This design comes from an exercise in tuning for small area on the open sky130 flow, not from production work. At most, simulation tests tie the RTL to the original design; equivalence was not proved. Some runs may be left out. An edit can pass the tests and still lose a function that they never use. The RTL of runs 5 to 10 was laid out without a check of its function.

Fig. 1: run 1, metal 1
Cells faint in the background.
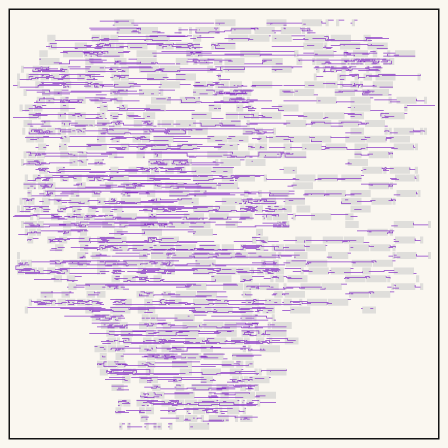
Fig. 2: run 1, metal 2
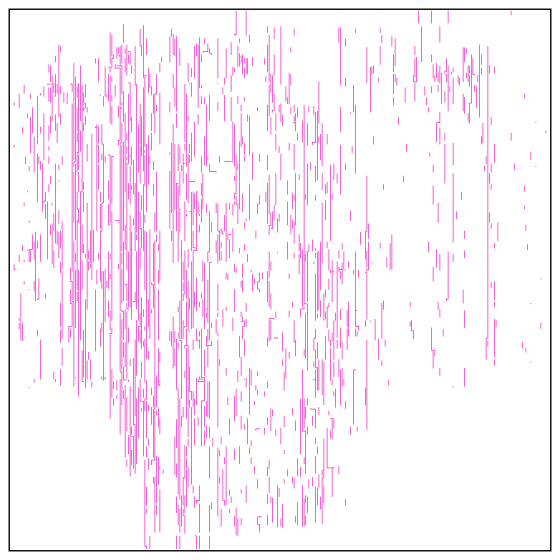
Fig. 3: run 1, the metal 3 layer
Cells faint in the background.
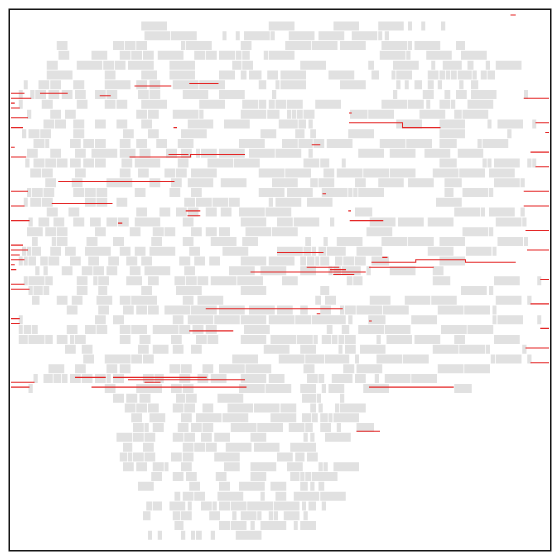
## design/flow/flow/run.sh

```bash
#!/bin/bash
# Standard layout; ports buffered with a small buffer, synthesis buffers removed before placement.
set -euo pipefail
export BUFFER_PORTS_ARGS="-buffer_cell sky130_fd_sc_hd__buf_1"
export REMOVE_ABC_BUFFERS=1
bash standard.sh > standard_flow.log 2>&1
```

## design/flow/config.mk

```make
export PLATFORM = sky130hd
export DESIGN_NAME = processing_element
export DESIGN_NICKNAME = processing_element
export VERILOG_FILES = /design/flow/design.v
export SDC_FILE = /design/flow/constraint.sdc
export NUM_CORES = 4
export LEC_CHECK = 0
export CAP_MARGIN = 20
export CORE_MARGIN = 2
export CORE_UTILIZATION = 40
export CTS_BUF_LIST = sky130_fd_sc_hd__clkbuf_8
export GPL_TIMING_DRIVEN = 0
export SLEW_MARGIN = 20
export SYNTH_HIERARCHICAL = 1
```

## design/flow/design.v

```verilog
module processing_element(activation, weight, out, clk, rst);
parameter NON_ZERO_WEIGHTS = 108,
          SPECIAL_CASE = 0,
          FRACTIONAL_BITS = 8,
          BIT_SIZE = 16;
output reg signed [BIT_SIZE-1:0] out;
input [BIT_SIZE-1:0] activation, weight;
input clk, rst;
reg [23:0] s_n;        
reg [15:0] d1, d2, d3, d4;   
reg [6:0] cnt;       
reg valid;           
wire load = (cnt == 0);
wire [23:0] nxt;
wire one1;
wire two2;
wire neg3;
wire x4;
wire x5;
wire x6;
wire x7;
wire x8;
wire x9;
wire x10;
wire x11;
wire x12;
wire x13;
wire x14;
wire x15;
wire x16;
wire x17;
wire x18;
wire x19;
wire pp20;
wire pp21;
wire pp22;
wire pp23;
wire pp24;
wire pp25;
wire pp26;
wire pp27;
wire pp28;
wire pp29;
wire pp30;
wire pp31;
wire pp32;
wire pp33;
wire pp34;
wire pp35;
wire pp36;
wire one37;
wire two38;
wire neg39;
wire x40;
wire x41;
wire x42;
wire x43;
wire x44;
wire x45;
wire x46;
wire x47;
wire x48;
wire x49;
wire x50;
wire x51;
wire x52;
wire x53;
wire x54;
wire x55;
wire pp56;
wire pp57;
wire pp58;
wire pp59;
wire pp60;
wire pp61;
wire pp62;
wire pp63;
wire pp64;
wire pp65;
wire pp66;
wire pp67;
wire pp68;
wire pp69;
wire pp70;
wire pp71;
wire pp72;
wire one73;
wire two74;
wire neg75;
wire x76;
wire x77;
wire x78;
wire x79;
wire x80;
wire x81;
wire x82;
wire x83;
wire x84;
wire x85;
wire x86;
wire x87;
wire x88;
wire x89;
wire x90;
wire x91;
wire pp92;
wire pp93;
wire pp94;
wire pp95;
wire pp96;
wire pp97;
wire pp98;
wire pp99;
wire pp100;
wire pp101;
wire pp102;
wire pp103;
wire pp104;
wire pp105;
wire pp106;
wire pp107;
wire pp108;
wire one109;
wire two110;
wire neg111;
wire x112;
wire x113;
wire x114;
wire x115;
wire x116;
wire x117;
wire x118;
wire x119;
wire x120;
wire x121;
wire x122;
wire x123;
wire x124;
wire x125;
wire x126;
wire x127;
wire pp128;
wire pp129;
wire pp130;
wire pp131;
wire pp132;
wire pp133;
wire pp134;
wire pp135;
wire pp136;
wire pp137;
wire pp138;
wire pp139;
wire pp140;
wire pp141;
wire pp142;
wire pp143;
wire pp144;
wire one145;
wire two146;
wire neg147;
wire x148;
wire x149;
wire x150;
wire x151;
wire x152;
wire x153;
wire x154;
wire x155;
wire x156;
wire x157;
wire x158;
wire x159;
wire x160;
wire x161;
wire x162;
wire x163;
wire pp164;
wire pp165;
wire pp166;
wire pp167;
wire pp168;
wire pp169;
wire pp170;
wire pp171;
wire pp172;
wire pp173;
wire pp174;
wire pp175;
wire pp176;
wire pp177;
wire pp178;
wire pp179;
wire one180;
wire two181;
wire neg182;
wire x183;
wire x184;
wire x185;
wire x186;
wire x187;
wire x188;
wire x189;
wire x190;
wire x191;
wire x192;
wire x193;
wire x194;
wire x195;
wire x196;
wire pp197;
wire pp198;
wire pp199;
wire pp200;
wire pp201;
wire pp202;
wire pp203;
wire pp204;
wire pp205;
wire pp206;
wire pp207;
wire pp208;
wire pp209;
wire pp210;
wire one211;
wire two212;
wire neg213;
wire x214;
wire x215;
wire x216;
wire x217;
wire x218;
wire x219;
wire x220;
wire x221;
wire x222;
wire x223;
wire x224;
wire x225;
wire pp226;
wire pp227;
wire pp228;
wire pp229;
wire pp230;
wire pp231;
wire pp232;
wire pp233;
wire pp234;
wire pp235;
wire pp236;
wire pp237;
wire one238;
wire two239;
wire neg240;
wire x241;
wire x242;
wire x243;
wire x244;
wire x245;
wire x246;
wire x247;
wire x248;
wire x249;
wire x250;
wire pp251;
wire pp252;
wire pp253;
wire pp254;
wire pp255;
wire pp256;
wire pp257;
wire pp258;
wire pp259;
wire pp260;
wire ac261;
wire ac262;
wire ac263;
wire ac264;
wire ac265;
wire ac266;
wire ac267;
wire ac268;
wire ac269;
wire ac270;
wire ac271;
wire ac272;
wire ac273;
wire ac274;
wire ac275;
wire ac276;
wire ac277;
wire ac278;
wire ac279;
wire ac280;
wire ac281;
wire ac282;
wire ac283;
wire ac284;
wire hs285;
wire hc286;
wire hs287;
wire hc288;
wire fs289;
wire fc290;
wire hs291;
wire hc292;
wire hs293;
wire hc294;
wire hs295;
wire hc296;
wire fs297;
wire fc298;
wire hs299;
wire hc300;
wire fs301;
wire fc302;
wire hs303;
wire hc304;
wire fs305;
wire fc306;
wire fs307;
wire fc308;
wire hs309;
wire hc310;
wire fs311;
wire fc312;
wire fs313;
wire fc314;
wire hs315;
wire hc316;
wire fs317;
wire fc318;
wire fs319;
wire fc320;
wire fs321;
wire fc322;
wire fs323;
wire fc324;
wire fs325;
wire fc326;
wire fs327;
wire fc328;
wire fs329;
wire fc330;
wire fs331;
wire fc332;
wire fs333;
wire fc334;
wire fs335;
wire fc336;
wire fs337;
wire fc338;
wire fs339;
wire fc340;
wire fs341;
wire fc342;
wire fs343;
wire fc344;
wire fs345;
wire fc346;
wire fs347;
wire fc348;
wire fs349;
wire fc350;
wire hs351;
wire hc352;
wire fs353;
wire fc354;
wire fs355;
wire fc356;
wire fs357;
wire fc358;
wire hs359;
wire hc360;
wire fs361;
wire fc362;
wire hs363;
wire hs364;
wire hc365;
wire hs366;
wire hc367;
wire fs368;
wire fc369;
wire hs370;
wire hc371;
wire fs372;
wire fc373;
wire hs374;
wire hc375;
wire fs376;
wire fc377;
wire fs378;
wire fc379;
wire fs380;
wire fc381;
wire fs382;
wire fc383;
wire fs384;
wire fc385;
wire fs386;
wire fc387;
wire fs388;
wire fc389;
wire fs390;
wire fc391;
wire fs392;
wire fc393;
wire fs394;
wire fc395;
wire fs396;
wire fc397;
wire fs398;
wire fc399;
wire fs400;
wire fc401;
wire fs402;
wire fc403;
wire fs404;
wire fc405;
wire fs406;
wire fc407;
wire fs408;
wire fc409;
wire fs410;
wire fc411;
wire fs412;
wire fc413;
wire fs414;
wire fc415;
wire fs416;
wire fc417;
wire fs418;
wire fc419;
wire fs420;
wire fc421;
wire fs422;
wire fc423;
wire fs424;
wire fc425;
wire fs426;
wire fc427;
wire fs428;
wire fc429;
wire fs430;
wire fc431;
wire fs432;
wire fc433;
wire fs434;
wire fc435;
wire fs436;
wire fs437;
wire hs438;
wire hc439;
wire hs440;
wire hc441;
wire fs442;
wire fc443;
wire fs444;
wire fc445;
wire fs446;
wire fc447;
wire fs448;
wire fc449;
wire fs450;
wire fc451;
wire fs452;
wire fc453;
wire fs454;
wire fc455;
wire fs456;
wire fc457;
wire fs458;
wire fc459;
wire fs460;
wire fc461;
wire fs462;
wire fc463;
wire fs464;
wire fc465;
wire fs466;
wire fc467;
wire fs468;
wire fc469;
wire fs470;
wire fc471;
wire fs472;
wire fc473;
wire fs474;
wire fc475;
wire fs476;
wire fc477;
wire fs478;
wire fc479;
wire fs480;
wire hs481;
wire hc482;
wire hs483;
wire hc484;
wire fs485;
wire fc486;
wire fs487;
wire fc488;
wire fs489;
wire fc490;
wire fs491;
wire fc492;
wire fs493;
wire fc494;
wire fs495;
wire fc496;
wire fs497;
wire fc498;
wire fs499;
wire fc500;
wire fs501;
wire fc502;
wire fs503;
wire fc504;
wire fs505;
wire fc506;
wire fs507;
wire fc508;
wire fs509;
wire fc510;
wire fs511;
wire fc512;
wire fs513;
wire fc514;
wire fs515;
wire fc516;
wire fs517;
wire fc518;
wire fs519;
wire fc520;
wire fs521;
wire fc522;
wire fs523;
wire fc524;
wire fs525;
wire fc526;
wire fs527;
wire g528;
wire p529;
wire g530;
wire p531;
wire g532;
wire p533;
wire g534;
wire p535;
wire g536;
wire p537;
wire g538;
wire p539;
wire g540;
wire p541;
wire g542;
wire p543;
wire g544;
wire p545;
wire g546;
wire p547;
wire g548;
wire p549;
wire g550;
wire p551;
wire g552;
wire p553;
wire g554;
wire p555;
wire g556;
wire p557;
wire g558;
wire p559;
wire g560;
wire p561;
wire g562;
wire p563;
wire g564;
wire p565;
wire g566;
wire p567;
wire g568;
wire p569;
wire g570;
wire p571;
wire g572;
wire p573;
wire g574;
wire p575;
wire G576;
wire P577;
wire G578;
wire P579;
wire G580;
wire P581;
wire G582;
wire P583;
wire G584;
wire P585;
wire G586;
wire P587;
wire G588;
wire P589;
wire G590;
wire P591;
wire G592;
wire P593;
wire G594;
wire P595;
wire G596;
wire P597;
wire G598;
wire P599;
wire G600;
wire P601;
wire G602;
wire P603;
wire G604;
wire P605;
wire G606;
wire P607;
wire G608;
wire P609;
wire G610;
wire P611;
wire G612;
wire P613;
wire G614;
wire P615;
wire G616;
wire P617;
wire G618;
wire P619;
wire G620;
wire P621;
wire G622;
wire P623;
wire G624;
wire P625;
wire G626;
wire P627;
wire G628;
wire P629;
wire G630;
wire P631;
wire G632;
wire P633;
wire G634;
wire P635;
wire G636;
wire P637;
wire G638;
wire P639;
wire G640;
wire P641;
wire G642;
wire P643;
wire G644;
wire P645;
wire G646;
wire P647;
wire G648;
wire P649;
wire G650;
wire P651;
wire G652;
wire P653;
wire G654;
wire P655;
wire G656;
wire P657;
wire G658;
wire P659;
wire G660;
wire P661;
wire G662;
wire P663;
wire G664;
wire P665;
wire G666;
wire P667;
wire G668;
wire P669;
wire G670;
wire P671;
wire G672;
wire P673;
wire G674;
wire P675;
wire G676;
wire P677;
wire G678;
wire P679;
assign one1 = weight[0] ^ 1'b0;
assign two2 = (weight[1] & ~weight[0] & ~1'b0) | (~weight[1] & weight[0] & 1'b0);
assign neg3 = weight[1] & ~(weight[0] & 1'b0);
assign x4 = activation[0] ^ neg3;
assign x5 = activation[1] ^ neg3;
assign x6 = activation[2] ^ neg3;
assign x7 = activation[3] ^ neg3;
assign x8 = activation[4] ^ neg3;
assign x9 = activation[5] ^ neg3;
assign x10 = activation[6] ^ neg3;
assign x11 = activation[7] ^ neg3;
assign x12 = activation[8] ^ neg3;
assign x13 = activation[9] ^ neg3;
assign x14 = activation[10] ^ neg3;
assign x15 = activation[11] ^ neg3;
assign x16 = activation[12] ^ neg3;
assign x17 = activation[13] ^ neg3;
assign x18 = activation[14] ^ neg3;
assign x19 = activation[15] ^ neg3;
assign pp20 = ((one1 & x4) | (two2 & neg3));
pe_a22o u_sel1 (.a(one1), .b(x5), .c(two2), .d(x4), .y(pp21));
pe_a22o u_sel2 (.a(one1), .b(x6), .c(two2), .d(x5), .y(pp22));
pe_a22o u_sel3 (.a(one1), .b(x7), .c(two2), .d(x6), .y(pp23));
pe_a22o u_sel4 (.a(one1), .b(x8), .c(two2), .d(x7), .y(pp24));
pe_a22o u_sel5 (.a(one1), .b(x9), .c(two2), .d(x8), .y(pp25));
pe_a22o u_sel6 (.a(one1), .b(x10), .c(two2), .d(x9), .y(pp26));
pe_a22o u_sel7 (.a(one1), .b(x11), .c(two2), .d(x10), .y(pp27));
pe_a22o u_sel8 (.a(one1), .b(x12), .c(two2), .d(x11), .y(pp28));
pe_a22o u_sel9 (.a(one1), .b(x13), .c(two2), .d(x12), .y(pp29));
pe_a22o u_sel10 (.a(one1), .b(x14), .c(two2), .d(x13), .y(pp30));
pe_a22o u_sel11 (.a(one1), .b(x15), .c(two2), .d(x14), .y(pp31));
pe_a22o u_sel12 (.a(one1), .b(x16), .c(two2), .d(x15), .y(pp32));
pe_a22o u_sel13 (.a(one1), .b(x17), .c(two2), .d(x16), .y(pp33));
pe_a22o u_sel14 (.a(one1), .b(x18), .c(two2), .d(x17), .y(pp34));
pe_a22o u_sel15 (.a(one1), .b(x19), .c(two2), .d(x18), .y(pp35));
pe_a22oi u_sel16 (.a(one1), .b(x19), .c(two2), .d(x19), .y(pp36));
assign one37 = weight[2] ^ weight[1];
assign two38 = (weight[3] & ~weight[2] & ~weight[1]) | (~weight[3] & weight[2] & weight[1]);
assign neg39 = weight[3] & ~(weight[2] & weight[1]);
assign x40 = activation[0] ^ neg39;
assign x41 = activation[1] ^ neg39;
assign x42 = activation[2] ^ neg39;
assign x43 = activation[3] ^ neg39;
assign x44 = activation[4] ^ neg39;
assign x45 = activation[5] ^ neg39;
assign x46 = activation[6] ^ neg39;
assign x47 = activation[7] ^ neg39;
assign x48 = activation[8] ^ neg39;
assign x49 = activation[9] ^ neg39;
assign x50 = activation[10] ^ neg39;
assign x51 = activation[11] ^ neg39;
assign x52 = activation[12] ^ neg39;
assign x53 = activation[13] ^ neg39;
assign x54 = activation[14] ^ neg39;
assign x55 = activation[15] ^ neg39;
assign pp56 = ((one37 & x40) | (two38 & neg39));
pe_a22o u_sel17 (.a(one37), .b(x41), .c(two38), .d(x40), .y(pp57));
pe_a22o u_sel18 (.a(one37), .b(x42), .c(two38), .d(x41), .y(pp58));
pe_a22o u_sel19 (.a(one37), .b(x43), .c(two38), .d(x42), .y(pp59));
pe_a22o u_sel20 (.a(one37), .b(x44), .c(two38), .d(x43), .y(pp60));
pe_a22o u_sel21 (.a(one37), .b(x45), .c(two38), .d(x44), .y(pp61));
pe_a22o u_sel22 (.a(one37), .b(x46), .c(two38), .d(x45), .y(pp62));
pe_a22o u_sel23 (.a(one37), .b(x47), .c(two38), .d(x46), .y(pp63));
pe_a22o u_sel24 (.a(one37), .b(x48), .c(two38), .d(x47), .y(pp64));
pe_a22o u_sel25 (.a(one37), .b(x49), .c(two38), .d(x48), .y(pp65));
pe_a22o u_sel26 (.a(one37), .b(x50), .c(two38), .d(x49), .y(pp66));
pe_a22o u_sel27 (.a(one37), .b(x51), .c(two38), .d(x50), .y(pp67));
pe_a22o u_sel28 (.a(one37), .b(x52), .c(two38), .d(x51), .y(pp68));
pe_a22o u_sel29 (.a(one37), .b(x53), .c(two38), .d(x52), .y(pp69));
pe_a22o u_sel30 (.a(one37), .b(x54), .c(two38), .d(x53), .y(pp70));
pe_a22o u_sel31 (.a(one37), .b(x55), .c(two38), .d(x54), .y(pp71));
pe_a22oi u_sel32 (.a(one37), .b(x55), .c(two38), .d(x55), .y(pp72));
assign one73 = weight[4] ^ weight[3];
assign two74 = (weight[5] & ~weight[4] & ~weight[3]) | (~weight[5] & weight[4] & weight[3]);
assign neg75 = weight[5] & ~(weight[4] & weight[3]);
assign x76 = activation[0] ^ neg75;
assign x77 = activation[1] ^ neg75;
assign x78 = activation[2] ^ neg75;
assign x79 = activation[3] ^ neg75;
assign x80 = activation[4] ^ neg75;
assign x81 = activation[5] ^ neg75;
assign x82 = activation[6] ^ neg75;
assign x83 = activation[7] ^ neg75;
assign x84 = activation[8] ^ neg75;
assign x85 = activation[9] ^ neg75;
assign x86 = activation[10] ^ neg75;
assign x87 = activation[11] ^ neg75;
assign x88 = activation[12] ^ neg75;
assign x89 = activation[13] ^ neg75;
assign x90 = activation[14] ^ neg75;
assign x91 = activation[15] ^ neg75;
assign pp92 = ((one73 & x76) | (two74 & neg75));
pe_a22o u_sel33 (.a(one73), .b(x77), .c(two74), .d(x76), .y(pp93));
pe_a22o u_sel34 (.a(one73), .b(x78), .c(two74), .d(x77), .y(pp94));
pe_a22o u_sel35 (.a(one73), .b(x79), .c(two74), .d(x78), .y(pp95));
pe_a22o u_sel36 (.a(one73), .b(x80), .c(two74), .d(x79), .y(pp96));
pe_a22o u_sel37 (.a(one73), .b(x81), .c(two74), .d(x80), .y(pp97));
pe_a22o u_sel38 (.a(one73), .b(x82), .c(two74), .d(x81), .y(pp98));
pe_a22o u_sel39 (.a(one73), .b(x83), .c(two74), .d(x82), .y(pp99));
pe_a22o u_sel40 (.a(one73), .b(x84), .c(two74), .d(x83), .y(pp100));
pe_a22o u_sel41 (.a(one73), .b(x85), .c(two74), .d(x84), .y(pp101));
pe_a22o u_sel42 (.a(one73), .b(x86), .c(two74), .d(x85), .y(pp102));
pe_a22o u_sel43 (.a(one73), .b(x87), .c(two74), .d(x86), .y(pp103));
pe_a22o u_sel44 (.a(one73), .b(x88), .c(two74), .d(x87), .y(pp104));
pe_a22o u_sel45 (.a(one73), .b(x89), .c(two74), .d(x88), .y(pp105));
pe_a22o u_sel46 (.a(one73), .b(x90), .c(two74), .d(x89), .y(pp106));
pe_a22o u_sel47 (.a(one73), .b(x91), .c(two74), .d(x90), .y(pp107));
pe_a22oi u_sel48 (.a(one73), .b(x91), .c(two74), .d(x91), .y(pp108));
assign one109 = weight[6] ^ weight[5];
assign two110 = (weight[7] & ~weight[6] & ~weight[5]) | (~weight[7] & weight[6] & weight[5]);
assign neg111 = weight[7] & ~(weight[6] & weight[5]);
assign x112 = activation[0] ^ neg111;
assign x113 = activation[1] ^ neg111;
assign x114 = activation[2] ^ neg111;
assign x115 = activation[3] ^ neg111;
assign x116 = activation[4] ^ neg111;
assign x117 = activation[5] ^ neg111;
assign x118 = activation[6] ^ neg111;
assign x119 = activation[7] ^ neg111;
assign x120 = activation[8] ^ neg111;
assign x121 = activation[9] ^ neg111;
assign x122 = activation[10] ^ neg111;
assign x123 = activation[11] ^ neg111;
assign x124 = activation[12] ^ neg111;
assign x125 = activation[13] ^ neg111;
assign x126 = activation[14] ^ neg111;
assign x127 = activation[15] ^ neg111;
assign pp128 = ((one109 & x112) | (two110 & neg111));
pe_a22o u_sel49 (.a(one109), .b(x113), .c(two110), .d(x112), .y(pp129));
pe_a22o u_sel50 (.a(one109), .b(x114), .c(two110), .d(x113), .y(pp130));
pe_a22o u_sel51 (.a(one109), .b(x115), .c(two110), .d(x114), .y(pp131));
pe_a22o u_sel52 (.a(one109), .b(x116), .c(two110), .d(x115), .y(pp132));
pe_a22o u_sel53 (.a(one109), .b(x117), .c(two110), .d(x116), .y(pp133));
pe_a22o u_sel54 (.a(one109), .b(x118), .c(two110), .d(x117), .y(pp134));
pe_a22o u_sel55 (.a(one109), .b(x119), .c(two110), .d(x118), .y(pp135));
pe_a22o u_sel56 (.a(one109), .b(x120), .c(two110), .d(x119), .y(pp136));
pe_a22o u_sel57 (.a(one109), .b(x121), .c(two110), .d(x120), .y(pp137));
pe_a22o u_sel58 (.a(one109), .b(x122), .c(two110), .d(x121), .y(pp138));
pe_a22o u_sel59 (.a(one109), .b(x123), .c(two110), .d(x122), .y(pp139));
pe_a22o u_sel60 (.a(one109), .b(x124), .c(two110), .d(x123), .y(pp140));
pe_a22o u_sel61 (.a(one109), .b(x125), .c(two110), .d(x124), .y(pp141));
pe_a22o u_sel62 (.a(one109), .b(x126), .c(two110), .d(x125), .y(pp142));
pe_a22o u_sel63 (.a(one109), .b(x127), .c(two110), .d(x126), .y(pp143));
pe_a22oi u_sel64 (.a(one109), .b(x127), .c(two110), .d(x127), .y(pp144));
assign one145 = weight[8] ^ weight[7];
assign two146 = (weight[9] & ~weight[8] & ~weight[7]) | (~weight[9] & weight[8] & weight[7]);
assign neg147 = weight[9] & ~(weight[8] & weight[7]);
assign x148 = activation[0] ^ neg147;
assign x149 = activation[1] ^ neg147;
assign x150 = activation[2] ^ neg147;
assign x151 = activation[3] ^ neg147;
assign x152 = activation[4] ^ neg147;
assign x153 = activation[5] ^ neg147;
assign x154 = activation[6] ^ neg147;
assign x155 = activation[7] ^ neg147;
assign x156 = activation[8] ^ neg147;
assign x157 = activation[9] ^ neg147;
assign x158 = activation[10] ^ neg147;
assign x159 = activation[11] ^ neg147;
assign x160 = activation[12] ^ neg147;
assign x161 = activation[13] ^ neg147;
assign x162 = activation[14] ^ neg147;
assign x163 = activation[15] ^ neg147;
assign pp164 = ((one145 & x148) | (two146 & neg147));
pe_a22o u_sel65 (.a(one145), .b(x149), .c(two146), .d(x148), .y(pp165));
pe_a22o u_sel66 (.a(one145), .b(x150), .c(two146), .d(x149), .y(pp166));
pe_a22o u_sel67 (.a(one145), .b(x151), .c(two146), .d(x150), .y(pp167));
pe_a22o u_sel68 (.a(one145), .b(x152), .c(two146), .d(x151), .y(pp168));
pe_a22o u_sel69 (.a(one145), .b(x153), .c(two146), .d(x152), .y(pp169));
pe_a22o u_sel70 (.a(one145), .b(x154), .c(two146), .d(x153), .y(pp170));
pe_a22o u_sel71 (.a(one145), .b(x155), .c(two146), .d(x154), .y(pp171));
pe_a22o u_sel72 (.a(one145), .b(x156), .c(two146), .d(x155), .y(pp172));
pe_a22o u_sel73 (.a(one145), .b(x157), .c(two146), .d(x156), .y(pp173));
pe_a22o u_sel74 (.a(one145), .b(x158), .c(two146), .d(x157), .y(pp174));
pe_a22o u_sel75 (.a(one145), .b(x159), .c(two146), .d(x158), .y(pp175));
pe_a22o u_sel76 (.a(one145), .b(x160), .c(two146), .d(x159), .y(pp176));
pe_a22o u_sel77 (.a(one145), .b(x161), .c(two146), .d(x160), .y(pp177));
pe_a22o u_sel78 (.a(one145), .b(x162), .c(two146), .d(x161), .y(pp178));
pe_a22o u_sel79 (.a(one145), .b(x163), .c(two146), .d(x162), .y(pp179));
assign one180 = weight[10] ^ weight[9];
assign two181 = (weight[11] & ~weight[10] & ~weight[9]) | (~weight[11] & weight[10] & weight[9]);
assign neg182 = weight[11] & ~(weight[10] & weight[9]);
assign x183 = activation[0] ^ neg182;
assign x184 = activation[1] ^ neg182;
assign x185 = activation[2] ^ neg182;
assign x186 = activation[3] ^ neg182;
assign x187 = activation[4] ^ neg182;
assign x188 = activation[5] ^ neg182;
assign x189 = activation[6] ^ neg182;
assign x190 = activation[7] ^ neg182;
assign x191 = activation[8] ^ neg182;
assign x192 = activation[9] ^ neg182;
assign x193 = activation[10] ^ neg182;
assign x194 = activation[11] ^ neg182;
assign x195 = activation[12] ^ neg182;
assign x196 = activation[13] ^ neg182;
assign pp197 = ((one180 & x183) | (two181 & neg182));
pe_a22o u_sel80 (.a(one180), .b(x184), .c(two181), .d(x183), .y(pp198));
pe_a22o u_sel81 (.a(one180), .b(x185), .c(two181), .d(x184), .y(pp199));
pe_a22o u_sel82 (.a(one180), .b(x186), .c(two181), .d(x185), .y(pp200));
pe_a22o u_sel83 (.a(one180), .b(x187), .c(two181), .d(x186), .y(pp201));
pe_a22o u_sel84 (.a(one180), .b(x188), .c(two181), .d(x187), .y(pp202));
pe_a22o u_sel85 (.a(one180), .b(x189), .c(two181), .d(x188), .y(pp203));
pe_a22o u_sel86 (.a(one180), .b(x190), .c(two181), .d(x189), .y(pp204));
pe_a22o u_sel87 (.a(one180), .b(x191), .c(two181), .d(x190), .y(pp205));
pe_a22o u_sel88 (.a(one180), .b(x192), .c(two181), .d(x191), .y(pp206));
pe_a22o u_sel89 (.a(one180), .b(x193), .c(two181), .d(x192), .y(pp207));
pe_a22o u_sel90 (.a(one180), .b(x194), .c(two181), .d(x193), .y(pp208));
pe_a22o u_sel91 (.a(one180), .b(x195), .c(two181), .d(x194), .y(pp209));
pe_a22o u_sel92 (.a(one180), .b(x196), .c(two181), .d(x195), .y(pp210));
assign one211 = weight[12] ^ weight[11];
assign two212 = (weight[13] & ~weight[12] & ~weight[11]) | (~weight[13] & weight[12] & weight[11]);
assign neg213 = weight[13] & ~(weight[12] & weight[11]);
assign x214 = activation[0] ^ neg213;
assign x215 = activation[1] ^ neg213;
assign x216 = activation[2] ^ neg213;
assign x217 = activation[3] ^ neg213;
assign x218 = activation[4] ^ neg213;
assign x219 = activation[5] ^ neg213;
assign x220 = activation[6] ^ neg213;
assign x221 = activation[7] ^ neg213;
assign x222 = activation[8] ^ neg213;
assign x223 = activation[9] ^ neg213;
assign x224 = activation[10] ^ neg213;
assign x225 = activation[11] ^ neg213;
assign pp226 = ((one211 & x214) | (two212 & neg213));
pe_a22o u_sel93 (.a(one211), .b(x215), .c(two212), .d(x214), .y(pp227));
pe_a22o u_sel94 (.a(one211), .b(x216), .c(two212), .d(x215), .y(pp228));
pe_a22o u_sel95 (.a(one211), .b(x217), .c(two212), .d(x216), .y(pp229));
pe_a22o u_sel96 (.a(one211), .b(x218), .c(two212), .d(x217), .y(pp230));
pe_a22o u_sel97 (.a(one211), .b(x219), .c(two212), .d(x218), .y(pp231));
pe_a22o u_sel98 (.a(one211), .b(x220), .c(two212), .d(x219), .y(pp232));
pe_a22o u_sel99 (.a(one211), .b(x221), .c(two212), .d(x220), .y(pp233));
pe_a22o u_sel100 (.a(one211), .b(x222), .c(two212), .d(x221), .y(pp234));
pe_a22o u_sel101 (.a(one211), .b(x223), .c(two212), .d(x222), .y(pp235));
pe_a22o u_sel102 (.a(one211), .b(x224), .c(two212), .d(x223), .y(pp236));
pe_a22o u_sel103 (.a(one211), .b(x225), .c(two212), .d(x224), .y(pp237));
assign one238 = weight[14] ^ weight[13];
assign two239 = (weight[15] & ~weight[14] & ~weight[13]) | (~weight[15] & weight[14] & weight[13]);
assign neg240 = weight[15] & ~(weight[14] & weight[13]);
assign x241 = activation[0] ^ neg240;
assign x242 = activation[1] ^ neg240;
assign x243 = activation[2] ^ neg240;
assign x244 = activation[3] ^ neg240;
assign x245 = activation[4] ^ neg240;
assign x246 = activation[5] ^ neg240;
assign x247 = activation[6] ^ neg240;
assign x248 = activation[7] ^ neg240;
assign x249 = activation[8] ^ neg240;
assign x250 = activation[9] ^ neg240;
assign pp251 = ((one238 & x241) | (two239 & neg240));
pe_a22o u_sel104 (.a(one238), .b(x242), .c(two239), .d(x241), .y(pp252));
pe_a22o u_sel105 (.a(one238), .b(x243), .c(two239), .d(x242), .y(pp253));
pe_a22o u_sel106 (.a(one238), .b(x244), .c(two239), .d(x243), .y(pp254));
pe_a22o u_sel107 (.a(one238), .b(x245), .c(two239), .d(x244), .y(pp255));
pe_a22o u_sel108 (.a(one238), .b(x246), .c(two239), .d(x245), .y(pp256));
pe_a22o u_sel109 (.a(one238), .b(x247), .c(two239), .d(x246), .y(pp257));
pe_a22o u_sel110 (.a(one238), .b(x248), .c(two239), .d(x247), .y(pp258));
pe_a22o u_sel111 (.a(one238), .b(x249), .c(two239), .d(x248), .y(pp259));
pe_a22o u_sel112 (.a(one238), .b(x250), .c(two239), .d(x249), .y(pp260));
assign ac261 = ~(s_n[0] | load);
assign ac262 = ~(s_n[1] | load);
assign ac263 = ~(s_n[2] | load);
assign ac264 = ~(s_n[3] | load);
assign ac265 = ~(s_n[4] | load);
assign ac266 = ~(s_n[5] | load);
assign ac267 = ~(s_n[6] | load);
assign ac268 = ~(s_n[7] | load);
assign ac269 = ~(s_n[8] | load);
assign ac270 = ~(s_n[9] | load);
assign ac271 = ~(s_n[10] | load);
assign ac272 = ~(s_n[11] | load);
assign ac273 = ~(s_n[12] | load);
assign ac274 = ~(s_n[13] | load);
assign ac275 = ~(s_n[14] | load);
assign ac276 = ~(s_n[15] | load);
assign ac277 = ~(s_n[16] | load);
assign ac278 = ~(s_n[17] | load);
assign ac279 = ~(s_n[18] | load);
assign ac280 = ~(s_n[19] | load);
assign ac281 = ~(s_n[20] | load);
assign ac282 = ~(s_n[21] | load);
assign ac283 = ~(s_n[22] | load);
assign ac284 = ~(s_n[23] | load);
pe_ha u_ha113 (.a(ac275), .b(neg240), .s(hs285), .co(hc286));
pe_ha u_ha114 (.a(ac276), .b(pp35), .s(hs287), .co(hc288));
pe_fa u_fa115 (.a(1'b1), .b(ac277), .c(pp36), .s(fs289), .co(fc290));
pe_ha u_ha116 (.a(1'b1), .b(ac278), .s(hs291), .co(hc292));
pe_ha u_ha117 (.a(ac269), .b(neg147), .s(hs293), .co(hc294));
pe_ha u_ha118 (.a(ac270), .b(pp29), .s(hs295), .co(hc296));
pe_fa u_fa119 (.a(ac271), .b(neg182), .c(pp30), .s(fs297), .co(fc298));
pe_ha u_ha120 (.a(pp64), .b(pp98), .s(hs299), .co(hc300));
pe_fa u_fa121 (.a(ac272), .b(pp31), .c(pp65), .s(fs301), .co(fc302));
pe_ha u_ha122 (.a(pp99), .b(pp133), .s(hs303), .co(hc304));
pe_fa u_fa123 (.a(ac273), .b(neg213), .c(pp32), .s(fs305), .co(fc306));
pe_fa u_fa124 (.a(pp66), .b(pp100), .c(pp134), .s(fs307), .co(fc308));
pe_ha u_ha125 (.a(pp168), .b(pp199), .s(hs309), .co(hc310));
pe_fa u_fa126 (.a(ac274), .b(pp33), .c(pp67), .s(fs311), .co(fc312));
pe_fa u_fa127 (.a(pp101), .b(pp135), .c(pp169), .s(fs313), .co(fc314));
pe_ha u_ha128 (.a(pp200), .b(pp227), .s(hs315), .co(hc316));
pe_fa u_fa129 (.a(hs285), .b(pp34), .c(pp68), .s(fs317), .co(fc318));
pe_fa u_fa130 (.a(pp102), .b(pp136), .c(pp170), .s(fs319), .co(fc320));
pe_fa u_fa131 (.a(pp201), .b(pp228), .c(pp251), .s(fs321), .co(fc322));
pe_fa u_fa132 (.a(hc286), .b(pp69), .c(pp103), .s(fs323), .co(fc324));
pe_fa u_fa133 (.a(pp137), .b(pp171), .c(pp202), .s(fs325), .co(fc326));
pe_fa u_fa134 (.a(pp229), .b(pp252), .c(hs287), .s(fs327), .co(fc328));
pe_fa u_fa135 (.a(pp70), .b(pp104), .c(pp138), .s(fs329), .co(fc330));
pe_fa u_fa136 (.a(pp172), .b(pp203), .c(pp230), .s(fs331), .co(fc332));
pe_fa u_fa137 (.a(pp253), .b(hc288), .c(fs289), .s(fs333), .co(fc334));
pe_fa u_fa138 (.a(hs291), .b(pp71), .c(pp105), .s(fs335), .co(fc336));
pe_fa u_fa139 (.a(pp139), .b(pp173), .c(pp204), .s(fs337), .co(fc338));
pe_fa u_fa140 (.a(pp231), .b(pp254), .c(fc290), .s(fs339), .co(fc340));
pe_fa u_fa141 (.a(ac279), .b(hc292), .c(pp72), .s(fs341), .co(fc342));
pe_fa u_fa142 (.a(pp106), .b(pp140), .c(pp174), .s(fs343), .co(fc344));
pe_fa u_fa143 (.a(pp205), .b(pp232), .c(pp255), .s(fs345), .co(fc346));
pe_fa u_fa144 (.a(1'b1), .b(ac280), .c(pp107), .s(fs347), .co(fc348));
pe_fa u_fa145 (.a(pp141), .b(pp175), .c(pp206), .s(fs349), .co(fc350));
pe_ha u_ha146 (.a(pp233), .b(pp256), .s(hs351), .co(hc352));
pe_fa u_fa147 (.a(ac281), .b(pp108), .c(pp142), .s(fs353), .co(fc354));
pe_fa u_fa148 (.a(pp176), .b(pp207), .c(pp234), .s(fs355), .co(fc356));
pe_fa u_fa149 (.a(1'b1), .b(ac282), .c(pp143), .s(fs357), .co(fc358));
pe_ha u_ha150 (.a(pp177), .b(pp208), .s(hs359), .co(hc360));
pe_fa u_fa151 (.a(ac283), .b(pp144), .c(pp178), .s(fs361), .co(fc362));
assign hs363 = 1'b1 ^ ac284;
pe_ha u_ha152 (.a(ac265), .b(neg75), .s(hs364), .co(hc365));
pe_ha u_ha153 (.a(ac266), .b(pp25), .s(hs366), .co(hc367));
pe_fa u_fa154 (.a(ac267), .b(neg111), .c(pp26), .s(fs368), .co(fc369));
pe_ha u_ha155 (.a(pp60), .b(pp94), .s(hs370), .co(hc371));
pe_fa u_fa156 (.a(ac268), .b(pp27), .c(pp61), .s(fs372), .co(fc373));
pe_ha u_ha157 (.a(pp95), .b(pp129), .s(hs374), .co(hc375));
pe_fa u_fa158 (.a(hs293), .b(pp28), .c(pp62), .s(fs376), .co(fc377));
pe_fa u_fa159 (.a(pp96), .b(pp130), .c(pp164), .s(fs378), .co(fc379));
pe_fa u_fa160 (.a(hc294), .b(pp63), .c(pp97), .s(fs380), .co(fc381));
pe_fa u_fa161 (.a(pp131), .b(pp165), .c(hs295), .s(fs382), .co(fc383));
pe_fa u_fa162 (.a(pp132), .b(pp166), .c(pp197), .s(fs384), .co(fc385));
pe_fa u_fa163 (.a(hc296), .b(hs299), .c(fs297), .s(fs386), .co(fc387));
pe_fa u_fa164 (.a(pp167), .b(pp198), .c(hc300), .s(fs388), .co(fc389));
pe_fa u_fa165 (.a(hs303), .b(fc298), .c(fs301), .s(fs390), .co(fc391));
pe_fa u_fa166 (.a(pp226), .b(hc304), .c(hs309), .s(fs392), .co(fc393));
pe_fa u_fa167 (.a(fc302), .b(fs305), .c(fs307), .s(fs394), .co(fc395));
pe_fa u_fa168 (.a(hc310), .b(hs315), .c(fc306), .s(fs396), .co(fc397));
pe_fa u_fa169 (.a(fc308), .b(fs311), .c(fs313), .s(fs398), .co(fc399));
pe_fa u_fa170 (.a(hc316), .b(fc312), .c(fc314), .s(fs400), .co(fc401));
pe_fa u_fa171 (.a(fs317), .b(fs319), .c(fs321), .s(fs402), .co(fc403));
pe_fa u_fa172 (.a(fc318), .b(fc320), .c(fc322), .s(fs404), .co(fc405));
pe_fa u_fa173 (.a(fs323), .b(fs325), .c(fs327), .s(fs406), .co(fc407));
pe_fa u_fa174 (.a(fc324), .b(fc326), .c(fs329), .s(fs408), .co(fc409));
pe_fa u_fa175 (.a(fs331), .b(fc328), .c(fs333), .s(fs410), .co(fc411));
pe_fa u_fa176 (.a(fc330), .b(fc332), .c(fs335), .s(fs412), .co(fc413));
pe_fa u_fa177 (.a(fs337), .b(fc334), .c(fs339), .s(fs414), .co(fc415));
pe_fa u_fa178 (.a(fc336), .b(fc338), .c(fs341), .s(fs416), .co(fc417));
pe_fa u_fa179 (.a(fs343), .b(fs345), .c(fc340), .s(fs418), .co(fc419));
pe_fa u_fa180 (.a(hs351), .b(fc342), .c(fc344), .s(fs420), .co(fc421));
pe_fa u_fa181 (.a(fc346), .b(fs347), .c(fs349), .s(fs422), .co(fc423));
pe_fa u_fa182 (.a(pp257), .b(hc352), .c(fc348), .s(fs424), .co(fc425));
pe_fa u_fa183 (.a(fc350), .b(fs353), .c(fs355), .s(fs426), .co(fc427));
pe_fa u_fa184 (.a(pp235), .b(pp258), .c(hs359), .s(fs428), .co(fc429));
pe_fa u_fa185 (.a(fc354), .b(fc356), .c(fs357), .s(fs430), .co(fc431));
pe_fa u_fa186 (.a(pp209), .b(pp236), .c(pp259), .s(fs432), .co(fc433));
pe_fa u_fa187 (.a(hc360), .b(fc358), .c(fs361), .s(fs434), .co(fc435));
assign fs436 = hs363 ^ pp179 ^ pp210;
assign fs437 = pp237 ^ pp260 ^ fc362;
pe_ha u_ha188 (.a(ac263), .b(neg39), .s(hs438), .co(hc439));
pe_ha u_ha189 (.a(ac264), .b(pp23), .s(hs440), .co(hc441));
pe_fa u_fa190 (.a(hs364), .b(pp24), .c(pp58), .s(fs442), .co(fc443));
pe_fa u_fa191 (.a(hc365), .b(pp59), .c(pp93), .s(fs444), .co(fc445));
pe_fa u_fa192 (.a(pp128), .b(hc367), .c(hs370), .s(fs446), .co(fc447));
pe_fa u_fa193 (.a(hc371), .b(hs374), .c(fc369), .s(fs448), .co(fc449));
pe_fa u_fa194 (.a(hc375), .b(fc373), .c(fs376), .s(fs450), .co(fc451));
pe_fa u_fa195 (.a(fc377), .b(fc379), .c(fs380), .s(fs452), .co(fc453));
pe_fa u_fa196 (.a(fc381), .b(fs384), .c(fc383), .s(fs454), .co(fc455));
pe_fa u_fa197 (.a(fc385), .b(fs388), .c(fc387), .s(fs456), .co(fc457));
pe_fa u_fa198 (.a(fc389), .b(fs392), .c(fc391), .s(fs458), .co(fc459));
pe_fa u_fa199 (.a(fc393), .b(fc395), .c(fs396), .s(fs460), .co(fc461));
pe_fa u_fa200 (.a(fc397), .b(fc399), .c(fs400), .s(fs462), .co(fc463));
pe_fa u_fa201 (.a(fc401), .b(fc403), .c(fs404), .s(fs464), .co(fc465));
pe_fa u_fa202 (.a(fc405), .b(fs408), .c(fc407), .s(fs466), .co(fc467));
pe_fa u_fa203 (.a(fc409), .b(fs412), .c(fc411), .s(fs468), .co(fc469));
pe_fa u_fa204 (.a(fc413), .b(fs416), .c(fc415), .s(fs470), .co(fc471));
pe_fa u_fa205 (.a(fc417), .b(fs420), .c(fs422), .s(fs472), .co(fc473));
pe_fa u_fa206 (.a(fc421), .b(fc423), .c(fs424), .s(fs474), .co(fc475));
pe_fa u_fa207 (.a(fs428), .b(fc425), .c(fc427), .s(fs476), .co(fc477));
pe_fa u_fa208 (.a(fs432), .b(fc429), .c(fc431), .s(fs478), .co(fc479));
assign fs480 = fc433 ^ fs436 ^ fc435;
pe_ha u_ha209 (.a(ac261), .b(neg3), .s(hs481), .co(hc482));
pe_ha u_ha210 (.a(ac262), .b(pp21), .s(hs483), .co(hc484));
pe_fa u_fa211 (.a(hs438), .b(pp22), .c(pp56), .s(fs485), .co(fc486));
pe_fa u_fa212 (.a(hc439), .b(pp57), .c(hs440), .s(fs487), .co(fc488));
pe_fa u_fa213 (.a(pp92), .b(hc441), .c(fs442), .s(fs489), .co(fc490));
pe_fa u_fa214 (.a(hs366), .b(fc443), .c(fs444), .s(fs491), .co(fc492));
pe_fa u_fa215 (.a(fc445), .b(fs368), .c(fs446), .s(fs493), .co(fc494));
pe_fa u_fa216 (.a(fs372), .b(fc447), .c(fs448), .s(fs495), .co(fc496));
pe_fa u_fa217 (.a(fs378), .b(fc449), .c(fs450), .s(fs497), .co(fc498));
pe_fa u_fa218 (.a(fs382), .b(fc451), .c(fs452), .s(fs499), .co(fc500));
pe_fa u_fa219 (.a(fc453), .b(fs386), .c(fs454), .s(fs501), .co(fc502));
pe_fa u_fa220 (.a(fs390), .b(fc455), .c(fs456), .s(fs503), .co(fc504));
pe_fa u_fa221 (.a(fs394), .b(fc457), .c(fs458), .s(fs505), .co(fc506));
pe_fa u_fa222 (.a(fs398), .b(fc459), .c(fs460), .s(fs507), .co(fc508));
pe_fa u_fa223 (.a(fs402), .b(fc461), .c(fs462), .s(fs509), .co(fc510));
pe_fa u_fa224 (.a(fs406), .b(fc463), .c(fs464), .s(fs511), .co(fc512));
pe_fa u_fa225 (.a(fc465), .b(fs410), .c(fs466), .s(fs513), .co(fc514));
pe_fa u_fa226 (.a(fs414), .b(fc467), .c(fs468), .s(fs515), .co(fc516));
pe_fa u_fa227 (.a(fs418), .b(fc469), .c(fs470), .s(fs517), .co(fc518));
pe_fa u_fa228 (.a(fc419), .b(fs472), .c(fc471), .s(fs519), .co(fc520));
pe_fa u_fa229 (.a(fs426), .b(fc473), .c(fs474), .s(fs521), .co(fc522));
pe_fa u_fa230 (.a(fs430), .b(fc475), .c(fs476), .s(fs523), .co(fc524));
pe_fa u_fa231 (.a(fs434), .b(fc477), .c(fs478), .s(fs525), .co(fc526));
assign fs527 = fs437 ^ fc479 ^ fs480;
assign g528 = hs481 & pp20;
assign p529 = hs481 ^ pp20;
assign g530 = hc482 & hs483;
assign p531 = hc482 ^ hs483;
assign g532 = hc484 & fs485;
assign p533 = hc484 ^ fs485;
assign g534 = fc486 & fs487;
assign p535 = fc486 ^ fs487;
assign g536 = fc488 & fs489;
assign p537 = fc488 ^ fs489;
assign g538 = fc490 & fs491;
assign p539 = fc490 ^ fs491;
assign g540 = fc492 & fs493;
assign p541 = fc492 ^ fs493;
assign g542 = fc494 & fs495;
assign p543 = fc494 ^ fs495;
assign g544 = fc496 & fs497;
assign p545 = fc496 ^ fs497;
assign g546 = fc498 & fs499;
assign p547 = fc498 ^ fs499;
assign g548 = fc500 & fs501;
assign p549 = fc500 ^ fs501;
assign g550 = fc502 & fs503;
assign p551 = fc502 ^ fs503;
assign g552 = fc504 & fs505;
assign p553 = fc504 ^ fs505;
assign g554 = fc506 & fs507;
assign p555 = fc506 ^ fs507;
assign g556 = fc508 & fs509;
assign p557 = fc508 ^ fs509;
assign g558 = fc510 & fs511;
assign p559 = fc510 ^ fs511;
assign g560 = fc512 & fs513;
assign p561 = fc512 ^ fs513;
assign g562 = fc514 & fs515;
assign p563 = fc514 ^ fs515;
assign g564 = fc516 & fs517;
assign p565 = fc516 ^ fs517;
assign g566 = fc518 & fs519;
assign p567 = fc518 ^ fs519;
assign g568 = fc520 & fs521;
assign p569 = fc520 ^ fs521;
assign g570 = fc522 & fs523;
assign p571 = fc522 ^ fs523;
assign g572 = fc524 & fs525;
assign p573 = fc524 ^ fs525;
assign g574 = fc526 & fs527;
assign p575 = fc526 ^ fs527;
assign G576 = g530 | (p531 & g528);
assign P577 = p531 & p529;
assign G578 = g534 | (p535 & g532);
assign P579 = p535 & p533;
assign G580 = g538 | (p539 & g536);
assign P581 = p539 & p537;
assign G582 = g542 | (p543 & g540);
assign P583 = p543 & p541;
assign G584 = g546 | (p547 & g544);
assign P585 = p547 & p545;
assign G586 = g550 | (p551 & g548);
assign P587 = p551 & p549;
assign G588 = g554 | (p555 & g552);
assign P589 = p555 & p553;
assign G590 = g558 | (p559 & g556);
assign P591 = p559 & p557;
assign G592 = g562 | (p563 & g560);
assign P593 = p563 & p561;
assign G594 = g566 | (p567 & g564);
assign P595 = p567 & p565;
assign G596 = g570 | (p571 & g568);
assign P597 = p571 & p569;
assign G598 = g574 | (p575 & g572);
assign P599 = p575 & p573;
assign G600 = g532 | (p533 & G576);
assign P601 = p533 & P577;
assign G602 = G578 | (P579 & G576);
assign P603 = P579 & P577;
assign G604 = g540 | (p541 & G580);
assign P605 = p541 & P581;
assign G606 = G582 | (P583 & G580);
assign P607 = P583 & P581;
assign G608 = g548 | (p549 & G584);
assign P609 = p549 & P585;
assign G610 = G586 | (P587 & G584);
assign P611 = P587 & P585;
assign G612 = g556 | (p557 & G588);
assign P613 = p557 & P589;
assign G614 = G590 | (P591 & G588);
assign P615 = P591 & P589;
assign G616 = g564 | (p565 & G592);
assign P617 = p565 & P593;
assign G618 = G594 | (P595 & G592);
assign P619 = P595 & P593;
assign G620 = g572 | (p573 & G596);
assign P621 = p573 & P597;
assign G622 = G598 | (P599 & G596);
assign P623 = P599 & P597;
assign G624 = g536 | (p537 & G602);
assign P625 = p537 & P603;
assign G626 = G580 | (P581 & G602);
assign P627 = P581 & P603;
assign G628 = G604 | (P605 & G602);
assign P629 = P605 & P603;
assign G630 = G606 | (P607 & G602);
assign P631 = P607 & P603;
assign G632 = g552 | (p553 & G610);
assign P633 = p553 & P611;
assign G634 = G588 | (P589 & G610);
assign P635 = P589 & P611;
assign G636 = G612 | (P613 & G610);
assign P637 = P613 & P611;
assign G638 = G614 | (P615 & G610);
assign P639 = P615 & P611;
assign G640 = g568 | (p569 & G618);
assign P641 = p569 & P619;
assign G642 = G596 | (P597 & G618);
assign P643 = P597 & P619;
assign G644 = G620 | (P621 & G618);
assign P645 = P621 & P619;
assign G646 = G622 | (P623 & G618);
assign P647 = P623 & P619;
assign G648 = g544 | (p545 & G630);
assign P649 = p545 & P631;
assign G650 = G584 | (P585 & G630);
assign P651 = P585 & P631;
assign G652 = G608 | (P609 & G630);
assign P653 = P609 & P631;
assign G654 = G610 | (P611 & G630);
assign P655 = P611 & P631;
assign G656 = G632 | (P633 & G630);
assign P657 = P633 & P631;
assign G658 = G634 | (P635 & G630);
assign P659 = P635 & P631;
assign G660 = G636 | (P637 & G630);
assign P661 = P637 & P631;
assign G662 = G638 | (P639 & G630);
assign P663 = P639 & P631;
assign G664 = g560 | (p561 & G662);
assign P665 = p561 & P663;
assign G666 = G592 | (P593 & G662);
assign P667 = P593 & P663;
assign G668 = G616 | (P617 & G662);
assign P669 = P617 & P663;
assign G670 = G618 | (P619 & G662);
assign P671 = P619 & P663;
assign G672 = G640 | (P641 & G662);
assign P673 = P641 & P663;
assign G674 = G642 | (P643 & G662);
assign P675 = P643 & P663;
assign G676 = G644 | (P645 & G662);
assign P677 = P645 & P663;
assign G678 = G646 | (P647 & G662);
assign P679 = P647 & P663;
assign nxt[0] = p529;
assign nxt[1] = (p531 ^ g528);
assign nxt[2] = (p533 ^ G576);
assign nxt[3] = (p535 ^ G600);
assign nxt[4] = (p537 ^ G602);
assign nxt[5] = (p539 ^ G624);
assign nxt[6] = (p541 ^ G626);
assign nxt[7] = (p543 ^ G628);
assign nxt[8] = (p545 ^ G630);
assign nxt[9] = (p547 ^ G648);
assign nxt[10] = (p549 ^ G650);
assign nxt[11] = (p551 ^ G652);
assign nxt[12] = (p553 ^ G654);
assign nxt[13] = (p555 ^ G656);
assign nxt[14] = (p557 ^ G658);
assign nxt[15] = (p559 ^ G660);
assign nxt[16] = (p561 ^ G662);
assign nxt[17] = (p563 ^ G664);
assign nxt[18] = (p565 ^ G666);
assign nxt[19] = (p567 ^ G668);
assign nxt[20] = (p569 ^ G670);
assign nxt[21] = (p571 ^ G672);
assign nxt[22] = (p573 ^ G674);
assign nxt[23] = (p575 ^ G676);
always @(posedge clk) begin
  s_n <= ~nxt;
  d1 <= s_n[FRACTIONAL_BITS+15:FRACTIONAL_BITS];
  d2 <= d1;
  d3 <= d2;
  d4 <= d3;
  if (!rst) begin
    cnt <= 0;
    valid <= 1'b0;
    out <= 0;
  end else begin
    cnt <= (cnt == NON_ZERO_WEIGHTS - 1) ? 7'd0 : cnt + 7'd1;
    valid <= valid | (cnt == 4);
    out <= valid ? ~d4 : 16'd0;
  end
end
endmodule
module pe_fa(a, b, c, s, co);
input a, b, c;
output s, co;
assign s = a ^ b ^ c;
assign co = (a & b) | (a & c) | (b & c);
endmodule
module pe_a22o(a, b, c, d, y);
input a, b, c, d;
output y;
assign y = (a & b) | (c & d);
endmodule
module pe_a22oi(a, b, c, d, y);
input a, b, c, d;
output y;
assign y = ~((a & b) | (c & d));
endmodule
module pe_ha(a, b, s, co);
input a, b;
output s, co;
assign s = a ^ b;
assign co = a & b;
endmodule
```

## design/flow/constraint.sdc

```tcl
create_clock -name core_clock -period 6.5 [get_ports {clk}]
set_input_delay 1.3000 -clock core_clock [delete_from_list [all_inputs] [get_ports {clk}]]
set_output_delay 1.3000 -clock core_clock [all_outputs]
set_load 0.01 [all_outputs]
```

## design/flow/standard.sh

```bash
#!/bin/bash
# synth_recipe.tcl (not shown) runs the flow's synth.tcl, then flattens the netlist and writes it again
# the make line also repeats each setting of config.mk as NAME=value (left out here)
make -C /OpenROAD-flow-scripts/flow DESIGN_CONFIG=/design/flow/config.mk WORK_HOME=/design/flow/orfs CLKGATE_MAP_FILE= SYNTH_SCRIPT=/design/flow/synth_recipe.tcl "${@:-finish}"
```

==> results.ini, run 1 <==
[sta]
grt_setup_unrepaired=no
setup_viol_count_final=0
timing.final.crit_share_pct=94.78
slew_headroom_pct=32.54
worst_pin_slew_ns=1.005
finalHoldViolCount=0

[cells_and_area]
antenna_cells=0
nets=975

[clocking]
h-tree-depth=3
clockBufferDepth=2
tritoncts=built
worstSkewPairLatency_ns=0.37

[grt]
use_met1_pct=22.28
grt.busiest_layer=met2
antenna_found_initial=0

[logic_synthesis]
netlist_area_mm2=0.008522
ys_warn_count=7
yosys-top-cells-area=dfxtp_1 (26%), fa_1 (25%), a22o_1 (12%), xnor2_1 (12%), ha_1 (7.3%)
synth-edff-count=0
ys_seq_elements=112
synth.largest_area_cell=dfxtp_1
synth-main-ff-cell=dfxtp_1

[die]
die_h_um=150.0
rows=53
die_w_um=150.0

[worst_hold_path]
min-delay-start=d1[2]
min_to=d2[2]
holdPathStages=0

[worst_setup_path]
r2r_start=cnt[1]
critPathRequiredTime_ns=6.77
worstPathCellList=buf_2 > ha_1 > nand2b_2 > xnor2_1 > a22o_1 > fa_1 > fa_1 > fa_1 > fa_1 > ha_1 > nand4_1 > a2111oi_2 > o21ai_2 > a211oi_2 > o21ai_1 > o2bb2ai_1
crit_type=in2reg
r2r_setup_slack_ns=0.64
cp_slowest_cell=fa_1
worstRegToRegCells=17
crit_path_end_kind=flop
critical_path.top_delay_family=adder cells

[outcome]
status=timing/DRC/antenna clean

[placement]
dpl.hpwl_um=14210
place.gp.congestion=0.8132

-- Fig. 1 (at the start) --
main direction: horizontal
nets with wire on the layer: 892
share of all routed wire: 51%
wire length on this layer: 8340 um

-- Fig. 2 (at the start) --
nets with wire on the layer: 785
main direction: vertical
longest straight run: 81.1 um

-- Fig. 3 (at the start) --
longest straight run: 42.8 um
share of all routed wire: 3.8%
wire length on this layer: 617 um

run 1: through the flow:
step	instance area, um2	instances	setup WS (ns)	TNS [ns]	hold slack [ns]
floorplan	8389	723	0.4133	0	0.3096
global placement	8917	1047	-0.9705	-7.314	0.3117
global route	9154	1066	0.007764	0	0.3248
CTS	9144	1066	0.1627	0	0.3219
finish	9154	1066	0.3394	0	0.3196
detailed placement	8945	1050	-0.4220	-2.486	0.3121
run 1: registers in the layout, summed over array words and instances (netlist names):
name and cells:
d1 16, valid 1, out 16, d4 16, s_n 24, d2 16, d3 16, cnt 7
run 1: cell usage in the layout, fill, tap and decap left out, types with 6 or more instances in the layout:
cell / synthesis / routed
a22o_1: 115 / 115
xnor2_1: 114 / 114
dfxtp_1: 112 / 112
fa_1: 105 / 105
nor2_1: 50 / 50
ha_1: 50 / 50
buf_1: 2 / 48
xor2_1: 30 / 30
inv_1: 24 / 24
nand2b_1: 16 / 12
a21oi_1: 12 / 12
nand2_1: 10 / 10
clkbuf_8: 0 / 10
nand3b_1: 7 / 7
o21ai_1: 1 / 6
run 1: cell type report:
type / count / area [um2] / area share, %
multi-input combinational: 587 / 6073 / 66.35
sequential: 112 / 2242 / 24.49
tap: 275 / 344.1 / 3.759
timing repair buffer: 52 / 207.7 / 2.269
clock buffer: 10 / 137.6 / 1.504
inverter: 24 / 90.09 / 0.9841
clock inverter: 6 / 58.81 / 0.6424
run 1: logic make-up after synthesis:
group	share of synthesized area [%]
AO/OA/AOI/OAI	16.94
XOR/XNOR	14.80
adder cells (fa/ha/maj)	32.01
buffers and inverters	2.746
flip-flops	26.31
multiplexers	0.1321
other	0.04400
AND/OR/NAND/NOR	7.018
run 1: per-layer routing:
| layer | wire length [um] | share of wire [%] |
|---|---|---|
| met1 | 8335 | 51 |
| met2 | 7101 | 44 |
| met3 | 616 | 3.8 |
| met4 | 248 | 1.5 |
| met5 | 0 | 0 |
run 1: modules after synthesis, one instance, submodules excluded:
module	area [um2]	copies in the design	cells
pe_ha	12.51	19	1
pe_a22oi	12.51	4	1
processing_element	5286	1	525
pe_a22o	8.758	108	1
pe_fa	20.02	100	1
run 1: how the worst max path moves through the flow:
stage | startpoint | endpoint | cells past startpoint
after CTS | weight[1] | s_n[23] | 15
after global routing | weight[1] | s_n[23] | 16
after detailed placement | weight[1] | s_n[23] | 16
final | weight[1] | s_n[23] | 16
after global placement | weight[1] | s_n[23] | 16
after floorplan | weight[2] | s_n[17] | 13
run 1: what timing repair did:
item                       CTS  global route
buffers inserted             0             0
hold buffers                 0             0
setup endpoints to repair    1             4
gates resized for setup      1             3
==> run 2: changes to the inputs <==
--- a/design/flow/flow/run.sh
+++ b/design/flow/flow/run.sh
@@ -5,2 +5,3 @@
 export REMOVE_ABC_BUFFERS=1
+export RECOVER_POWER=100
 bash standard.sh > standard_flow.log 2>&1
==> run 2 against run 1 <==
Effect of this change: still clean; first-iteration DRC count shrank 1.4%; critical path depth is the same; clock skew is essentially flat; fmax grew 0.32%; sequential cell count is the same; die area is the same; highest routed layer unchanged.
==> results.ini, run 2 <==
[sta]
setup_viol_count_final=0
grt_setup_unrepaired=no
timing.final.crit_share_pct=94.48
slew_headroom_pct=32.62
worst_pin_slew_ns=1.004
finalHoldViolCount=0

[die]
die_w_um=150.0
die_h_um=150.0
rows=53
initial_core_util_pct=40.67

[clocking]
clockBufferDepth=2
h-tree-depth=3
post_cts_buffers=0
postCtsHoldBufs=0
worstSkewPairLatency_ns=0.37
tritoncts=built

[cells_and_area]
final_core_utilization_pct=43.61
fill_cells=2040
multi_input_area_mm2=0.006057
mostFrequentLayoutCell=a22o_1
antenna_cells=0
nets=975
top_register=s_n
final_cell_mix=a22o_1 (115), xnor2_1 (114), dfxtp_1 (112)
final_area_mm2=0.009138
regArea_mm2=0.002242
largest_register_ff_count=24

[logic_synthesis]
synth-main-ff-cell=dfxtp_1
yosys-top-cells-area=dfxtp_1 (26%), fa_1 (25%), a22o_1 (12%), xnor2_1 (12%), ha_1 (7.3%)
synth_commonest_cells=a22o_1 (115), xnor2_1 (114), dfxtp_1 (112), fa_1 (105)
netlist_area_mm2=0.008522
synth.largest_area_cell=dfxtp_1
ys_warn_count=7
ys_seq_elements=112
synth-edff-count=0

[detailed_routing]
wl_per_cell_um=15.31
drt_iter0_drc=215

[outcome]
status=timing/DRC/antenna clean

[worst_setup_path]
critPathRequiredTime_ns=6.77
crit_type=in2reg
crit_path_end_kind=flop

[placement]
place.gp.congestion=0.8132
dpl.hpwl_um=14210
postPlaceCellArea_mm2=0.008945

[grt]
antenna_found_initial=0

## run 2: per-module statistics from Yosys, one instance, submodules excluded
module / cell area [um2] / cells inside / times used / flops+latches
pe_a22oi: 12.51 / 1 / 4 / 0
pe_fa: 20.02 / 1 / 100 / 0
pe_ha: 12.51 / 1 / 19 / 0
processing_element: 5286 / 525 / 1 / 112
pe_a22o: 8.758 / 1 / 108 / 0
## run 2: area by class of cell
cell class	count	area share (%)
multi-input cells	587	66.29
flip-flops and latches	112	24.54
well taps	275	3.766
repair buffers	52	2.273
clock buffers	10	1.506
inverters	24	0.9859
clock inverters	6	0.6436
## run 2: kinds of logic (layout without fill, tap and decap cells)
family | count (synthesis) | count (layout) | synth area share (%)
muxes | 1 | 1 | 0.1321
and+or+nand+nor | 115 | 115 | 7.018
buffers and inverters | 60 | 92 | 2.746
xor gates and xnor gates | 144 | 144 | 14.80
adders and majority gates | 155 | 155 | 32.01
other | 1 | 4 | 0.04400
DFF | 112 | 112 | 26.31
AOI/OAI and AO/OA | 168 | 168 | 16.94
## run 2: worst max-delay path: stages
cell and delay (ns):
buf_2 0.43, ha_1 0.22, nand2b_2 0.42, xnor2_1 0.16
a22o_1 0.26, fa_1 0.50, fa_1 0.41, fa_1 0.55
fa_1 0.42, ha_1 0.46, nand4_1 0.17, a2111oi_2 0.33
o21ai_2 0.18, a211oi_2 0.33, nor3_1 0.11, xor2_1 0.14
## run 2: repair_timing
action | in CTS | in global routing
endpoints found under the setup margin | 1 | 4
gates resized for setup | 1 | 3
pin swaps | 0 | 0
hold endpoints to repair | 0 | 0
## run 2: per-layer routing
| layer | global-route usage, % | wire [um] |
|---|---|---|
| met1 | 22.28 | 8364 |
| met2 | 24.43 | 7114 |
| met3 | 1.799 | 595 |
| met4 | 4.811 | 248 |
| met5 | 0 | 0 |
## run 2: path summary, 6_finish.rpt
check,startpoint,end,slack [ns],depth (start not counted)
max,weight[1],s_n[22],0.36,16
min,d1[2],d2[2],0.32,0
max reg2reg,cnt[0],s_n[22],0.67,17
min reg2reg,d1[2],d2[2],0.32,0
## run 2: metrics by stage
step / setup TNS, ns / setup WS (ns) / hold WS (ns) / std cells
3_3_place_gp: -7.314 / -0.9705 / 0.3117 / 1047
6_report: 0 / 0.3590 / 0.3196 / 1066
4_1_cts: 0 / 0.1627 / 0.3219 / 1066
3_5_place_dp: -2.486 / -0.4220 / 0.3121 / 1050
2_1_floorplan: 0 / 0.4133 / 0.3096 / 723
5_1_grt: 0 / 0.02982 / 0.3248 / 1066
Fig. 4: run 2, metal 2
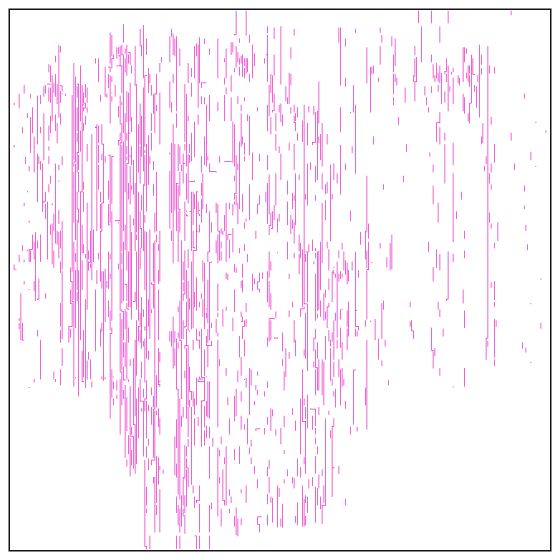
share of all routed wire: 44%
longest straight run: 81.1 um
main direction: vertical
wire length on this layer: 7110 um

Fig. 5: run 2, metal 1
Cells faint in the background.
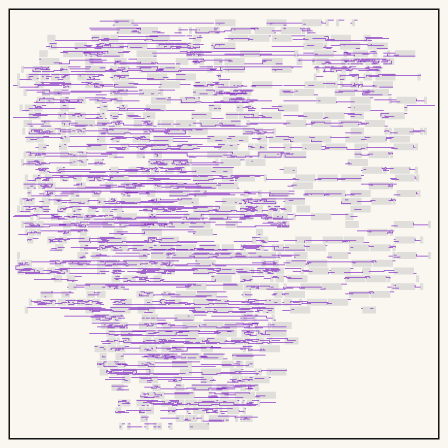
routed vias: 5408
final WL: 16320 um
met1 usage: 22.28%

Fig. 6: run 2, worst path highlighted
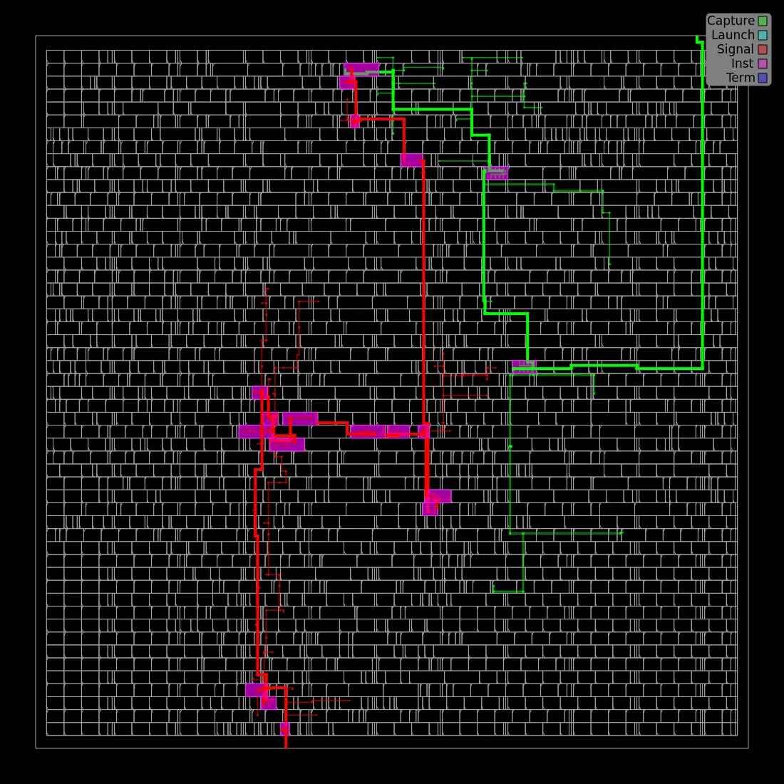
crit path time final: 6.141 ns
fin cells: 1066

Fig. 7: run 2, M4 wires
Bar = 50 um. Cells faint in the background.
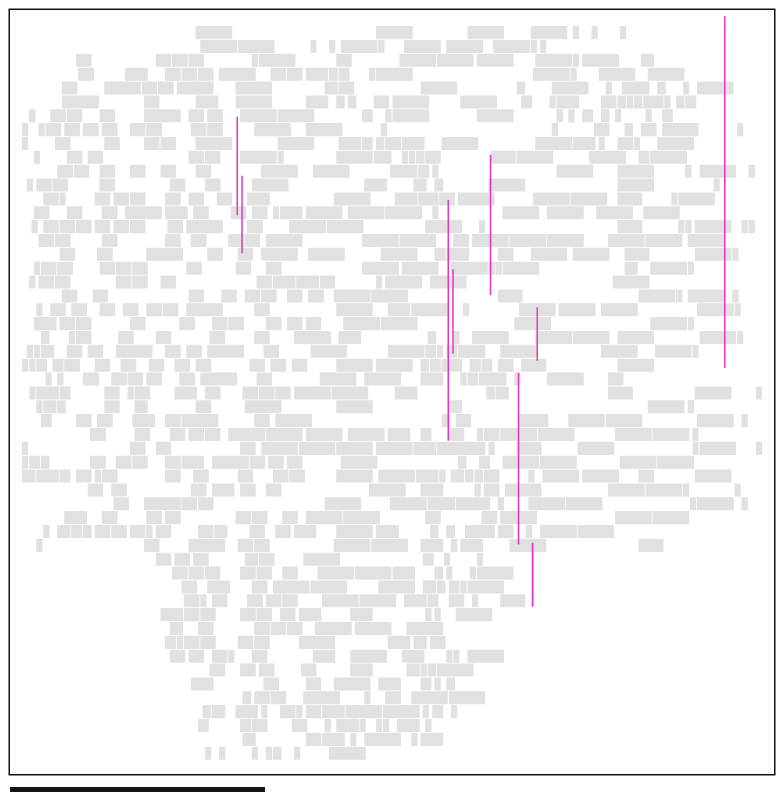
share of all routed wire: 1.5%
longest straight run: 68.7 um
main direction: vertical
nets with wire on the layer: 6

==> run 3: changes to the inputs <==
--- a/design/flow/flow/run.sh
+++ b/design/flow/flow/run.sh
@@ -6,2 +6,3 @@
 export RECOVER_POWER=100
+export CTS_ARGS="-buf_list sky130_fd_sc_hd__clkbuf_16 -repair_clock_nets"
 bash standard.sh > standard_flow.log 2>&1
==> run 3 against run 2 <==
Effect of this change: still clean on timing, DRC and antenna; global-route usage about the same; non-clock buffer count unchanged; critical path depth decreased by 1; highest routed layer unchanged.
==> results.ini, run 3 <==
[detailed_routing]
top_layer_used=met4
m1WireLength_um=8385
drt_iter0_drc=213
met3_length_um=572
met2_length_um=7132
wl_per_cell_um=15.33

[logic_synthesis]
synth-edff-count=0
netlist_area_mm2=0.008522
ys_warn_count=7
yosys-top-cells-area=dfxtp_1 (26%), fa_1 (25%), a22o_1 (12%), xnor2_1 (12%), ha_1 (7.3%)
yosysMostFrequentCell=a22o_1
synth_commonest_cells=a22o_1 (115), xnor2_1 (114), dfxtp_1 (112), fa_1 (105)
ys_seq_elements=112
synthCells=756
synth-main-ff-cell=dfxtp_1
synth.largest_area_cell=dfxtp_1

[die]
initial_core_util_pct=40.67
rows=53
core_mm2=0.02096
die_w_um=150.0
die_h_um=150.0

[worst_setup_path]
crit_path_end_kind=flop
path_max_fanout=15
cpMostUsedCell=fa_1
critical_path.top_delay_family=adder cells
startpoint_type=input port
cp_num_buf_inv=1
cp_slowest_cell=nand2b_1
worstPathCellList=clkbuf_1 > ha_1 > nand2b_1 > xnor2_1 > a22o_1 > fa_1 > fa_1 > fa_1 > fa_1 > ha_1 > and4_1 > a221oi_2 > nand2_4 > fa_1 > xnor2_1
critPathRequiredTime_ns=6.73
critPathMaxStageDelay_ns=0.64
crit_type=in2reg
critical_path_arrival_ns=6.45

[placement]
io_buffers=49
postPlaceCellArea_mm2=0.008945
place.gp.congestion=0.8132
dpl.hpwl_um=14210
place_inst=1050

[clocking]
clockRootBuffer=clkbuf_16
worstSkewPairLatency_ns=0.34
postCtsHoldBufs=0
cts_buffers=9
h-tree-depth=3
clockBufferDepth=2
tritoncts=built

[cells_and_area]
final_cells=1066
nets=975
drive_gt1_share_pct=5.563
mostFrequentLayoutCell=a22o_1
fill_cells=2026
final_cell_mix=a22o_1 (115), xnor2_1 (114), dfxtp_1 (112)
antenna_cells=0
largest_register_ff_count=24
final_area_mm2=0.009228
top_register=s_n

[outcome]
status=timing/DRC/antenna clean

[sta]
clock_skew_ns=0.01044
grt_setup_unrepaired=no
timing.final.crit_share_pct=95.66
setup_viol_count_final=0
worst_pin_slew_ns=0.9822
slew_headroom_pct=34.08
finalHoldViolCount=0

[worst_hold_path]
hold_path.class=reg2reg

[grt]
antenna_found_initial=0
grt_usage_pct=15.47
grt_max_degree=24

[run 3: area by class of cell]
type | count | area (um2) | area share [%]
multi-input combinational | 587 | 6056 | 65.63
sequential | 112 | 2242 | 24.30
tap | 275 | 344.1 | 3.729
clock buffer | 9 | 225.2 | 2.441
timing repair buffer | 52 | 207.7 | 2.251
inverter | 24 | 90.09 | 0.9763
clock inverter | 7 | 62.56 | 0.6780
[run 3: through the flow]
stage	setup WS (ns)	hold WS, ns
final	0.2819	0.3205
after CTS	0.1185	0.3212
after floorplan	0.4133	0.3096
after global routing	0.07672	0.3229
after detailed placement	-0.4220	0.3121
after global placement	-0.9705	0.3117
[run 3: path summary, 6_finish.rpt]
path                            startpoint  endpoint  slack (ns)  cells past startpoint
worst max-delay path             weight[9]   s_n[17]        0.28                     15
worst max register to register      cnt[0]   s_n[17]        0.59                     16
worst min-delay path                 d1[2]     d2[2]        0.32                      0
worst min register to register       d1[2]     d2[2]        0.32                      0
[run 3: per-module statistics from Yosys, one instance, submodules excluded]
module	copies in the design	area (um2)
pe_a22o	108	8.758
processing_element	1	5286
pe_ha	19	12.51
pe_a22oi	4	12.51
pe_fa	100	20.02
[run 3: what timing repair did]
item | CTS | global route
setup endpoints to repair | 4 | 4
pin swaps | 0 | 0
gates resized for setup | 1 | 4
buffers inserted | 0 | 0
endpoints found under the hold margin | 0 | 0
[run 3: cells by family after synthesis]
group                    synth area share, %
multiplexers                          0.1321
flip-flops                             26.31
AO/OA/AOI/OAI                          16.94
other                                0.04400
buffers and inverters                  2.746
XOR/XNOR                               14.80
adder cells (fa/ha/maj)                32.01
AND/OR/NAND/NOR                        7.018
[run 3: layer usage]
metal  track usage (%)  up-vias
li1                  -     2677
met1             22.30     2602
met2             24.38      101
met3             1.890       19
met4             4.528        0
met5                 0        -
[run 3: worst reg2reg max path, cell delays in order (launching register included)]
cell	delay [ns]
dfxtp_1	0.33
inv_1	0.06
ha_1	0.15
nor4b_2	0.32
and2_1	0.79
nor2_1	0.14
ha_1	0.35
fa_1	0.51
fa_1	0.47
fa_1	0.53
fa_1	0.42
ha_1	0.37
and4_1	0.19
a221oi_2	0.53
nand2_4	0.12
fa_1	0.40
xnor2_1	0.13
Fig. 8: run 3, worst path highlighted
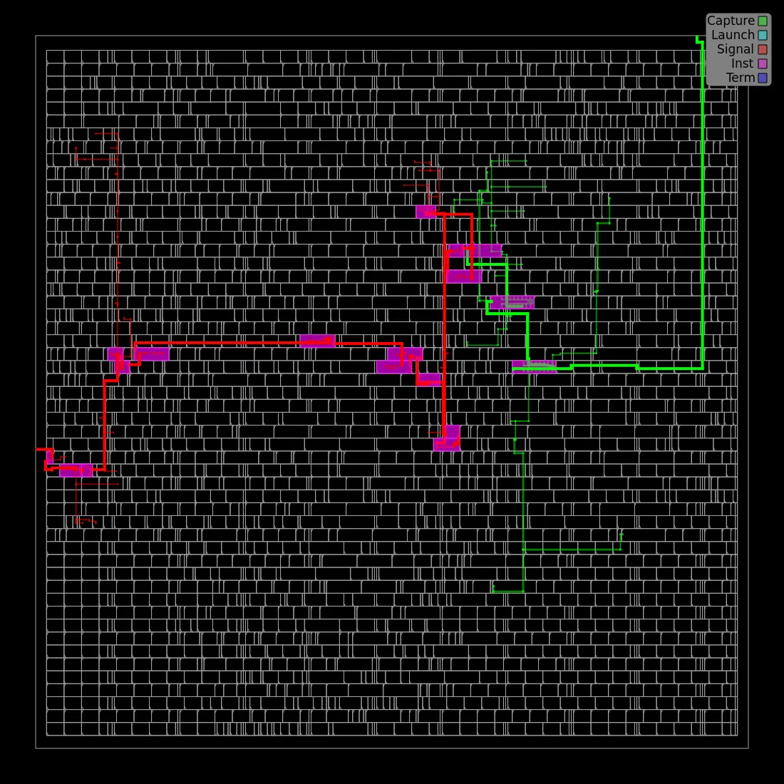
Total Neg Setup Slack: 0 ns
fin util: 44.04%
crit path time final: 6.218 ns
final setup margin: 0.2819 ns

Fig. 9: run 3, the metal 3 layer
Cells faint in the background.
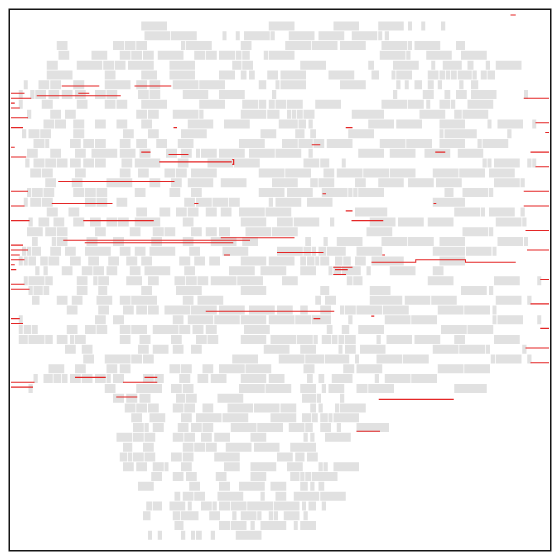
wire length on this layer: 573 um
longest straight run: 51.5 um
nets with wire on the layer: 64
share of all routed wire: 3.5%
main direction: horizontal

Fig. 10: run 3, metal 1
Cells faint in the background.
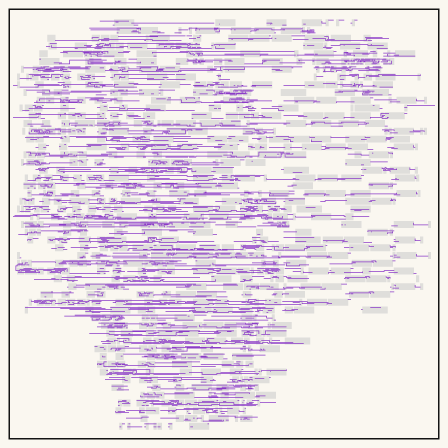
met1 usage: 22.30%
final WL: 16340 um
routed vias: 5399

Fig. 11: run 3, metal 2
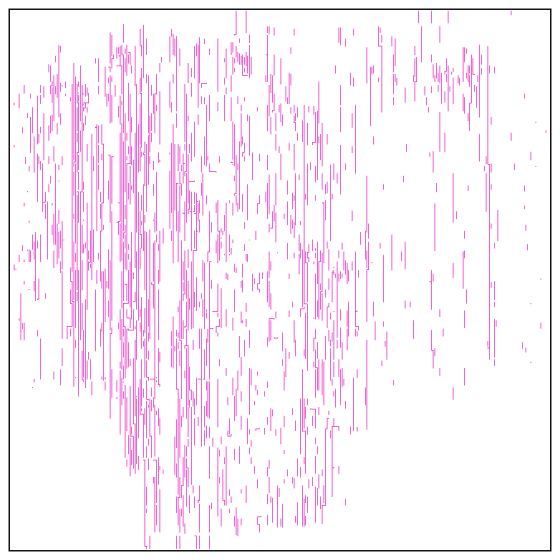
M2 GR Usage: 24.38%

==> run 4: changes to the inputs <==
--- a/design/flow/flow/run.sh
+++ b/design/flow/flow/run.sh
@@ -6,3 +6,3 @@
 export RECOVER_POWER=100
-export CTS_ARGS="-buf_list sky130_fd_sc_hd__clkbuf_16 -repair_clock_nets"
+export CTS_ARGS="-sink_clustering_enable -sink_clustering_size 30 -sink_clustering_max_diameter 200 -buf_list sky130_fd_sc_hd__clkbuf_16 -repair_clock_nets"
 bash standard.sh > standard_flow.log 2>&1
==> run 4 against run 3 <==
Effect of this change: final cell count did not move; global-route usage did not move; fmax did not move; worst setup slack did not move; synthesized area did not move; first-iteration DRC count did not move.
==> results.ini, run 4 <==
[outcome]
status=timing/DRC/antenna clean

[sta]
setup_viol_count_final=0
fmax_mhz=160.8
timing.final.crit_share_pct=95.66
period_needed_ns=6.218
slew_headroom_pct=34.08
worst_pin_slew_ns=0.9822
grt_setup_unrepaired=no
clock_skew_ns=0.01044
finalHoldViolCount=0

[worst_setup_path]
crit_path_end_kind=flop
critical_path_arrival_ns=6.45
r2r_setup_slack_ns=0.59
path_max_fanout=15
critPathRequiredTime_ns=6.73
r2r_start=cnt[0]
worstRegToRegCells=16
crit_type=in2reg
startpoint_type=input port
worstReg2RegEnd=s_n[17]

[logic_synthesis]
synth-main-ff-cell=dfxtp_1
ys_seq_elements=112
synthCells=756
avgSynthCellArea_um2=11.27
yosysMostFrequentCell=a22o_1
ys_seq_area_share_pct=26.31
synth-edff-count=0
netlist_area_mm2=0.008522
synth.largest_area_cell=dfxtp_1
yosys-top-cells-area=dfxtp_1 (26%), fa_1 (25%), a22o_1 (12%), xnor2_1 (12%), ha_1 (7.3%)
ys_warn_count=7
synth_commonest_cells=a22o_1 (115), xnor2_1 (114), dfxtp_1 (112), fa_1 (105)
yosys.area.top_type_share_pct=26.31

[clocking]
h-tree-depth=3
postCtsHoldBufs=0
tritoncts=built
cts_buffers=9
clockRootBuffer=clkbuf_16
clockBufferDepth=2
worstSkewPairLatency_ns=0.34

[worst_hold_path]
min_to=d2[2]
holdPathStages=0
hold_path.class=reg2reg
min-delay-start=d1[2]

[die]
core_mm2=0.02096
die_h_um=150.0
initial_core_util_pct=40.67
die_w_um=150.0
rows=53

[placement]
postPlaceCellArea_mm2=0.008945
dpl.hpwl_um=14210
io_buffers=49
place.gp.congestion=0.8132
place_inst=1050

[grt]
grt_usage_pct=15.47
grt_pass1_vias=5387
antenna_found_initial=0
grt_max_degree=24
grt_overflow=0

[cells_and_area]
final_cell_mix=a22o_1 (115), xnor2_1 (114), dfxtp_1 (112)
drive_gt1_share_pct=5.563
final_area_mm2=0.009228
mostFrequentLayoutCell=a22o_1
fill_cells=2026
nets=975
top_register=s_n
largest_register_ff_count=24
final_cells=1066
antenna_cells=0

[detailed_routing]
drt_wl_total_um=16340
wl_per_cell_um=15.33
drt_iter0_drc=213
num_vias=5399
first_pass_iters=4
vias_per_cell=5.065

[run 4: cell counts after synthesis]
Identical to the previous run, type by type.
[run 4: logic make-up after synthesis]
logic type               after synthesis  synth area share [%]
buffers and inverters                 60                 2.746
AND/OR/NAND/NOR                      115                 7.018
flip-flops                           112                 26.31
multiplexers                           1                0.1321
other                                  1               0.04400
XOR/XNOR                             144                 14.80
AO/OA/AOI/OAI                        168                 16.94
adder cells (fa/ha/maj)              155                 32.01
[run 4: worst max path at each step]
stage	start	slack, ns	endpoint
2_1_floorplan	weight[2]	0.41	s_n[17]
3_3_place_gp	weight[1]	-0.97	s_n[23]
3_5_place_dp	weight[1]	-0.42	s_n[23]
4_1_cts	weight[1]	0.12	s_n[23]
5_1_grt	weight[9]	0.08	s_n[23]
6_report	weight[9]	0.28	s_n[17]
[run 4: area by class of cell]
type	count	area, um2	area share [%]
clock buffers	9	225.2	2.441
well taps	275	344.1	3.729
multi-input cells	587	6056	65.63
inverters	24	90.09	0.9763
clock inverters	7	62.56	0.6780
repair buffers	52	207.7	2.251
flip-flops and latches	112	2242	24.30
[run 4: repair_timing]
| item | CTS | global route |
|---|---|---|
| setup buffers | 0 | 0 |
| endpoints found under the setup margin | 4 | 4 |
| gates resized for setup | 1 | 4 |
| gates cloned | 0 | 0 |
[run 4: metal layers]
metal	track usage, %	wire length [um]	share of wire [%]
met1	22.30	8385	51
met4	4.528	248	1.5
met5	0	0	0
met3	1.890	572	3.5
met2	24.38	7132	44
[run 4: critical path: stages]
cell and delay, ns:
clkbuf_1 0.22, ha_1 0.18, nand2b_1 0.64, xnor2_1 0.19, a22o_1 0.27, fa_1 0.49
fa_1 0.54, fa_1 0.43, fa_1 0.45, ha_1 0.37, and4_1 0.19, a221oi_2 0.53
nand2_4 0.12, fa_1 0.40, xnor2_1 0.13
[run 4: metrics by stage]
step / setup slack (ns) / hold slack [ns] / util (%) / setup TNS (ns)
floorplan: 0.4133 / 0.3096 / - / 0
detailed placement: -0.4220 / 0.3121 / 42.69 / -2.486
global placement: -0.9705 / 0.3117 / 42.55 / -7.314
CTS: 0.1185 / 0.3212 / 44.07 / 0
global route: 0.07672 / 0.3229 / 44.04 / 0
finish: 0.2819 / 0.3205 / 44.04 / 0
[run 4: per-module statistics from Yosys (local to each module, per instance)]
| module | times used | cells inside |
|---|---|---|
| pe_fa | 100 | 1 |
| pe_ha | 19 | 1 |
| pe_a22oi | 4 | 1 |
| processing_element | 1 | 525 |
| pe_a22o | 108 | 1 |
Fig. 12: run 4, signal routing as the flow saved it
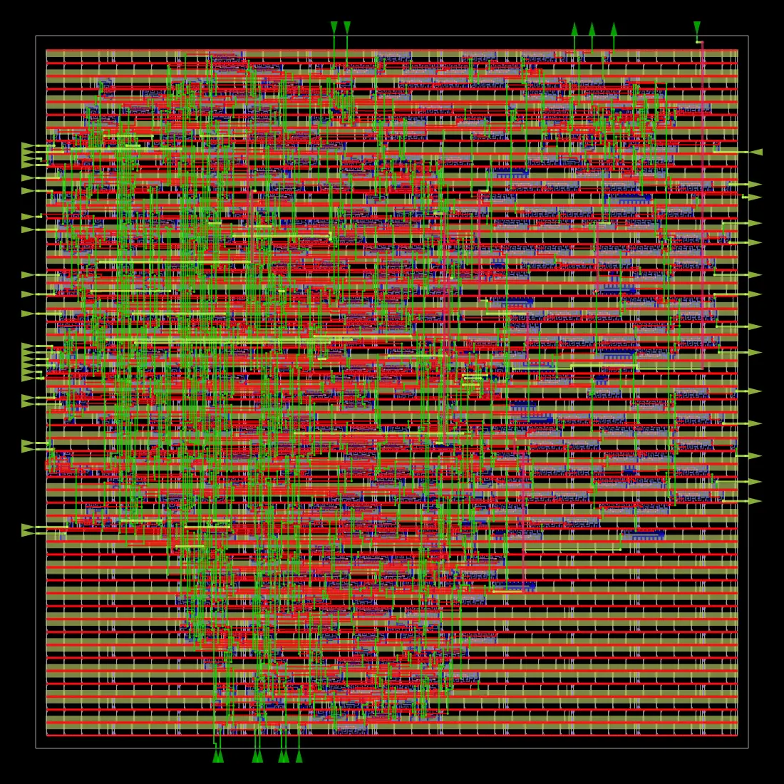
met2 wire len: 7132 um
routed wl met3: 572 um

Fig. 13: run 4, M4 wires
Bar = 50 um. Cells faint in the background.
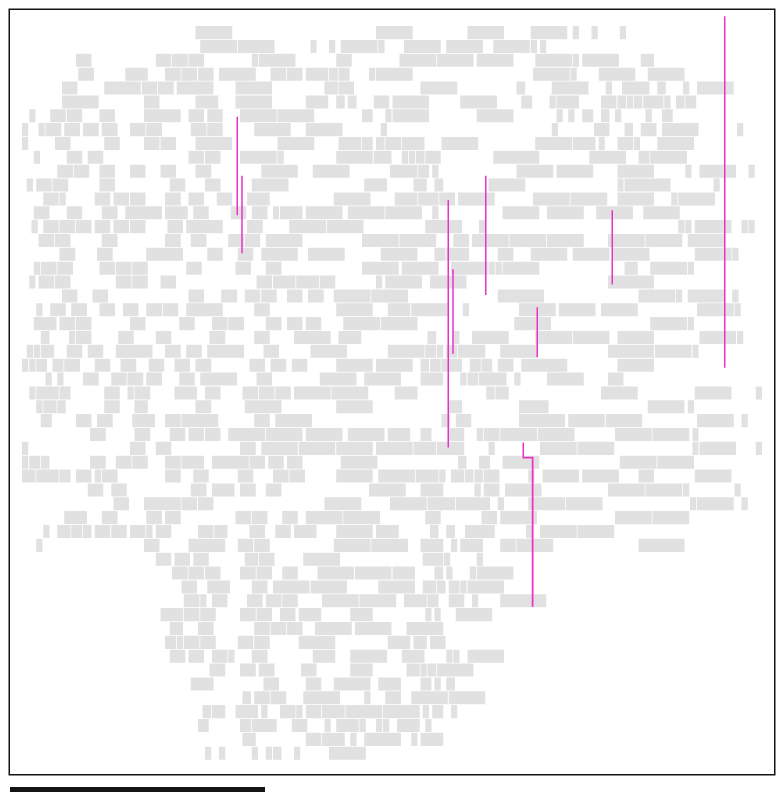

==> run 5: changes to the inputs <==
--- a/design/flow/design.v
+++ b/design/flow/design.v
@@ -8,4 +8,4 @@
 input clk, rst;
-reg [23:0] s_n;        
-reg [15:0] d1, d2, d3, d4;   
+reg [23:0] s;
+reg [15:0] d1, d2, d3, d4;
 reg [6:0] cnt;       
@@ -671,24 +671,2 @@
 wire P657;
-wire G658;
-wire P659;
-wire G660;
-wire P661;
-wire G662;
-wire P663;
-wire G664;
-wire P665;
-wire G666;
-wire P667;
-wire G668;
-wire P669;
-wire G670;
-wire P671;
-wire G672;
-wire P673;
-wire G674;
-wire P675;
-wire G676;
-wire P677;
-wire G678;
-wire P679;
 assign one1 = weight[0] ^ 1'b0;
@@ -953,26 +931,26 @@
 pe_a22o u_sel112 (.a(one238), .b(x250), .c(two239), .d(x249), .y(pp260));
-assign ac261 = ~(s_n[0] | load);
-assign ac262 = ~(s_n[1] | load);
-assign ac263 = ~(s_n[2] | load);
-assign ac264 = ~(s_n[3] | load);
-assign ac265 = ~(s_n[4] | load);
-assign ac266 = ~(s_n[5] | load);
-assign ac267 = ~(s_n[6] | load);
-assign ac268 = ~(s_n[7] | load);
-assign ac269 = ~(s_n[8] | load);
-assign ac270 = ~(s_n[9] | load);
-assign ac271 = ~(s_n[10] | load);
-assign ac272 = ~(s_n[11] | load);
-assign ac273 = ~(s_n[12] | load);
-assign ac274 = ~(s_n[13] | load);
-assign ac275 = ~(s_n[14] | load);
-assign ac276 = ~(s_n[15] | load);
-assign ac277 = ~(s_n[16] | load);
-assign ac278 = ~(s_n[17] | load);
-assign ac279 = ~(s_n[18] | load);
-assign ac280 = ~(s_n[19] | load);
-assign ac281 = ~(s_n[20] | load);
-assign ac282 = ~(s_n[21] | load);
-assign ac283 = ~(s_n[22] | load);
-assign ac284 = ~(s_n[23] | load);
+assign ac261 = s[0] & ~load;
+assign ac262 = s[1] & ~load;
+assign ac263 = s[2] & ~load;
+assign ac264 = s[3] & ~load;
+assign ac265 = s[4] & ~load;
+assign ac266 = s[5] & ~load;
+assign ac267 = s[6] & ~load;
+assign ac268 = s[7] & ~load;
+assign ac269 = s[8] & ~load;
+assign ac270 = s[9] & ~load;
+assign ac271 = s[10] & ~load;
+assign ac272 = s[11] & ~load;
+assign ac273 = s[12] & ~load;
+assign ac274 = s[13] & ~load;
+assign ac275 = s[14] & ~load;
+assign ac276 = s[15] & ~load;
+assign ac277 = s[16] & ~load;
+assign ac278 = s[17] & ~load;
+assign ac279 = s[18] & ~load;
+assign ac280 = s[19] & ~load;
+assign ac281 = s[20] & ~load;
+assign ac282 = s[21] & ~load;
+assign ac283 = s[22] & ~load;
+assign ac284 = s[23] & ~load;
 pe_ha u_ha113 (.a(ac275), .b(neg240), .s(hs285), .co(hc286));
@@ -1173,82 +1151,60 @@
 assign P599 = p575 & p573;
-assign G600 = g532 | (p533 & G576);
-assign P601 = p533 & P577;
-assign G602 = G578 | (P579 & G576);
-assign P603 = P579 & P577;
-assign G604 = g540 | (p541 & G580);
-assign P605 = p541 & P581;
-assign G606 = G582 | (P583 & G580);
-assign P607 = P583 & P581;
-assign G608 = g548 | (p549 & G584);
-assign P609 = p549 & P585;
-assign G610 = G586 | (P587 & G584);
-assign P611 = P587 & P585;
-assign G612 = g556 | (p557 & G588);
-assign P613 = p557 & P589;
-assign G614 = G590 | (P591 & G588);
-assign P615 = P591 & P589;
-assign G616 = g564 | (p565 & G592);
-assign P617 = p565 & P593;
-assign G618 = G594 | (P595 & G592);
-assign P619 = P595 & P593;
-assign G620 = g572 | (p573 & G596);
-assign P621 = p573 & P597;
-assign G622 = G598 | (P599 & G596);
-assign P623 = P599 & P597;
-assign G624 = g536 | (p537 & G602);
-assign P625 = p537 & P603;
-assign G626 = G580 | (P581 & G602);
-assign P627 = P581 & P603;
-assign G628 = G604 | (P605 & G602);
-assign P629 = P605 & P603;
-assign G630 = G606 | (P607 & G602);
-assign P631 = P607 & P603;
-assign G632 = g552 | (p553 & G610);
-assign P633 = p553 & P611;
-assign G634 = G588 | (P589 & G610);
-assign P635 = P589 & P611;
-assign G636 = G612 | (P613 & G610);
-assign P637 = P613 & P611;
-assign G638 = G614 | (P615 & G610);
-assign P639 = P615 & P611;
-assign G640 = g568 | (p569 & G618);
-assign P641 = p569 & P619;
-assign G642 = G596 | (P597 & G618);
-assign P643 = P597 & P619;
-assign G644 = G620 | (P621 & G618);
-assign P645 = P621 & P619;
-assign G646 = G622 | (P623 & G618);
-assign P647 = P623 & P619;
-assign G648 = g544 | (p545 & G630);
-assign P649 = p545 & P631;
-assign G650 = G584 | (P585 & G630);
-assign P651 = P585 & P631;
-assign G652 = G608 | (P609 & G630);
-assign P653 = P609 & P631;
-assign G654 = G610 | (P611 & G630);
-assign P655 = P611 & P631;
-assign G656 = G632 | (P633 & G630);
-assign P657 = P633 & P631;
-assign G658 = G634 | (P635 & G630);
-assign P659 = P635 & P631;
-assign G660 = G636 | (P637 & G630);
-assign P661 = P637 & P631;
-assign G662 = G638 | (P639 & G630);
-assign P663 = P639 & P631;
-assign G664 = g560 | (p561 & G662);
-assign P665 = p561 & P663;
-assign G666 = G592 | (P593 & G662);
-assign P667 = P593 & P663;
-assign G668 = G616 | (P617 & G662);
-assign P669 = P617 & P663;
-assign G670 = G618 | (P619 & G662);
-assign P671 = P619 & P663;
-assign G672 = G640 | (P641 & G662);
-assign P673 = P641 & P663;
-assign G674 = G642 | (P643 & G662);
-assign P675 = P643 & P663;
-assign G676 = G644 | (P645 & G662);
-assign P677 = P645 & P663;
-assign G678 = G646 | (P647 & G662);
-assign P679 = P647 & P663;
+assign G600 = G578 | (P579 & G576);
+assign P601 = P579 & P577;
+assign G602 = G582 | (P583 & G580);
+assign P603 = P583 & P581;
+assign G604 = G586 | (P587 & G584);
+assign P605 = P587 & P585;
+assign G606 = G590 | (P591 & G588);
+assign P607 = P591 & P589;
+assign G608 = G594 | (P595 & G592);
+assign P609 = P595 & P593;
+assign G610 = G598 | (P599 & G596);
+assign P611 = P599 & P597;
+assign G612 = G602 | (P603 & G600);
+assign P613 = P603 & P601;
+assign G614 = G606 | (P607 & G604);
+assign P615 = P607 & P605;
+assign G616 = G610 | (P611 & G608);
+assign P617 = P611 & P609;
+assign G618 = G614 | (P615 & G612);
+assign P619 = P615 & P613;
+assign G620 = G616 | (P617 & G618);
+assign P621 = P617 & P619;
+assign G622 = G604 | (P605 & G612);
+assign P623 = P605 & P613;
+assign G624 = G608 | (P609 & G618);
+assign P625 = P609 & P619;
+assign G626 = G580 | (P581 & G600);
+assign P627 = P581 & P601;
+assign G628 = G584 | (P585 & G612);
+assign P629 = P585 & P613;
+assign G630 = G588 | (P589 & G622);
+assign P631 = P589 & P623;
+assign G632 = G592 | (P593 & G618);
+assign P633 = P593 & P619;
+assign G634 = G596 | (P597 & G624);
+assign P635 = P597 & P625;
+assign G636 = g532 | (p533 & G576);
+assign P637 = p533 & P577;
+assign G638 = g536 | (p537 & G600);
+assign P639 = p537 & P601;
+assign G640 = g540 | (p541 & G626);
+assign P641 = p541 & P627;
+assign G642 = g544 | (p545 & G612);
+assign P643 = p545 & P613;
+assign G644 = g548 | (p549 & G628);
+assign P645 = p549 & P629;
+assign G646 = g552 | (p553 & G622);
+assign P647 = p553 & P623;
+assign G648 = g556 | (p557 & G630);
+assign P649 = p557 & P631;
+assign G650 = g560 | (p561 & G618);
+assign P651 = p561 & P619;
+assign G652 = g564 | (p565 & G632);
+assign P653 = p565 & P633;
+assign G654 = g568 | (p569 & G624);
+assign P655 = p569 & P625;
+assign G656 = g572 | (p573 & G634);
+assign P657 = p573 & P635;
 assign nxt[0] = p529;
@@ -1256,26 +1212,26 @@
 assign nxt[2] = (p533 ^ G576);
-assign nxt[3] = (p535 ^ G600);
-assign nxt[4] = (p537 ^ G602);
-assign nxt[5] = (p539 ^ G624);
+assign nxt[3] = (p535 ^ G636);
+assign nxt[4] = (p537 ^ G600);
+assign nxt[5] = (p539 ^ G638);
 assign nxt[6] = (p541 ^ G626);
-assign nxt[7] = (p543 ^ G628);
-assign nxt[8] = (p545 ^ G630);
-assign nxt[9] = (p547 ^ G648);
-assign nxt[10] = (p549 ^ G650);
-assign nxt[11] = (p551 ^ G652);
-assign nxt[12] = (p553 ^ G654);
-assign nxt[13] = (p555 ^ G656);
-assign nxt[14] = (p557 ^ G658);
-assign nxt[15] = (p559 ^ G660);
-assign nxt[16] = (p561 ^ G662);
-assign nxt[17] = (p563 ^ G664);
-assign nxt[18] = (p565 ^ G666);
-assign nxt[19] = (p567 ^ G668);
-assign nxt[20] = (p569 ^ G670);
-assign nxt[21] = (p571 ^ G672);
-assign nxt[22] = (p573 ^ G674);
-assign nxt[23] = (p575 ^ G676);
+assign nxt[7] = (p543 ^ G640);
+assign nxt[8] = (p545 ^ G612);
+assign nxt[9] = (p547 ^ G642);
+assign nxt[10] = (p549 ^ G628);
+assign nxt[11] = (p551 ^ G644);
+assign nxt[12] = (p553 ^ G622);
+assign nxt[13] = (p555 ^ G646);
+assign nxt[14] = (p557 ^ G630);
+assign nxt[15] = (p559 ^ G648);
+assign nxt[16] = (p561 ^ G618);
+assign nxt[17] = (p563 ^ G650);
+assign nxt[18] = (p565 ^ G632);
+assign nxt[19] = (p567 ^ G652);
+assign nxt[20] = (p569 ^ G624);
+assign nxt[21] = (p571 ^ G654);
+assign nxt[22] = (p573 ^ G634);
+assign nxt[23] = (p575 ^ G656);
 always @(posedge clk) begin
-  s_n <= ~nxt;
-  d1 <= s_n[FRACTIONAL_BITS+15:FRACTIONAL_BITS];
+  s <= nxt;
+  d1 <= s[FRACTIONAL_BITS+15:FRACTIONAL_BITS];
   d2 <= d1;
@@ -1290,3 +1246,3 @@
     valid <= valid | (cnt == 4);
-    out <= valid ? ~d4 : 16'd0;
+    out <= valid ? d4 : 16'd0;
   end
==> design/flow/run.sh (new file) <==
#!/bin/bash
# synth_recipe.tcl (not shown) runs the flow's synth.tcl, then flattens the netlist and writes it again
# the make line also repeats each setting of config.mk as NAME=value (left out here)
make -C /OpenROAD-flow-scripts/flow DESIGN_CONFIG=/design/flow/config.mk WORK_HOME=/design/flow/orfs CLKGATE_MAP_FILE= SYNTH_SCRIPT=/design/flow/synth_recipe.tcl finish
removed: design/flow/flow/run.sh
removed: design/flow/standard.sh
==> run 5 against run 4 <==
Effect of this change: still clean on timing, DRC and antenna; worst setup slack got worse by 0.096 ns; count of clock-buffer cells in the layout unchanged; first-iteration DRC count increased by 10%; register-to-register slack got worse by 0.16 ns; largest cell class unchanged.
==> results.ini, run 5 <==
[grt]
grt.busiest_layer=met2
use_met1_pct=24.00
grt_pass1_wl_um=29820
grt_overflow=0
antenna_found_initial=0
grt_use_met3_pct=3.262
grt_max_degree=23
grt_pass1_vias=5672

[clocking]
worstSkewPairLatency_ns=0.39
cts_buffers=9
clock_sinks=112
clockBufferDepth=2
tritoncts=built
postCtsHoldBufs=0
h-tree-depth=3
clkTransAtPathRegs_ns=0.12
clockRootBuffer=clkbuf_8

[die]
core_mm2=0.02089
dieArea_mm2=0.02237
rows=53
die_w_um=149.6
io_pins=50
initial_core_util_pct=40.57
die_h_um=149.6

[logic_synthesis]
avgSynthCellArea_um2=11.53
synthCells=735
yosys.area.top_type_share_pct=26.46
ys_seq_elements=112
async_reset_ff_share_pct=0
synth_commonest_cells=xnor2_1 (117), a22o_1 (115), dfxtp_1 (112), fa_1 (112), ha_1 (49)
yosys-top-cells-area=dfxtp_1 (26%), fa_1 (26%), xnor2_1 (12%), a22o_1 (12%), ha_1 (7.2%)
ys_warn_count=7
synth-main-ff-cell=dfxtp_1
ys_seq_area_share_pct=26.46
yosysMostFrequentCell=xnor2_1
synth.largest_area_cell=dfxtp_1
netlist_area_mm2=0.008474
ys_types=40
synth-edff-count=0

[cells_and_area]
nets=996
synthToLayoutAreaGrowth_pct=15.68
drive_gt1_share_pct=13.28
antenna_cells=0
top_register=s
final_core_utilization_pct=46.93
fill_cells=1997
largest_register_ff_count=24
final_cell_mix=xnor2_1 (114), a22o_1 (114), dfxtp_1 (112)

[run]
drv_cap=0

[sta]
finalHoldViolCount=0
grt_setup_unrepaired=no
fmax_mhz=158.4
slew_headroom_pct=45.30
fin_tns_setup_ns=0
drv_slew=0
worst_pin_slew_ns=0.8206
clock_skew_ns=0.01705
timing.final.crit_share_pct=97.14
setup_viol_count_final=0
period_needed_ns=6.314

[worst_setup_path]
cp-startpoint=weight[1]
crit_path_end_kind=flop
critPathMaxStageDelay_ns=0.57
startpoint_type=input port
critical_path_arrival_ns=6.63
critPathRequiredTime_ns=6.81
cp_slowest_cell=fa_1
path_max_fanout=10
cpMostUsedCell=fa_1
r2r_start=cnt[4]
worstPathCellList=clkbuf_4 > buf_8 > buf_12 > nor2b_4 > a22oi_2 > fa_1 > fa_1 > fa_2 > fa_1 > fa_1 > ha_4 > a21oi_2 > o31ai_1 > a31oi_1 > buf_4 > a31oi_2 > o41a_1 > fa_2 > xnor2_2 > xnor2_1 > xnor2_1
crit_type=in2reg

[worst_hold_path]
hold_path.class=reg2reg
min-delay-start=d1[11]

[detailed_routing]
first_pass_iters=5
vias_per_cell=5.053
drc_errors=0
postRouteAntennaNets=0
drt_iter0_drc=235

[placement]
dpl.hpwl_um=14580
place.gp.congestion=0.8731
io_buffers=32

[outcome]
status=timing/DRC/antenna clean

==> run 5: changes by cell type after synthesis, moves of 5 or more <==
| cell | before | now |
|---|---|---|
| fa_1 | 105 | 112 |
| xor2_1 | 30 | 24 |
| buf_2 | 7 | 16 |
| clkbuf_1 | 27 | 21 |
| nor2_1 | 50 | 12 |
| and3_1 | 2 | 18 |
| nor2b_1 | 5 | 25 |
| a21oi_1 | 12 | 7 |
==> run 5: per-module statistics from Yosys, one instance, submodules excluded <==
module / cell area, um2 / flops+latches / times used
pe_a22o: 8.758 / 0 / 108
pe_a22oi: 12.51 / 0 / 4
pe_fa: 20.02 / 0 / 100
pe_ha: 12.51 / 0 / 19
processing_element: 5239 / 112 / 1
==> run 5: timing repair <==
action | in CTS | in global routing
endpoints found under the setup margin | 9 | 1
gates resized for setup | 65 | 37
pin swaps | 18 | 22
buffers inserted | 11 | 9
==> run 5: final cells by class <==
type | count | area (um2) | area share (%)
clock inverters | 7 | 76.32 | 0.7786
flip-flops and latches | 112 | 2242 | 22.87
inverters | 27 | 101.3 | 1.034
repair buffers | 54 | 465.4 | 4.748
plain buffers | 35 | 261.5 | 2.668
well taps | 275 | 344.1 | 3.510
clock buffers | 9 | 123.9 | 1.264
multi-input cells | 562 | 6188 | 63.13
==> run 5: logic make-up after synthesis <==
| family | after synthesis | share of synthesized area (%) |
|---|---|---|
| AOI/OAI and AO/OA | 154 | 14.99 |
| other | 1 | 0.04425 |
| buffers and inverters | 64 | 3.071 |
| adders and majority gates | 161 | 33.69 |
| DFF | 112 | 26.46 |
| and+or+nand+nor | 102 | 7.175 |
| xor gates and xnor gates | 141 | 14.57 |
==> run 5: routing by layer <==
layer / vias to the layer above / wire length [um]
met5: - / 0
met4: 0 / 213
met3: 8 / 710
met2: 89 / 8386
met1: 2698 / 8724
li1: 2667 / -
==> run 5: critical path, delay by kind of cell <==
kind / cells / cell delay, ns
AOI/OAI and AO/OA: 6 / 0.90
xor gates and xnor gates: 3 / 0.45
adders and majority gates: 7 / 3.11
buffers and inverters: 4 / 0.60
and+or+nand+nor: 1 / 0.24
==> run 5: worst paths after layout <==
check                 to  slack, ns  depth (start not counted)
hold / removal    d2[11]       0.32                          0
setup / recovery   s[23]       0.19                         21
hold reg to reg   d2[11]       0.32                          0
setup reg to reg   s[23]       0.43                         21
==> run 5: stage by stage <==
stage                     cells  setup WS, ns  area, um2  hold WS [ns]
final                      1081        0.1861       9803        0.3185
after global routing       1081      0.007231       9803        0.3271
after CTS                  1072      0.004660       9629        0.3182
after detailed placement   1047        -1.308       9184        0.3121
after global placement     1045        -1.386       9158        0.3104
after floorplan             738       0.03547       8493        0.3096
Fig. 14: run 5, metal 2
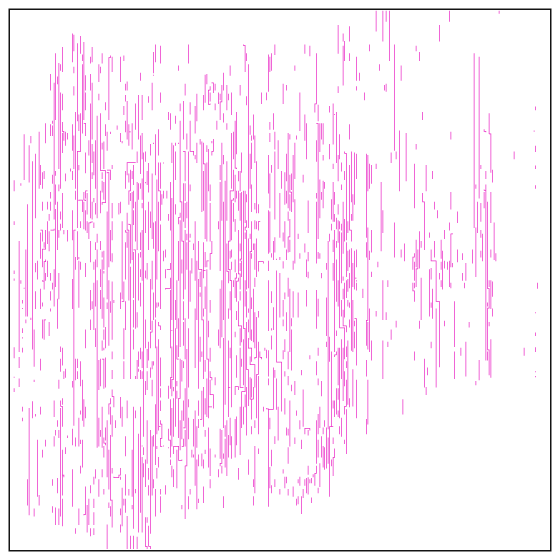
final WL: 18030 um
M2 GR Usage: 27.68%
routed vias: 5462

Fig. 15: run 5, signal routing as the flow saved it
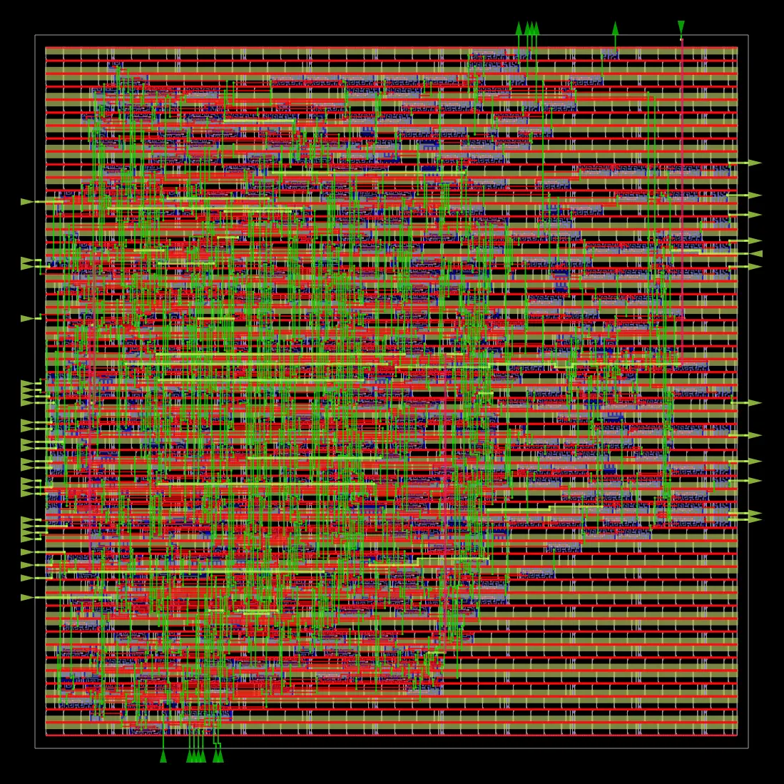
drt wl/cell: 16.68 um
routed wl met3: 710 um
uppermost layer routed: met4
Total GRT Usage: 17.27%

Fig. 16: run 5, the metal 3 layer
Cells faint in the background.
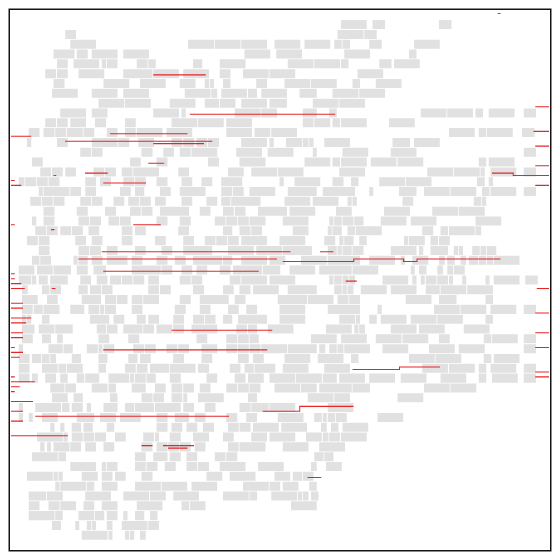
wire length on this layer: 710 um
longest straight run: 54.7 um
share of all routed wire: 3.9%
main direction: horizontal
nets with wire on the layer: 59

Fig. 17: run 5, clock network drawn from the DEF
Bar = 50 um.
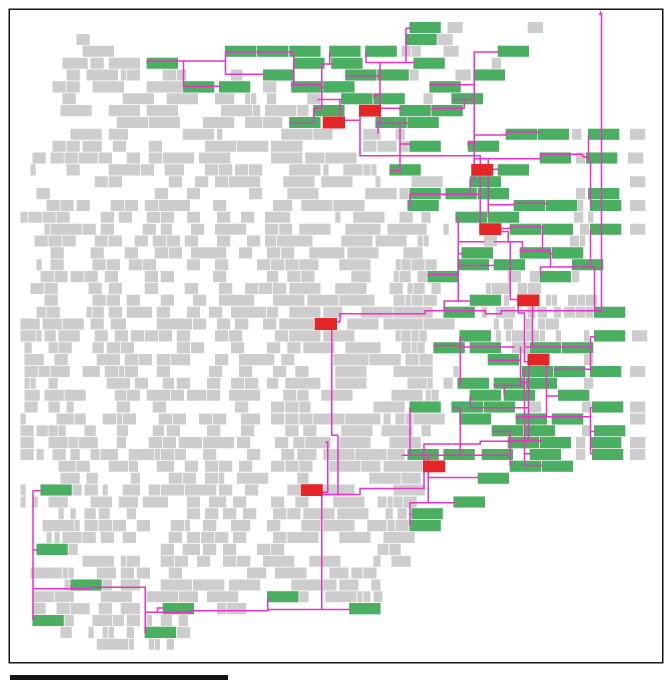
[green] flip-flops | count: 112
[red] clock drivers | count: 9
[magenta] clock wires | length: 1320 um
routed clock nets: 10

==> run 6: changes to the inputs <==
--- a/design/flow/design.v
+++ b/design/flow/design.v
@@ -955,18 +955,18 @@
 assign ac284 = s[23] & ~load;
-pe_ha u_ha113 (.a(ac275), .b(neg240), .s(hs285), .co(hc286));
-pe_ha u_ha114 (.a(ac276), .b(pp35), .s(hs287), .co(hc288));
+pe_fa u_fa113 (.a(ac275), .b(neg240), .c(1'b0), .s(hs285), .co(hc286));
+pe_fa u_fa114 (.a(ac276), .b(pp35), .c(1'b0), .s(hs287), .co(hc288));
 pe_fa u_fa115 (.a(1'b1), .b(ac277), .c(pp36), .s(fs289), .co(fc290));
-pe_ha u_ha116 (.a(1'b1), .b(ac278), .s(hs291), .co(hc292));
-pe_ha u_ha117 (.a(ac269), .b(neg147), .s(hs293), .co(hc294));
-pe_ha u_ha118 (.a(ac270), .b(pp29), .s(hs295), .co(hc296));
+pe_fa u_fa116 (.a(1'b1), .b(ac278), .c(1'b0), .s(hs291), .co(hc292));
+pe_fa u_fa117 (.a(ac269), .b(neg147), .c(1'b0), .s(hs293), .co(hc294));
+pe_fa u_fa118 (.a(ac270), .b(pp29), .c(1'b0), .s(hs295), .co(hc296));
 pe_fa u_fa119 (.a(ac271), .b(neg182), .c(pp30), .s(fs297), .co(fc298));
-pe_ha u_ha120 (.a(pp64), .b(pp98), .s(hs299), .co(hc300));
+pe_fa u_fa120 (.a(pp64), .b(pp98), .c(1'b0), .s(hs299), .co(hc300));
 pe_fa u_fa121 (.a(ac272), .b(pp31), .c(pp65), .s(fs301), .co(fc302));
-pe_ha u_ha122 (.a(pp99), .b(pp133), .s(hs303), .co(hc304));
+pe_fa u_fa122 (.a(pp99), .b(pp133), .c(1'b0), .s(hs303), .co(hc304));
 pe_fa u_fa123 (.a(ac273), .b(neg213), .c(pp32), .s(fs305), .co(fc306));
 pe_fa u_fa124 (.a(pp66), .b(pp100), .c(pp134), .s(fs307), .co(fc308));
-pe_ha u_ha125 (.a(pp168), .b(pp199), .s(hs309), .co(hc310));
+pe_fa u_fa125 (.a(pp168), .b(pp199), .c(1'b0), .s(hs309), .co(hc310));
 pe_fa u_fa126 (.a(ac274), .b(pp33), .c(pp67), .s(fs311), .co(fc312));
 pe_fa u_fa127 (.a(pp101), .b(pp135), .c(pp169), .s(fs313), .co(fc314));
-pe_ha u_ha128 (.a(pp200), .b(pp227), .s(hs315), .co(hc316));
+pe_fa u_fa128 (.a(pp200), .b(pp227), .c(1'b0), .s(hs315), .co(hc316));
 pe_fa u_fa129 (.a(hs285), .b(pp34), .c(pp68), .s(fs317), .co(fc318));
@@ -988,3 +988,3 @@
 pe_fa u_fa145 (.a(pp141), .b(pp175), .c(pp206), .s(fs349), .co(fc350));
-pe_ha u_ha146 (.a(pp233), .b(pp256), .s(hs351), .co(hc352));
+pe_fa u_fa146 (.a(pp233), .b(pp256), .c(1'b0), .s(hs351), .co(hc352));
 pe_fa u_fa147 (.a(ac281), .b(pp108), .c(pp142), .s(fs353), .co(fc354));
@@ -992,11 +992,11 @@
 pe_fa u_fa149 (.a(1'b1), .b(ac282), .c(pp143), .s(fs357), .co(fc358));
-pe_ha u_ha150 (.a(pp177), .b(pp208), .s(hs359), .co(hc360));
+pe_fa u_fa150 (.a(pp177), .b(pp208), .c(1'b0), .s(hs359), .co(hc360));
 pe_fa u_fa151 (.a(ac283), .b(pp144), .c(pp178), .s(fs361), .co(fc362));
 assign hs363 = 1'b1 ^ ac284;
-pe_ha u_ha152 (.a(ac265), .b(neg75), .s(hs364), .co(hc365));
-pe_ha u_ha153 (.a(ac266), .b(pp25), .s(hs366), .co(hc367));
+pe_fa u_fa152 (.a(ac265), .b(neg75), .c(1'b0), .s(hs364), .co(hc365));
+pe_fa u_fa153 (.a(ac266), .b(pp25), .c(1'b0), .s(hs366), .co(hc367));
 pe_fa u_fa154 (.a(ac267), .b(neg111), .c(pp26), .s(fs368), .co(fc369));
-pe_ha u_ha155 (.a(pp60), .b(pp94), .s(hs370), .co(hc371));
+pe_fa u_fa155 (.a(pp60), .b(pp94), .c(1'b0), .s(hs370), .co(hc371));
 pe_fa u_fa156 (.a(ac268), .b(pp27), .c(pp61), .s(fs372), .co(fc373));
-pe_ha u_ha157 (.a(pp95), .b(pp129), .s(hs374), .co(hc375));
+pe_fa u_fa157 (.a(pp95), .b(pp129), .c(1'b0), .s(hs374), .co(hc375));
 pe_fa u_fa158 (.a(hs293), .b(pp28), .c(pp62), .s(fs376), .co(fc377));
@@ -1033,4 +1033,4 @@
 assign fs437 = pp237 ^ pp260 ^ fc362;
-pe_ha u_ha188 (.a(ac263), .b(neg39), .s(hs438), .co(hc439));
-pe_ha u_ha189 (.a(ac264), .b(pp23), .s(hs440), .co(hc441));
+pe_fa u_fa188 (.a(ac263), .b(neg39), .c(1'b0), .s(hs438), .co(hc439));
+pe_fa u_fa189 (.a(ac264), .b(pp23), .c(1'b0), .s(hs440), .co(hc441));
 pe_fa u_fa190 (.a(hs364), .b(pp24), .c(pp58), .s(fs442), .co(fc443));
@@ -1055,4 +1055,4 @@
 assign fs480 = fc433 ^ fs436 ^ fc435;
-pe_ha u_ha209 (.a(ac261), .b(neg3), .s(hs481), .co(hc482));
-pe_ha u_ha210 (.a(ac262), .b(pp21), .s(hs483), .co(hc484));
+pe_fa u_fa209 (.a(ac261), .b(neg3), .c(1'b0), .s(hs481), .co(hc482));
+pe_fa u_fa210 (.a(ac262), .b(pp21), .c(1'b0), .s(hs483), .co(hc484));
 pe_fa u_fa211 (.a(hs438), .b(pp22), .c(pp56), .s(fs485), .co(fc486));
==> run 6 against run 5 <==
Effect of this change: utilization up 1.0 points; register-to-register slack better by 0.07 ns; first-iteration DRC count increased by 12%; global-route usage increased by 0.45 points; synthesized cell count increased by 0.14%; critical path type unchanged; die area is 1.7% higher; wire length grew 1.7%; critical path depth shrank 1; worst hold slack better by 0.015 ns; sequential cell count did not move; non-clock buffer count is 7 lower.
==> results.ini, run 6 <==
[grt]
grt_overflow=0
grt_usage_pct=17.72
antenna_found_initial=0
grt_max_degree=22

[sta]
drv_slew=0
timing.final.crit_share_pct=97.34
slew_headroom_pct=46.12
worst_pin_slew_ns=0.8082
fmax_mhz=158.1
finalHoldViolCount=0
setup_viol_count_final=0
fin_tns_setup_ns=0

[clocking]
cts_buffers=9
clockRootBuffer=clkbuf_8
clockBufferDepth=2
clkTransAtPathRegs_ns=0.11
postCtsHoldBufs=0

[worst_setup_path]
critical_path_arrival_ns=6.65
worstPathCellList=clkdlybuf4s50_1 > ha_1 > nand2b_4 > buf_6 > inv_2 > fa_1 > fa_2 > fa_1 > fa_1 > fa_1 > ha_4 > a21oi_4 > o21ai_4 > a31oi_4 > a31oi_4 > o41a_1 > fa_2 > xnor2_2 > xnor2_1 > xnor2_1
r2r_start=cnt[4]
critical_path.top_delay_family=adder cells
cp_slowest_cell=fa_1
r2r_setup_slack_ns=0.50
crit_path_end_kind=flop
critPathRequiredTime_ns=6.82
cpMostUsedCell=fa_1
crit_type=in2reg
worstRegToRegCells=20
critPathMaxStageDelay_ns=0.59

[worst_hold_path]
holdPathStages=0
min-delay-start=d1[11]
hold_path.class=reg2reg
min_to=d2[11]

[die]
io_pins=50
core_mm2=0.02109
rows=53
die_h_um=150.8
initial_core_util_pct=40.88

[logic_synthesis]
synthCells=736
synth-main-ff-cell=dfxtp_1
ys_warn_count=7
synth-edff-count=0
synth.largest_area_cell=fa_1
ys_seq_area_share_pct=26.01
synth_commonest_cells=fa_1 (131), xnor2_1 (117), a22o_1 (115), dfxtp_1 (112), ha_1 (30)
avgSynthCellArea_um2=11.71
netlist_area_mm2=0.008621
yosysMostFrequentCell=fa_1
yosys-top-cells-area=fa_1 (30%), dfxtp_1 (26%), xnor2_1 (12%), a22o_1 (12%), ha_1 (4.4%)

[cells_and_area]
regArea_mm2=0.002242
fill_cells=1977
drive_gt1_share_pct=14.67
multi_input_area_mm2=0.006541
mostFrequentLayoutCell=a22o_1
largest_register_ff_count=24

[outcome]
status=timing/DRC/antenna clean

[placement]
dpl.hpwl_um=15040
post-place-ws_ns=-1.329
io_buffers=32

[detailed_routing]
drc_errors=0
postRouteAntennaNets=0
vias_per_cell=5.027
drt_iter0_drc=264

[run]
drv_cap=0

run 6: area by class of cell:
type	instances	share of cell area [%]
Multi-Input combinational cell	581	64.70
Sequential cell	112	22.18
Timing Repair Buffer	49	4.554
Tap cell	275	3.403
Buffer	33	2.240
Clock buffer	9	1.225
Inverter	27	1.002
Clock inverter	7	0.7054
run 6: worst register-to-register path: stages (launching register included):
cell     delay, ns
dfxtp_1       0.38
nor4_1        0.27
and2_1        0.17
and2b_2       0.28
buf_2         0.28
nor2b_1       0.11
fa_1          0.56
fa_2          0.45
fa_2          0.40
fa_1          0.47
fa_1          0.59
ha_4          0.23
a21oi_4       0.16
o21ai_4       0.09
a31oi_4       0.19
a31oi_4       0.13
o41a_1        0.37
fa_2          0.37
xnor2_2       0.14
xnor2_1       0.17
xnor2_1       0.13
run 6: per-stage QoR:
| stage | hold slack, ns | instance area [um2] |
|---|---|---|
| 2_1_floorplan | 0.3096 | 8707 |
| 3_3_place_gp | 0.3102 | 9371 |
| 3_5_place_dp | 0.3121 | 9398 |
| 4_1_cts | 0.3257 | 10010 |
| 5_1_grt | 0.3279 | 10110 |
| 6_report | 0.3333 | 10110 |
run 6: modules after synthesis (local to each module, per instance):
module	flops+latches	cells inside
pe_a22o	0	1
processing_element	112	505
pe_fa	0	1
pe_a22oi	0	1
run 6: per-layer routing:
metal,wire length (um),track usage [%],up-vias
li1,-,-,2642
met1,8975,25.46,2732
met2,8548,28.66,106
met3,599,2.380,14
met4,223,4.065,0
met5,0,0,-
run 6: worst max-delay path by stage:
stage / from / endpoint / slack (ns) / cells past startpoint
6_report: weight[14] / s[23] / 0.17 / 20
5_1_grt: weight[14] / s[23] / -0.003 / 20
4_1_cts: weight[2] / s[23] / 0.0009 / 22
3_5_place_dp: weight[1] / s[23] / -1.33 / 20
3_3_place_gp: weight[9] / s[23] / -1.49 / 18
2_1_floorplan: weight[1] / s[23] / 0.007 / 19
run 6: timing repair:
item | 4_1_cts | 5_1_grt
pin swaps | 34 | 32
buffers inserted | 14 | 1
setup endpoints to repair | 11 | 1
gates resized for setup | 93 | 28
run 6: cells by family (layout without fill, tap and decap cells):
kind of cell	count (synthesis)	in the layout	share of synthesized area (%)
AOI/OAI and AO/OA	154	154	14.73
xor gates and xnor gates	141	141	14.33
adders and majority gates	161	161	34.78
buffers and inverters	64	125	3.019
DFF	112	112	26.01
other	2	23	0.08712
and+or+nand+nor	102	102	7.054
Fig. 18: run 6, metal 1
Cells faint in the background.
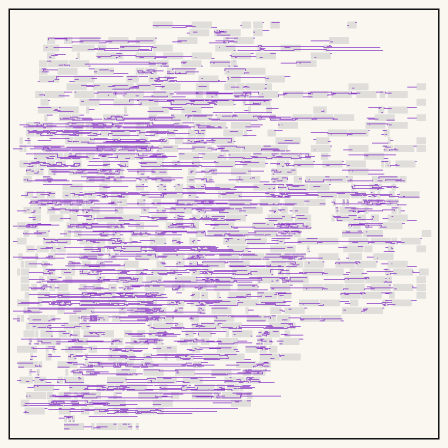
share of all routed wire: 49%
nets with wire on the layer: 916
wire length on this layer: 8980 um
longest straight run: 60.3 um

Fig. 19: run 6, signal routing as the flow saved it
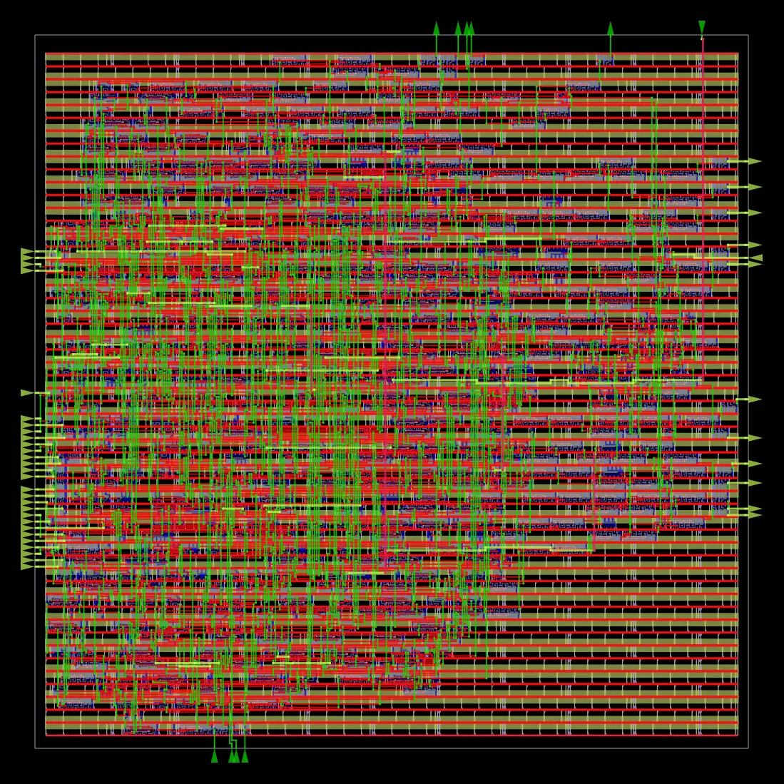
drt wl/cell: 16.79 um
final WL: 18350 um

Fig. 20: run 6, metal 2
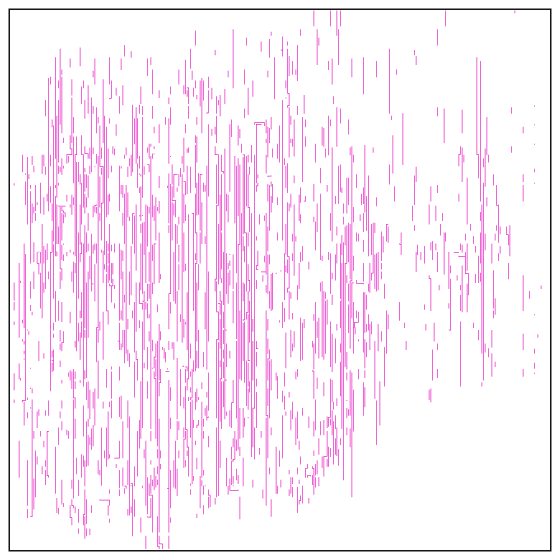
M2 GR Usage: 28.66%
routed vias: 5494

Fig. 21: run 6, worst path highlighted
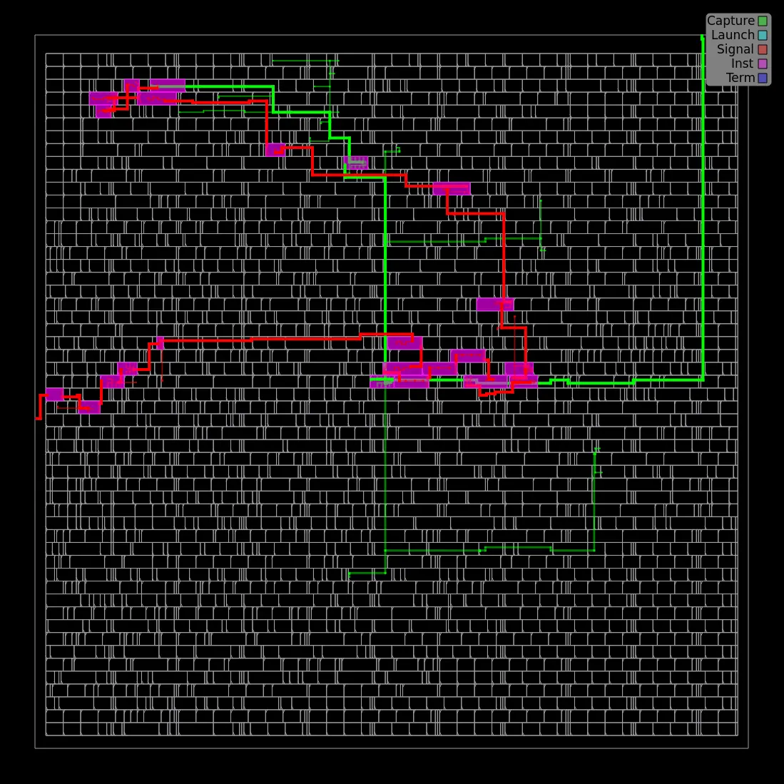
fin util: 47.95%
fin cells: 1093
crit path time final: 6.327 ns
final setup margin: 0.1730 ns

==> run 7: a larger rewrite; changed files in full <==
removed: design/flow/run.sh
==> design/flow/design.v <==
module processing_element(activation, weight, out, clk, rst);
parameter NON_ZERO_WEIGHTS = 108,
          SPECIAL_CASE = 0,
          FRACTIONAL_BITS = 8,
          BIT_SIZE = 16;
output reg signed [BIT_SIZE-1:0] out;
input [BIT_SIZE-1:0] activation, weight;
input clk, rst;
reg [23:0] s;
reg [15:0] d1, d2, d3, d4;
reg [6:0] cnt;       
reg valid;           
wire load = (cnt == 0);
wire [23:0] nxt;
reg [1:0] cr;          
wire [1:0] nxt_c;
wire [23:0] res;        
wire one1;
wire two2;
wire neg3;
wire x4;
wire x5;
wire x6;
wire x7;
wire x8;
wire x9;
wire x10;
wire x11;
wire x12;
wire x13;
wire x14;
wire x15;
wire x16;
wire x17;
wire x18;
wire x19;
wire pp20;
wire pp21;
wire pp22;
wire pp23;
wire pp24;
wire pp25;
wire pp26;
wire pp27;
wire pp28;
wire pp29;
wire pp30;
wire pp31;
wire pp32;
wire pp33;
wire pp34;
wire pp35;
wire pp36;
wire one37;
wire two38;
wire neg39;
wire x40;
wire x41;
wire x42;
wire x43;
wire x44;
wire x45;
wire x46;
wire x47;
wire x48;
wire x49;
wire x50;
wire x51;
wire x52;
wire x53;
wire x54;
wire x55;
wire pp56;
wire pp57;
wire pp58;
wire pp59;
wire pp60;
wire pp61;
wire pp62;
wire pp63;
wire pp64;
wire pp65;
wire pp66;
wire pp67;
wire pp68;
wire pp69;
wire pp70;
wire pp71;
wire pp72;
wire one73;
wire two74;
wire neg75;
wire x76;
wire x77;
wire x78;
wire x79;
wire x80;
wire x81;
wire x82;
wire x83;
wire x84;
wire x85;
wire x86;
wire x87;
wire x88;
wire x89;
wire x90;
wire x91;
wire pp92;
wire pp93;
wire pp94;
wire pp95;
wire pp96;
wire pp97;
wire pp98;
wire pp99;
wire pp100;
wire pp101;
wire pp102;
wire pp103;
wire pp104;
wire pp105;
wire pp106;
wire pp107;
wire pp108;
wire one109;
wire two110;
wire neg111;
wire x112;
wire x113;
wire x114;
wire x115;
wire x116;
wire x117;
wire x118;
wire x119;
wire x120;
wire x121;
wire x122;
wire x123;
wire x124;
wire x125;
wire x126;
wire x127;
wire pp128;
wire pp129;
wire pp130;
wire pp131;
wire pp132;
wire pp133;
wire pp134;
wire pp135;
wire pp136;
wire pp137;
wire pp138;
wire pp139;
wire pp140;
wire pp141;
wire pp142;
wire pp143;
wire pp144;
wire one145;
wire two146;
wire neg147;
wire x148;
wire x149;
wire x150;
wire x151;
wire x152;
wire x153;
wire x154;
wire x155;
wire x156;
wire x157;
wire x158;
wire x159;
wire x160;
wire x161;
wire x162;
wire x163;
wire pp164;
wire pp165;
wire pp166;
wire pp167;
wire pp168;
wire pp169;
wire pp170;
wire pp171;
wire pp172;
wire pp173;
wire pp174;
wire pp175;
wire pp176;
wire pp177;
wire pp178;
wire pp179;
wire one180;
wire two181;
wire neg182;
wire x183;
wire x184;
wire x185;
wire x186;
wire x187;
wire x188;
wire x189;
wire x190;
wire x191;
wire x192;
wire x193;
wire x194;
wire x195;
wire x196;
wire pp197;
wire pp198;
wire pp199;
wire pp200;
wire pp201;
wire pp202;
wire pp203;
wire pp204;
wire pp205;
wire pp206;
wire pp207;
wire pp208;
wire pp209;
wire pp210;
wire one211;
wire two212;
wire neg213;
wire x214;
wire x215;
wire x216;
wire x217;
wire x218;
wire x219;
wire x220;
wire x221;
wire x222;
wire x223;
wire x224;
wire x225;
wire pp226;
wire pp227;
wire pp228;
wire pp229;
wire pp230;
wire pp231;
wire pp232;
wire pp233;
wire pp234;
wire pp235;
wire pp236;
wire pp237;
wire one238;
wire two239;
wire neg240;
wire x241;
wire x242;
wire x243;
wire x244;
wire x245;
wire x246;
wire x247;
wire x248;
wire x249;
wire x250;
wire pp251;
wire pp252;
wire pp253;
wire pp254;
wire pp255;
wire pp256;
wire pp257;
wire pp258;
wire pp259;
wire pp260;
wire ac261;
wire ac262;
wire ac263;
wire ac264;
wire ac265;
wire ac266;
wire ac267;
wire ac268;
wire ac269;
wire ac270;
wire ac271;
wire ac272;
wire ac273;
wire ac274;
wire ac275;
wire ac276;
wire ac277;
wire ac278;
wire ac279;
wire ac280;
wire ac281;
wire ac282;
wire ac283;
wire ac284;
wire ak285;
wire ak286;
wire hs287;
wire hc288;
wire hs289;
wire hc290;
wire fs291;
wire fc292;
wire hs293;
wire hc294;
wire fs295;
wire fc296;
wire fs297;
wire fc298;
wire hs299;
wire hc300;
wire fs301;
wire fc302;
wire hs303;
wire hc304;
wire fs305;
wire fc306;
wire hs307;
wire hc308;
wire fs309;
wire fc310;
wire fs311;
wire fc312;
wire hs313;
wire hc314;
wire fs315;
wire fc316;
wire fs317;
wire fc318;
wire hs319;
wire hc320;
wire fs321;
wire fc322;
wire fs323;
wire fc324;
wire fs325;
wire fc326;
wire fs327;
wire fc328;
wire fs329;
wire fc330;
wire fs331;
wire fc332;
wire fs333;
wire fc334;
wire fs335;
wire fc336;
wire fs337;
wire fc338;
wire fs339;
wire fc340;
wire fs341;
wire fc342;
wire fs343;
wire fc344;
wire fs345;
wire fc346;
wire fs347;
wire fc348;
wire fs349;
wire fc350;
wire fs351;
wire fc352;
wire fs353;
wire fc354;
wire hs355;
wire hc356;
wire fs357;
wire fc358;
wire fs359;
wire fc360;
wire fs361;
wire fc362;
wire hs363;
wire hc364;
wire fs365;
wire fc366;
wire hs367;
wire hs368;
wire hc369;
wire hs370;
wire hc371;
wire fs372;
wire fc373;
wire hs374;
wire hc375;
wire fs376;
wire fc377;
wire hs378;
wire hc379;
wire fs380;
wire fc381;
wire fs382;
wire fc383;
wire fs384;
wire fc385;
wire fs386;
wire fc387;
wire fs388;
wire fc389;
wire fs390;
wire fc391;
wire fs392;
wire fc393;
wire fs394;
wire fc395;
wire fs396;
wire fc397;
wire fs398;
wire fc399;
wire fs400;
wire fc401;
wire fs402;
wire fc403;
wire fs404;
wire fc405;
wire fs406;
wire fc407;
wire fs408;
wire fc409;
wire fs410;
wire fc411;
wire fs412;
wire fc413;
wire fs414;
wire fc415;
wire fs416;
wire fc417;
wire fs418;
wire fc419;
wire fs420;
wire fc421;
wire fs422;
wire fc423;
wire fs424;
wire fc425;
wire fs426;
wire fc427;
wire fs428;
wire fc429;
wire fs430;
wire fc431;
wire fs432;
wire fc433;
wire fs434;
wire fc435;
wire fs436;
wire fc437;
wire fs438;
wire fc439;
wire fs440;
wire fs441;
wire hs442;
wire hc443;
wire hs444;
wire hc445;
wire fs446;
wire fc447;
wire fs448;
wire fc449;
wire fs450;
wire fc451;
wire fs452;
wire fc453;
wire fs454;
wire fc455;
wire fs456;
wire fc457;
wire fs458;
wire fc459;
wire fs460;
wire fc461;
wire fs462;
wire fc463;
wire fs464;
wire fc465;
wire fs466;
wire fc467;
wire fs468;
wire fc469;
wire fs470;
wire fc471;
wire fs472;
wire fc473;
wire fs474;
wire fc475;
wire fs476;
wire fc477;
wire fs478;
wire fc479;
wire fs480;
wire fc481;
wire fs482;
wire fc483;
wire fs484;
wire hs485;
wire hc486;
wire hs487;
wire hc488;
wire fs489;
wire fc490;
wire fs491;
wire fc492;
wire fs493;
wire fc494;
wire fs495;
wire fc496;
wire fs497;
wire fc498;
wire fs499;
wire fc500;
wire fs501;
wire fc502;
wire fs503;
wire fc504;
wire fs505;
wire fc506;
wire fs507;
wire fc508;
wire fs509;
wire fc510;
wire fs511;
wire fc512;
wire fs513;
wire fc514;
wire fs515;
wire fc516;
wire fs517;
wire fc518;
wire fs519;
wire fc520;
wire fs521;
wire fc522;
wire fs523;
wire fc524;
wire fs525;
wire fc526;
wire fs527;
wire fc528;
wire fs529;
wire fc530;
wire fs531;
wire rc532;
wire rc533;
wire rc534;
wire rc535;
wire rc536;
wire rc537;
wire rc538;
wire rc539;
wire rc540;
wire rc541;
wire rc542;
wire rc543;
wire rc544;
wire rc545;
wire rc546;
wire rc547;
wire rc548;
wire rc549;
wire rc550;
wire rc551;
wire rc552;
wire rc553;
wire rc554;
wire qc555;
wire qs556;
wire qc557;
wire qs558;
wire qc559;
wire qs560;
wire qc561;
wire qs562;
wire qc563;
wire qs564;
wire qc565;
wire qs566;
wire qc567;
wire qs568;
wire qc569;
wire qs570;
wire qc571;
wire qs572;
wire qc573;
wire qs574;
wire qc575;
wire qs576;
wire qc577;
wire qs578;
wire qc579;
wire qs580;
wire qc581;
wire qs582;
wire qc583;
wire qs584;
assign one1 = weight[0] ^ 1'b0;
assign two2 = (weight[1] & ~weight[0] & ~1'b0) | (~weight[1] & weight[0] & 1'b0);
assign neg3 = weight[1] & ~(weight[0] & 1'b0);
assign x4 = activation[0] ^ neg3;
assign x5 = activation[1] ^ neg3;
assign x6 = activation[2] ^ neg3;
assign x7 = activation[3] ^ neg3;
assign x8 = activation[4] ^ neg3;
assign x9 = activation[5] ^ neg3;
assign x10 = activation[6] ^ neg3;
assign x11 = activation[7] ^ neg3;
assign x12 = activation[8] ^ neg3;
assign x13 = activation[9] ^ neg3;
assign x14 = activation[10] ^ neg3;
assign x15 = activation[11] ^ neg3;
assign x16 = activation[12] ^ neg3;
assign x17 = activation[13] ^ neg3;
assign x18 = activation[14] ^ neg3;
assign x19 = activation[15] ^ neg3;
assign pp20 = ((one1 & x4) | (two2 & neg3));
pe_a22o u_sel1 (.a(one1), .b(x5), .c(two2), .d(x4), .y(pp21));
pe_a22o u_sel2 (.a(one1), .b(x6), .c(two2), .d(x5), .y(pp22));
pe_a22o u_sel3 (.a(one1), .b(x7), .c(two2), .d(x6), .y(pp23));
pe_a22o u_sel4 (.a(one1), .b(x8), .c(two2), .d(x7), .y(pp24));
pe_a22o u_sel5 (.a(one1), .b(x9), .c(two2), .d(x8), .y(pp25));
pe_a22o u_sel6 (.a(one1), .b(x10), .c(two2), .d(x9), .y(pp26));
pe_a22o u_sel7 (.a(one1), .b(x11), .c(two2), .d(x10), .y(pp27));
pe_a22o u_sel8 (.a(one1), .b(x12), .c(two2), .d(x11), .y(pp28));
pe_a22o u_sel9 (.a(one1), .b(x13), .c(two2), .d(x12), .y(pp29));
pe_a22o u_sel10 (.a(one1), .b(x14), .c(two2), .d(x13), .y(pp30));
pe_a22o u_sel11 (.a(one1), .b(x15), .c(two2), .d(x14), .y(pp31));
pe_a22o u_sel12 (.a(one1), .b(x16), .c(two2), .d(x15), .y(pp32));
pe_a22o u_sel13 (.a(one1), .b(x17), .c(two2), .d(x16), .y(pp33));
pe_a22o u_sel14 (.a(one1), .b(x18), .c(two2), .d(x17), .y(pp34));
pe_a22o u_sel15 (.a(one1), .b(x19), .c(two2), .d(x18), .y(pp35));
pe_a22oi u_sel16 (.a(one1), .b(x19), .c(two2), .d(x19), .y(pp36));
assign one37 = weight[2] ^ weight[1];
assign two38 = (weight[3] & ~weight[2] & ~weight[1]) | (~weight[3] & weight[2] & weight[1]);
assign neg39 = weight[3] & ~(weight[2] & weight[1]);
assign x40 = activation[0] ^ neg39;
assign x41 = activation[1] ^ neg39;
assign x42 = activation[2] ^ neg39;
assign x43 = activation[3] ^ neg39;
assign x44 = activation[4] ^ neg39;
assign x45 = activation[5] ^ neg39;
assign x46 = activation[6] ^ neg39;
assign x47 = activation[7] ^ neg39;
assign x48 = activation[8] ^ neg39;
assign x49 = activation[9] ^ neg39;
assign x50 = activation[10] ^ neg39;
assign x51 = activation[11] ^ neg39;
assign x52 = activation[12] ^ neg39;
assign x53 = activation[13] ^ neg39;
assign x54 = activation[14] ^ neg39;
assign x55 = activation[15] ^ neg39;
assign pp56 = ((one37 & x40) | (two38 & neg39));
pe_a22o u_sel17 (.a(one37), .b(x41), .c(two38), .d(x40), .y(pp57));
pe_a22o u_sel18 (.a(one37), .b(x42), .c(two38), .d(x41), .y(pp58));
pe_a22o u_sel19 (.a(one37), .b(x43), .c(two38), .d(x42), .y(pp59));
pe_a22o u_sel20 (.a(one37), .b(x44), .c(two38), .d(x43), .y(pp60));
pe_a22o u_sel21 (.a(one37), .b(x45), .c(two38), .d(x44), .y(pp61));
pe_a22o u_sel22 (.a(one37), .b(x46), .c(two38), .d(x45), .y(pp62));
pe_a22o u_sel23 (.a(one37), .b(x47), .c(two38), .d(x46), .y(pp63));
pe_a22o u_sel24 (.a(one37), .b(x48), .c(two38), .d(x47), .y(pp64));
pe_a22o u_sel25 (.a(one37), .b(x49), .c(two38), .d(x48), .y(pp65));
pe_a22o u_sel26 (.a(one37), .b(x50), .c(two38), .d(x49), .y(pp66));
pe_a22o u_sel27 (.a(one37), .b(x51), .c(two38), .d(x50), .y(pp67));
pe_a22o u_sel28 (.a(one37), .b(x52), .c(two38), .d(x51), .y(pp68));
pe_a22o u_sel29 (.a(one37), .b(x53), .c(two38), .d(x52), .y(pp69));
pe_a22o u_sel30 (.a(one37), .b(x54), .c(two38), .d(x53), .y(pp70));
pe_a22o u_sel31 (.a(one37), .b(x55), .c(two38), .d(x54), .y(pp71));
pe_a22oi u_sel32 (.a(one37), .b(x55), .c(two38), .d(x55), .y(pp72));
assign one73 = weight[4] ^ weight[3];
assign two74 = (weight[5] & ~weight[4] & ~weight[3]) | (~weight[5] & weight[4] & weight[3]);
assign neg75 = weight[5] & ~(weight[4] & weight[3]);
assign x76 = activation[0] ^ neg75;
assign x77 = activation[1] ^ neg75;
assign x78 = activation[2] ^ neg75;
assign x79 = activation[3] ^ neg75;
assign x80 = activation[4] ^ neg75;
assign x81 = activation[5] ^ neg75;
assign x82 = activation[6] ^ neg75;
assign x83 = activation[7] ^ neg75;
assign x84 = activation[8] ^ neg75;
assign x85 = activation[9] ^ neg75;
assign x86 = activation[10] ^ neg75;
assign x87 = activation[11] ^ neg75;
assign x88 = activation[12] ^ neg75;
assign x89 = activation[13] ^ neg75;
assign x90 = activation[14] ^ neg75;
assign x91 = activation[15] ^ neg75;
assign pp92 = ((one73 & x76) | (two74 & neg75));
pe_a22o u_sel33 (.a(one73), .b(x77), .c(two74), .d(x76), .y(pp93));
pe_a22o u_sel34 (.a(one73), .b(x78), .c(two74), .d(x77), .y(pp94));
pe_a22o u_sel35 (.a(one73), .b(x79), .c(two74), .d(x78), .y(pp95));
pe_a22o u_sel36 (.a(one73), .b(x80), .c(two74), .d(x79), .y(pp96));
pe_a22o u_sel37 (.a(one73), .b(x81), .c(two74), .d(x80), .y(pp97));
pe_a22o u_sel38 (.a(one73), .b(x82), .c(two74), .d(x81), .y(pp98));
pe_a22o u_sel39 (.a(one73), .b(x83), .c(two74), .d(x82), .y(pp99));
pe_a22o u_sel40 (.a(one73), .b(x84), .c(two74), .d(x83), .y(pp100));
pe_a22o u_sel41 (.a(one73), .b(x85), .c(two74), .d(x84), .y(pp101));
pe_a22o u_sel42 (.a(one73), .b(x86), .c(two74), .d(x85), .y(pp102));
pe_a22o u_sel43 (.a(one73), .b(x87), .c(two74), .d(x86), .y(pp103));
pe_a22o u_sel44 (.a(one73), .b(x88), .c(two74), .d(x87), .y(pp104));
pe_a22o u_sel45 (.a(one73), .b(x89), .c(two74), .d(x88), .y(pp105));
pe_a22o u_sel46 (.a(one73), .b(x90), .c(two74), .d(x89), .y(pp106));
pe_a22o u_sel47 (.a(one73), .b(x91), .c(two74), .d(x90), .y(pp107));
pe_a22oi u_sel48 (.a(one73), .b(x91), .c(two74), .d(x91), .y(pp108));
assign one109 = weight[6] ^ weight[5];
assign two110 = (weight[7] & ~weight[6] & ~weight[5]) | (~weight[7] & weight[6] & weight[5]);
assign neg111 = weight[7] & ~(weight[6] & weight[5]);
assign x112 = activation[0] ^ neg111;
assign x113 = activation[1] ^ neg111;
assign x114 = activation[2] ^ neg111;
assign x115 = activation[3] ^ neg111;
assign x116 = activation[4] ^ neg111;
assign x117 = activation[5] ^ neg111;
assign x118 = activation[6] ^ neg111;
assign x119 = activation[7] ^ neg111;
assign x120 = activation[8] ^ neg111;
assign x121 = activation[9] ^ neg111;
assign x122 = activation[10] ^ neg111;
assign x123 = activation[11] ^ neg111;
assign x124 = activation[12] ^ neg111;
assign x125 = activation[13] ^ neg111;
assign x126 = activation[14] ^ neg111;
assign x127 = activation[15] ^ neg111;
assign pp128 = ((one109 & x112) | (two110 & neg111));
pe_a22o u_sel49 (.a(one109), .b(x113), .c(two110), .d(x112), .y(pp129));
pe_a22o u_sel50 (.a(one109), .b(x114), .c(two110), .d(x113), .y(pp130));
pe_a22o u_sel51 (.a(one109), .b(x115), .c(two110), .d(x114), .y(pp131));
pe_a22o u_sel52 (.a(one109), .b(x116), .c(two110), .d(x115), .y(pp132));
pe_a22o u_sel53 (.a(one109), .b(x117), .c(two110), .d(x116), .y(pp133));
pe_a22o u_sel54 (.a(one109), .b(x118), .c(two110), .d(x117), .y(pp134));
pe_a22o u_sel55 (.a(one109), .b(x119), .c(two110), .d(x118), .y(pp135));
pe_a22o u_sel56 (.a(one109), .b(x120), .c(two110), .d(x119), .y(pp136));
pe_a22o u_sel57 (.a(one109), .b(x121), .c(two110), .d(x120), .y(pp137));
pe_a22o u_sel58 (.a(one109), .b(x122), .c(two110), .d(x121), .y(pp138));
pe_a22o u_sel59 (.a(one109), .b(x123), .c(two110), .d(x122), .y(pp139));
pe_a22o u_sel60 (.a(one109), .b(x124), .c(two110), .d(x123), .y(pp140));
pe_a22o u_sel61 (.a(one109), .b(x125), .c(two110), .d(x124), .y(pp141));
pe_a22o u_sel62 (.a(one109), .b(x126), .c(two110), .d(x125), .y(pp142));
pe_a22o u_sel63 (.a(one109), .b(x127), .c(two110), .d(x126), .y(pp143));
pe_a22oi u_sel64 (.a(one109), .b(x127), .c(two110), .d(x127), .y(pp144));
assign one145 = weight[8] ^ weight[7];
assign two146 = (weight[9] & ~weight[8] & ~weight[7]) | (~weight[9] & weight[8] & weight[7]);
assign neg147 = weight[9] & ~(weight[8] & weight[7]);
assign x148 = activation[0] ^ neg147;
assign x149 = activation[1] ^ neg147;
assign x150 = activation[2] ^ neg147;
assign x151 = activation[3] ^ neg147;
assign x152 = activation[4] ^ neg147;
assign x153 = activation[5] ^ neg147;
assign x154 = activation[6] ^ neg147;
assign x155 = activation[7] ^ neg147;
assign x156 = activation[8] ^ neg147;
assign x157 = activation[9] ^ neg147;
assign x158 = activation[10] ^ neg147;
assign x159 = activation[11] ^ neg147;
assign x160 = activation[12] ^ neg147;
assign x161 = activation[13] ^ neg147;
assign x162 = activation[14] ^ neg147;
assign x163 = activation[15] ^ neg147;
assign pp164 = ((one145 & x148) | (two146 & neg147));
pe_a22o u_sel65 (.a(one145), .b(x149), .c(two146), .d(x148), .y(pp165));
pe_a22o u_sel66 (.a(one145), .b(x150), .c(two146), .d(x149), .y(pp166));
pe_a22o u_sel67 (.a(one145), .b(x151), .c(two146), .d(x150), .y(pp167));
pe_a22o u_sel68 (.a(one145), .b(x152), .c(two146), .d(x151), .y(pp168));
pe_a22o u_sel69 (.a(one145), .b(x153), .c(two146), .d(x152), .y(pp169));
pe_a22o u_sel70 (.a(one145), .b(x154), .c(two146), .d(x153), .y(pp170));
pe_a22o u_sel71 (.a(one145), .b(x155), .c(two146), .d(x154), .y(pp171));
pe_a22o u_sel72 (.a(one145), .b(x156), .c(two146), .d(x155), .y(pp172));
pe_a22o u_sel73 (.a(one145), .b(x157), .c(two146), .d(x156), .y(pp173));
pe_a22o u_sel74 (.a(one145), .b(x158), .c(two146), .d(x157), .y(pp174));
pe_a22o u_sel75 (.a(one145), .b(x159), .c(two146), .d(x158), .y(pp175));
pe_a22o u_sel76 (.a(one145), .b(x160), .c(two146), .d(x159), .y(pp176));
pe_a22o u_sel77 (.a(one145), .b(x161), .c(two146), .d(x160), .y(pp177));
pe_a22o u_sel78 (.a(one145), .b(x162), .c(two146), .d(x161), .y(pp178));
pe_a22o u_sel79 (.a(one145), .b(x163), .c(two146), .d(x162), .y(pp179));
assign one180 = weight[10] ^ weight[9];
assign two181 = (weight[11] & ~weight[10] & ~weight[9]) | (~weight[11] & weight[10] & weight[9]);
assign neg182 = weight[11] & ~(weight[10] & weight[9]);
assign x183 = activation[0] ^ neg182;
assign x184 = activation[1] ^ neg182;
assign x185 = activation[2] ^ neg182;
assign x186 = activation[3] ^ neg182;
assign x187 = activation[4] ^ neg182;
assign x188 = activation[5] ^ neg182;
assign x189 = activation[6] ^ neg182;
assign x190 = activation[7] ^ neg182;
assign x191 = activation[8] ^ neg182;
assign x192 = activation[9] ^ neg182;
assign x193 = activation[10] ^ neg182;
assign x194 = activation[11] ^ neg182;
assign x195 = activation[12] ^ neg182;
assign x196 = activation[13] ^ neg182;
assign pp197 = ((one180 & x183) | (two181 & neg182));
pe_a22o u_sel80 (.a(one180), .b(x184), .c(two181), .d(x183), .y(pp198));
pe_a22o u_sel81 (.a(one180), .b(x185), .c(two181), .d(x184), .y(pp199));
pe_a22o u_sel82 (.a(one180), .b(x186), .c(two181), .d(x185), .y(pp200));
pe_a22o u_sel83 (.a(one180), .b(x187), .c(two181), .d(x186), .y(pp201));
pe_a22o u_sel84 (.a(one180), .b(x188), .c(two181), .d(x187), .y(pp202));
pe_a22o u_sel85 (.a(one180), .b(x189), .c(two181), .d(x188), .y(pp203));
pe_a22o u_sel86 (.a(one180), .b(x190), .c(two181), .d(x189), .y(pp204));
pe_a22o u_sel87 (.a(one180), .b(x191), .c(two181), .d(x190), .y(pp205));
pe_a22o u_sel88 (.a(one180), .b(x192), .c(two181), .d(x191), .y(pp206));
pe_a22o u_sel89 (.a(one180), .b(x193), .c(two181), .d(x192), .y(pp207));
pe_a22o u_sel90 (.a(one180), .b(x194), .c(two181), .d(x193), .y(pp208));
pe_a22o u_sel91 (.a(one180), .b(x195), .c(two181), .d(x194), .y(pp209));
pe_a22o u_sel92 (.a(one180), .b(x196), .c(two181), .d(x195), .y(pp210));
assign one211 = weight[12] ^ weight[11];
assign two212 = (weight[13] & ~weight[12] & ~weight[11]) | (~weight[13] & weight[12] & weight[11]);
assign neg213 = weight[13] & ~(weight[12] & weight[11]);
assign x214 = activation[0] ^ neg213;
assign x215 = activation[1] ^ neg213;
assign x216 = activation[2] ^ neg213;
assign x217 = activation[3] ^ neg213;
assign x218 = activation[4] ^ neg213;
assign x219 = activation[5] ^ neg213;
assign x220 = activation[6] ^ neg213;
assign x221 = activation[7] ^ neg213;
assign x222 = activation[8] ^ neg213;
assign x223 = activation[9] ^ neg213;
assign x224 = activation[10] ^ neg213;
assign x225 = activation[11] ^ neg213;
assign pp226 = ((one211 & x214) | (two212 & neg213));
pe_a22o u_sel93 (.a(one211), .b(x215), .c(two212), .d(x214), .y(pp227));
pe_a22o u_sel94 (.a(one211), .b(x216), .c(two212), .d(x215), .y(pp228));
pe_a22o u_sel95 (.a(one211), .b(x217), .c(two212), .d(x216), .y(pp229));
pe_a22o u_sel96 (.a(one211), .b(x218), .c(two212), .d(x217), .y(pp230));
pe_a22o u_sel97 (.a(one211), .b(x219), .c(two212), .d(x218), .y(pp231));
pe_a22o u_sel98 (.a(one211), .b(x220), .c(two212), .d(x219), .y(pp232));
pe_a22o u_sel99 (.a(one211), .b(x221), .c(two212), .d(x220), .y(pp233));
pe_a22o u_sel100 (.a(one211), .b(x222), .c(two212), .d(x221), .y(pp234));
pe_a22o u_sel101 (.a(one211), .b(x223), .c(two212), .d(x222), .y(pp235));
pe_a22o u_sel102 (.a(one211), .b(x224), .c(two212), .d(x223), .y(pp236));
pe_a22o u_sel103 (.a(one211), .b(x225), .c(two212), .d(x224), .y(pp237));
assign one238 = weight[14] ^ weight[13];
assign two239 = (weight[15] & ~weight[14] & ~weight[13]) | (~weight[15] & weight[14] & weight[13]);
assign neg240 = weight[15] & ~(weight[14] & weight[13]);
assign x241 = activation[0] ^ neg240;
assign x242 = activation[1] ^ neg240;
assign x243 = activation[2] ^ neg240;
assign x244 = activation[3] ^ neg240;
assign x245 = activation[4] ^ neg240;
assign x246 = activation[5] ^ neg240;
assign x247 = activation[6] ^ neg240;
assign x248 = activation[7] ^ neg240;
assign x249 = activation[8] ^ neg240;
assign x250 = activation[9] ^ neg240;
assign pp251 = ((one238 & x241) | (two239 & neg240));
pe_a22o u_sel104 (.a(one238), .b(x242), .c(two239), .d(x241), .y(pp252));
pe_a22o u_sel105 (.a(one238), .b(x243), .c(two239), .d(x242), .y(pp253));
pe_a22o u_sel106 (.a(one238), .b(x244), .c(two239), .d(x243), .y(pp254));
pe_a22o u_sel107 (.a(one238), .b(x245), .c(two239), .d(x244), .y(pp255));
pe_a22o u_sel108 (.a(one238), .b(x246), .c(two239), .d(x245), .y(pp256));
pe_a22o u_sel109 (.a(one238), .b(x247), .c(two239), .d(x246), .y(pp257));
pe_a22o u_sel110 (.a(one238), .b(x248), .c(two239), .d(x247), .y(pp258));
pe_a22o u_sel111 (.a(one238), .b(x249), .c(two239), .d(x248), .y(pp259));
pe_a22o u_sel112 (.a(one238), .b(x250), .c(two239), .d(x249), .y(pp260));
assign ac261 = s[0] & ~load;
assign ac262 = s[1] & ~load;
assign ac263 = s[2] & ~load;
assign ac264 = s[3] & ~load;
assign ac265 = s[4] & ~load;
assign ac266 = s[5] & ~load;
assign ac267 = s[6] & ~load;
assign ac268 = s[7] & ~load;
assign ac269 = s[8] & ~load;
assign ac270 = s[9] & ~load;
assign ac271 = s[10] & ~load;
assign ac272 = s[11] & ~load;
assign ac273 = s[12] & ~load;
assign ac274 = s[13] & ~load;
assign ac275 = s[14] & ~load;
assign ac276 = s[15] & ~load;
assign ac277 = s[16] & ~load;
assign ac278 = s[17] & ~load;
assign ac279 = s[18] & ~load;
assign ac280 = s[19] & ~load;
assign ac281 = s[20] & ~load;
assign ac282 = s[21] & ~load;
assign ac283 = s[22] & ~load;
assign ac284 = s[23] & ~load;
assign ak285 = cr[0] & ~load;
assign ak286 = cr[1] & ~load;
pe_ha u_ha113 (.a(ac275), .b(neg240), .s(hs287), .co(hc288));
pe_ha u_ha114 (.a(ac276), .b(pp35), .s(hs289), .co(hc290));
pe_fa u_fa115 (.a(1'b1), .b(ac277), .c(ak286), .s(fs291), .co(fc292));
pe_ha u_ha116 (.a(pp36), .b(pp70), .s(hs293), .co(hc294));
pe_fa u_fa117 (.a(1'b1), .b(ac278), .c(pp71), .s(fs295), .co(fc296));
pe_fa u_fa118 (.a(ac269), .b(ak285), .c(neg147), .s(fs297), .co(fc298));
pe_ha u_ha119 (.a(ac270), .b(pp29), .s(hs299), .co(hc300));
pe_fa u_fa120 (.a(ac271), .b(neg182), .c(pp30), .s(fs301), .co(fc302));
pe_ha u_ha121 (.a(pp64), .b(pp98), .s(hs303), .co(hc304));
pe_fa u_fa122 (.a(ac272), .b(pp31), .c(pp65), .s(fs305), .co(fc306));
pe_ha u_ha123 (.a(pp99), .b(pp133), .s(hs307), .co(hc308));
pe_fa u_fa124 (.a(ac273), .b(neg213), .c(pp32), .s(fs309), .co(fc310));
pe_fa u_fa125 (.a(pp66), .b(pp100), .c(pp134), .s(fs311), .co(fc312));
pe_ha u_ha126 (.a(pp168), .b(pp199), .s(hs313), .co(hc314));
pe_fa u_fa127 (.a(ac274), .b(pp33), .c(pp67), .s(fs315), .co(fc316));
pe_fa u_fa128 (.a(pp101), .b(pp135), .c(pp169), .s(fs317), .co(fc318));
pe_ha u_ha129 (.a(pp200), .b(pp227), .s(hs319), .co(hc320));
pe_fa u_fa130 (.a(hs287), .b(pp34), .c(pp68), .s(fs321), .co(fc322));
pe_fa u_fa131 (.a(pp102), .b(pp136), .c(pp170), .s(fs323), .co(fc324));
pe_fa u_fa132 (.a(pp201), .b(pp228), .c(pp251), .s(fs325), .co(fc326));
pe_fa u_fa133 (.a(hc288), .b(pp69), .c(pp103), .s(fs327), .co(fc328));
pe_fa u_fa134 (.a(pp137), .b(pp171), .c(pp202), .s(fs329), .co(fc330));
pe_fa u_fa135 (.a(pp229), .b(pp252), .c(hs289), .s(fs331), .co(fc332));
pe_fa u_fa136 (.a(fs291), .b(pp104), .c(pp138), .s(fs333), .co(fc334));
pe_fa u_fa137 (.a(pp172), .b(pp203), .c(pp230), .s(fs335), .co(fc336));
pe_fa u_fa138 (.a(pp253), .b(hc290), .c(hs293), .s(fs337), .co(fc338));
pe_fa u_fa139 (.a(fc292), .b(pp105), .c(pp139), .s(fs339), .co(fc340));
pe_fa u_fa140 (.a(pp173), .b(pp204), .c(pp231), .s(fs341), .co(fc342));
pe_fa u_fa141 (.a(pp254), .b(hc294), .c(fs295), .s(fs343), .co(fc344));
pe_fa u_fa142 (.a(ac279), .b(pp72), .c(pp106), .s(fs345), .co(fc346));
pe_fa u_fa143 (.a(pp140), .b(pp174), .c(pp205), .s(fs347), .co(fc348));
pe_fa u_fa144 (.a(pp232), .b(pp255), .c(fc296), .s(fs349), .co(fc350));
pe_fa u_fa145 (.a(1'b1), .b(ac280), .c(pp107), .s(fs351), .co(fc352));
pe_fa u_fa146 (.a(pp141), .b(pp175), .c(pp206), .s(fs353), .co(fc354));
pe_ha u_ha147 (.a(pp233), .b(pp256), .s(hs355), .co(hc356));
pe_fa u_fa148 (.a(ac281), .b(pp108), .c(pp142), .s(fs357), .co(fc358));
pe_fa u_fa149 (.a(pp176), .b(pp207), .c(pp234), .s(fs359), .co(fc360));
pe_fa u_fa150 (.a(1'b1), .b(ac282), .c(pp143), .s(fs361), .co(fc362));
pe_ha u_ha151 (.a(pp177), .b(pp208), .s(hs363), .co(hc364));
pe_fa u_fa152 (.a(ac283), .b(pp144), .c(pp178), .s(fs365), .co(fc366));
assign hs367 = 1'b1 ^ ac284;
pe_ha u_ha153 (.a(ac265), .b(neg75), .s(hs368), .co(hc369));
pe_ha u_ha154 (.a(ac266), .b(pp25), .s(hs370), .co(hc371));
pe_fa u_fa155 (.a(ac267), .b(neg111), .c(pp26), .s(fs372), .co(fc373));
pe_ha u_ha156 (.a(pp60), .b(pp94), .s(hs374), .co(hc375));
pe_fa u_fa157 (.a(ac268), .b(pp27), .c(pp61), .s(fs376), .co(fc377));
pe_ha u_ha158 (.a(pp95), .b(pp129), .s(hs378), .co(hc379));
pe_fa u_fa159 (.a(pp28), .b(pp62), .c(pp96), .s(fs380), .co(fc381));
pe_fa u_fa160 (.a(pp130), .b(pp164), .c(fs297), .s(fs382), .co(fc383));
pe_fa u_fa161 (.a(pp63), .b(pp97), .c(pp131), .s(fs384), .co(fc385));
pe_fa u_fa162 (.a(pp165), .b(fc298), .c(hs299), .s(fs386), .co(fc387));
pe_fa u_fa163 (.a(pp132), .b(pp166), .c(pp197), .s(fs388), .co(fc389));
pe_fa u_fa164 (.a(hc300), .b(hs303), .c(fs301), .s(fs390), .co(fc391));
pe_fa u_fa165 (.a(pp167), .b(pp198), .c(hc304), .s(fs392), .co(fc393));
pe_fa u_fa166 (.a(hs307), .b(fc302), .c(fs305), .s(fs394), .co(fc395));
pe_fa u_fa167 (.a(pp226), .b(hc308), .c(hs313), .s(fs396), .co(fc397));
pe_fa u_fa168 (.a(fc306), .b(fs309), .c(fs311), .s(fs398), .co(fc399));
pe_fa u_fa169 (.a(hc314), .b(hs319), .c(fc310), .s(fs400), .co(fc401));
pe_fa u_fa170 (.a(fc312), .b(fs315), .c(fs317), .s(fs402), .co(fc403));
pe_fa u_fa171 (.a(hc320), .b(fc316), .c(fc318), .s(fs404), .co(fc405));
pe_fa u_fa172 (.a(fs321), .b(fs323), .c(fs325), .s(fs406), .co(fc407));
pe_fa u_fa173 (.a(fc322), .b(fc324), .c(fc326), .s(fs408), .co(fc409));
pe_fa u_fa174 (.a(fs327), .b(fs329), .c(fs331), .s(fs410), .co(fc411));
pe_fa u_fa175 (.a(fc328), .b(fc330), .c(fs333), .s(fs412), .co(fc413));
pe_fa u_fa176 (.a(fs335), .b(fc332), .c(fs337), .s(fs414), .co(fc415));
pe_fa u_fa177 (.a(fc334), .b(fc336), .c(fs339), .s(fs416), .co(fc417));
pe_fa u_fa178 (.a(fs341), .b(fc338), .c(fs343), .s(fs418), .co(fc419));
pe_fa u_fa179 (.a(fc340), .b(fc342), .c(fs345), .s(fs420), .co(fc421));
pe_fa u_fa180 (.a(fs347), .b(fc344), .c(fs349), .s(fs422), .co(fc423));
pe_fa u_fa181 (.a(hs355), .b(fc346), .c(fc348), .s(fs424), .co(fc425));
pe_fa u_fa182 (.a(fs351), .b(fs353), .c(fc350), .s(fs426), .co(fc427));
pe_fa u_fa183 (.a(pp257), .b(hc356), .c(fc352), .s(fs428), .co(fc429));
pe_fa u_fa184 (.a(fc354), .b(fs357), .c(fs359), .s(fs430), .co(fc431));
pe_fa u_fa185 (.a(pp235), .b(pp258), .c(hs363), .s(fs432), .co(fc433));
pe_fa u_fa186 (.a(fc358), .b(fc360), .c(fs361), .s(fs434), .co(fc435));
pe_fa u_fa187 (.a(pp209), .b(pp236), .c(pp259), .s(fs436), .co(fc437));
pe_fa u_fa188 (.a(hc364), .b(fc362), .c(fs365), .s(fs438), .co(fc439));
assign fs440 = hs367 ^ pp179 ^ pp210;
assign fs441 = pp237 ^ pp260 ^ fc366;
pe_ha u_ha189 (.a(ac263), .b(neg39), .s(hs442), .co(hc443));
pe_ha u_ha190 (.a(ac264), .b(pp23), .s(hs444), .co(hc445));
pe_fa u_fa191 (.a(hs368), .b(pp24), .c(pp58), .s(fs446), .co(fc447));
pe_fa u_fa192 (.a(hc369), .b(pp59), .c(pp93), .s(fs448), .co(fc449));
pe_fa u_fa193 (.a(pp128), .b(hc371), .c(hs374), .s(fs450), .co(fc451));
pe_fa u_fa194 (.a(hc375), .b(hs378), .c(fc373), .s(fs452), .co(fc453));
pe_fa u_fa195 (.a(hc379), .b(fc377), .c(fs380), .s(fs454), .co(fc455));
pe_fa u_fa196 (.a(fc381), .b(fs384), .c(fc383), .s(fs456), .co(fc457));
pe_fa u_fa197 (.a(fc385), .b(fs388), .c(fc387), .s(fs458), .co(fc459));
pe_fa u_fa198 (.a(fc389), .b(fs392), .c(fc391), .s(fs460), .co(fc461));
pe_fa u_fa199 (.a(fc393), .b(fs396), .c(fc395), .s(fs462), .co(fc463));
pe_fa u_fa200 (.a(fc397), .b(fc399), .c(fs400), .s(fs464), .co(fc465));
pe_fa u_fa201 (.a(fc401), .b(fc403), .c(fs404), .s(fs466), .co(fc467));
pe_fa u_fa202 (.a(fc405), .b(fc407), .c(fs408), .s(fs468), .co(fc469));
pe_fa u_fa203 (.a(fc409), .b(fs412), .c(fc411), .s(fs470), .co(fc471));
pe_fa u_fa204 (.a(fc413), .b(fs416), .c(fc415), .s(fs472), .co(fc473));
pe_fa u_fa205 (.a(fc417), .b(fs420), .c(fc419), .s(fs474), .co(fc475));
pe_fa u_fa206 (.a(fc421), .b(fs424), .c(fc423), .s(fs476), .co(fc477));
pe_fa u_fa207 (.a(fc425), .b(fs428), .c(fs430), .s(fs478), .co(fc479));
pe_fa u_fa208 (.a(fs432), .b(fc429), .c(fc431), .s(fs480), .co(fc481));
pe_fa u_fa209 (.a(fs436), .b(fc433), .c(fc435), .s(fs482), .co(fc483));
assign fs484 = fc437 ^ fs440 ^ fc439;
pe_ha u_ha210 (.a(ac261), .b(neg3), .s(hs485), .co(hc486));
pe_ha u_ha211 (.a(ac262), .b(pp21), .s(hs487), .co(hc488));
pe_fa u_fa212 (.a(hs442), .b(pp22), .c(pp56), .s(fs489), .co(fc490));
pe_fa u_fa213 (.a(hc443), .b(pp57), .c(hs444), .s(fs491), .co(fc492));
pe_fa u_fa214 (.a(pp92), .b(hc445), .c(fs446), .s(fs493), .co(fc494));
pe_fa u_fa215 (.a(hs370), .b(fc447), .c(fs448), .s(fs495), .co(fc496));
pe_fa u_fa216 (.a(fc449), .b(fs372), .c(fs450), .s(fs497), .co(fc498));
pe_fa u_fa217 (.a(fs376), .b(fc451), .c(fs452), .s(fs499), .co(fc500));
pe_fa u_fa218 (.a(fs382), .b(fc453), .c(fs454), .s(fs501), .co(fc502));
pe_fa u_fa219 (.a(fs386), .b(fc455), .c(fs456), .s(fs503), .co(fc504));
pe_fa u_fa220 (.a(fc457), .b(fs390), .c(fs458), .s(fs505), .co(fc506));
pe_fa u_fa221 (.a(fs394), .b(fc459), .c(fs460), .s(fs507), .co(fc508));
pe_fa u_fa222 (.a(fs398), .b(fc461), .c(fs462), .s(fs509), .co(fc510));
pe_fa u_fa223 (.a(fs402), .b(fc463), .c(fs464), .s(fs511), .co(fc512));
pe_fa u_fa224 (.a(fs406), .b(fc465), .c(fs466), .s(fs513), .co(fc514));
pe_fa u_fa225 (.a(fs410), .b(fc467), .c(fs468), .s(fs515), .co(fc516));
pe_fa u_fa226 (.a(fs414), .b(fc469), .c(fs470), .s(fs517), .co(fc518));
pe_fa u_fa227 (.a(fs418), .b(fc471), .c(fs472), .s(fs519), .co(fc520));
pe_fa u_fa228 (.a(fs422), .b(fc473), .c(fs474), .s(fs521), .co(fc522));
pe_fa u_fa229 (.a(fs426), .b(fc475), .c(fs476), .s(fs523), .co(fc524));
pe_fa u_fa230 (.a(fc427), .b(fs478), .c(fc477), .s(fs525), .co(fc526));
pe_fa u_fa231 (.a(fs434), .b(fc479), .c(fs480), .s(fs527), .co(fc528));
pe_fa u_fa232 (.a(fs438), .b(fc481), .c(fs482), .s(fs529), .co(fc530));
assign fs531 = fs441 ^ fc483 ^ fs484;
pe_ha u_ha233 (.a(hs485), .b(pp20), .s(nxt[0]), .co(rc532));
pe_fa u_fa234 (.a(hc486), .b(hs487), .c(rc532), .s(nxt[1]), .co(rc533));
pe_fa u_fa235 (.a(hc488), .b(fs489), .c(rc533), .s(nxt[2]), .co(rc534));
pe_fa u_fa236 (.a(fc490), .b(fs491), .c(rc534), .s(nxt[3]), .co(rc535));
pe_fa u_fa237 (.a(fc492), .b(fs493), .c(rc535), .s(nxt[4]), .co(rc536));
pe_fa u_fa238 (.a(fc494), .b(fs495), .c(rc536), .s(nxt[5]), .co(rc537));
pe_fa u_fa239 (.a(fc496), .b(fs497), .c(rc537), .s(nxt[6]), .co(rc538));
pe_fa u_fa240 (.a(fc498), .b(fs499), .c(rc538), .s(nxt[7]), .co(rc539));
assign nxt_c[0] = rc539;
pe_ha u_ha241 (.a(fc500), .b(fs501), .s(nxt[8]), .co(rc540));
pe_fa u_fa242 (.a(fc502), .b(fs503), .c(rc540), .s(nxt[9]), .co(rc541));
pe_fa u_fa243 (.a(fc504), .b(fs505), .c(rc541), .s(nxt[10]), .co(rc542));
pe_fa u_fa244 (.a(fc506), .b(fs507), .c(rc542), .s(nxt[11]), .co(rc543));
pe_fa u_fa245 (.a(fc508), .b(fs509), .c(rc543), .s(nxt[12]), .co(rc544));
pe_fa u_fa246 (.a(fc510), .b(fs511), .c(rc544), .s(nxt[13]), .co(rc545));
pe_fa u_fa247 (.a(fc512), .b(fs513), .c(rc545), .s(nxt[14]), .co(rc546));
pe_fa u_fa248 (.a(fc514), .b(fs515), .c(rc546), .s(nxt[15]), .co(rc547));
assign nxt_c[1] = rc547;
pe_ha u_ha249 (.a(fc516), .b(fs517), .s(nxt[16]), .co(rc548));
pe_fa u_fa250 (.a(fc518), .b(fs519), .c(rc548), .s(nxt[17]), .co(rc549));
pe_fa u_fa251 (.a(fc520), .b(fs521), .c(rc549), .s(nxt[18]), .co(rc550));
pe_fa u_fa252 (.a(fc522), .b(fs523), .c(rc550), .s(nxt[19]), .co(rc551));
pe_fa u_fa253 (.a(fc524), .b(fs525), .c(rc551), .s(nxt[20]), .co(rc552));
pe_fa u_fa254 (.a(fc526), .b(fs527), .c(rc552), .s(nxt[21]), .co(rc553));
pe_fa u_fa255 (.a(fc528), .b(fs529), .c(rc553), .s(nxt[22]), .co(rc554));
assign nxt[23] = fc530 ^ fs531 ^ rc554;
pe_ha u_ha256 (.a(s[8]), .b(cr[0]), .s(qs556), .co(qc555));
assign res[8] = qs556;
pe_ha u_ha257 (.a(s[9]), .b(qc555), .s(qs558), .co(qc557));
assign res[9] = qs558;
pe_ha u_ha258 (.a(s[10]), .b(qc557), .s(qs560), .co(qc559));
assign res[10] = qs560;
pe_ha u_ha259 (.a(s[11]), .b(qc559), .s(qs562), .co(qc561));
assign res[11] = qs562;
pe_ha u_ha260 (.a(s[12]), .b(qc561), .s(qs564), .co(qc563));
assign res[12] = qs564;
pe_ha u_ha261 (.a(s[13]), .b(qc563), .s(qs566), .co(qc565));
assign res[13] = qs566;
pe_ha u_ha262 (.a(s[14]), .b(qc565), .s(qs568), .co(qc567));
assign res[14] = qs568;
pe_ha u_ha263 (.a(s[15]), .b(qc567), .s(qs570), .co(qc569));
assign res[15] = qs570;
pe_fa u_fa264 (.a(s[16]), .b(qc569), .c(cr[1]), .s(qs572), .co(qc571));
assign res[16] = qs572;
pe_ha u_ha265 (.a(s[17]), .b(qc571), .s(qs574), .co(qc573));
assign res[17] = qs574;
pe_ha u_ha266 (.a(s[18]), .b(qc573), .s(qs576), .co(qc575));
assign res[18] = qs576;
pe_ha u_ha267 (.a(s[19]), .b(qc575), .s(qs578), .co(qc577));
assign res[19] = qs578;
pe_ha u_ha268 (.a(s[20]), .b(qc577), .s(qs580), .co(qc579));
assign res[20] = qs580;
pe_ha u_ha269 (.a(s[21]), .b(qc579), .s(qs582), .co(qc581));
assign res[21] = qs582;
pe_ha u_ha270 (.a(s[22]), .b(qc581), .s(qs584), .co(qc583));
assign res[22] = qs584;
assign res[23] = s[23] ^ qc583;
assign res[0] = s[0];
assign res[1] = s[1];
assign res[2] = s[2];
assign res[3] = s[3];
assign res[4] = s[4];
assign res[5] = s[5];
assign res[6] = s[6];
assign res[7] = s[7];
always @(posedge clk) begin
  s <= nxt;
  d1 <= res[FRACTIONAL_BITS+15:FRACTIONAL_BITS];
  cr <= nxt_c;
  d2 <= d1;
  d3 <= d2;
  d4 <= d3;
  if (!rst) begin
    cnt <= 0;
    valid <= 1'b0;
    out <= 0;
  end else begin
    cnt <= (cnt == NON_ZERO_WEIGHTS - 1) ? 7'd0 : cnt + 7'd1;
    valid <= valid | (cnt == 4);
    out <= valid ? d4 : 16'd0;
  end
end
endmodule
module pe_fa(a, b, c, s, co);
input a, b, c;
output s, co;
assign s = a ^ b ^ c;
assign co = (a & b) | (a & c) | (b & c);
endmodule
module pe_a22o(a, b, c, d, y);
input a, b, c, d;
output y;
assign y = (a & b) | (c & d);
endmodule
module pe_a22oi(a, b, c, d, y);
input a, b, c, d;
output y;
assign y = ~((a & b) | (c & d));
endmodule
module pe_ha(a, b, s, co);
input a, b;
output s, co;
assign s = a ^ b;
assign co = a & b;
endmodule
==> design/flow/flow/run.sh <==
#!/bin/bash
# Standard layout; ports buffered with a small buffer, synthesis buffers removed before placement.
set -euo pipefail
export BUFFER_PORTS_ARGS="-buffer_cell sky130_fd_sc_hd__buf_1"
export REMOVE_ABC_BUFFERS=1
export RECOVER_POWER=100
bash standard.sh > standard_flow.log 2>&1
==> design/flow/standard.sh <==
#!/bin/bash
# synth_recipe.tcl (not shown) runs the flow's synth.tcl, then flattens the netlist and writes it again
# the make line also repeats each setting of config.mk as NAME=value (left out here)
make -C /OpenROAD-flow-scripts/flow DESIGN_CONFIG=/design/flow/config.mk WORK_HOME=/design/flow/orfs CLKGATE_MAP_FILE= SYNTH_SCRIPT=/design/flow/synth_recipe.tcl "${@:-finish}"
==> run 7 against run 6 <==
Effect of this change: the layout now fails its checks (setup timing); fmax down 7.3%; sequential cell count up 2; utilization rose by 0.15 points; non-clock buffer count increased by 8; synthesized area fell by 3.6%; critical path depth fell by 1; sequential share of layout area is 1.2 points higher; count of clock-buffer cells in the layout grew 9; die area down 3.5%; critical path type unchanged.
==> results.ini, run 7 <==
[outcome]
status=finished with violations
so_faults=setup timing

[logic_synthesis]
yosysMostFrequentCell=fa_1
ys_types=29
ys_seq_area_share_pct=27.47
yosys.area.top_type_share_pct=29.64
avgSynthCellArea_um2=12.32
synth-edff-count=0
synth_commonest_cells=fa_1 (123), a22o_1 (115), dfxtp_1 (114), xnor2_1 (108), ha_1 (44)
netlist_area_mm2=0.008307
synthCells=674

[die]
initial_core_util_pct=40.92
die_h_um=148.1
io_pins=50
core_mm2=0.02030

[worst_setup_path]
crit_type=in2reg
critPathRequiredTime_ns=6.82
cpMostUsedCell=fa_2
critical_path_arrival_ns=7.14
worstRegToRegCells=20
r2r_setup_slack_ns=-0.22
r2r_start=cnt[0]
cp_num_buf_inv=1

[cells_and_area]
multi_input_area_mm2=0.006151
antenna_cells=0
nets=952
synthToLayoutAreaGrowth_pct=17.55
top_register=s
drive_gt1_share_pct=19.50
final_cell_mix=a22o_1 (115), dfxtp_1 (114), fa_1 (104)

[grt]
grt_overflow=0
grt_usage_pct=18.48
grt_max_degree=23
grt_pass1_wl_um=31350
antenna_found_initial=0

[run]
drv_cap=0

[sta]
setup_viol_count_final=1
fmax_mhz=146.5
slew_headroom_pct=45.72
timing.final.crit_share_pct=105.0
worst_slack_ns=-0.3280
worst_pin_slew_ns=0.8037

[detailed_routing]
drc_errors=0
wl_per_cell_um=18.25
drt_iter0_drc=298
vias_per_cell=5.250
first_pass_iters=4

[clocking]
clock_sinks=114
cts_buffers=17
tritoncts=built
worstSkewPairLatency_ns=0.44
clkTransAtPathRegs_ns=0.07
postCtsHoldBufs=0

[placement]
place.gp.congestion=0.8853
dpl.hpwl_um=13850

[worst_hold_path]
holdPathStages=0

## run 7: changes by cell type after synthesis, sizes merged, moves of 8 or more
| cell | before | now |
|---|---|---|
| fa | 131 | 123 |
| inv | 27 | 11 |
| and2 | 2 | 26 |
| nor2b | 27 | 4 |
| xnor2 | 117 | 108 |
| ha | 30 | 44 |
## run 7: Yosys stat by module, one instance, submodules excluded
module / cells inside / flops+latches / copies in the design
pe_a22o: 1 / 0 / 108
pe_a22oi: 1 / 0 / 4
pe_ha: 1 / 0 / 35
processing_element: 404 / 114 / 1
pe_fa: 1 / 0 / 123
## run 7: cell type report
class / instances / share of cell area (%)
Multi-Input combinational cell: 517 / 62.99
Sequential cell: 114 / 23.37
Timing Repair Buffer: 90 / 5.792
Tap cell: 270 / 3.460
Clock buffer: 18 / 2.537
Clock inverter: 14 / 1.422
Inverter: 11 / 0.4229
## run 7: through the flow
step | util, % | area [um2] | cells
2_1_floorplan | - | 8159 | 640
3_3_place_gp | 42.76 | 8681 | 959
3_5_place_dp | 42.95 | 8718 | 961
4_1_cts | 46.70 | 9479 | 1015
5_1_grt | 48.10 | 9764 | 1034
6_report | 48.10 | 9764 | 1034
## run 7: path summary, 6_finish.rpt
kind | end
hold reg to reg | d3[4]
setup / recovery | s[23]
hold / removal | d3[4]
setup reg to reg | s[23]
## run 7: timing repair
item	4_1_cts	5_1_grt
buffers inserted	20	19
gates resized for setup	64	38
endpoints found under the hold margin	0	0
setup endpoints to repair	8	4
gates cloned	2	0
pin swaps	15	24
## run 7: cells by family (layout without fill, tap and decap cells)
logic type      Yosys count  in the layout  synth area share (%)
fa+ha+maj               167            167                 36.27
compound gates          133            133                 13.81
xor+xnor                129            129                 13.93
flops                   114            114                 27.47
simple gates             82             84                 6.055
buf+inv                  48            133                 2.410
other cells               1              4               0.04514
## run 7: metal layers
layer | vias to the layer above | global-route usage [%] | wire, um
li1 | 2488 | - | -
met4 | 0 | 5.952 | 286
met1 | 2768 | 24.68 | 8494
met2 | 147 | 30.67 | 9206
met3 | 26 | 3.313 | 883
met5 | - | 0 | 0
## run 7: worst register-to-register path, stage by stage, from the launching register on
cell and delay [ns]:
dfxtp_1 0.35, inv_1 0.07, ha_1 0.15, nor4b_4 0.31
nand2_4 0.11, and2_1 0.19, fa_1 0.58, fa_1 0.45
fa_1 0.49, fa_1 0.56, fa_1 0.43, ha_2 0.20
fa_2 0.34, fa_2 0.35, fa_2 0.35, fa_2 0.36
fa_2 0.38, fa_2 0.40, xor2_2 0.15, xnor3_1 0.20
xnor3_1 0.20
Fig. 22: run 7, the metal 3 layer
Cells faint in the background.
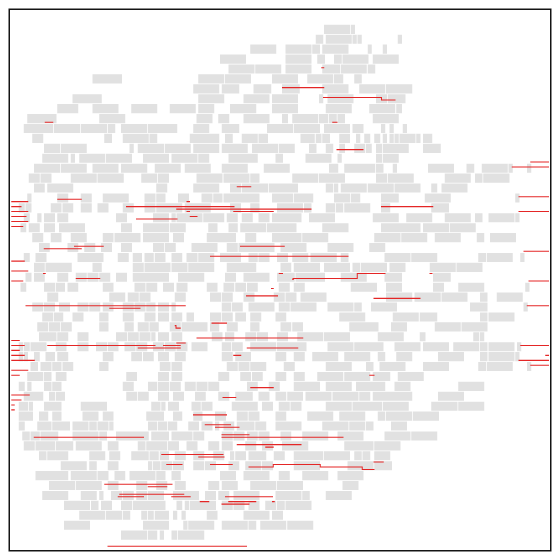
longest straight run: 43.7 um
share of all routed wire: 4.7%

Fig. 23: run 7, worst path highlighted
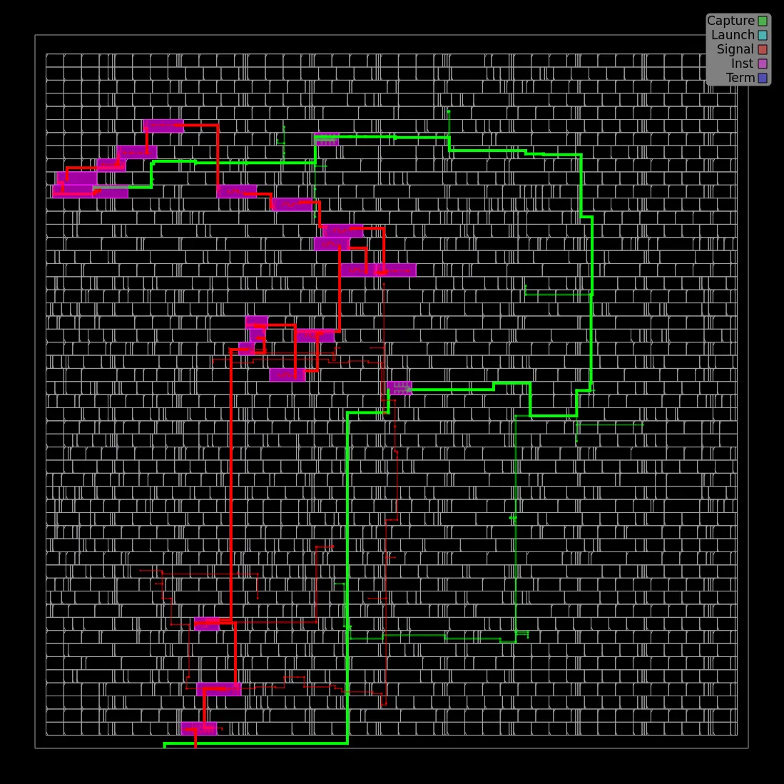
fin cells: 1034
fin util: 48.10%
Total Neg Setup Slack: -0.3280 ns
final setup margin: -0.3280 ns
crit path time final: 6.828 ns

Fig. 24: run 7, signal routing as the flow saved it
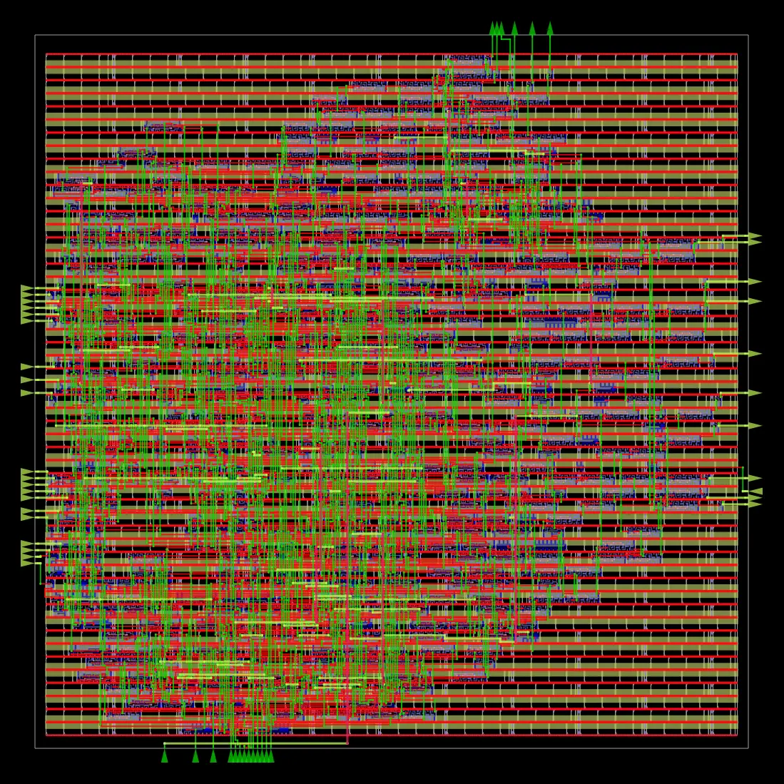
met2 wire len: 9206 um
routed wl met3: 883 um
Metal-1 WL: 8494 um
routed vias: 5429
final WL: 18870 um

Fig. 25: run 7, metal 1
Cells faint in the background.
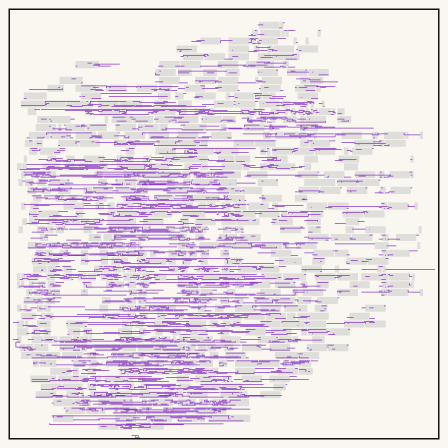
met1 usage: 24.68%

--- run 8: outline of the changes from run 7 ---
design/flow/design.v: 1117 -> 1132 lines; modules unchanged: 4
  processing_element: edited, 1095 -> 1110 lines
==> run 8 against run 7 <==
Effect of this change: the run now finishes clean; worst hold slack worse by 0.00094 ns; non-clock buffer count down 24; final cell count down 1.8%; critical endpoint is now s[17].
==> results.ini, run 8 <==
[outcome]
status=timing/DRC/antenna clean

[cells_and_area]
antenna_cells=0
drive_gt1_share_pct=13.02
synthToLayoutAreaGrowth_pct=13.05
fill_cells=1898
top_register=s
multi_input_area_mm2=0.006107
nets=937

[detailed_routing]
drt_iter0_drc=344
first_pass_iters=4
drc_errors=0

[grt]
grt_overflow=0
grt_pass1_wl_um=29530
grt_max_degree=27
antenna_found_initial=0

[logic_synthesis]
synth.largest_area_cell=fa_1
ys_seq_elements=115
yosys-top-cells-area=fa_1 (30%), dfxtp_1 (27%), a22o_1 (12%), xnor2_1 (11%), ha_1 (7.0%)
synth_commonest_cells=fa_1 (124), a22o_1 (115), dfxtp_1 (115), xnor2_1 (108), ha_1 (47)
ys_types=29
netlist_area_mm2=0.008391
avgSynthCellArea_um2=12.34

[worst_setup_path]
critPathRequiredTime_ns=6.81
worstPathCellList=buf_8 > ha_2 > nand2b_4 > buf_4 > buf_4 > xnor2_1 > a22o_1 > fa_1 > fa_1 > fa_1 > fa_1 > ha_1 > fa_1 > fa_1 > fa_1 > fa_1 > fa_1
startpoint_type=input port

[die]
core_mm2=0.02043
die_w_um=148.8
initial_core_util_pct=41.07
die_h_um=148.8

[clocking]
clock_sinks=115
cts_buffers=17

[sta]
worst_pin_slew_ns=0.8333
fmax_mhz=158.1
drv_slew=0
clock_skew_ns=0.02051
finalHoldViolCount=0
timing.final.crit_share_pct=97.33

[worst_hold_path]
hold_path.class=reg2reg

[placement]
io_buffers=49
place.gp.congestion=0.8564

## run 8: cell count changes after synthesis, sizes merged
cell and change:
fa +1, dfxtp +1, and2 +1, ha +3
## run 8: metrics by stage
stage | util, % | hold WS, ns | cell area (um2) | std cells
2_1_floorplan | - | 0.3096 | 8243 | 646
3_3_place_gp | 42.90 | 0.3117 | 8765 | 965
3_5_place_dp | 43.03 | 0.3121 | 8791 | 966
4_1_cts | 46.26 | 0.3235 | 9450 | 1013
5_1_grt | 46.43 | 0.3317 | 9485 | 1015
6_report | 46.43 | 0.3251 | 9485 | 1015
## run 8: kinds of logic after synthesis
group	share of synthesized area, %
XOR/XNOR	13.79
AND/OR/NAND/NOR	6.069
adder cells (fa/ha/maj)	36.59
flip-flops	27.44
AO/OA/AOI/OAI	13.67
other	0.04469
buffers and inverters	2.386
## run 8: final cells by class
cell class,count,area share [%]
clock buffer,17,2.467
clock inverter,15,1.411
inverter,11,0.4353
multi-input combinational,521,64.38
sequential,115,24.27
tap,270,3.562
timing repair buffer,66,3.469
## run 8: per-module statistics from Yosys, one instance, submodules excluded
module              flip-flops and latches  cells  times used
pe_a22oi                                 0      1           4
processing_element                     115    406           1
pe_fa                                    0      1         124
pe_a22o                                  0      1         108
pe_ha                                    0      1          38
## run 8: worst paths after layout
path                                start    end  cells past startpoint
worst min-delay path                d2[3]  d3[3]                      0
worst min register to register      d2[3]  d3[3]                      0
worst max-delay path            weight[1]  s[17]                     17
worst max register to register     cnt[2]  s[23]                     16
## run 8: timing repair
item | 4_1_cts | 5_1_grt
cloned | 0 | 1
setup buffers | 15 | 1
endpoints found under the setup margin | 5 | 1
pin swaps | 3 | 3
resized for setup | 54 | 6
## run 8: per-layer routing
metal	GRT usage, %	vias up	share of wire [%]
li1	-	2455	-
met1	23.68	2672	47
met2	27.48	155	47
met3	3.456	24	4.9
met4	5.857	0	2.0
met5	0	-	0
Fig. 26: run 8, metal 2
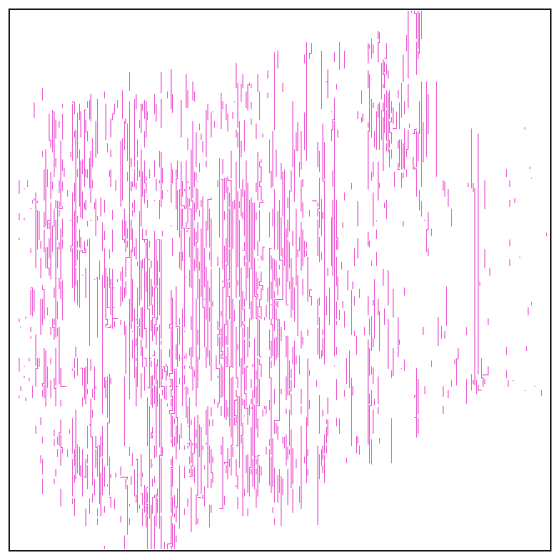
main direction: vertical
wire length on this layer: 8340 um
nets with wire on the layer: 813
longest straight run: 66.3 um

Fig. 27: run 8, worst path highlighted
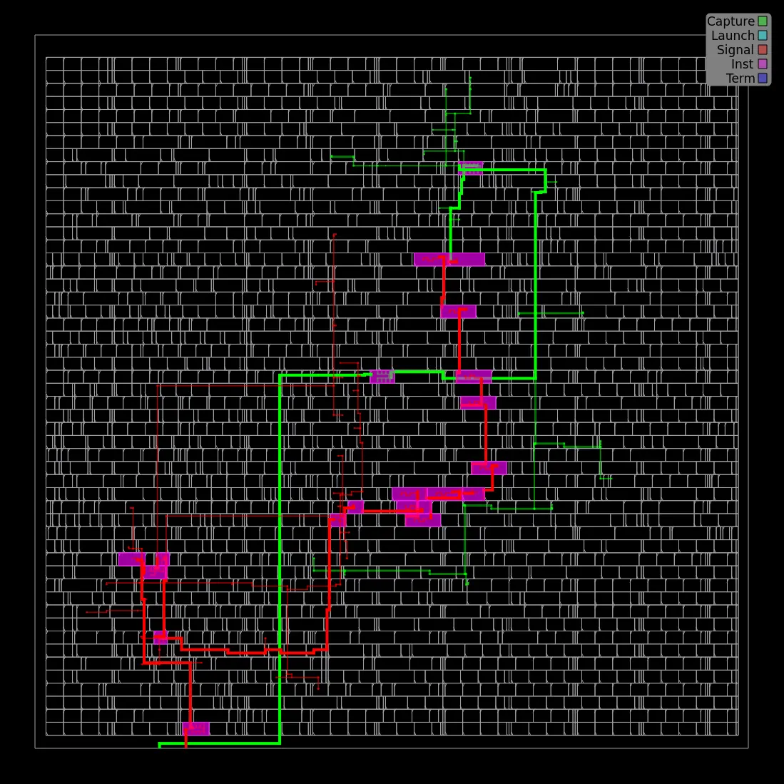
fin cells: 1015
final setup margin: 0.1736 ns
Total Neg Setup Slack: 0 ns
fin util: 46.43%

Fig. 28: run 8, M4 wires
Bar = 50 um. Cells faint in the background.
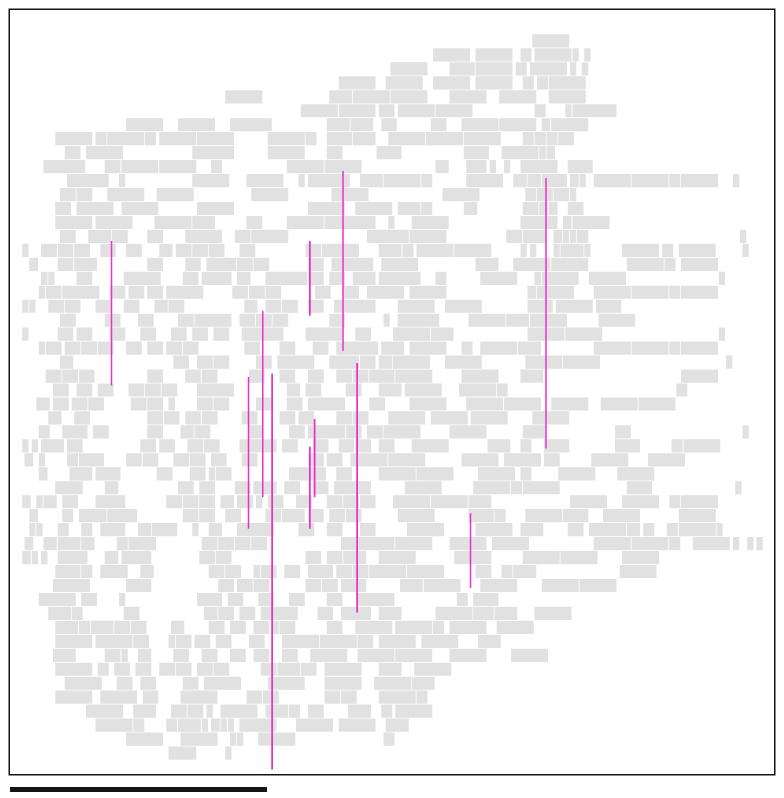
longest straight run: 76.8 um
share of all routed wire: 2.0%
main direction: vertical
nets with wire on the layer: 10
wire length on this layer: 365 um

Fig. 29: run 8, signal routing as the flow saved it
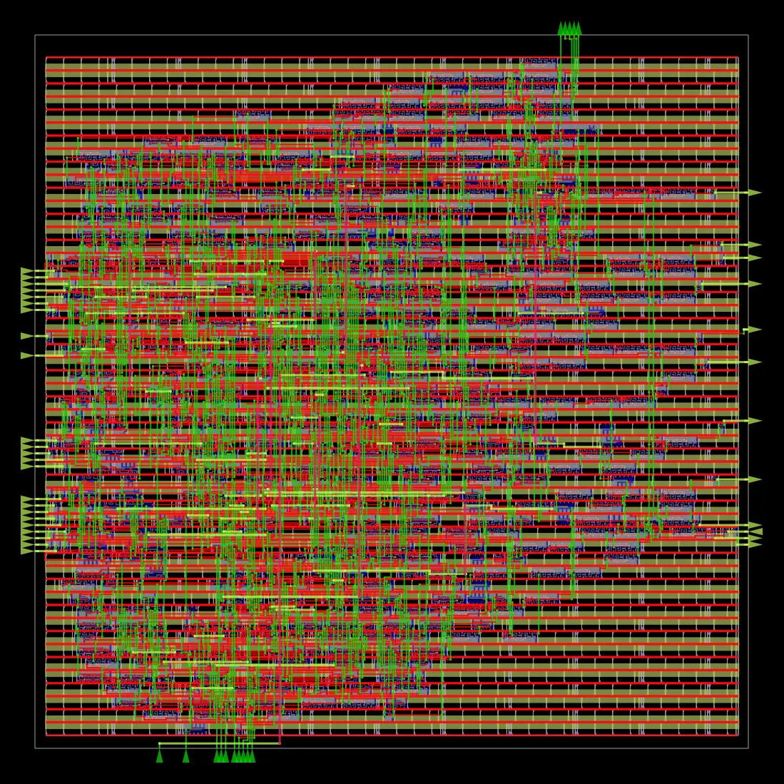
drt wl/cell: 17.67 um
final WL: 17930 um
routed wl met3: 882 um
met2 wire len: 8344 um

==> run 9: too many edits to list; what changed since run 8 <==
design/flow/design.v: 1132 -> 1325 lines; modules unchanged: 4
  processing_element: edited, 1110 -> 1303 lines
==> run 9 against run 8 <==
Effect of this change: worst setup slack better by 0.093 ns; synthesized cell count up 10%; worst hold slack better by 0.0036 ns.
==> results.ini, run 9 <==
[worst_setup_path]
critical_path_arrival_ns=6.51
startpoint_type=input port
path_max_fanout=22
worstRegToRegCells=20
crit_path_end_kind=flop
crit_type=in2reg
critPathRequiredTime_ns=6.78

[sta]
timing.hold.ws_ns=0.3288
timing.final.crit_share_pct=95.89
worst_pin_slew_ns=0.9253
grt_setup_unrepaired=no
finalHoldViolCount=0
slew_headroom_pct=38.32
setup_viol_count_final=0
drv_slew=0
fmax_mhz=160.4
clock_skew_ns=0.02141

[grt]
grt_pass1_wl_um=28170
grt_pass1_vias=5437
antenna_found_initial=0
grt_overflow=0
grt.busiest_layer=met2
grt_use_met3_pct=2.477
use_met1_pct=22.95
grt_max_degree=25

[detailed_routing]
drc_errors=0
first_pass_iters=4
vias_per_cell=5.045
postRouteAntennaNets=0
drt_iter0_drc=257

[logic_synthesis]
yosys-top-cells-area=dfxtp_1 (27%), fa_1 (24%), xnor2_1 (12%), a22o_1 (12%), ha_1 (8.0%)
avgSynthCellArea_um2=11.18
ys_seq_area_share_pct=26.70
synth-edff-count=0
ys_types=39
synthCells=751
async_reset_ff_share_pct=0
netlist_area_mm2=0.008397
ys_warn_count=7
ys_seq_elements=112
yosysMostFrequentCell=xnor2_1
synth_commonest_cells=xnor2_1 (117), a22o_1 (116), dfxtp_1 (112), fa_1 (102), ha_1 (54)
yosys.area.top_type_share_pct=26.70
synth-main-ff-cell=dfxtp_1
synth.largest_area_cell=dfxtp_1

[placement]
place.gp.congestion=0.8345
io_buffers=49
dpl.hpwl_um=13750

[cells_and_area]
mostFrequentLayoutCell=xnor2_1
antenna_cells=0
synthToLayoutAreaGrowth_pct=8.210
nets=970
top_register=s_n
largest_register_ff_count=24
final_cell_mix=xnor2_1 (117), a22o_1 (116), dfxtp_1 (112)
drive_gt1_share_pct=5.478

[run]
drv_cap=0

[clocking]
clockRootBuffer=clkbuf_8
tritoncts=built
postCtsHoldBufs=0
worstSkewPairLatency_ns=0.39
clkTransAtPathRegs_ns=0.11
clock_sinks=112
clockBufferDepth=2
h-tree-depth=3
cts_buffers=9

[outcome]
status=timing/DRC/antenna clean

[die]
dieArea_mm2=0.02217
die_h_um=148.9
initial_core_util_pct=40.33
rows=53
io_pins=50
die_w_um=148.9
core_mm2=0.02082

[worst_hold_path]
hold_path.class=reg2reg
holdPathStages=0

## run 9: changes by cell type after synthesis, sizes merged, moves of 12 or more
cell	before	now
and2	27	3
and3	16	2
buf	16	4
fa	124	102
inv	11	29
nor2	5	46
## run 9: area by class of cell
cell class | count | area [um2]
clock buffers | 9 | 123.9
clock inverters | 7 | 101.3
fillers | 2084 | 11740
inverters | 29 | 108.9
multi-input cells | 575 | 5937
flip-flops and latches | 112 | 2242
well taps | 275 | 344.1
repair buffers | 53 | 229.0
## run 9: path summary, 6_finish.rpt
kind                  end      start  slack (ns)
setup / recovery  s_n[23]  weight[1]        0.27
hold / removal      d3[0]      d2[0]        0.33
setup reg to reg  s_n[23]     cnt[0]        0.44
hold reg to reg     d3[0]      d2[0]        0.33
## run 9: repair_timing
action | 4_1_cts | 5_1_grt
setup buffers | 0 | 0
endpoints found under the setup margin | 3 | 3
resized for setup | 1 | 5
pin swaps | 0 | 0
## run 9: kinds of logic (layout without fill, tap and decap cells)
| family | after synthesis | after routing | synth area share [%] |
|---|---|---|---|
| compound gates | 165 | 165 | 16.06 |
| fa+ha+maj | 156 | 156 | 32.36 |
| xor+xnor | 146 | 146 | 15.32 |
| flops | 112 | 112 | 26.70 |
| simple gates | 108 | 108 | 6.691 |
| buf+inv | 64 | 98 | 2.861 |
## run 9: modules after synthesis (local to each module, per instance)
module	flip-flops and latches	cells	area (um2)	copies in the design
pe_a22o	0	1	8.758	108
processing_element	112	521	5196	1
pe_a22oi	0	1	12.51	4
pe_ha	0	1	12.51	21
pe_fa	0	1	20.02	97
## run 9: worst max-delay path: stages
cell and delay, ns:
clkbuf_4 0.28, ha_1 0.27, nand2b_2 0.44, xnor2_1 0.26
a22o_1 0.25, fa_1 0.47, fa_1 0.43, fa_1 0.53
fa_1 0.41, ha_1 0.32, a21o_1 0.17, a21o_1 0.17
a21o_1 0.19, nor3_1 0.13, o21ai_1 0.17, and4_1 0.26
o211a_1 0.22, a211o_1 0.22
## run 9: stage by stage
| step | std cells | worst slack (ns) | instance area, um2 | setup TNS [ns] |
|---|---|---|---|---|
| after global routing | 1060 | 0.09250 | 9086 | 0 |
| after detailed placement | 1043 | -0.6333 | 8835 | -3.005 |
| after CTS | 1059 | 0.08888 | 9062 | 0 |
| after floorplan | 716 | 0.3036 | 8265 | 0 |
| after global placement | 1040 | -1.367 | 8793 | -11.24 |
| final | 1060 | 0.2671 | 9086 | 0 |
## run 9: layer usage
metal	routed length (um)	vias to the layer above	share of wire, %
met3	702	16	4.2
met1	8444	2590	50
met4	265	0	1.6
met2	7402	99	44
li1	-	2643	-
met5	0	-	0
Fig. 30: run 9, metal 1
Cells faint in the background.
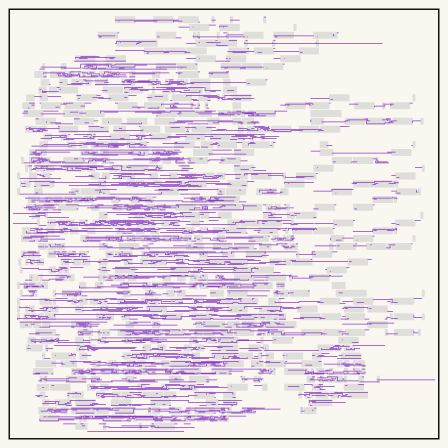
routed vias: 5348
final WL: 16810 um

Fig. 31: run 9, worst path highlighted
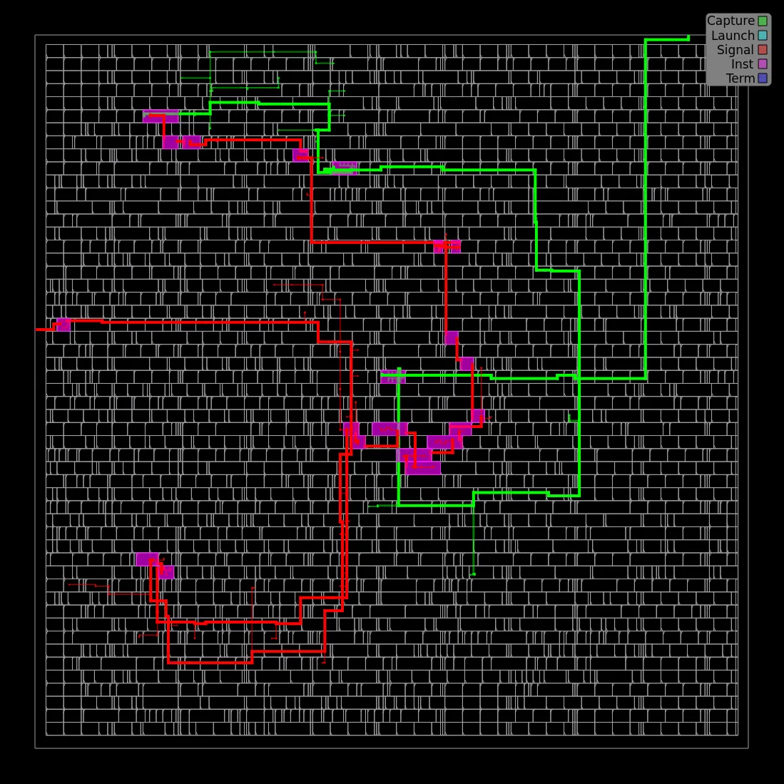
fin cells: 1060
fin util: 43.64%
final setup margin: 0.2671 ns
crit path time final: 6.233 ns

Fig. 32: run 9, metal 2
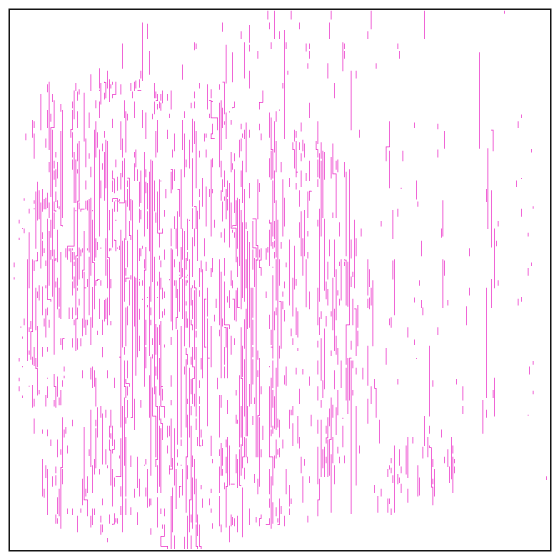
M2 GR Usage: 26.18%

Fig. 33: run 9, signal routing as the flow saved it
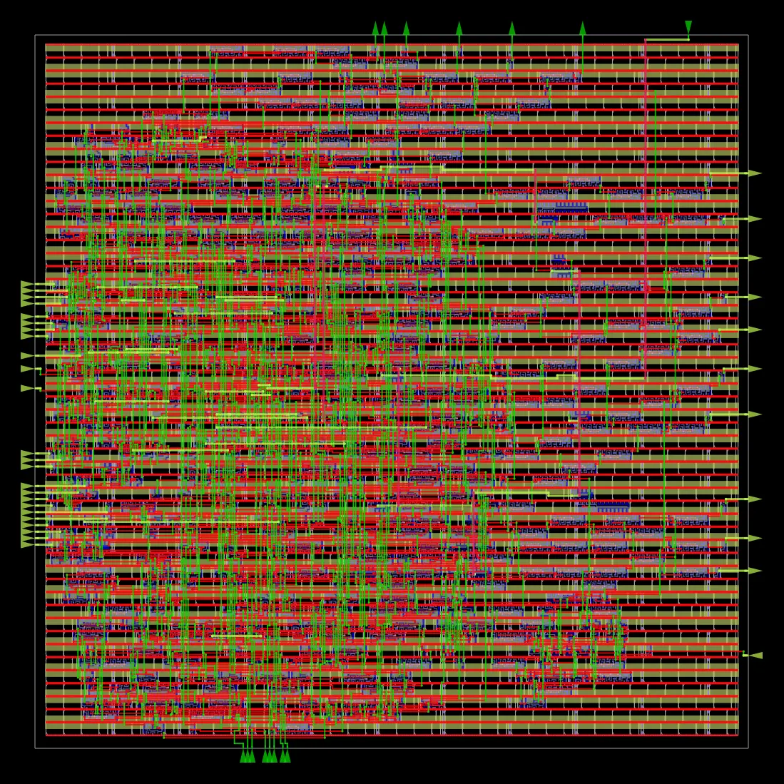
Total GRT Usage: 16.26%
drt wl/cell: 15.86 um
routed wl met3: 702 um
met2 wire len: 7402 um

--- run 10: outline of the changes from run 9 ---
design/flow/design.v: 1325 -> 1272 lines; modules unchanged: 4
  processing_element: edited, 1303 -> 1250 lines
==> run 10 against run 9 <==
Effect of this change: still clean on timing, DRC and antenna; worst setup slack worse by 0.023 ns; final cell count up 1.9%; via count up 4.0%; register-to-register slack worse by 0.02 ns; count of clock-buffer cells in the layout unchanged; wire length up 9.9%; clock skew down 0.0074 ns; global-route usage up 1.1 points; final area up 5.0%; worst hold slack worse by 0.0065 ns; largest cell class unchanged.
==> results.ini, run 10 <==
[worst_setup_path]
critPathRequiredTime_ns=6.83
crit_type=in2reg
critical_path_arrival_ns=6.58
worstRegToRegCells=21
crit_path_end_kind=flop
r2r_setup_slack_ns=0.42
path_max_fanout=6

[detailed_routing]
drt_iter0_drc=251
vias_per_cell=5.152
drc_errors=0
wl_per_cell_um=17.11
first_pass_iters=7

[logic_synthesis]
ys_warn_count=7
ys_seq_elements=112
synth_commonest_cells=a22o_1 (115), xnor2_1 (114), dfxtp_1 (112), fa_1 (111), ha_1 (49)
yosys.area.top_type_share_pct=26.63
ys_types=39
synth_mux_area_share_pct=0
yosys-top-cells-area=dfxtp_1 (27%), fa_1 (26%), a22o_1 (12%), xnor2_1 (12%), ha_1 (7.3%)
async_reset_ff_share_pct=0
synth-main-ff-cell=dfxtp_1
synthSimpleGateAreaFrac_pct=5.900
synth-edff-count=0
synth_compound_area_share_pct=15.60
synth-xor-area-share_pct=14.67
synth-adder-area-share_pct=33.68
synth.largest_area_cell=dfxtp_1
netlist_area_mm2=0.008419
synth_top_family_by_area=adder cells
synthCells=742
ys_seq_area_share_pct=26.63
avgSynthCellArea_um2=11.35

[sta]
timing.final.crit_share_pct=96.24
drv_slew=0
clock_skew_ns=0.01402
fmax_mhz=159.9
worst_pin_slew_ns=0.7455
grt_setup_unrepaired=no
fin_tns_setup_ns=0
finalHoldViolCount=0
period_needed_ns=6.256
setup_viol_count_final=0

[grt]
grt_pass1_wl_um=29700
grt.busiest_layer=met2
grt_usage_pct=17.40
grt_max_degree=23
use_met2_pct=27.97
grt_overflow=0
grt_use_met3_pct=3.028
grt_pass1_vias=5539
antenna_found_initial=0

[placement]
postPlaceCellArea_mm2=0.008838
io_buffers=49
place.gp.congestion=0.8320
dpl.hpwl_um=14210

[cells_and_area]
multi_input_area_mm2=0.006102
regArea_mm2=0.002242
drive_gt1_share_pct=11.55
top_register=s_n
largest_register_ff_count=24
final_area_mm2=0.009538
antenna_cells=0
mostFrequentLayoutCell=a22o_1
synthToLayoutAreaGrowth_pct=13.29
fill_cells=2029
final_cell_mix=a22o_1 (115), xnor2_1 (114), dfxtp_1 (112)
nets=994

[die]
core_mm2=0.02082
initial_core_util_pct=40.43
dieArea_mm2=0.02222
die_h_um=149.1
io_pins=50
rows=53
die_w_um=149.1

[run]
drv_cap=0

[outcome]
status=timing/DRC/antenna clean

[worst_hold_path]
hold_path.class=reg2reg
holdPathStages=0

[clocking]
cts_buffers=9
clockRootBuffer=clkbuf_8
tritoncts=built
clkTransAtPathRegs_ns=0.12
postCtsHoldBufs=0
worstSkewPairLatency_ns=0.39
clock_sinks=112
h-tree-depth=3
clockBufferDepth=2

==> run 10: cell count changes after synthesis, sizes merged, moves of 3 or more <==
cell | before | now
clkbuf | 31 | 24
a21o | 5 | 9
xnor2 | 118 | 114
ha | 54 | 49
inv | 29 | 41
nand2 | 8 | 5
buf | 4 | 10
or2 | 6 | 2
o21ai | 17 | 11
fa | 102 | 111
a21oi | 8 | 5
==> run 10: worst max-delay path, stage by stage <==
cell and delay (ns):
buf_2 0.16, ha_2 0.19, nand2b_4 0.19, buf_4 0.18, xnor2_1 0.14, a22o_1 0.25
ha_1 0.31, fa_1 0.41, fa_1 0.51, fa_1 0.45, ha_4 0.32, and4_1 0.25
nand3_1 0.11, a21o_4 0.23, a2111oi_4 0.42, o41ai_2 0.15, fa_2 0.37, xnor2_1 0.18
xnor2_1 0.15, xnor2_1 0.15, xnor2_1 0.13
==> run 10: stage by stage <==
stage / setup WS (ns) / instances / hold slack, ns / utilization, %
final: 0.2444 / 1080 / 0.3222 / 45.81
after global routing: 0.04167 / 1080 / 0.3358 / 45.81
after CTS: 0.02084 / 1064 / 0.3186 / 44.89
after detailed placement: -1.524 / 1034 / 0.3121 / 42.45
after global placement: -2.255 / 1033 / 0.3112 / 42.32
after floorplan: -0.2085 / 709 / 0.3096 / -
==> run 10: what timing repair did <==
action                                  CTS  global route
endpoints found under the setup margin    9             1
buffers inserted                         13            16
resized for setup                        35            15
hold endpoints to repair                  0             0
gates cloned                              1             0
pin swaps                                 2             3
==> run 10: cells by family after synthesis <==
family	count (synthesis)
flip-flops	112
adder cells (fa/ha/maj)	160
XOR/XNOR	141
buffers and inverters	75
AND/OR/NAND/NOR	97
other	1
AO/OA/AOI/OAI	156
==> run 10: worst paths after layout <==
kind / start / to
hold / removal: d2[11] / d3[11]
hold reg to reg: d2[11] / d3[11]
setup reg to reg: cnt[0] / s_n[23]
setup / recovery: weight[3] / s_n[23]
==> run 10: cell type report <==
class                           count  share of cell area (%)
Sequential cell                   112                   23.51
Clock buffer                        9                   1.299
Inverter                           41                   1.614
Timing Repair Buffer               79                   4.827
Multi-Input combinational cell    557                   63.98
Clock inverter                      7                   1.168
Tap cell                          275                   3.608
==> run 10: modules after synthesis, one instance, submodules excluded <==
module / cell area [um2] / copies in the design
pe_a22o: 8.758 / 108
pe_a22oi: 12.51 / 4
pe_fa: 20.02 / 99
pe_ha: 12.51 / 18
processing_element: 5216 / 1
==> run 10: routing by layer <==
metal	vias up	wire length [um]
met5	-	0
met4	0	380
met3	20	848
met2	120	8485
met1	2779	8765
li1	2645	-
Fig. 34: run 10, the metal 3 layer
Cells faint in the background.
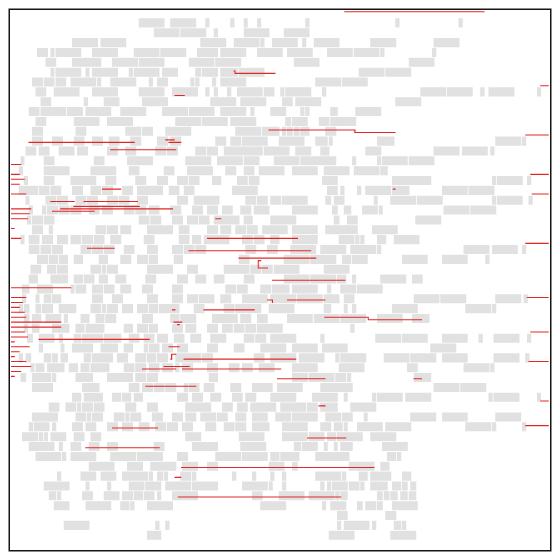
main direction: horizontal
longest straight run: 53.1 um
wire length on this layer: 849 um
nets with wire on the layer: 70
share of all routed wire: 4.6%

Fig. 35: run 10, M4 wires
Bar = 50 um. Cells faint in the background.
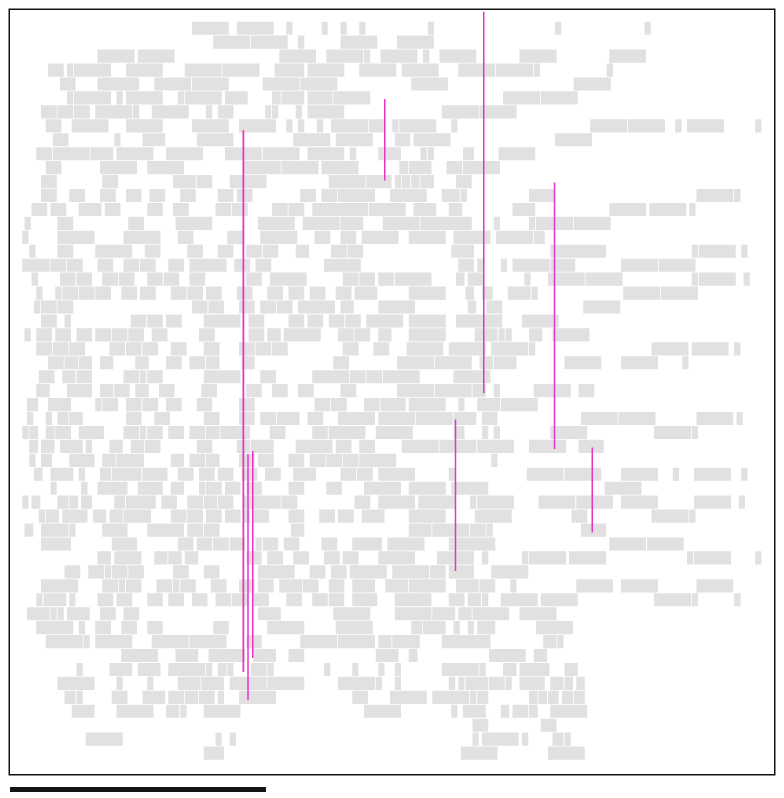
routed vias: 5564
final WL: 18480 um

Fig. 36: run 10, metal 1
Cells faint in the background.
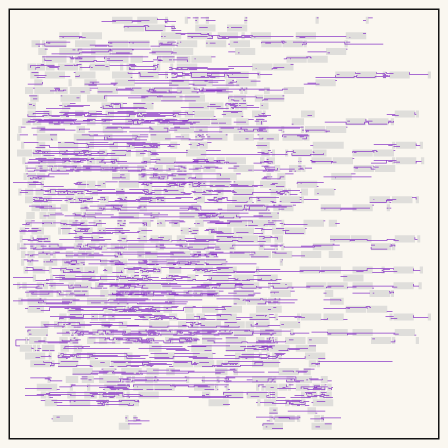
met1 usage: 23.99%

Fig. 37: run 10, metal 2
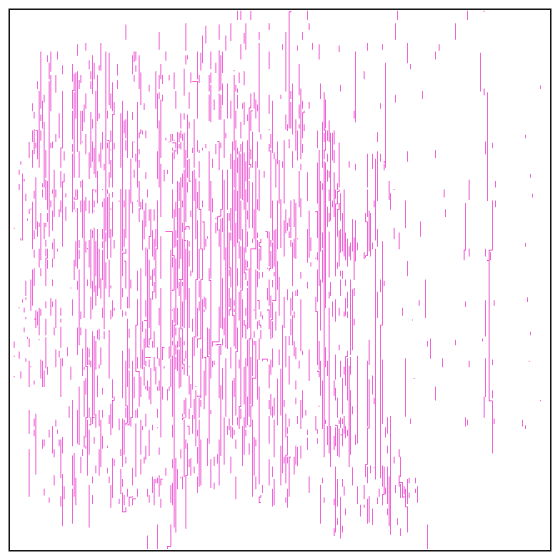
longest straight run: 81.6 um
share of all routed wire: 46%
main direction: vertical
nets with wire on the layer: 864

## Run 11: large edit since run 10, in outline
design/flow/design.v: 1272 -> 1357 lines; modules unchanged: 2
  processing_element: edited, 1250 -> 1335 lines
  pe_o22ai: new, 5 lines
  pe_o22a: new, 5 lines
  removed: pe_a22o, pe_a22oi
==> module pe_o22a as of run 11 <==
module pe_o22a(a, b, c, d, y);
input a, b, c, d;
output y;
assign y = (a | b) & (c | d);
endmodule
==> module pe_o22ai as of run 11 <==
module pe_o22ai(a, b, c, d, y);
input a, b, c, d;
output y;
assign y = ~((a | b) & (c | d));
endmodule
--- a/design/flow/flow/run.sh
+++ b/design/flow/flow/run.sh
@@ -5,3 +5,4 @@
 export REMOVE_ABC_BUFFERS=1
 export RECOVER_POWER=100
+export CTS_ARGS="-sink_clustering_enable -repair_clock_nets -buf_list sky130_fd_sc_hd__clkbuf_8 -dont_use_dummy_load"
 bash standard.sh > standard_flow.log 2>&1
--- a/design/flow/config.mk
+++ b/design/flow/config.mk
@@ -6,9 +6,9 @@
 export NUM_CORES = 4
 export LEC_CHECK = 0
-export CAP_MARGIN = 20
+export CAP_MARGIN = 0
 export CORE_MARGIN = 2
 export CORE_UTILIZATION = 40
 export CTS_BUF_LIST = sky130_fd_sc_hd__clkbuf_8
 export GPL_TIMING_DRIVEN = 0
-export SLEW_MARGIN = 20
+export SLEW_MARGIN = 0
 export SYNTH_HIERARCHICAL = 1
==> run 11 against run 10 <==
Effect of this change: highest routed layer unchanged; critical endpoint unchanged; via count is 1.9% lower; worst setup slack better by 0.095 ns; utilization is 2.3 points lower; wire length is 8.4% lower; final area is 8.6% lower; sequential cell count stayed put; global-route usage is 1.4 points lower; clock skew is 0.015 ns higher; register-to-register slack better by 0.05 ns.
==> results.ini, run 11 <==
[placement]
place_inst=1047
place.gp.congestion=0.8968
dpl.hpwl_um=13570
io_buffers=49

[clocking]
tritoncts=built
clockRootBuffer=clkbuf_8
clock_sinks=112
cts_buffers=9
clockBufferDepth=2
h-tree-depth=3
worstSkewPairLatency_ns=0.38
clkTransAtPathRegs_ns=0.10
postCtsHoldBufs=0

[die]
die_h_um=146.2
io_pins=50
dieArea_mm2=0.02137
initial_core_util_pct=40.35
die_w_um=146.2
rows=52
core_mm2=0.02004

[logic_synthesis]
ys_types=41
synth_commonest_cells=xnor2_1 (135), dfxtp_1 (112), o22ai_1 (108), fa_1 (102), ha_1 (54)
ys_seq_elements=112
async_reset_ff_share_pct=0
yosys-top-cells-area=dfxtp_1 (28%), fa_1 (25%), xnor2_1 (15%), ha_1 (8.4%), o22ai_1 (8.4%)
synthCells=753
synth.largest_area_cell=dfxtp_1
netlist_area_mm2=0.008085
ys_warn_count=7
ys_seq_area_share_pct=27.73
yosysMostFrequentCell=xnor2_1
synth-edff-count=0
yosys.area.top_type_share_pct=27.73
synth-main-ff-cell=dfxtp_1
avgSynthCellArea_um2=10.74

[run]
drv_cap=0

[cells_and_area]
final_cell_mix=xnor2_1 (135), dfxtp_1 (112), o22ai_1 (108)
antenna_cells=0
drive_gt1_share_pct=4.447
fill_cells=1976
synthToLayoutAreaGrowth_pct=7.815
mostFrequentLayoutCell=xnor2_1
nets=979
largest_register_ff_count=24
top_register=s_n
final_cells=1057
final_core_utilization_pct=43.50

[worst_setup_path]
startpoint_type=input port
cp-startpoint=weight[11]
crit_path_end_kind=flop
critical_path_arrival_ns=6.43
worstReg2RegEnd=s_n[23]
path_max_fanout=13
critPathRequiredTime_ns=6.77
worstRegToRegCells=19
r2r_start=cnt[0]
r2r_setup_slack_ns=0.47
crit_type=in2reg

[sta]
setup_viol_count_final=0
clock_skew_ns=0.02948
drv_slew=0
slew_headroom_pct=19.63
timing.final.crit_share_pct=94.78
fmax_mhz=162.3
finalHoldViolCount=0
worst_pin_slew_ns=1.199
grt_setup_unrepaired=no

[detailed_routing]
first_pass_iters=4
drc_errors=0
drt_iter0_drc=220
postRouteAntennaNets=0
vias_per_cell=5.164

[outcome]
status=timing/DRC/antenna clean

[worst_hold_path]
hold_path.class=reg2reg
min-delay-start=d2[8]
min_to=d3[8]
holdPathStages=0

[grt]
grt_max_degree=25
grt_pass1_wl_um=27670
grt_pass1_vias=5434
grt_overflow=0
antenna_found_initial=0

[run 11: cell count changes after synthesis, sizes merged, moves of 9 or more]
| cell | previous run | this run |
|---|---|---|
| a22o | 115 | 1 |
| o22ai | 0 | 108 |
| nor3 | 2 | 11 |
| xnor2 | 114 | 136 |
| xor2 | 27 | 10 |
| fa | 111 | 102 |
| clkbuf | 24 | 15 |
| nand2b | 15 | 3 |
| a21oi | 5 | 15 |
[run 11: logic make-up (layout without fill, tap and decap cells)]
| family | Yosys count | count (layout) | synth area share (%) |
|---|---|---|---|
| DFF | 112 | 112 | 27.73 |
| and+or+nand+nor | 108 | 109 | 6.469 |
| buffers and inverters | 66 | 99 | 3.126 |
| xor gates and xnor gates | 146 | 146 | 15.91 |
| AOI/OAI and AO/OA | 165 | 165 | 13.15 |
| adders and majority gates | 156 | 156 | 33.61 |
[run 11: stage by stage]
step                      setup TNS (ns)  hold WS (ns)  worst slack (ns)  cell area [um2]
final                                  0        0.3131            0.3392             8717
after global routing                   0        0.3248           0.03085             8717
after CTS                              0        0.3085            0.1160             8703
after detailed placement          -6.979        0.3121            -1.032             8566
after global placement            -11.26        0.3122            -1.378             8493
after floorplan                        0        0.3096           0.03154             7971
[run 11: worst max path at each step]
stage | endpoint | depth (start not counted) | slack, ns
floorplan | s_n[23] | 17 | 0.03
finish | s_n[23] | 17 | 0.34
global route | s_n[23] | 17 | 0.03
CTS | s_n[23] | 19 | 0.12
detailed placement | s_n[23] | 17 | -1.03
global placement | s_n[23] | 18 | -1.38
[run 11: per-module statistics from Yosys, one instance, submodules excluded]
module	area, um2	cells inside	times used
processing_element	5170	523	1
pe_o22ai	6.256	1	108
pe_o22a	8.758	1	4
pe_fa	20.02	1	97
pe_ha	12.51	1	21
[run 11: routing by layer]
layer	GRT usage, %	up-vias	part of all wire (%)
met5	0	-	0
met4	3.835	0	1.4
met3	2.250	13	3.9
met2	25.94	106	45
met1	22.85	2659	50
li1	-	2680	-
[run 11: critical path: stages]
cell and delay (ns):
buf_1 0.13, ha_1 0.24, nor2_2 0.63, ha_1 0.28, ha_1 0.25, fa_1 0.51
fa_1 0.44, fa_1 0.54, fa_1 0.44, ha_1 0.35, a21o_1 0.17, a21o_1 0.18
nor3_1 0.12, o21ai_1 0.15, and4_1 0.26, o211a_1 0.23, a211o_1 0.21
[run 11: cell type report]
cell class                 instances  area (um2)  share of cell area [%]
sequential                       112        2242                   25.72
multi-input combinational        576        5629                   64.58
clock buffer                       9       123.9                   1.421
timing repair buffer              53       245.2                   2.813
inverter                          37       138.9                   1.593
tap                              270       337.8                   3.875
[run 11: repair_timing]
action                     4_1_cts  5_1_grt
resized for setup                4        6
setup endpoints to repair        9        3
cloned                           0        1
setup buffers                    0        0
pin swaps                        0        1
Fig. 38: run 11, metal 1
Cells faint in the background.
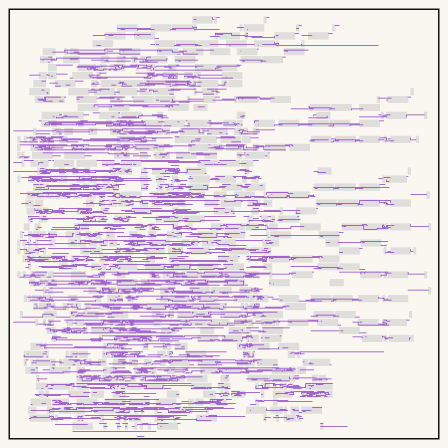
routed vias: 5458
met1 usage: 22.85%
final WL: 16930 um

Fig. 39: run 11, metal 2
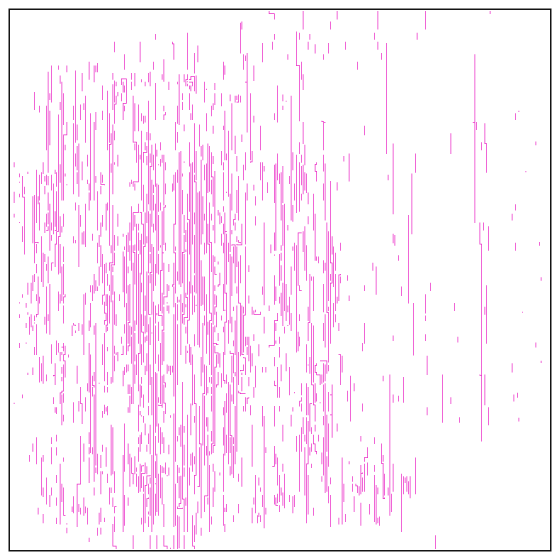
share of all routed wire: 45%
longest straight run: 60.2 um
nets with wire on the layer: 826
main direction: vertical

Fig. 40: run 11, worst path highlighted
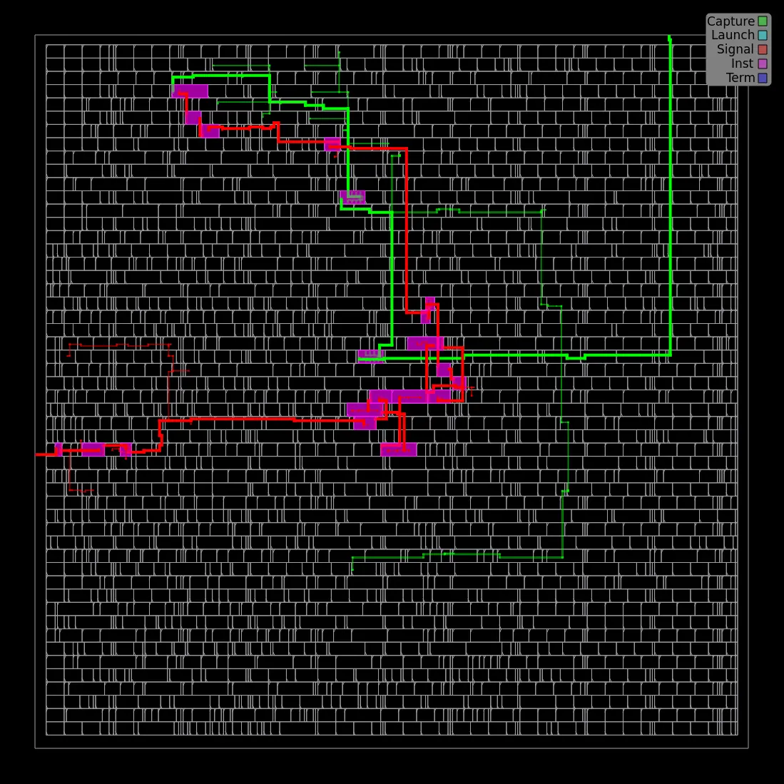
crit path time final: 6.161 ns
final setup margin: 0.3392 ns

Fig. 41: run 11, signal routing as the flow saved it
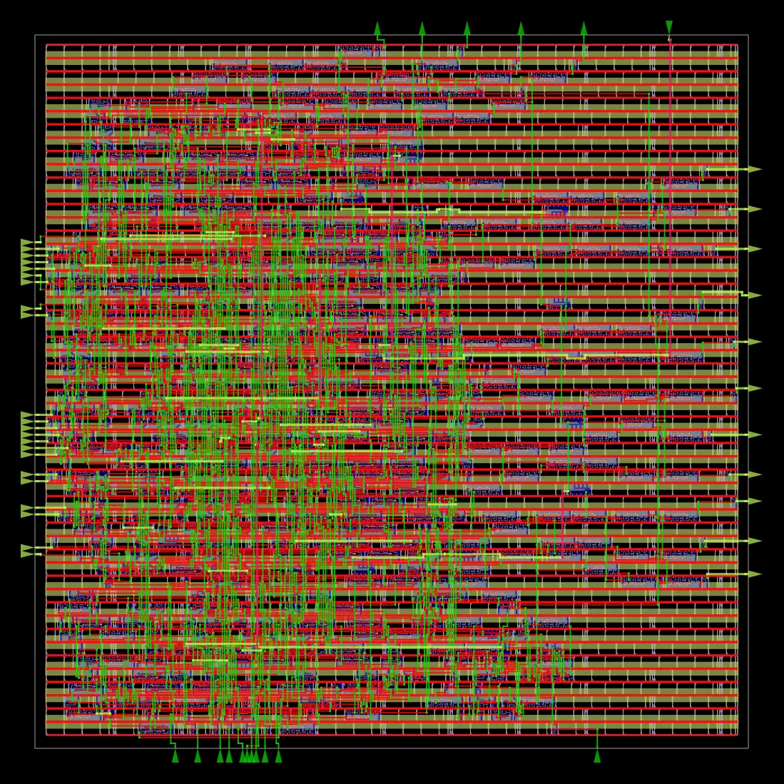
met2 wire len: 7617 um
Total GRT Usage: 16.03%
Metal-1 WL: 8411 um
drt wl/cell: 16.02 um

==> run 12: changes to the inputs <==
--- a/design/flow/config.mk
+++ b/design/flow/config.mk
@@ -7,3 +7,3 @@
 export LEC_CHECK = 0
-export CAP_MARGIN = 0
+export CAP_MARGIN = 20
 export CORE_MARGIN = 2
@@ -12,3 +12,3 @@
 export GPL_TIMING_DRIVEN = 0
-export SLEW_MARGIN = 0
+export SLEW_MARGIN = 20
 export SYNTH_HIERARCHICAL = 1
==> run 12 against run 11 <==
Effect of this change: via count grew 0.26%; sequential share of layout area is essentially flat; first-iteration DRC count shrank 2.7%; clock skew shrank 0.0093 ns; worst setup slack lost 0.011 ns; fmax shrank 0.19%; critical endpoint unchanged.
==> results.ini, run 12 <==
[placement]
io_buffers=49
place.gp.congestion=0.8968
post-place-ws_ns=-0.08692
dpl.hpwl_um=13570
place_inst=1049

[logic_synthesis]
synth_commonest_cells=xnor2_1 (135), dfxtp_1 (112), o22ai_1 (108), fa_1 (102), ha_1 (54)
yosys-top-cells-area=dfxtp_1 (28%), fa_1 (25%), xnor2_1 (15%), ha_1 (8.4%), o22ai_1 (8.4%)
synth-main-ff-cell=dfxtp_1
yosysMostFrequentCell=xnor2_1
netlist_area_mm2=0.008085
synthCells=753
ys_seq_elements=112
avgSynthCellArea_um2=10.74
synth.largest_area_cell=dfxtp_1
ys_warn_count=7
yosys.area.top_type_share_pct=27.73
ys_seq_area_share_pct=27.73
synth-edff-count=0

[detailed_routing]
vias_per_cell=5.167
drc_errors=0
drt_iter0_drc=214
postRouteAntennaNets=0

[outcome]
status=timing/DRC/antenna clean

[sta]
drv_slew=0
period_needed_ns=6.172
grt_setup_unrepaired=no
setup_viol_count_final=0
clock_skew_ns=0.02018
finalHoldViolCount=0
worst_slack_ns=0.3277
worst_pin_slew_ns=1.201
timing.final.crit_share_pct=94.96
slew_headroom_pct=19.49
fmax_mhz=162.0

[worst_setup_path]
worstPathCellList=buf_2 > ha_1 > nor2_2 > buf_6 > xnor2_1 > o22ai_1 > fa_1 > fa_1 > fa_1 > fa_1 > ha_1 > a21o_1 > a21o_1 > a21o_1 > nor3_1 > o21ai_1 > and4_1 > o211a_1 > a211o_1
crit_path_end_kind=flop
cp_slowest_cell=fa_1
startpoint_type=input port
worstRegToRegCells=18
critPathRequiredTime_ns=6.77
worstReg2RegEnd=s_n[23]
critPathMaxStageDelay_ns=0.55
cp-startpoint=weight[1]
critical_path_arrival_ns=6.44
crit_type=in2reg
path_max_fanout=22

[cells_and_area]
top_register=s_n
mostFrequentLayoutCell=xnor2_1
synthToLayoutAreaGrowth_pct=7.923
antenna_cells=0
largest_register_ff_count=24
drive_gt1_share_pct=4.689
fill_cells=1989

[grt]
grt.busiest_layer=met2
use_met2_pct=25.73
grt_pass1_vias=5462

[clocking]
clockRootBuffer=clkbuf_8
tritoncts=built
post_cts_resized=0
clkTransAtPathRegs_ns=0.10
h-tree-depth=3
clock_sinks=112
postCtsHoldBufs=0

[worst_hold_path]
hold_path.class=reg2reg
min_to=d4[11]

[die]
initial_core_util_pct=40.35
core_mm2=0.02004
die_h_um=146.2
die_w_um=146.2

[run 12: final cells by class]
type / count / area, um2 / share of cell area (%)
clock buffer: 9 / 123.9 / 1.420
inverter: 37 / 138.9 / 1.592
multi-input combinational: 576 / 5630 / 64.53
sequential: 112 / 2242 / 25.70
tap: 270 / 337.8 / 3.872
timing repair buffer: 55 / 252.7 / 2.896
[run 12: critical path: cells and delay by family]
family | cells | cell delay (ns)
fa+ha+maj | 6 | 2.51
compound gates | 7 | 1.34
simple gates | 3 | 0.63
buf+inv | 2 | 0.54
xor+xnor | 1 | 0.11
[run 12: metal layers]
| layer | routed length, um | vias up |
|---|---|---|
| met5 | 0 | - |
| met4 | 278 | 0 |
| met3 | 827 | 14 |
| met2 | 7531 | 125 |
| met1 | 8385 | 2648 |
| li1 | - | 2685 |
[run 12: per-stage QoR]
stage	utilization (%)	instance area [um2]	hold WS, ns	TNS (ns)
after floorplan	-	7971	0.3096	0
after global placement	42.38	8493	0.3122	-11.26
after detailed placement	42.88	8592	0.3121	-0.08692
after CTS	43.49	8716	0.3064	0
after global routing	43.54	8726	0.3164	0
final	43.54	8726	0.3090	0
[run 12: timing repair]
action / in CTS / in global routing
endpoints found under the hold margin: 0 / 0
setup buffers: 0 / 0
endpoints found under the setup margin: 0 / 1
[run 12: modules after synthesis, one instance, submodules excluded]
module	area (um2)	copies in the design
pe_o22ai	6.256	108
pe_ha	12.51	21
processing_element	5170	1
pe_fa	20.02	97
pe_o22a	8.758	4
[run 12: cell families after synthesis]
| family | Yosys count | share of synthesized area, % |
|---|---|---|
| AO/OA/AOI/OAI | 165 | 13.15 |
| buffers and inverters | 66 | 3.126 |
| adder cells (fa/ha/maj) | 156 | 33.61 |
| flip-flops | 112 | 27.73 |
| XOR/XNOR | 146 | 15.91 |
| AND/OR/NAND/NOR | 108 | 6.469 |
[run 12: how the worst max path moves through the flow]
stage / cells past startpoint / endpoint
2_1_floorplan: 17 / s_n[23]
3_3_place_gp: 18 / s_n[23]
3_5_place_dp: 17 / s_n[23]
4_1_cts: 19 / s_n[23]
5_1_grt: 17 / s_n[23]
6_report: 19 / s_n[23]
Fig. 42: run 12, metal 1
Cells faint in the background.
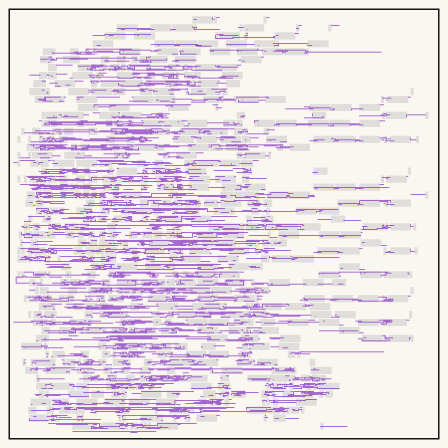
routed vias: 5472
final WL: 17020 um
met1 usage: 22.83%

Fig. 43: run 12, the metal 3 layer
Cells faint in the background.
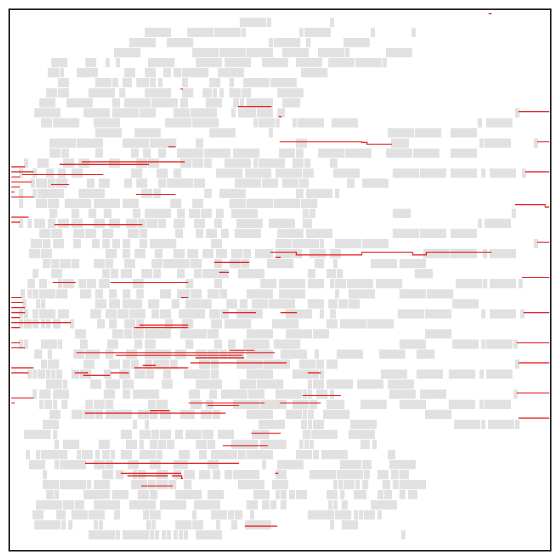
met3 usage: 2.750%

Fig. 44: run 12, signal routing as the flow saved it
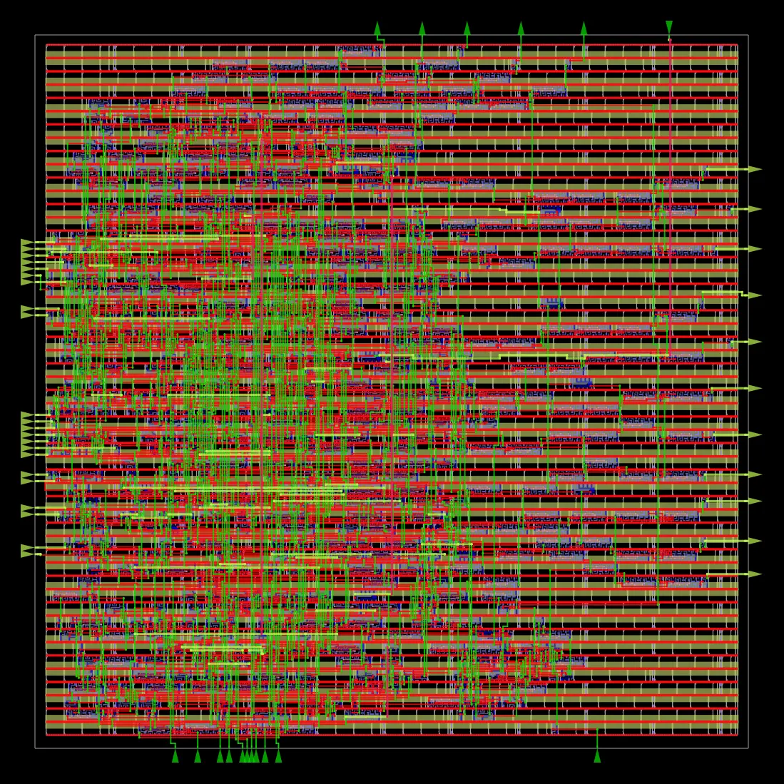
Total GRT Usage: 16.18%
met2 wire len: 7531 um
routed wl met3: 827 um

Fig. 45: run 12, metal 2
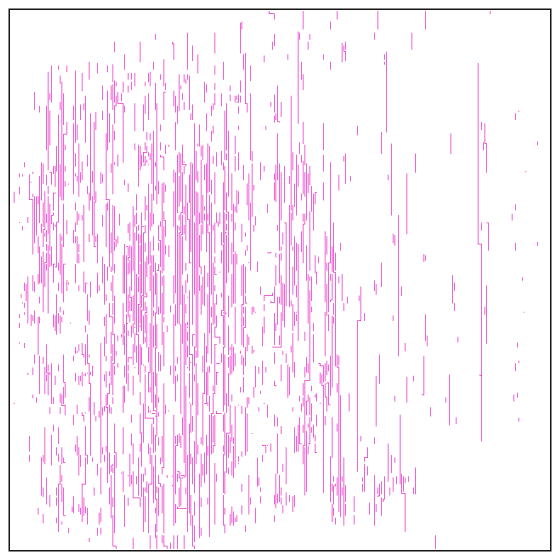
longest straight run: 53.4 um
share of all routed wire: 44%
nets with wire on the layer: 835

==> run 13: changes to the inputs <==
--- a/design/flow/config.mk
+++ b/design/flow/config.mk
@@ -7,8 +7,8 @@
 export LEC_CHECK = 0
-export CAP_MARGIN = 20
+export CAP_MARGIN = 0
 export CORE_MARGIN = 2
-export CORE_UTILIZATION = 40
+export CORE_UTILIZATION = 65
 export CTS_BUF_LIST = sky130_fd_sc_hd__clkbuf_8
 export GPL_TIMING_DRIVEN = 0
-export SLEW_MARGIN = 20
+export SLEW_MARGIN = 0
 export SYNTH_HIERARCHICAL = 1
==> run 13 against run 12 <==
Effect of this change: sequential share of layout area increased by 0.38 points; largest cell class unchanged; final area is 1.4% lower; wire length grew 1.9%; sequential cell count unchanged; still clean on timing, DRC and antenna; worst setup slack lost 0.095 ns; critical path depth is 2 lower; utilization increased by 28 points; final cell count shrank 9.8%.
==> results.ini, run 13 <==
[worst_setup_path]
worstReg2RegEnd=s_n[23]
crit_type=in2reg
worstPathCellList=buf_2 > ha_1 > inv_1 > o22ai_1 > fa_1 > fa_1 > fa_1 > fa_1 > ha_1 > a21o_1 > a21o_1 > a21o_1 > nor3_1 > o21ai_1 > and4_1 > o211a_1 > a211o_1
critical_path_arrival_ns=6.53
r2r_start=cnt[0]
cp-startpoint=weight[1]
cpMostUsedCell=fa_1
cp_slowest_cell=fa_1
critPathMaxStageDelay_ns=0.54
cp_num_buf_inv=2
worstRegToRegCells=19
critPathRequiredTime_ns=6.77
crit_path_end_kind=flop
path_max_fanout=22
cp_num_cells=17
startpoint_type=input port
critical_path.top_delay_family=adder cells
r2r_setup_slack_ns=0.43
endpoint=s_n[23]

[clocking]
cts_buffers=9
h-tree-depth=3
worstSkewPairLatency_ns=0.39
tritoncts=built
clkTransAtPathRegs_ns=0.09
clockBufferDepth=2
postCtsHoldBufs=0
clock_sinks=112
clockRootBuffer=clkbuf_8

[detailed_routing]
vias_per_cell=5.988
wl_per_cell_um=18.17
drt_wl_total_um=17350
first_pass_iters=6
drc_errors=0
postRouteAntennaNets=0
drt_iter0_drc=447
num_vias=5719

[grt]
grt_usage_pct=27.79
grt.busiest_layer=met2
grt_pass1_vias=5814
grt_max_degree=25
grt_overflow=0
antenna_found_initial=0
use_met2_pct=44.17
grt_use_met3_pct=6.015
use_met1_pct=38.59
grt_pass1_wl_um=28790

[logic_synthesis]
ys_seq_elements=112
ys_warn_count=7
synthCells=753
ys_types=41
yosys-top-cells-area=dfxtp_1 (28%), fa_1 (25%), xnor2_1 (15%), ha_1 (8.4%), o22ai_1 (8.4%)
synth-edff-count=0
avgSynthCellArea_um2=10.74
synth.largest_area_cell=dfxtp_1
netlist_area_mm2=0.008085
synth_commonest_cells=xnor2_1 (135), dfxtp_1 (112), o22ai_1 (108), fa_1 (102), ha_1 (54)
yosys.area.top_type_share_pct=27.73
ys_seq_area_share_pct=27.73
yosysMostFrequentCell=xnor2_1
synth-main-ff-cell=dfxtp_1
async_reset_ff_share_pct=0

[placement]
post-place-ws_ns=-1.177
place_inst=945
io_buffers=49
place.gp.congestion=0.9121
dpl.hpwl_um=13900

[cells_and_area]
synthToLayoutAreaGrowth_pct=6.360
fill_cells=914
drive_gt1_share_pct=4.574
final_cell_mix=xnor2_1 (135), dfxtp_1 (112), o22ai_1 (108)
largest_register_ff_count=24
top_register=s_n
mostFrequentLayoutCell=xnor2_1
nets=979
antenna_cells=0

[die]
dieArea_mm2=0.01335
die_h_um=115.5
core_mm2=0.01206
rows=40
initial_core_util_pct=67.03
io_pins=50
die_w_um=115.5

[sta]
fmax_mhz=159.6
setup_viol_count_final=0
clock_skew_ns=0.03514
drv_slew=0
worst_slack_ns=0.2330
finalHoldViolCount=0
timing.final.crit_share_pct=96.42
fin_tns_setup_ns=0
slew_headroom_pct=25.11
timing.hold.ws_ns=0.3110
worst_pin_slew_ns=1.123
grt_setup_unrepaired=no

[outcome]
status=timing/DRC/antenna clean

[run]
drv_cap=0

[worst_hold_path]
hold_path.class=reg2reg
min-delay-start=d2[4]

-- run 13: how the worst min path moves through the flow --
stage / end / slack [ns] / depth (start not counted)
floorplan: d2[0] / 0.31 / 0
global placement: d4[10] / 0.31 / 0
detailed placement: d2[2] / 0.31 / 0
CTS: d3[0] / 0.31 / 0
global route: d4[1] / 0.31 / 0
finish: d3[4] / 0.31 / 0
-- run 13: cell type report --
cell class | instances | area [um2] | area share (%)
inverters | 37 | 138.9 | 1.615
flip-flops and latches | 112 | 2242 | 26.07
well taps | 168 | 210.2 | 2.444
multi-input cells | 576 | 5639 | 65.58
repair buffers | 53 | 245.2 | 2.852
clock buffers | 9 | 123.9 | 1.440
-- run 13: modules after synthesis (local to each module, per instance) --
module | copies in the design | flip-flops and latches
pe_fa | 97 | 0
pe_o22a | 4 | 0
processing_element | 1 | 112
pe_ha | 21 | 0
pe_o22ai | 108 | 0
-- run 13: cell families (layout without fill, tap and decap cells) --
| kind of cell | Yosys count | after routing | share of synthesized area [%] |
|---|---|---|---|
| AOI/OAI and AO/OA | 165 | 165 | 13.15 |
| adders and majority gates | 156 | 156 | 33.61 |
| xor gates and xnor gates | 146 | 146 | 15.91 |
| DFF | 112 | 112 | 27.73 |
| and+or+nand+nor | 108 | 109 | 6.469 |
| buffers and inverters | 66 | 99 | 3.126 |
-- run 13: routing by layer --
metal / wire length (um) / share of wire [%]
met1: 7855 / 45
met2: 7829 / 45
met3: 1333 / 7.7
met4: 331 / 1.9
met5: 0 / 0
-- run 13: metrics by stage --
stage / area [um2]
after floorplan: 7971
after global placement: 8366
after detailed placement: 8438
after CTS: 8576
after global routing: 8600
final: 8600
-- run 13: timing repair --
item | 4_1_cts | 5_1_grt
pin swaps | 0 | 1
setup buffers | 0 | 0
setup endpoints to repair | 10 | 3
resized for setup | 4 | 8
gates cloned | 0 | 1
Fig. 46: run 13, the metal 3 layer
Cells faint in the background.
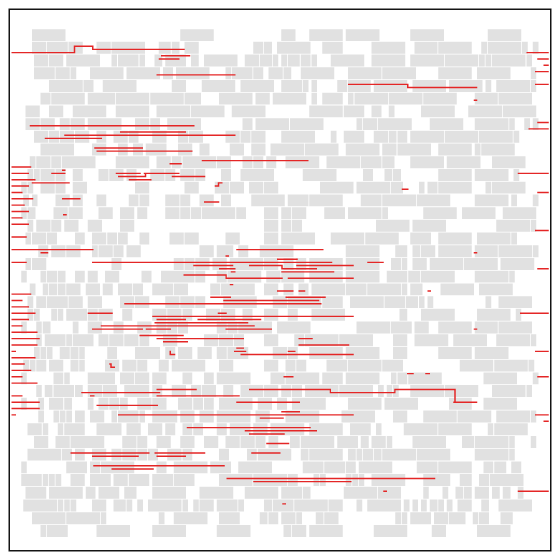
main direction: horizontal
wire length on this layer: 1330 um
nets with wire on the layer: 122
share of all routed wire: 7.7%
longest straight run: 51.1 um

Fig. 47: run 13, worst path highlighted
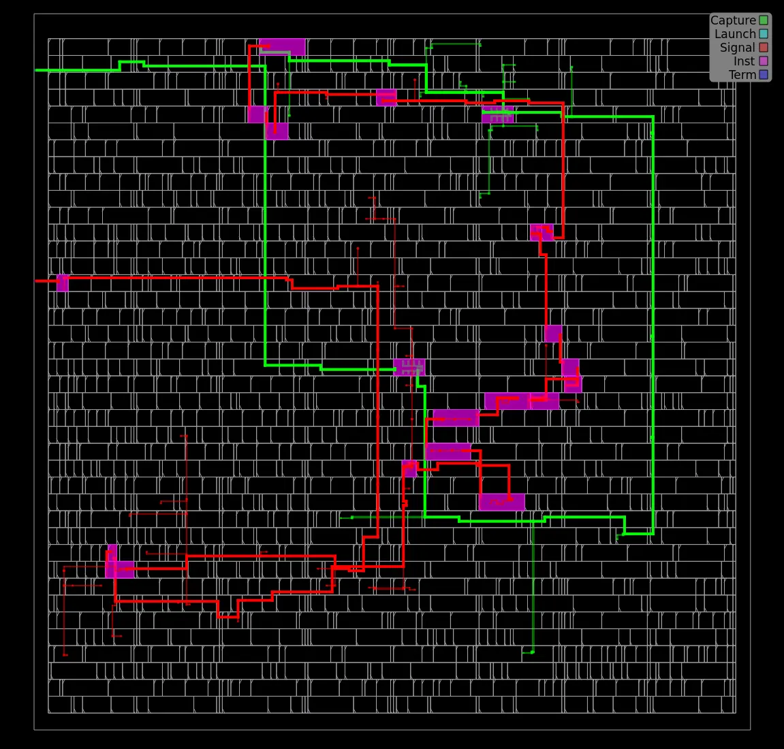
crit path time final: 6.267 ns
fin cells: 955
fin util: 71.30%

Fig. 48: run 13, metal 2
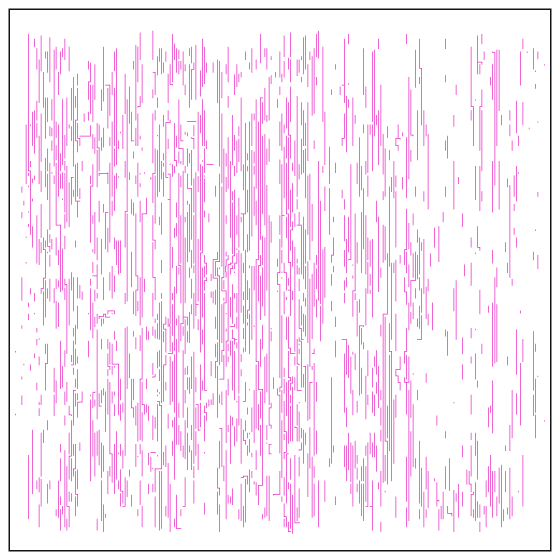
share of all routed wire: 45%
main direction: vertical

Fig. 49: run 13, metal 1
Cells faint in the background.
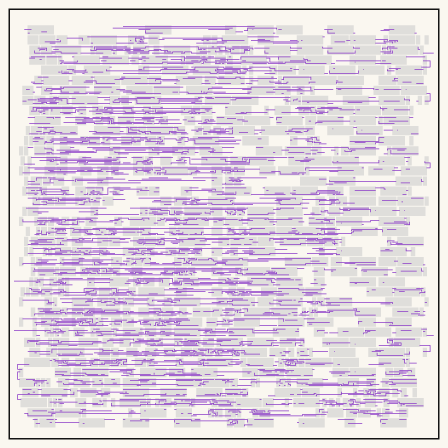
share of all routed wire: 45%
nets with wire on the layer: 881
longest straight run: 50.6 um
main direction: horizontal

==> run 14: changes to the inputs <==
--- a/design/flow/flow/run.sh
+++ b/design/flow/flow/run.sh
@@ -6,3 +6,3 @@
 export RECOVER_POWER=100
-export CTS_ARGS="-sink_clustering_enable -repair_clock_nets -buf_list sky130_fd_sc_hd__clkbuf_8 -dont_use_dummy_load"
+export CTS_ARGS="-sink_clustering_enable -repair_clock_nets -buf_list sky130_fd_sc_hd__clkbuf_8 -dont_use_dummy_load -sink_buffer_max_cap_derate 1.0"
 bash standard.sh > standard_flow.log 2>&1
--- a/design/flow/config.mk
+++ b/design/flow/config.mk
@@ -9,3 +9,3 @@
 export CORE_MARGIN = 2
-export CORE_UTILIZATION = 65
+export CORE_UTILIZATION = 40
 export CTS_BUF_LIST = sky130_fd_sc_hd__clkbuf_8
==> run 14 against run 13 <==
Effect of this change: still clean; worst setup slack improved by 0.11 ns; sequential share of layout area fell by 0.35 points; utilization shrank 28 points; synthesized area is the same; sequential cell count stayed put; critical endpoint unchanged.
==> results.ini, run 14 <==
[outcome]
status=timing/DRC/antenna clean

[worst_setup_path]
crit_type=in2reg
crit_path_end_kind=flop
path_max_fanout=13
critical_path.top_delay_family=adder cells
cp_num_buf_inv=1
startpoint_type=input port

[detailed_routing]
wl_per_cell_um=16.02
drc_errors=0
drt_wl_total_um=16930
postRouteAntennaNets=0

[clocking]
clockRootBuffer=clkbuf_8
cts_buffers=9
tritoncts=built
clkTransAtPathRegs_ns=0.10

[placement]
dpl.hpwl_um=13570
place_inst=1047
io_buffers=49

[cells_and_area]
mostFrequentLayoutCell=xnor2_1
final_cell_mix=xnor2_1 (135), dfxtp_1 (112), o22ai_1 (108)
final_cells=1057
top_register=s_n
nets=979
drive_gt1_share_pct=4.447

[logic_synthesis]
yosysMostFrequentCell=xnor2_1
ys_seq_elements=112
synth-adder-area-share_pct=33.61
ys_seq_area_share_pct=27.73
synth_mux_area_share_pct=0
netlist_area_mm2=0.008085
ys_warn_count=7
avgSynthCellArea_um2=10.74
synthSimpleGateAreaFrac_pct=6.469
synthCells=753
synth-xor-area-share_pct=15.91
yosys.area.top_type_share_pct=27.73
synth.largest_area_cell=dfxtp_1
yosys-top-cells-area=dfxtp_1 (28%), fa_1 (25%), xnor2_1 (15%), ha_1 (8.4%), o22ai_1 (8.4%)

[sta]
setup_viol_count_final=0
finalHoldViolCount=0
slew_headroom_pct=19.63
period_needed_ns=6.161

[die]
die_h_um=146.2
dieArea_mm2=0.02137
rows=52

[grt]
grt_usage_pct=16.03
grt_pass1_wl_um=27670

[run 14: cell types whose count changed in the layout (fill, tap and decap cells not counted)]
cell     delta
a21oi_4     -1
nand2_2     -1
nand2_1     +1
a21oi_2     +1
[run 14: layout make-up]
type,instances,area (um2)
multi-input combinational,576,5629
inverter,37,138.9
tap,270,337.8
fill,1976,11320
timing repair buffer,53,245.2
sequential,112,2242
clock buffer,9,123.9
[run 14: Yosys stat by module (local to each module, per instance)]
module | cells | cell area (um2) | copies in the design
pe_o22ai | 1 | 6.256 | 108
pe_fa | 1 | 20.02 | 97
pe_o22a | 1 | 8.758 | 4
processing_element | 523 | 5170 | 1
pe_ha | 1 | 12.51 | 21
[run 14: per-stage QoR]
| stage | setup TNS [ns] | area (um2) | setup WS, ns | utilization, % |
|---|---|---|---|---|
| after CTS | 0 | 8703 | 0.1160 | 43.43 |
| after global routing | 0 | 8717 | 0.03085 | 43.50 |
| after detailed placement | -6.979 | 8566 | -1.032 | 42.74 |
| after floorplan | 0 | 7971 | 0.03154 | - |
| final | 0 | 8717 | 0.3392 | 43.50 |
| after global placement | -11.26 | 8493 | -1.378 | 42.38 |
[run 14: logic make-up after synthesis]
logic type / after synthesis
simple gates: 108
xor+xnor: 146
buf+inv: 66
compound gates: 165
flops: 112
fa+ha+maj: 156
[run 14: layer usage]
metal	track usage (%)	up-vias	routed length [um]
li1	-	2680	-
met1	22.85	2659	8411
met2	25.94	106	7617
met3	2.250	13	660
met4	3.835	0	242
met5	0	-	0
[run 14: path summary, 6_finish.rpt]
kind	start	endpoint	slack (ns)	cells past startpoint
worst min register to register	d2[8]	d3[8]	0.31	0
worst max-delay path	weight[11]	s_n[23]	0.34	17
worst min-delay path	d2[8]	d3[8]	0.31	0
worst max register to register	cnt[0]	s_n[23]	0.47	19
[run 14: worst reg2reg max path, cell delays in order, from the launching register on]
cell and delay, ns:
dfxtp_1 0.34, inv_1 0.06, ha_1 0.12, or4b_1 0.62, nor3_4 0.55, nor2_1 0.12, ha_1 0.23, ha_1 0.19
fa_1 0.39, fa_1 0.45, fa_1 0.42, fa_1 0.51, fa_1 0.42, ha_1 0.33, a21o_1 0.20, nor3_1 0.16
o21ai_1 0.15, and4_1 0.26, o211a_1 0.23, a211o_1 0.21
[run 14: what timing repair did]
action                                  4_1_cts  5_1_grt
endpoints found under the setup margin        9        3
gates resized for setup                       4        6
buffers inserted                              0        0
cloned                                        0        1
pin swaps                                     0        1
hold buffers                                  0        0
Fig. 50: run 14, the metal 3 layer
Cells faint in the background.
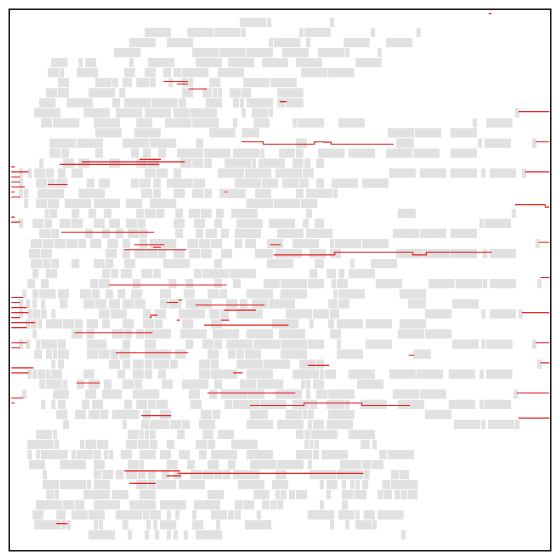
share of all routed wire: 3.9%
wire length on this layer: 660 um

Fig. 51: run 14, clock network drawn from the DEF
Bar = 50 um.
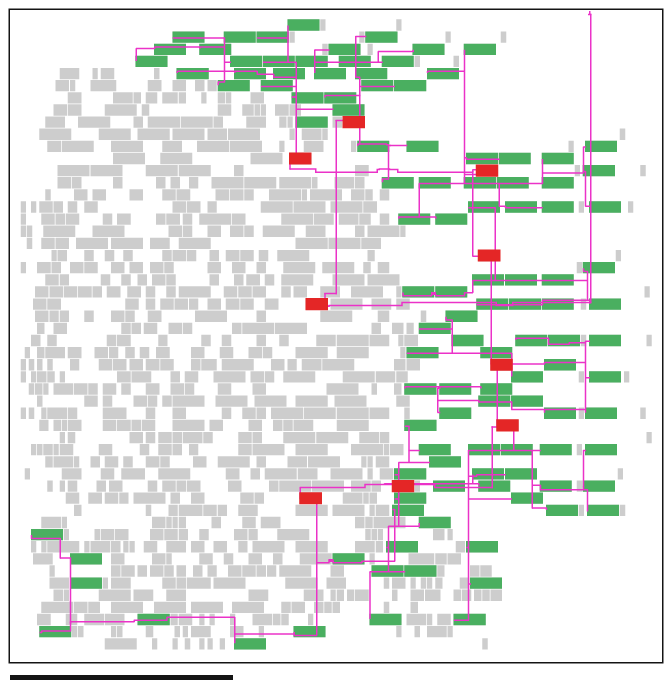
later-pin clock latency in the skew report: 0.38 ns
Layout Skew: 0.02948 ns

## what the ideal ports hide
The results above use ideal ports. As a check the final layouts listed here were re-extracted and re-timed, cells and wires unchanged. Step 1 (the two cells are an assumption about what drives the block):
set clk [get_ports {clk}]
set_driving_cell -lib_cell sky130_fd_sc_hd__clkbuf_16 $clk
set_driving_cell -lib_cell sky130_fd_sc_hd__buf_2 [delete_from_list [all_inputs] $clk]
Step 2 moves the port delays by t, midway between the first and last clock arrival at a register: inputs arrive t later, outputs are due t later. That takes back most of the time a late clock gives input paths. a / b / c = no drivers / after step 1 / after step 2; a / b = the first two.
run | t, ns | slack for setup (ns) | worst data-port slew with drivers (ns) | cell pins on the clock port's net
run 1 | 0.395 | 0.339 / 0.352 / -0.043 | 0.04 | 1
run 2 | 0.395 | 0.359 / 0.372 / -0.023 | 0.04 | 1
run 3 | 0.373 | 0.282 / 0.297 / -0.076 | 0.04 | 1
run 4 | 0.373 | 0.282 / 0.297 / -0.076 | 0.04 | 1
run 5 | 0.417 | 0.186 / 0.198 / -0.220 | 0.05 | 1
run 6 | 0.421 | 0.173 / 0.191 / -0.231 | 0.04 | 1
run 7 | 0.466 | -0.328 / -0.335 / -0.801 | 0.06 | 1
run 8 | 0.464 | 0.174 / 0.163 / -0.300 | 0.05 | 1
run 9 | 0.414 | 0.267 / 0.283 / -0.131 | 0.03 | 1
run 10 | 0.422 | 0.244 / 0.259 / -0.163 | 0.05 | 1
run 11 | 0.398 | 0.339 / 0.356 / -0.042 | 0.03 | 1
run 12 | 0.401 | 0.328 / 0.342 / -0.059 | 0.03 | 1
run 13 | 0.408 | 0.233 / 0.250 / -0.158 | 0.04 | 1
run 14 | 0.398 | 0.339 / 0.356 / -0.042 | 0.03 | 1
Met with ideal ports but missed after step 2: setup timing in 13 of these runs. For run 8, which loses most, drivers alone change the setup slack by -0.011 ns; drivers and shift together by -0.474 ns.
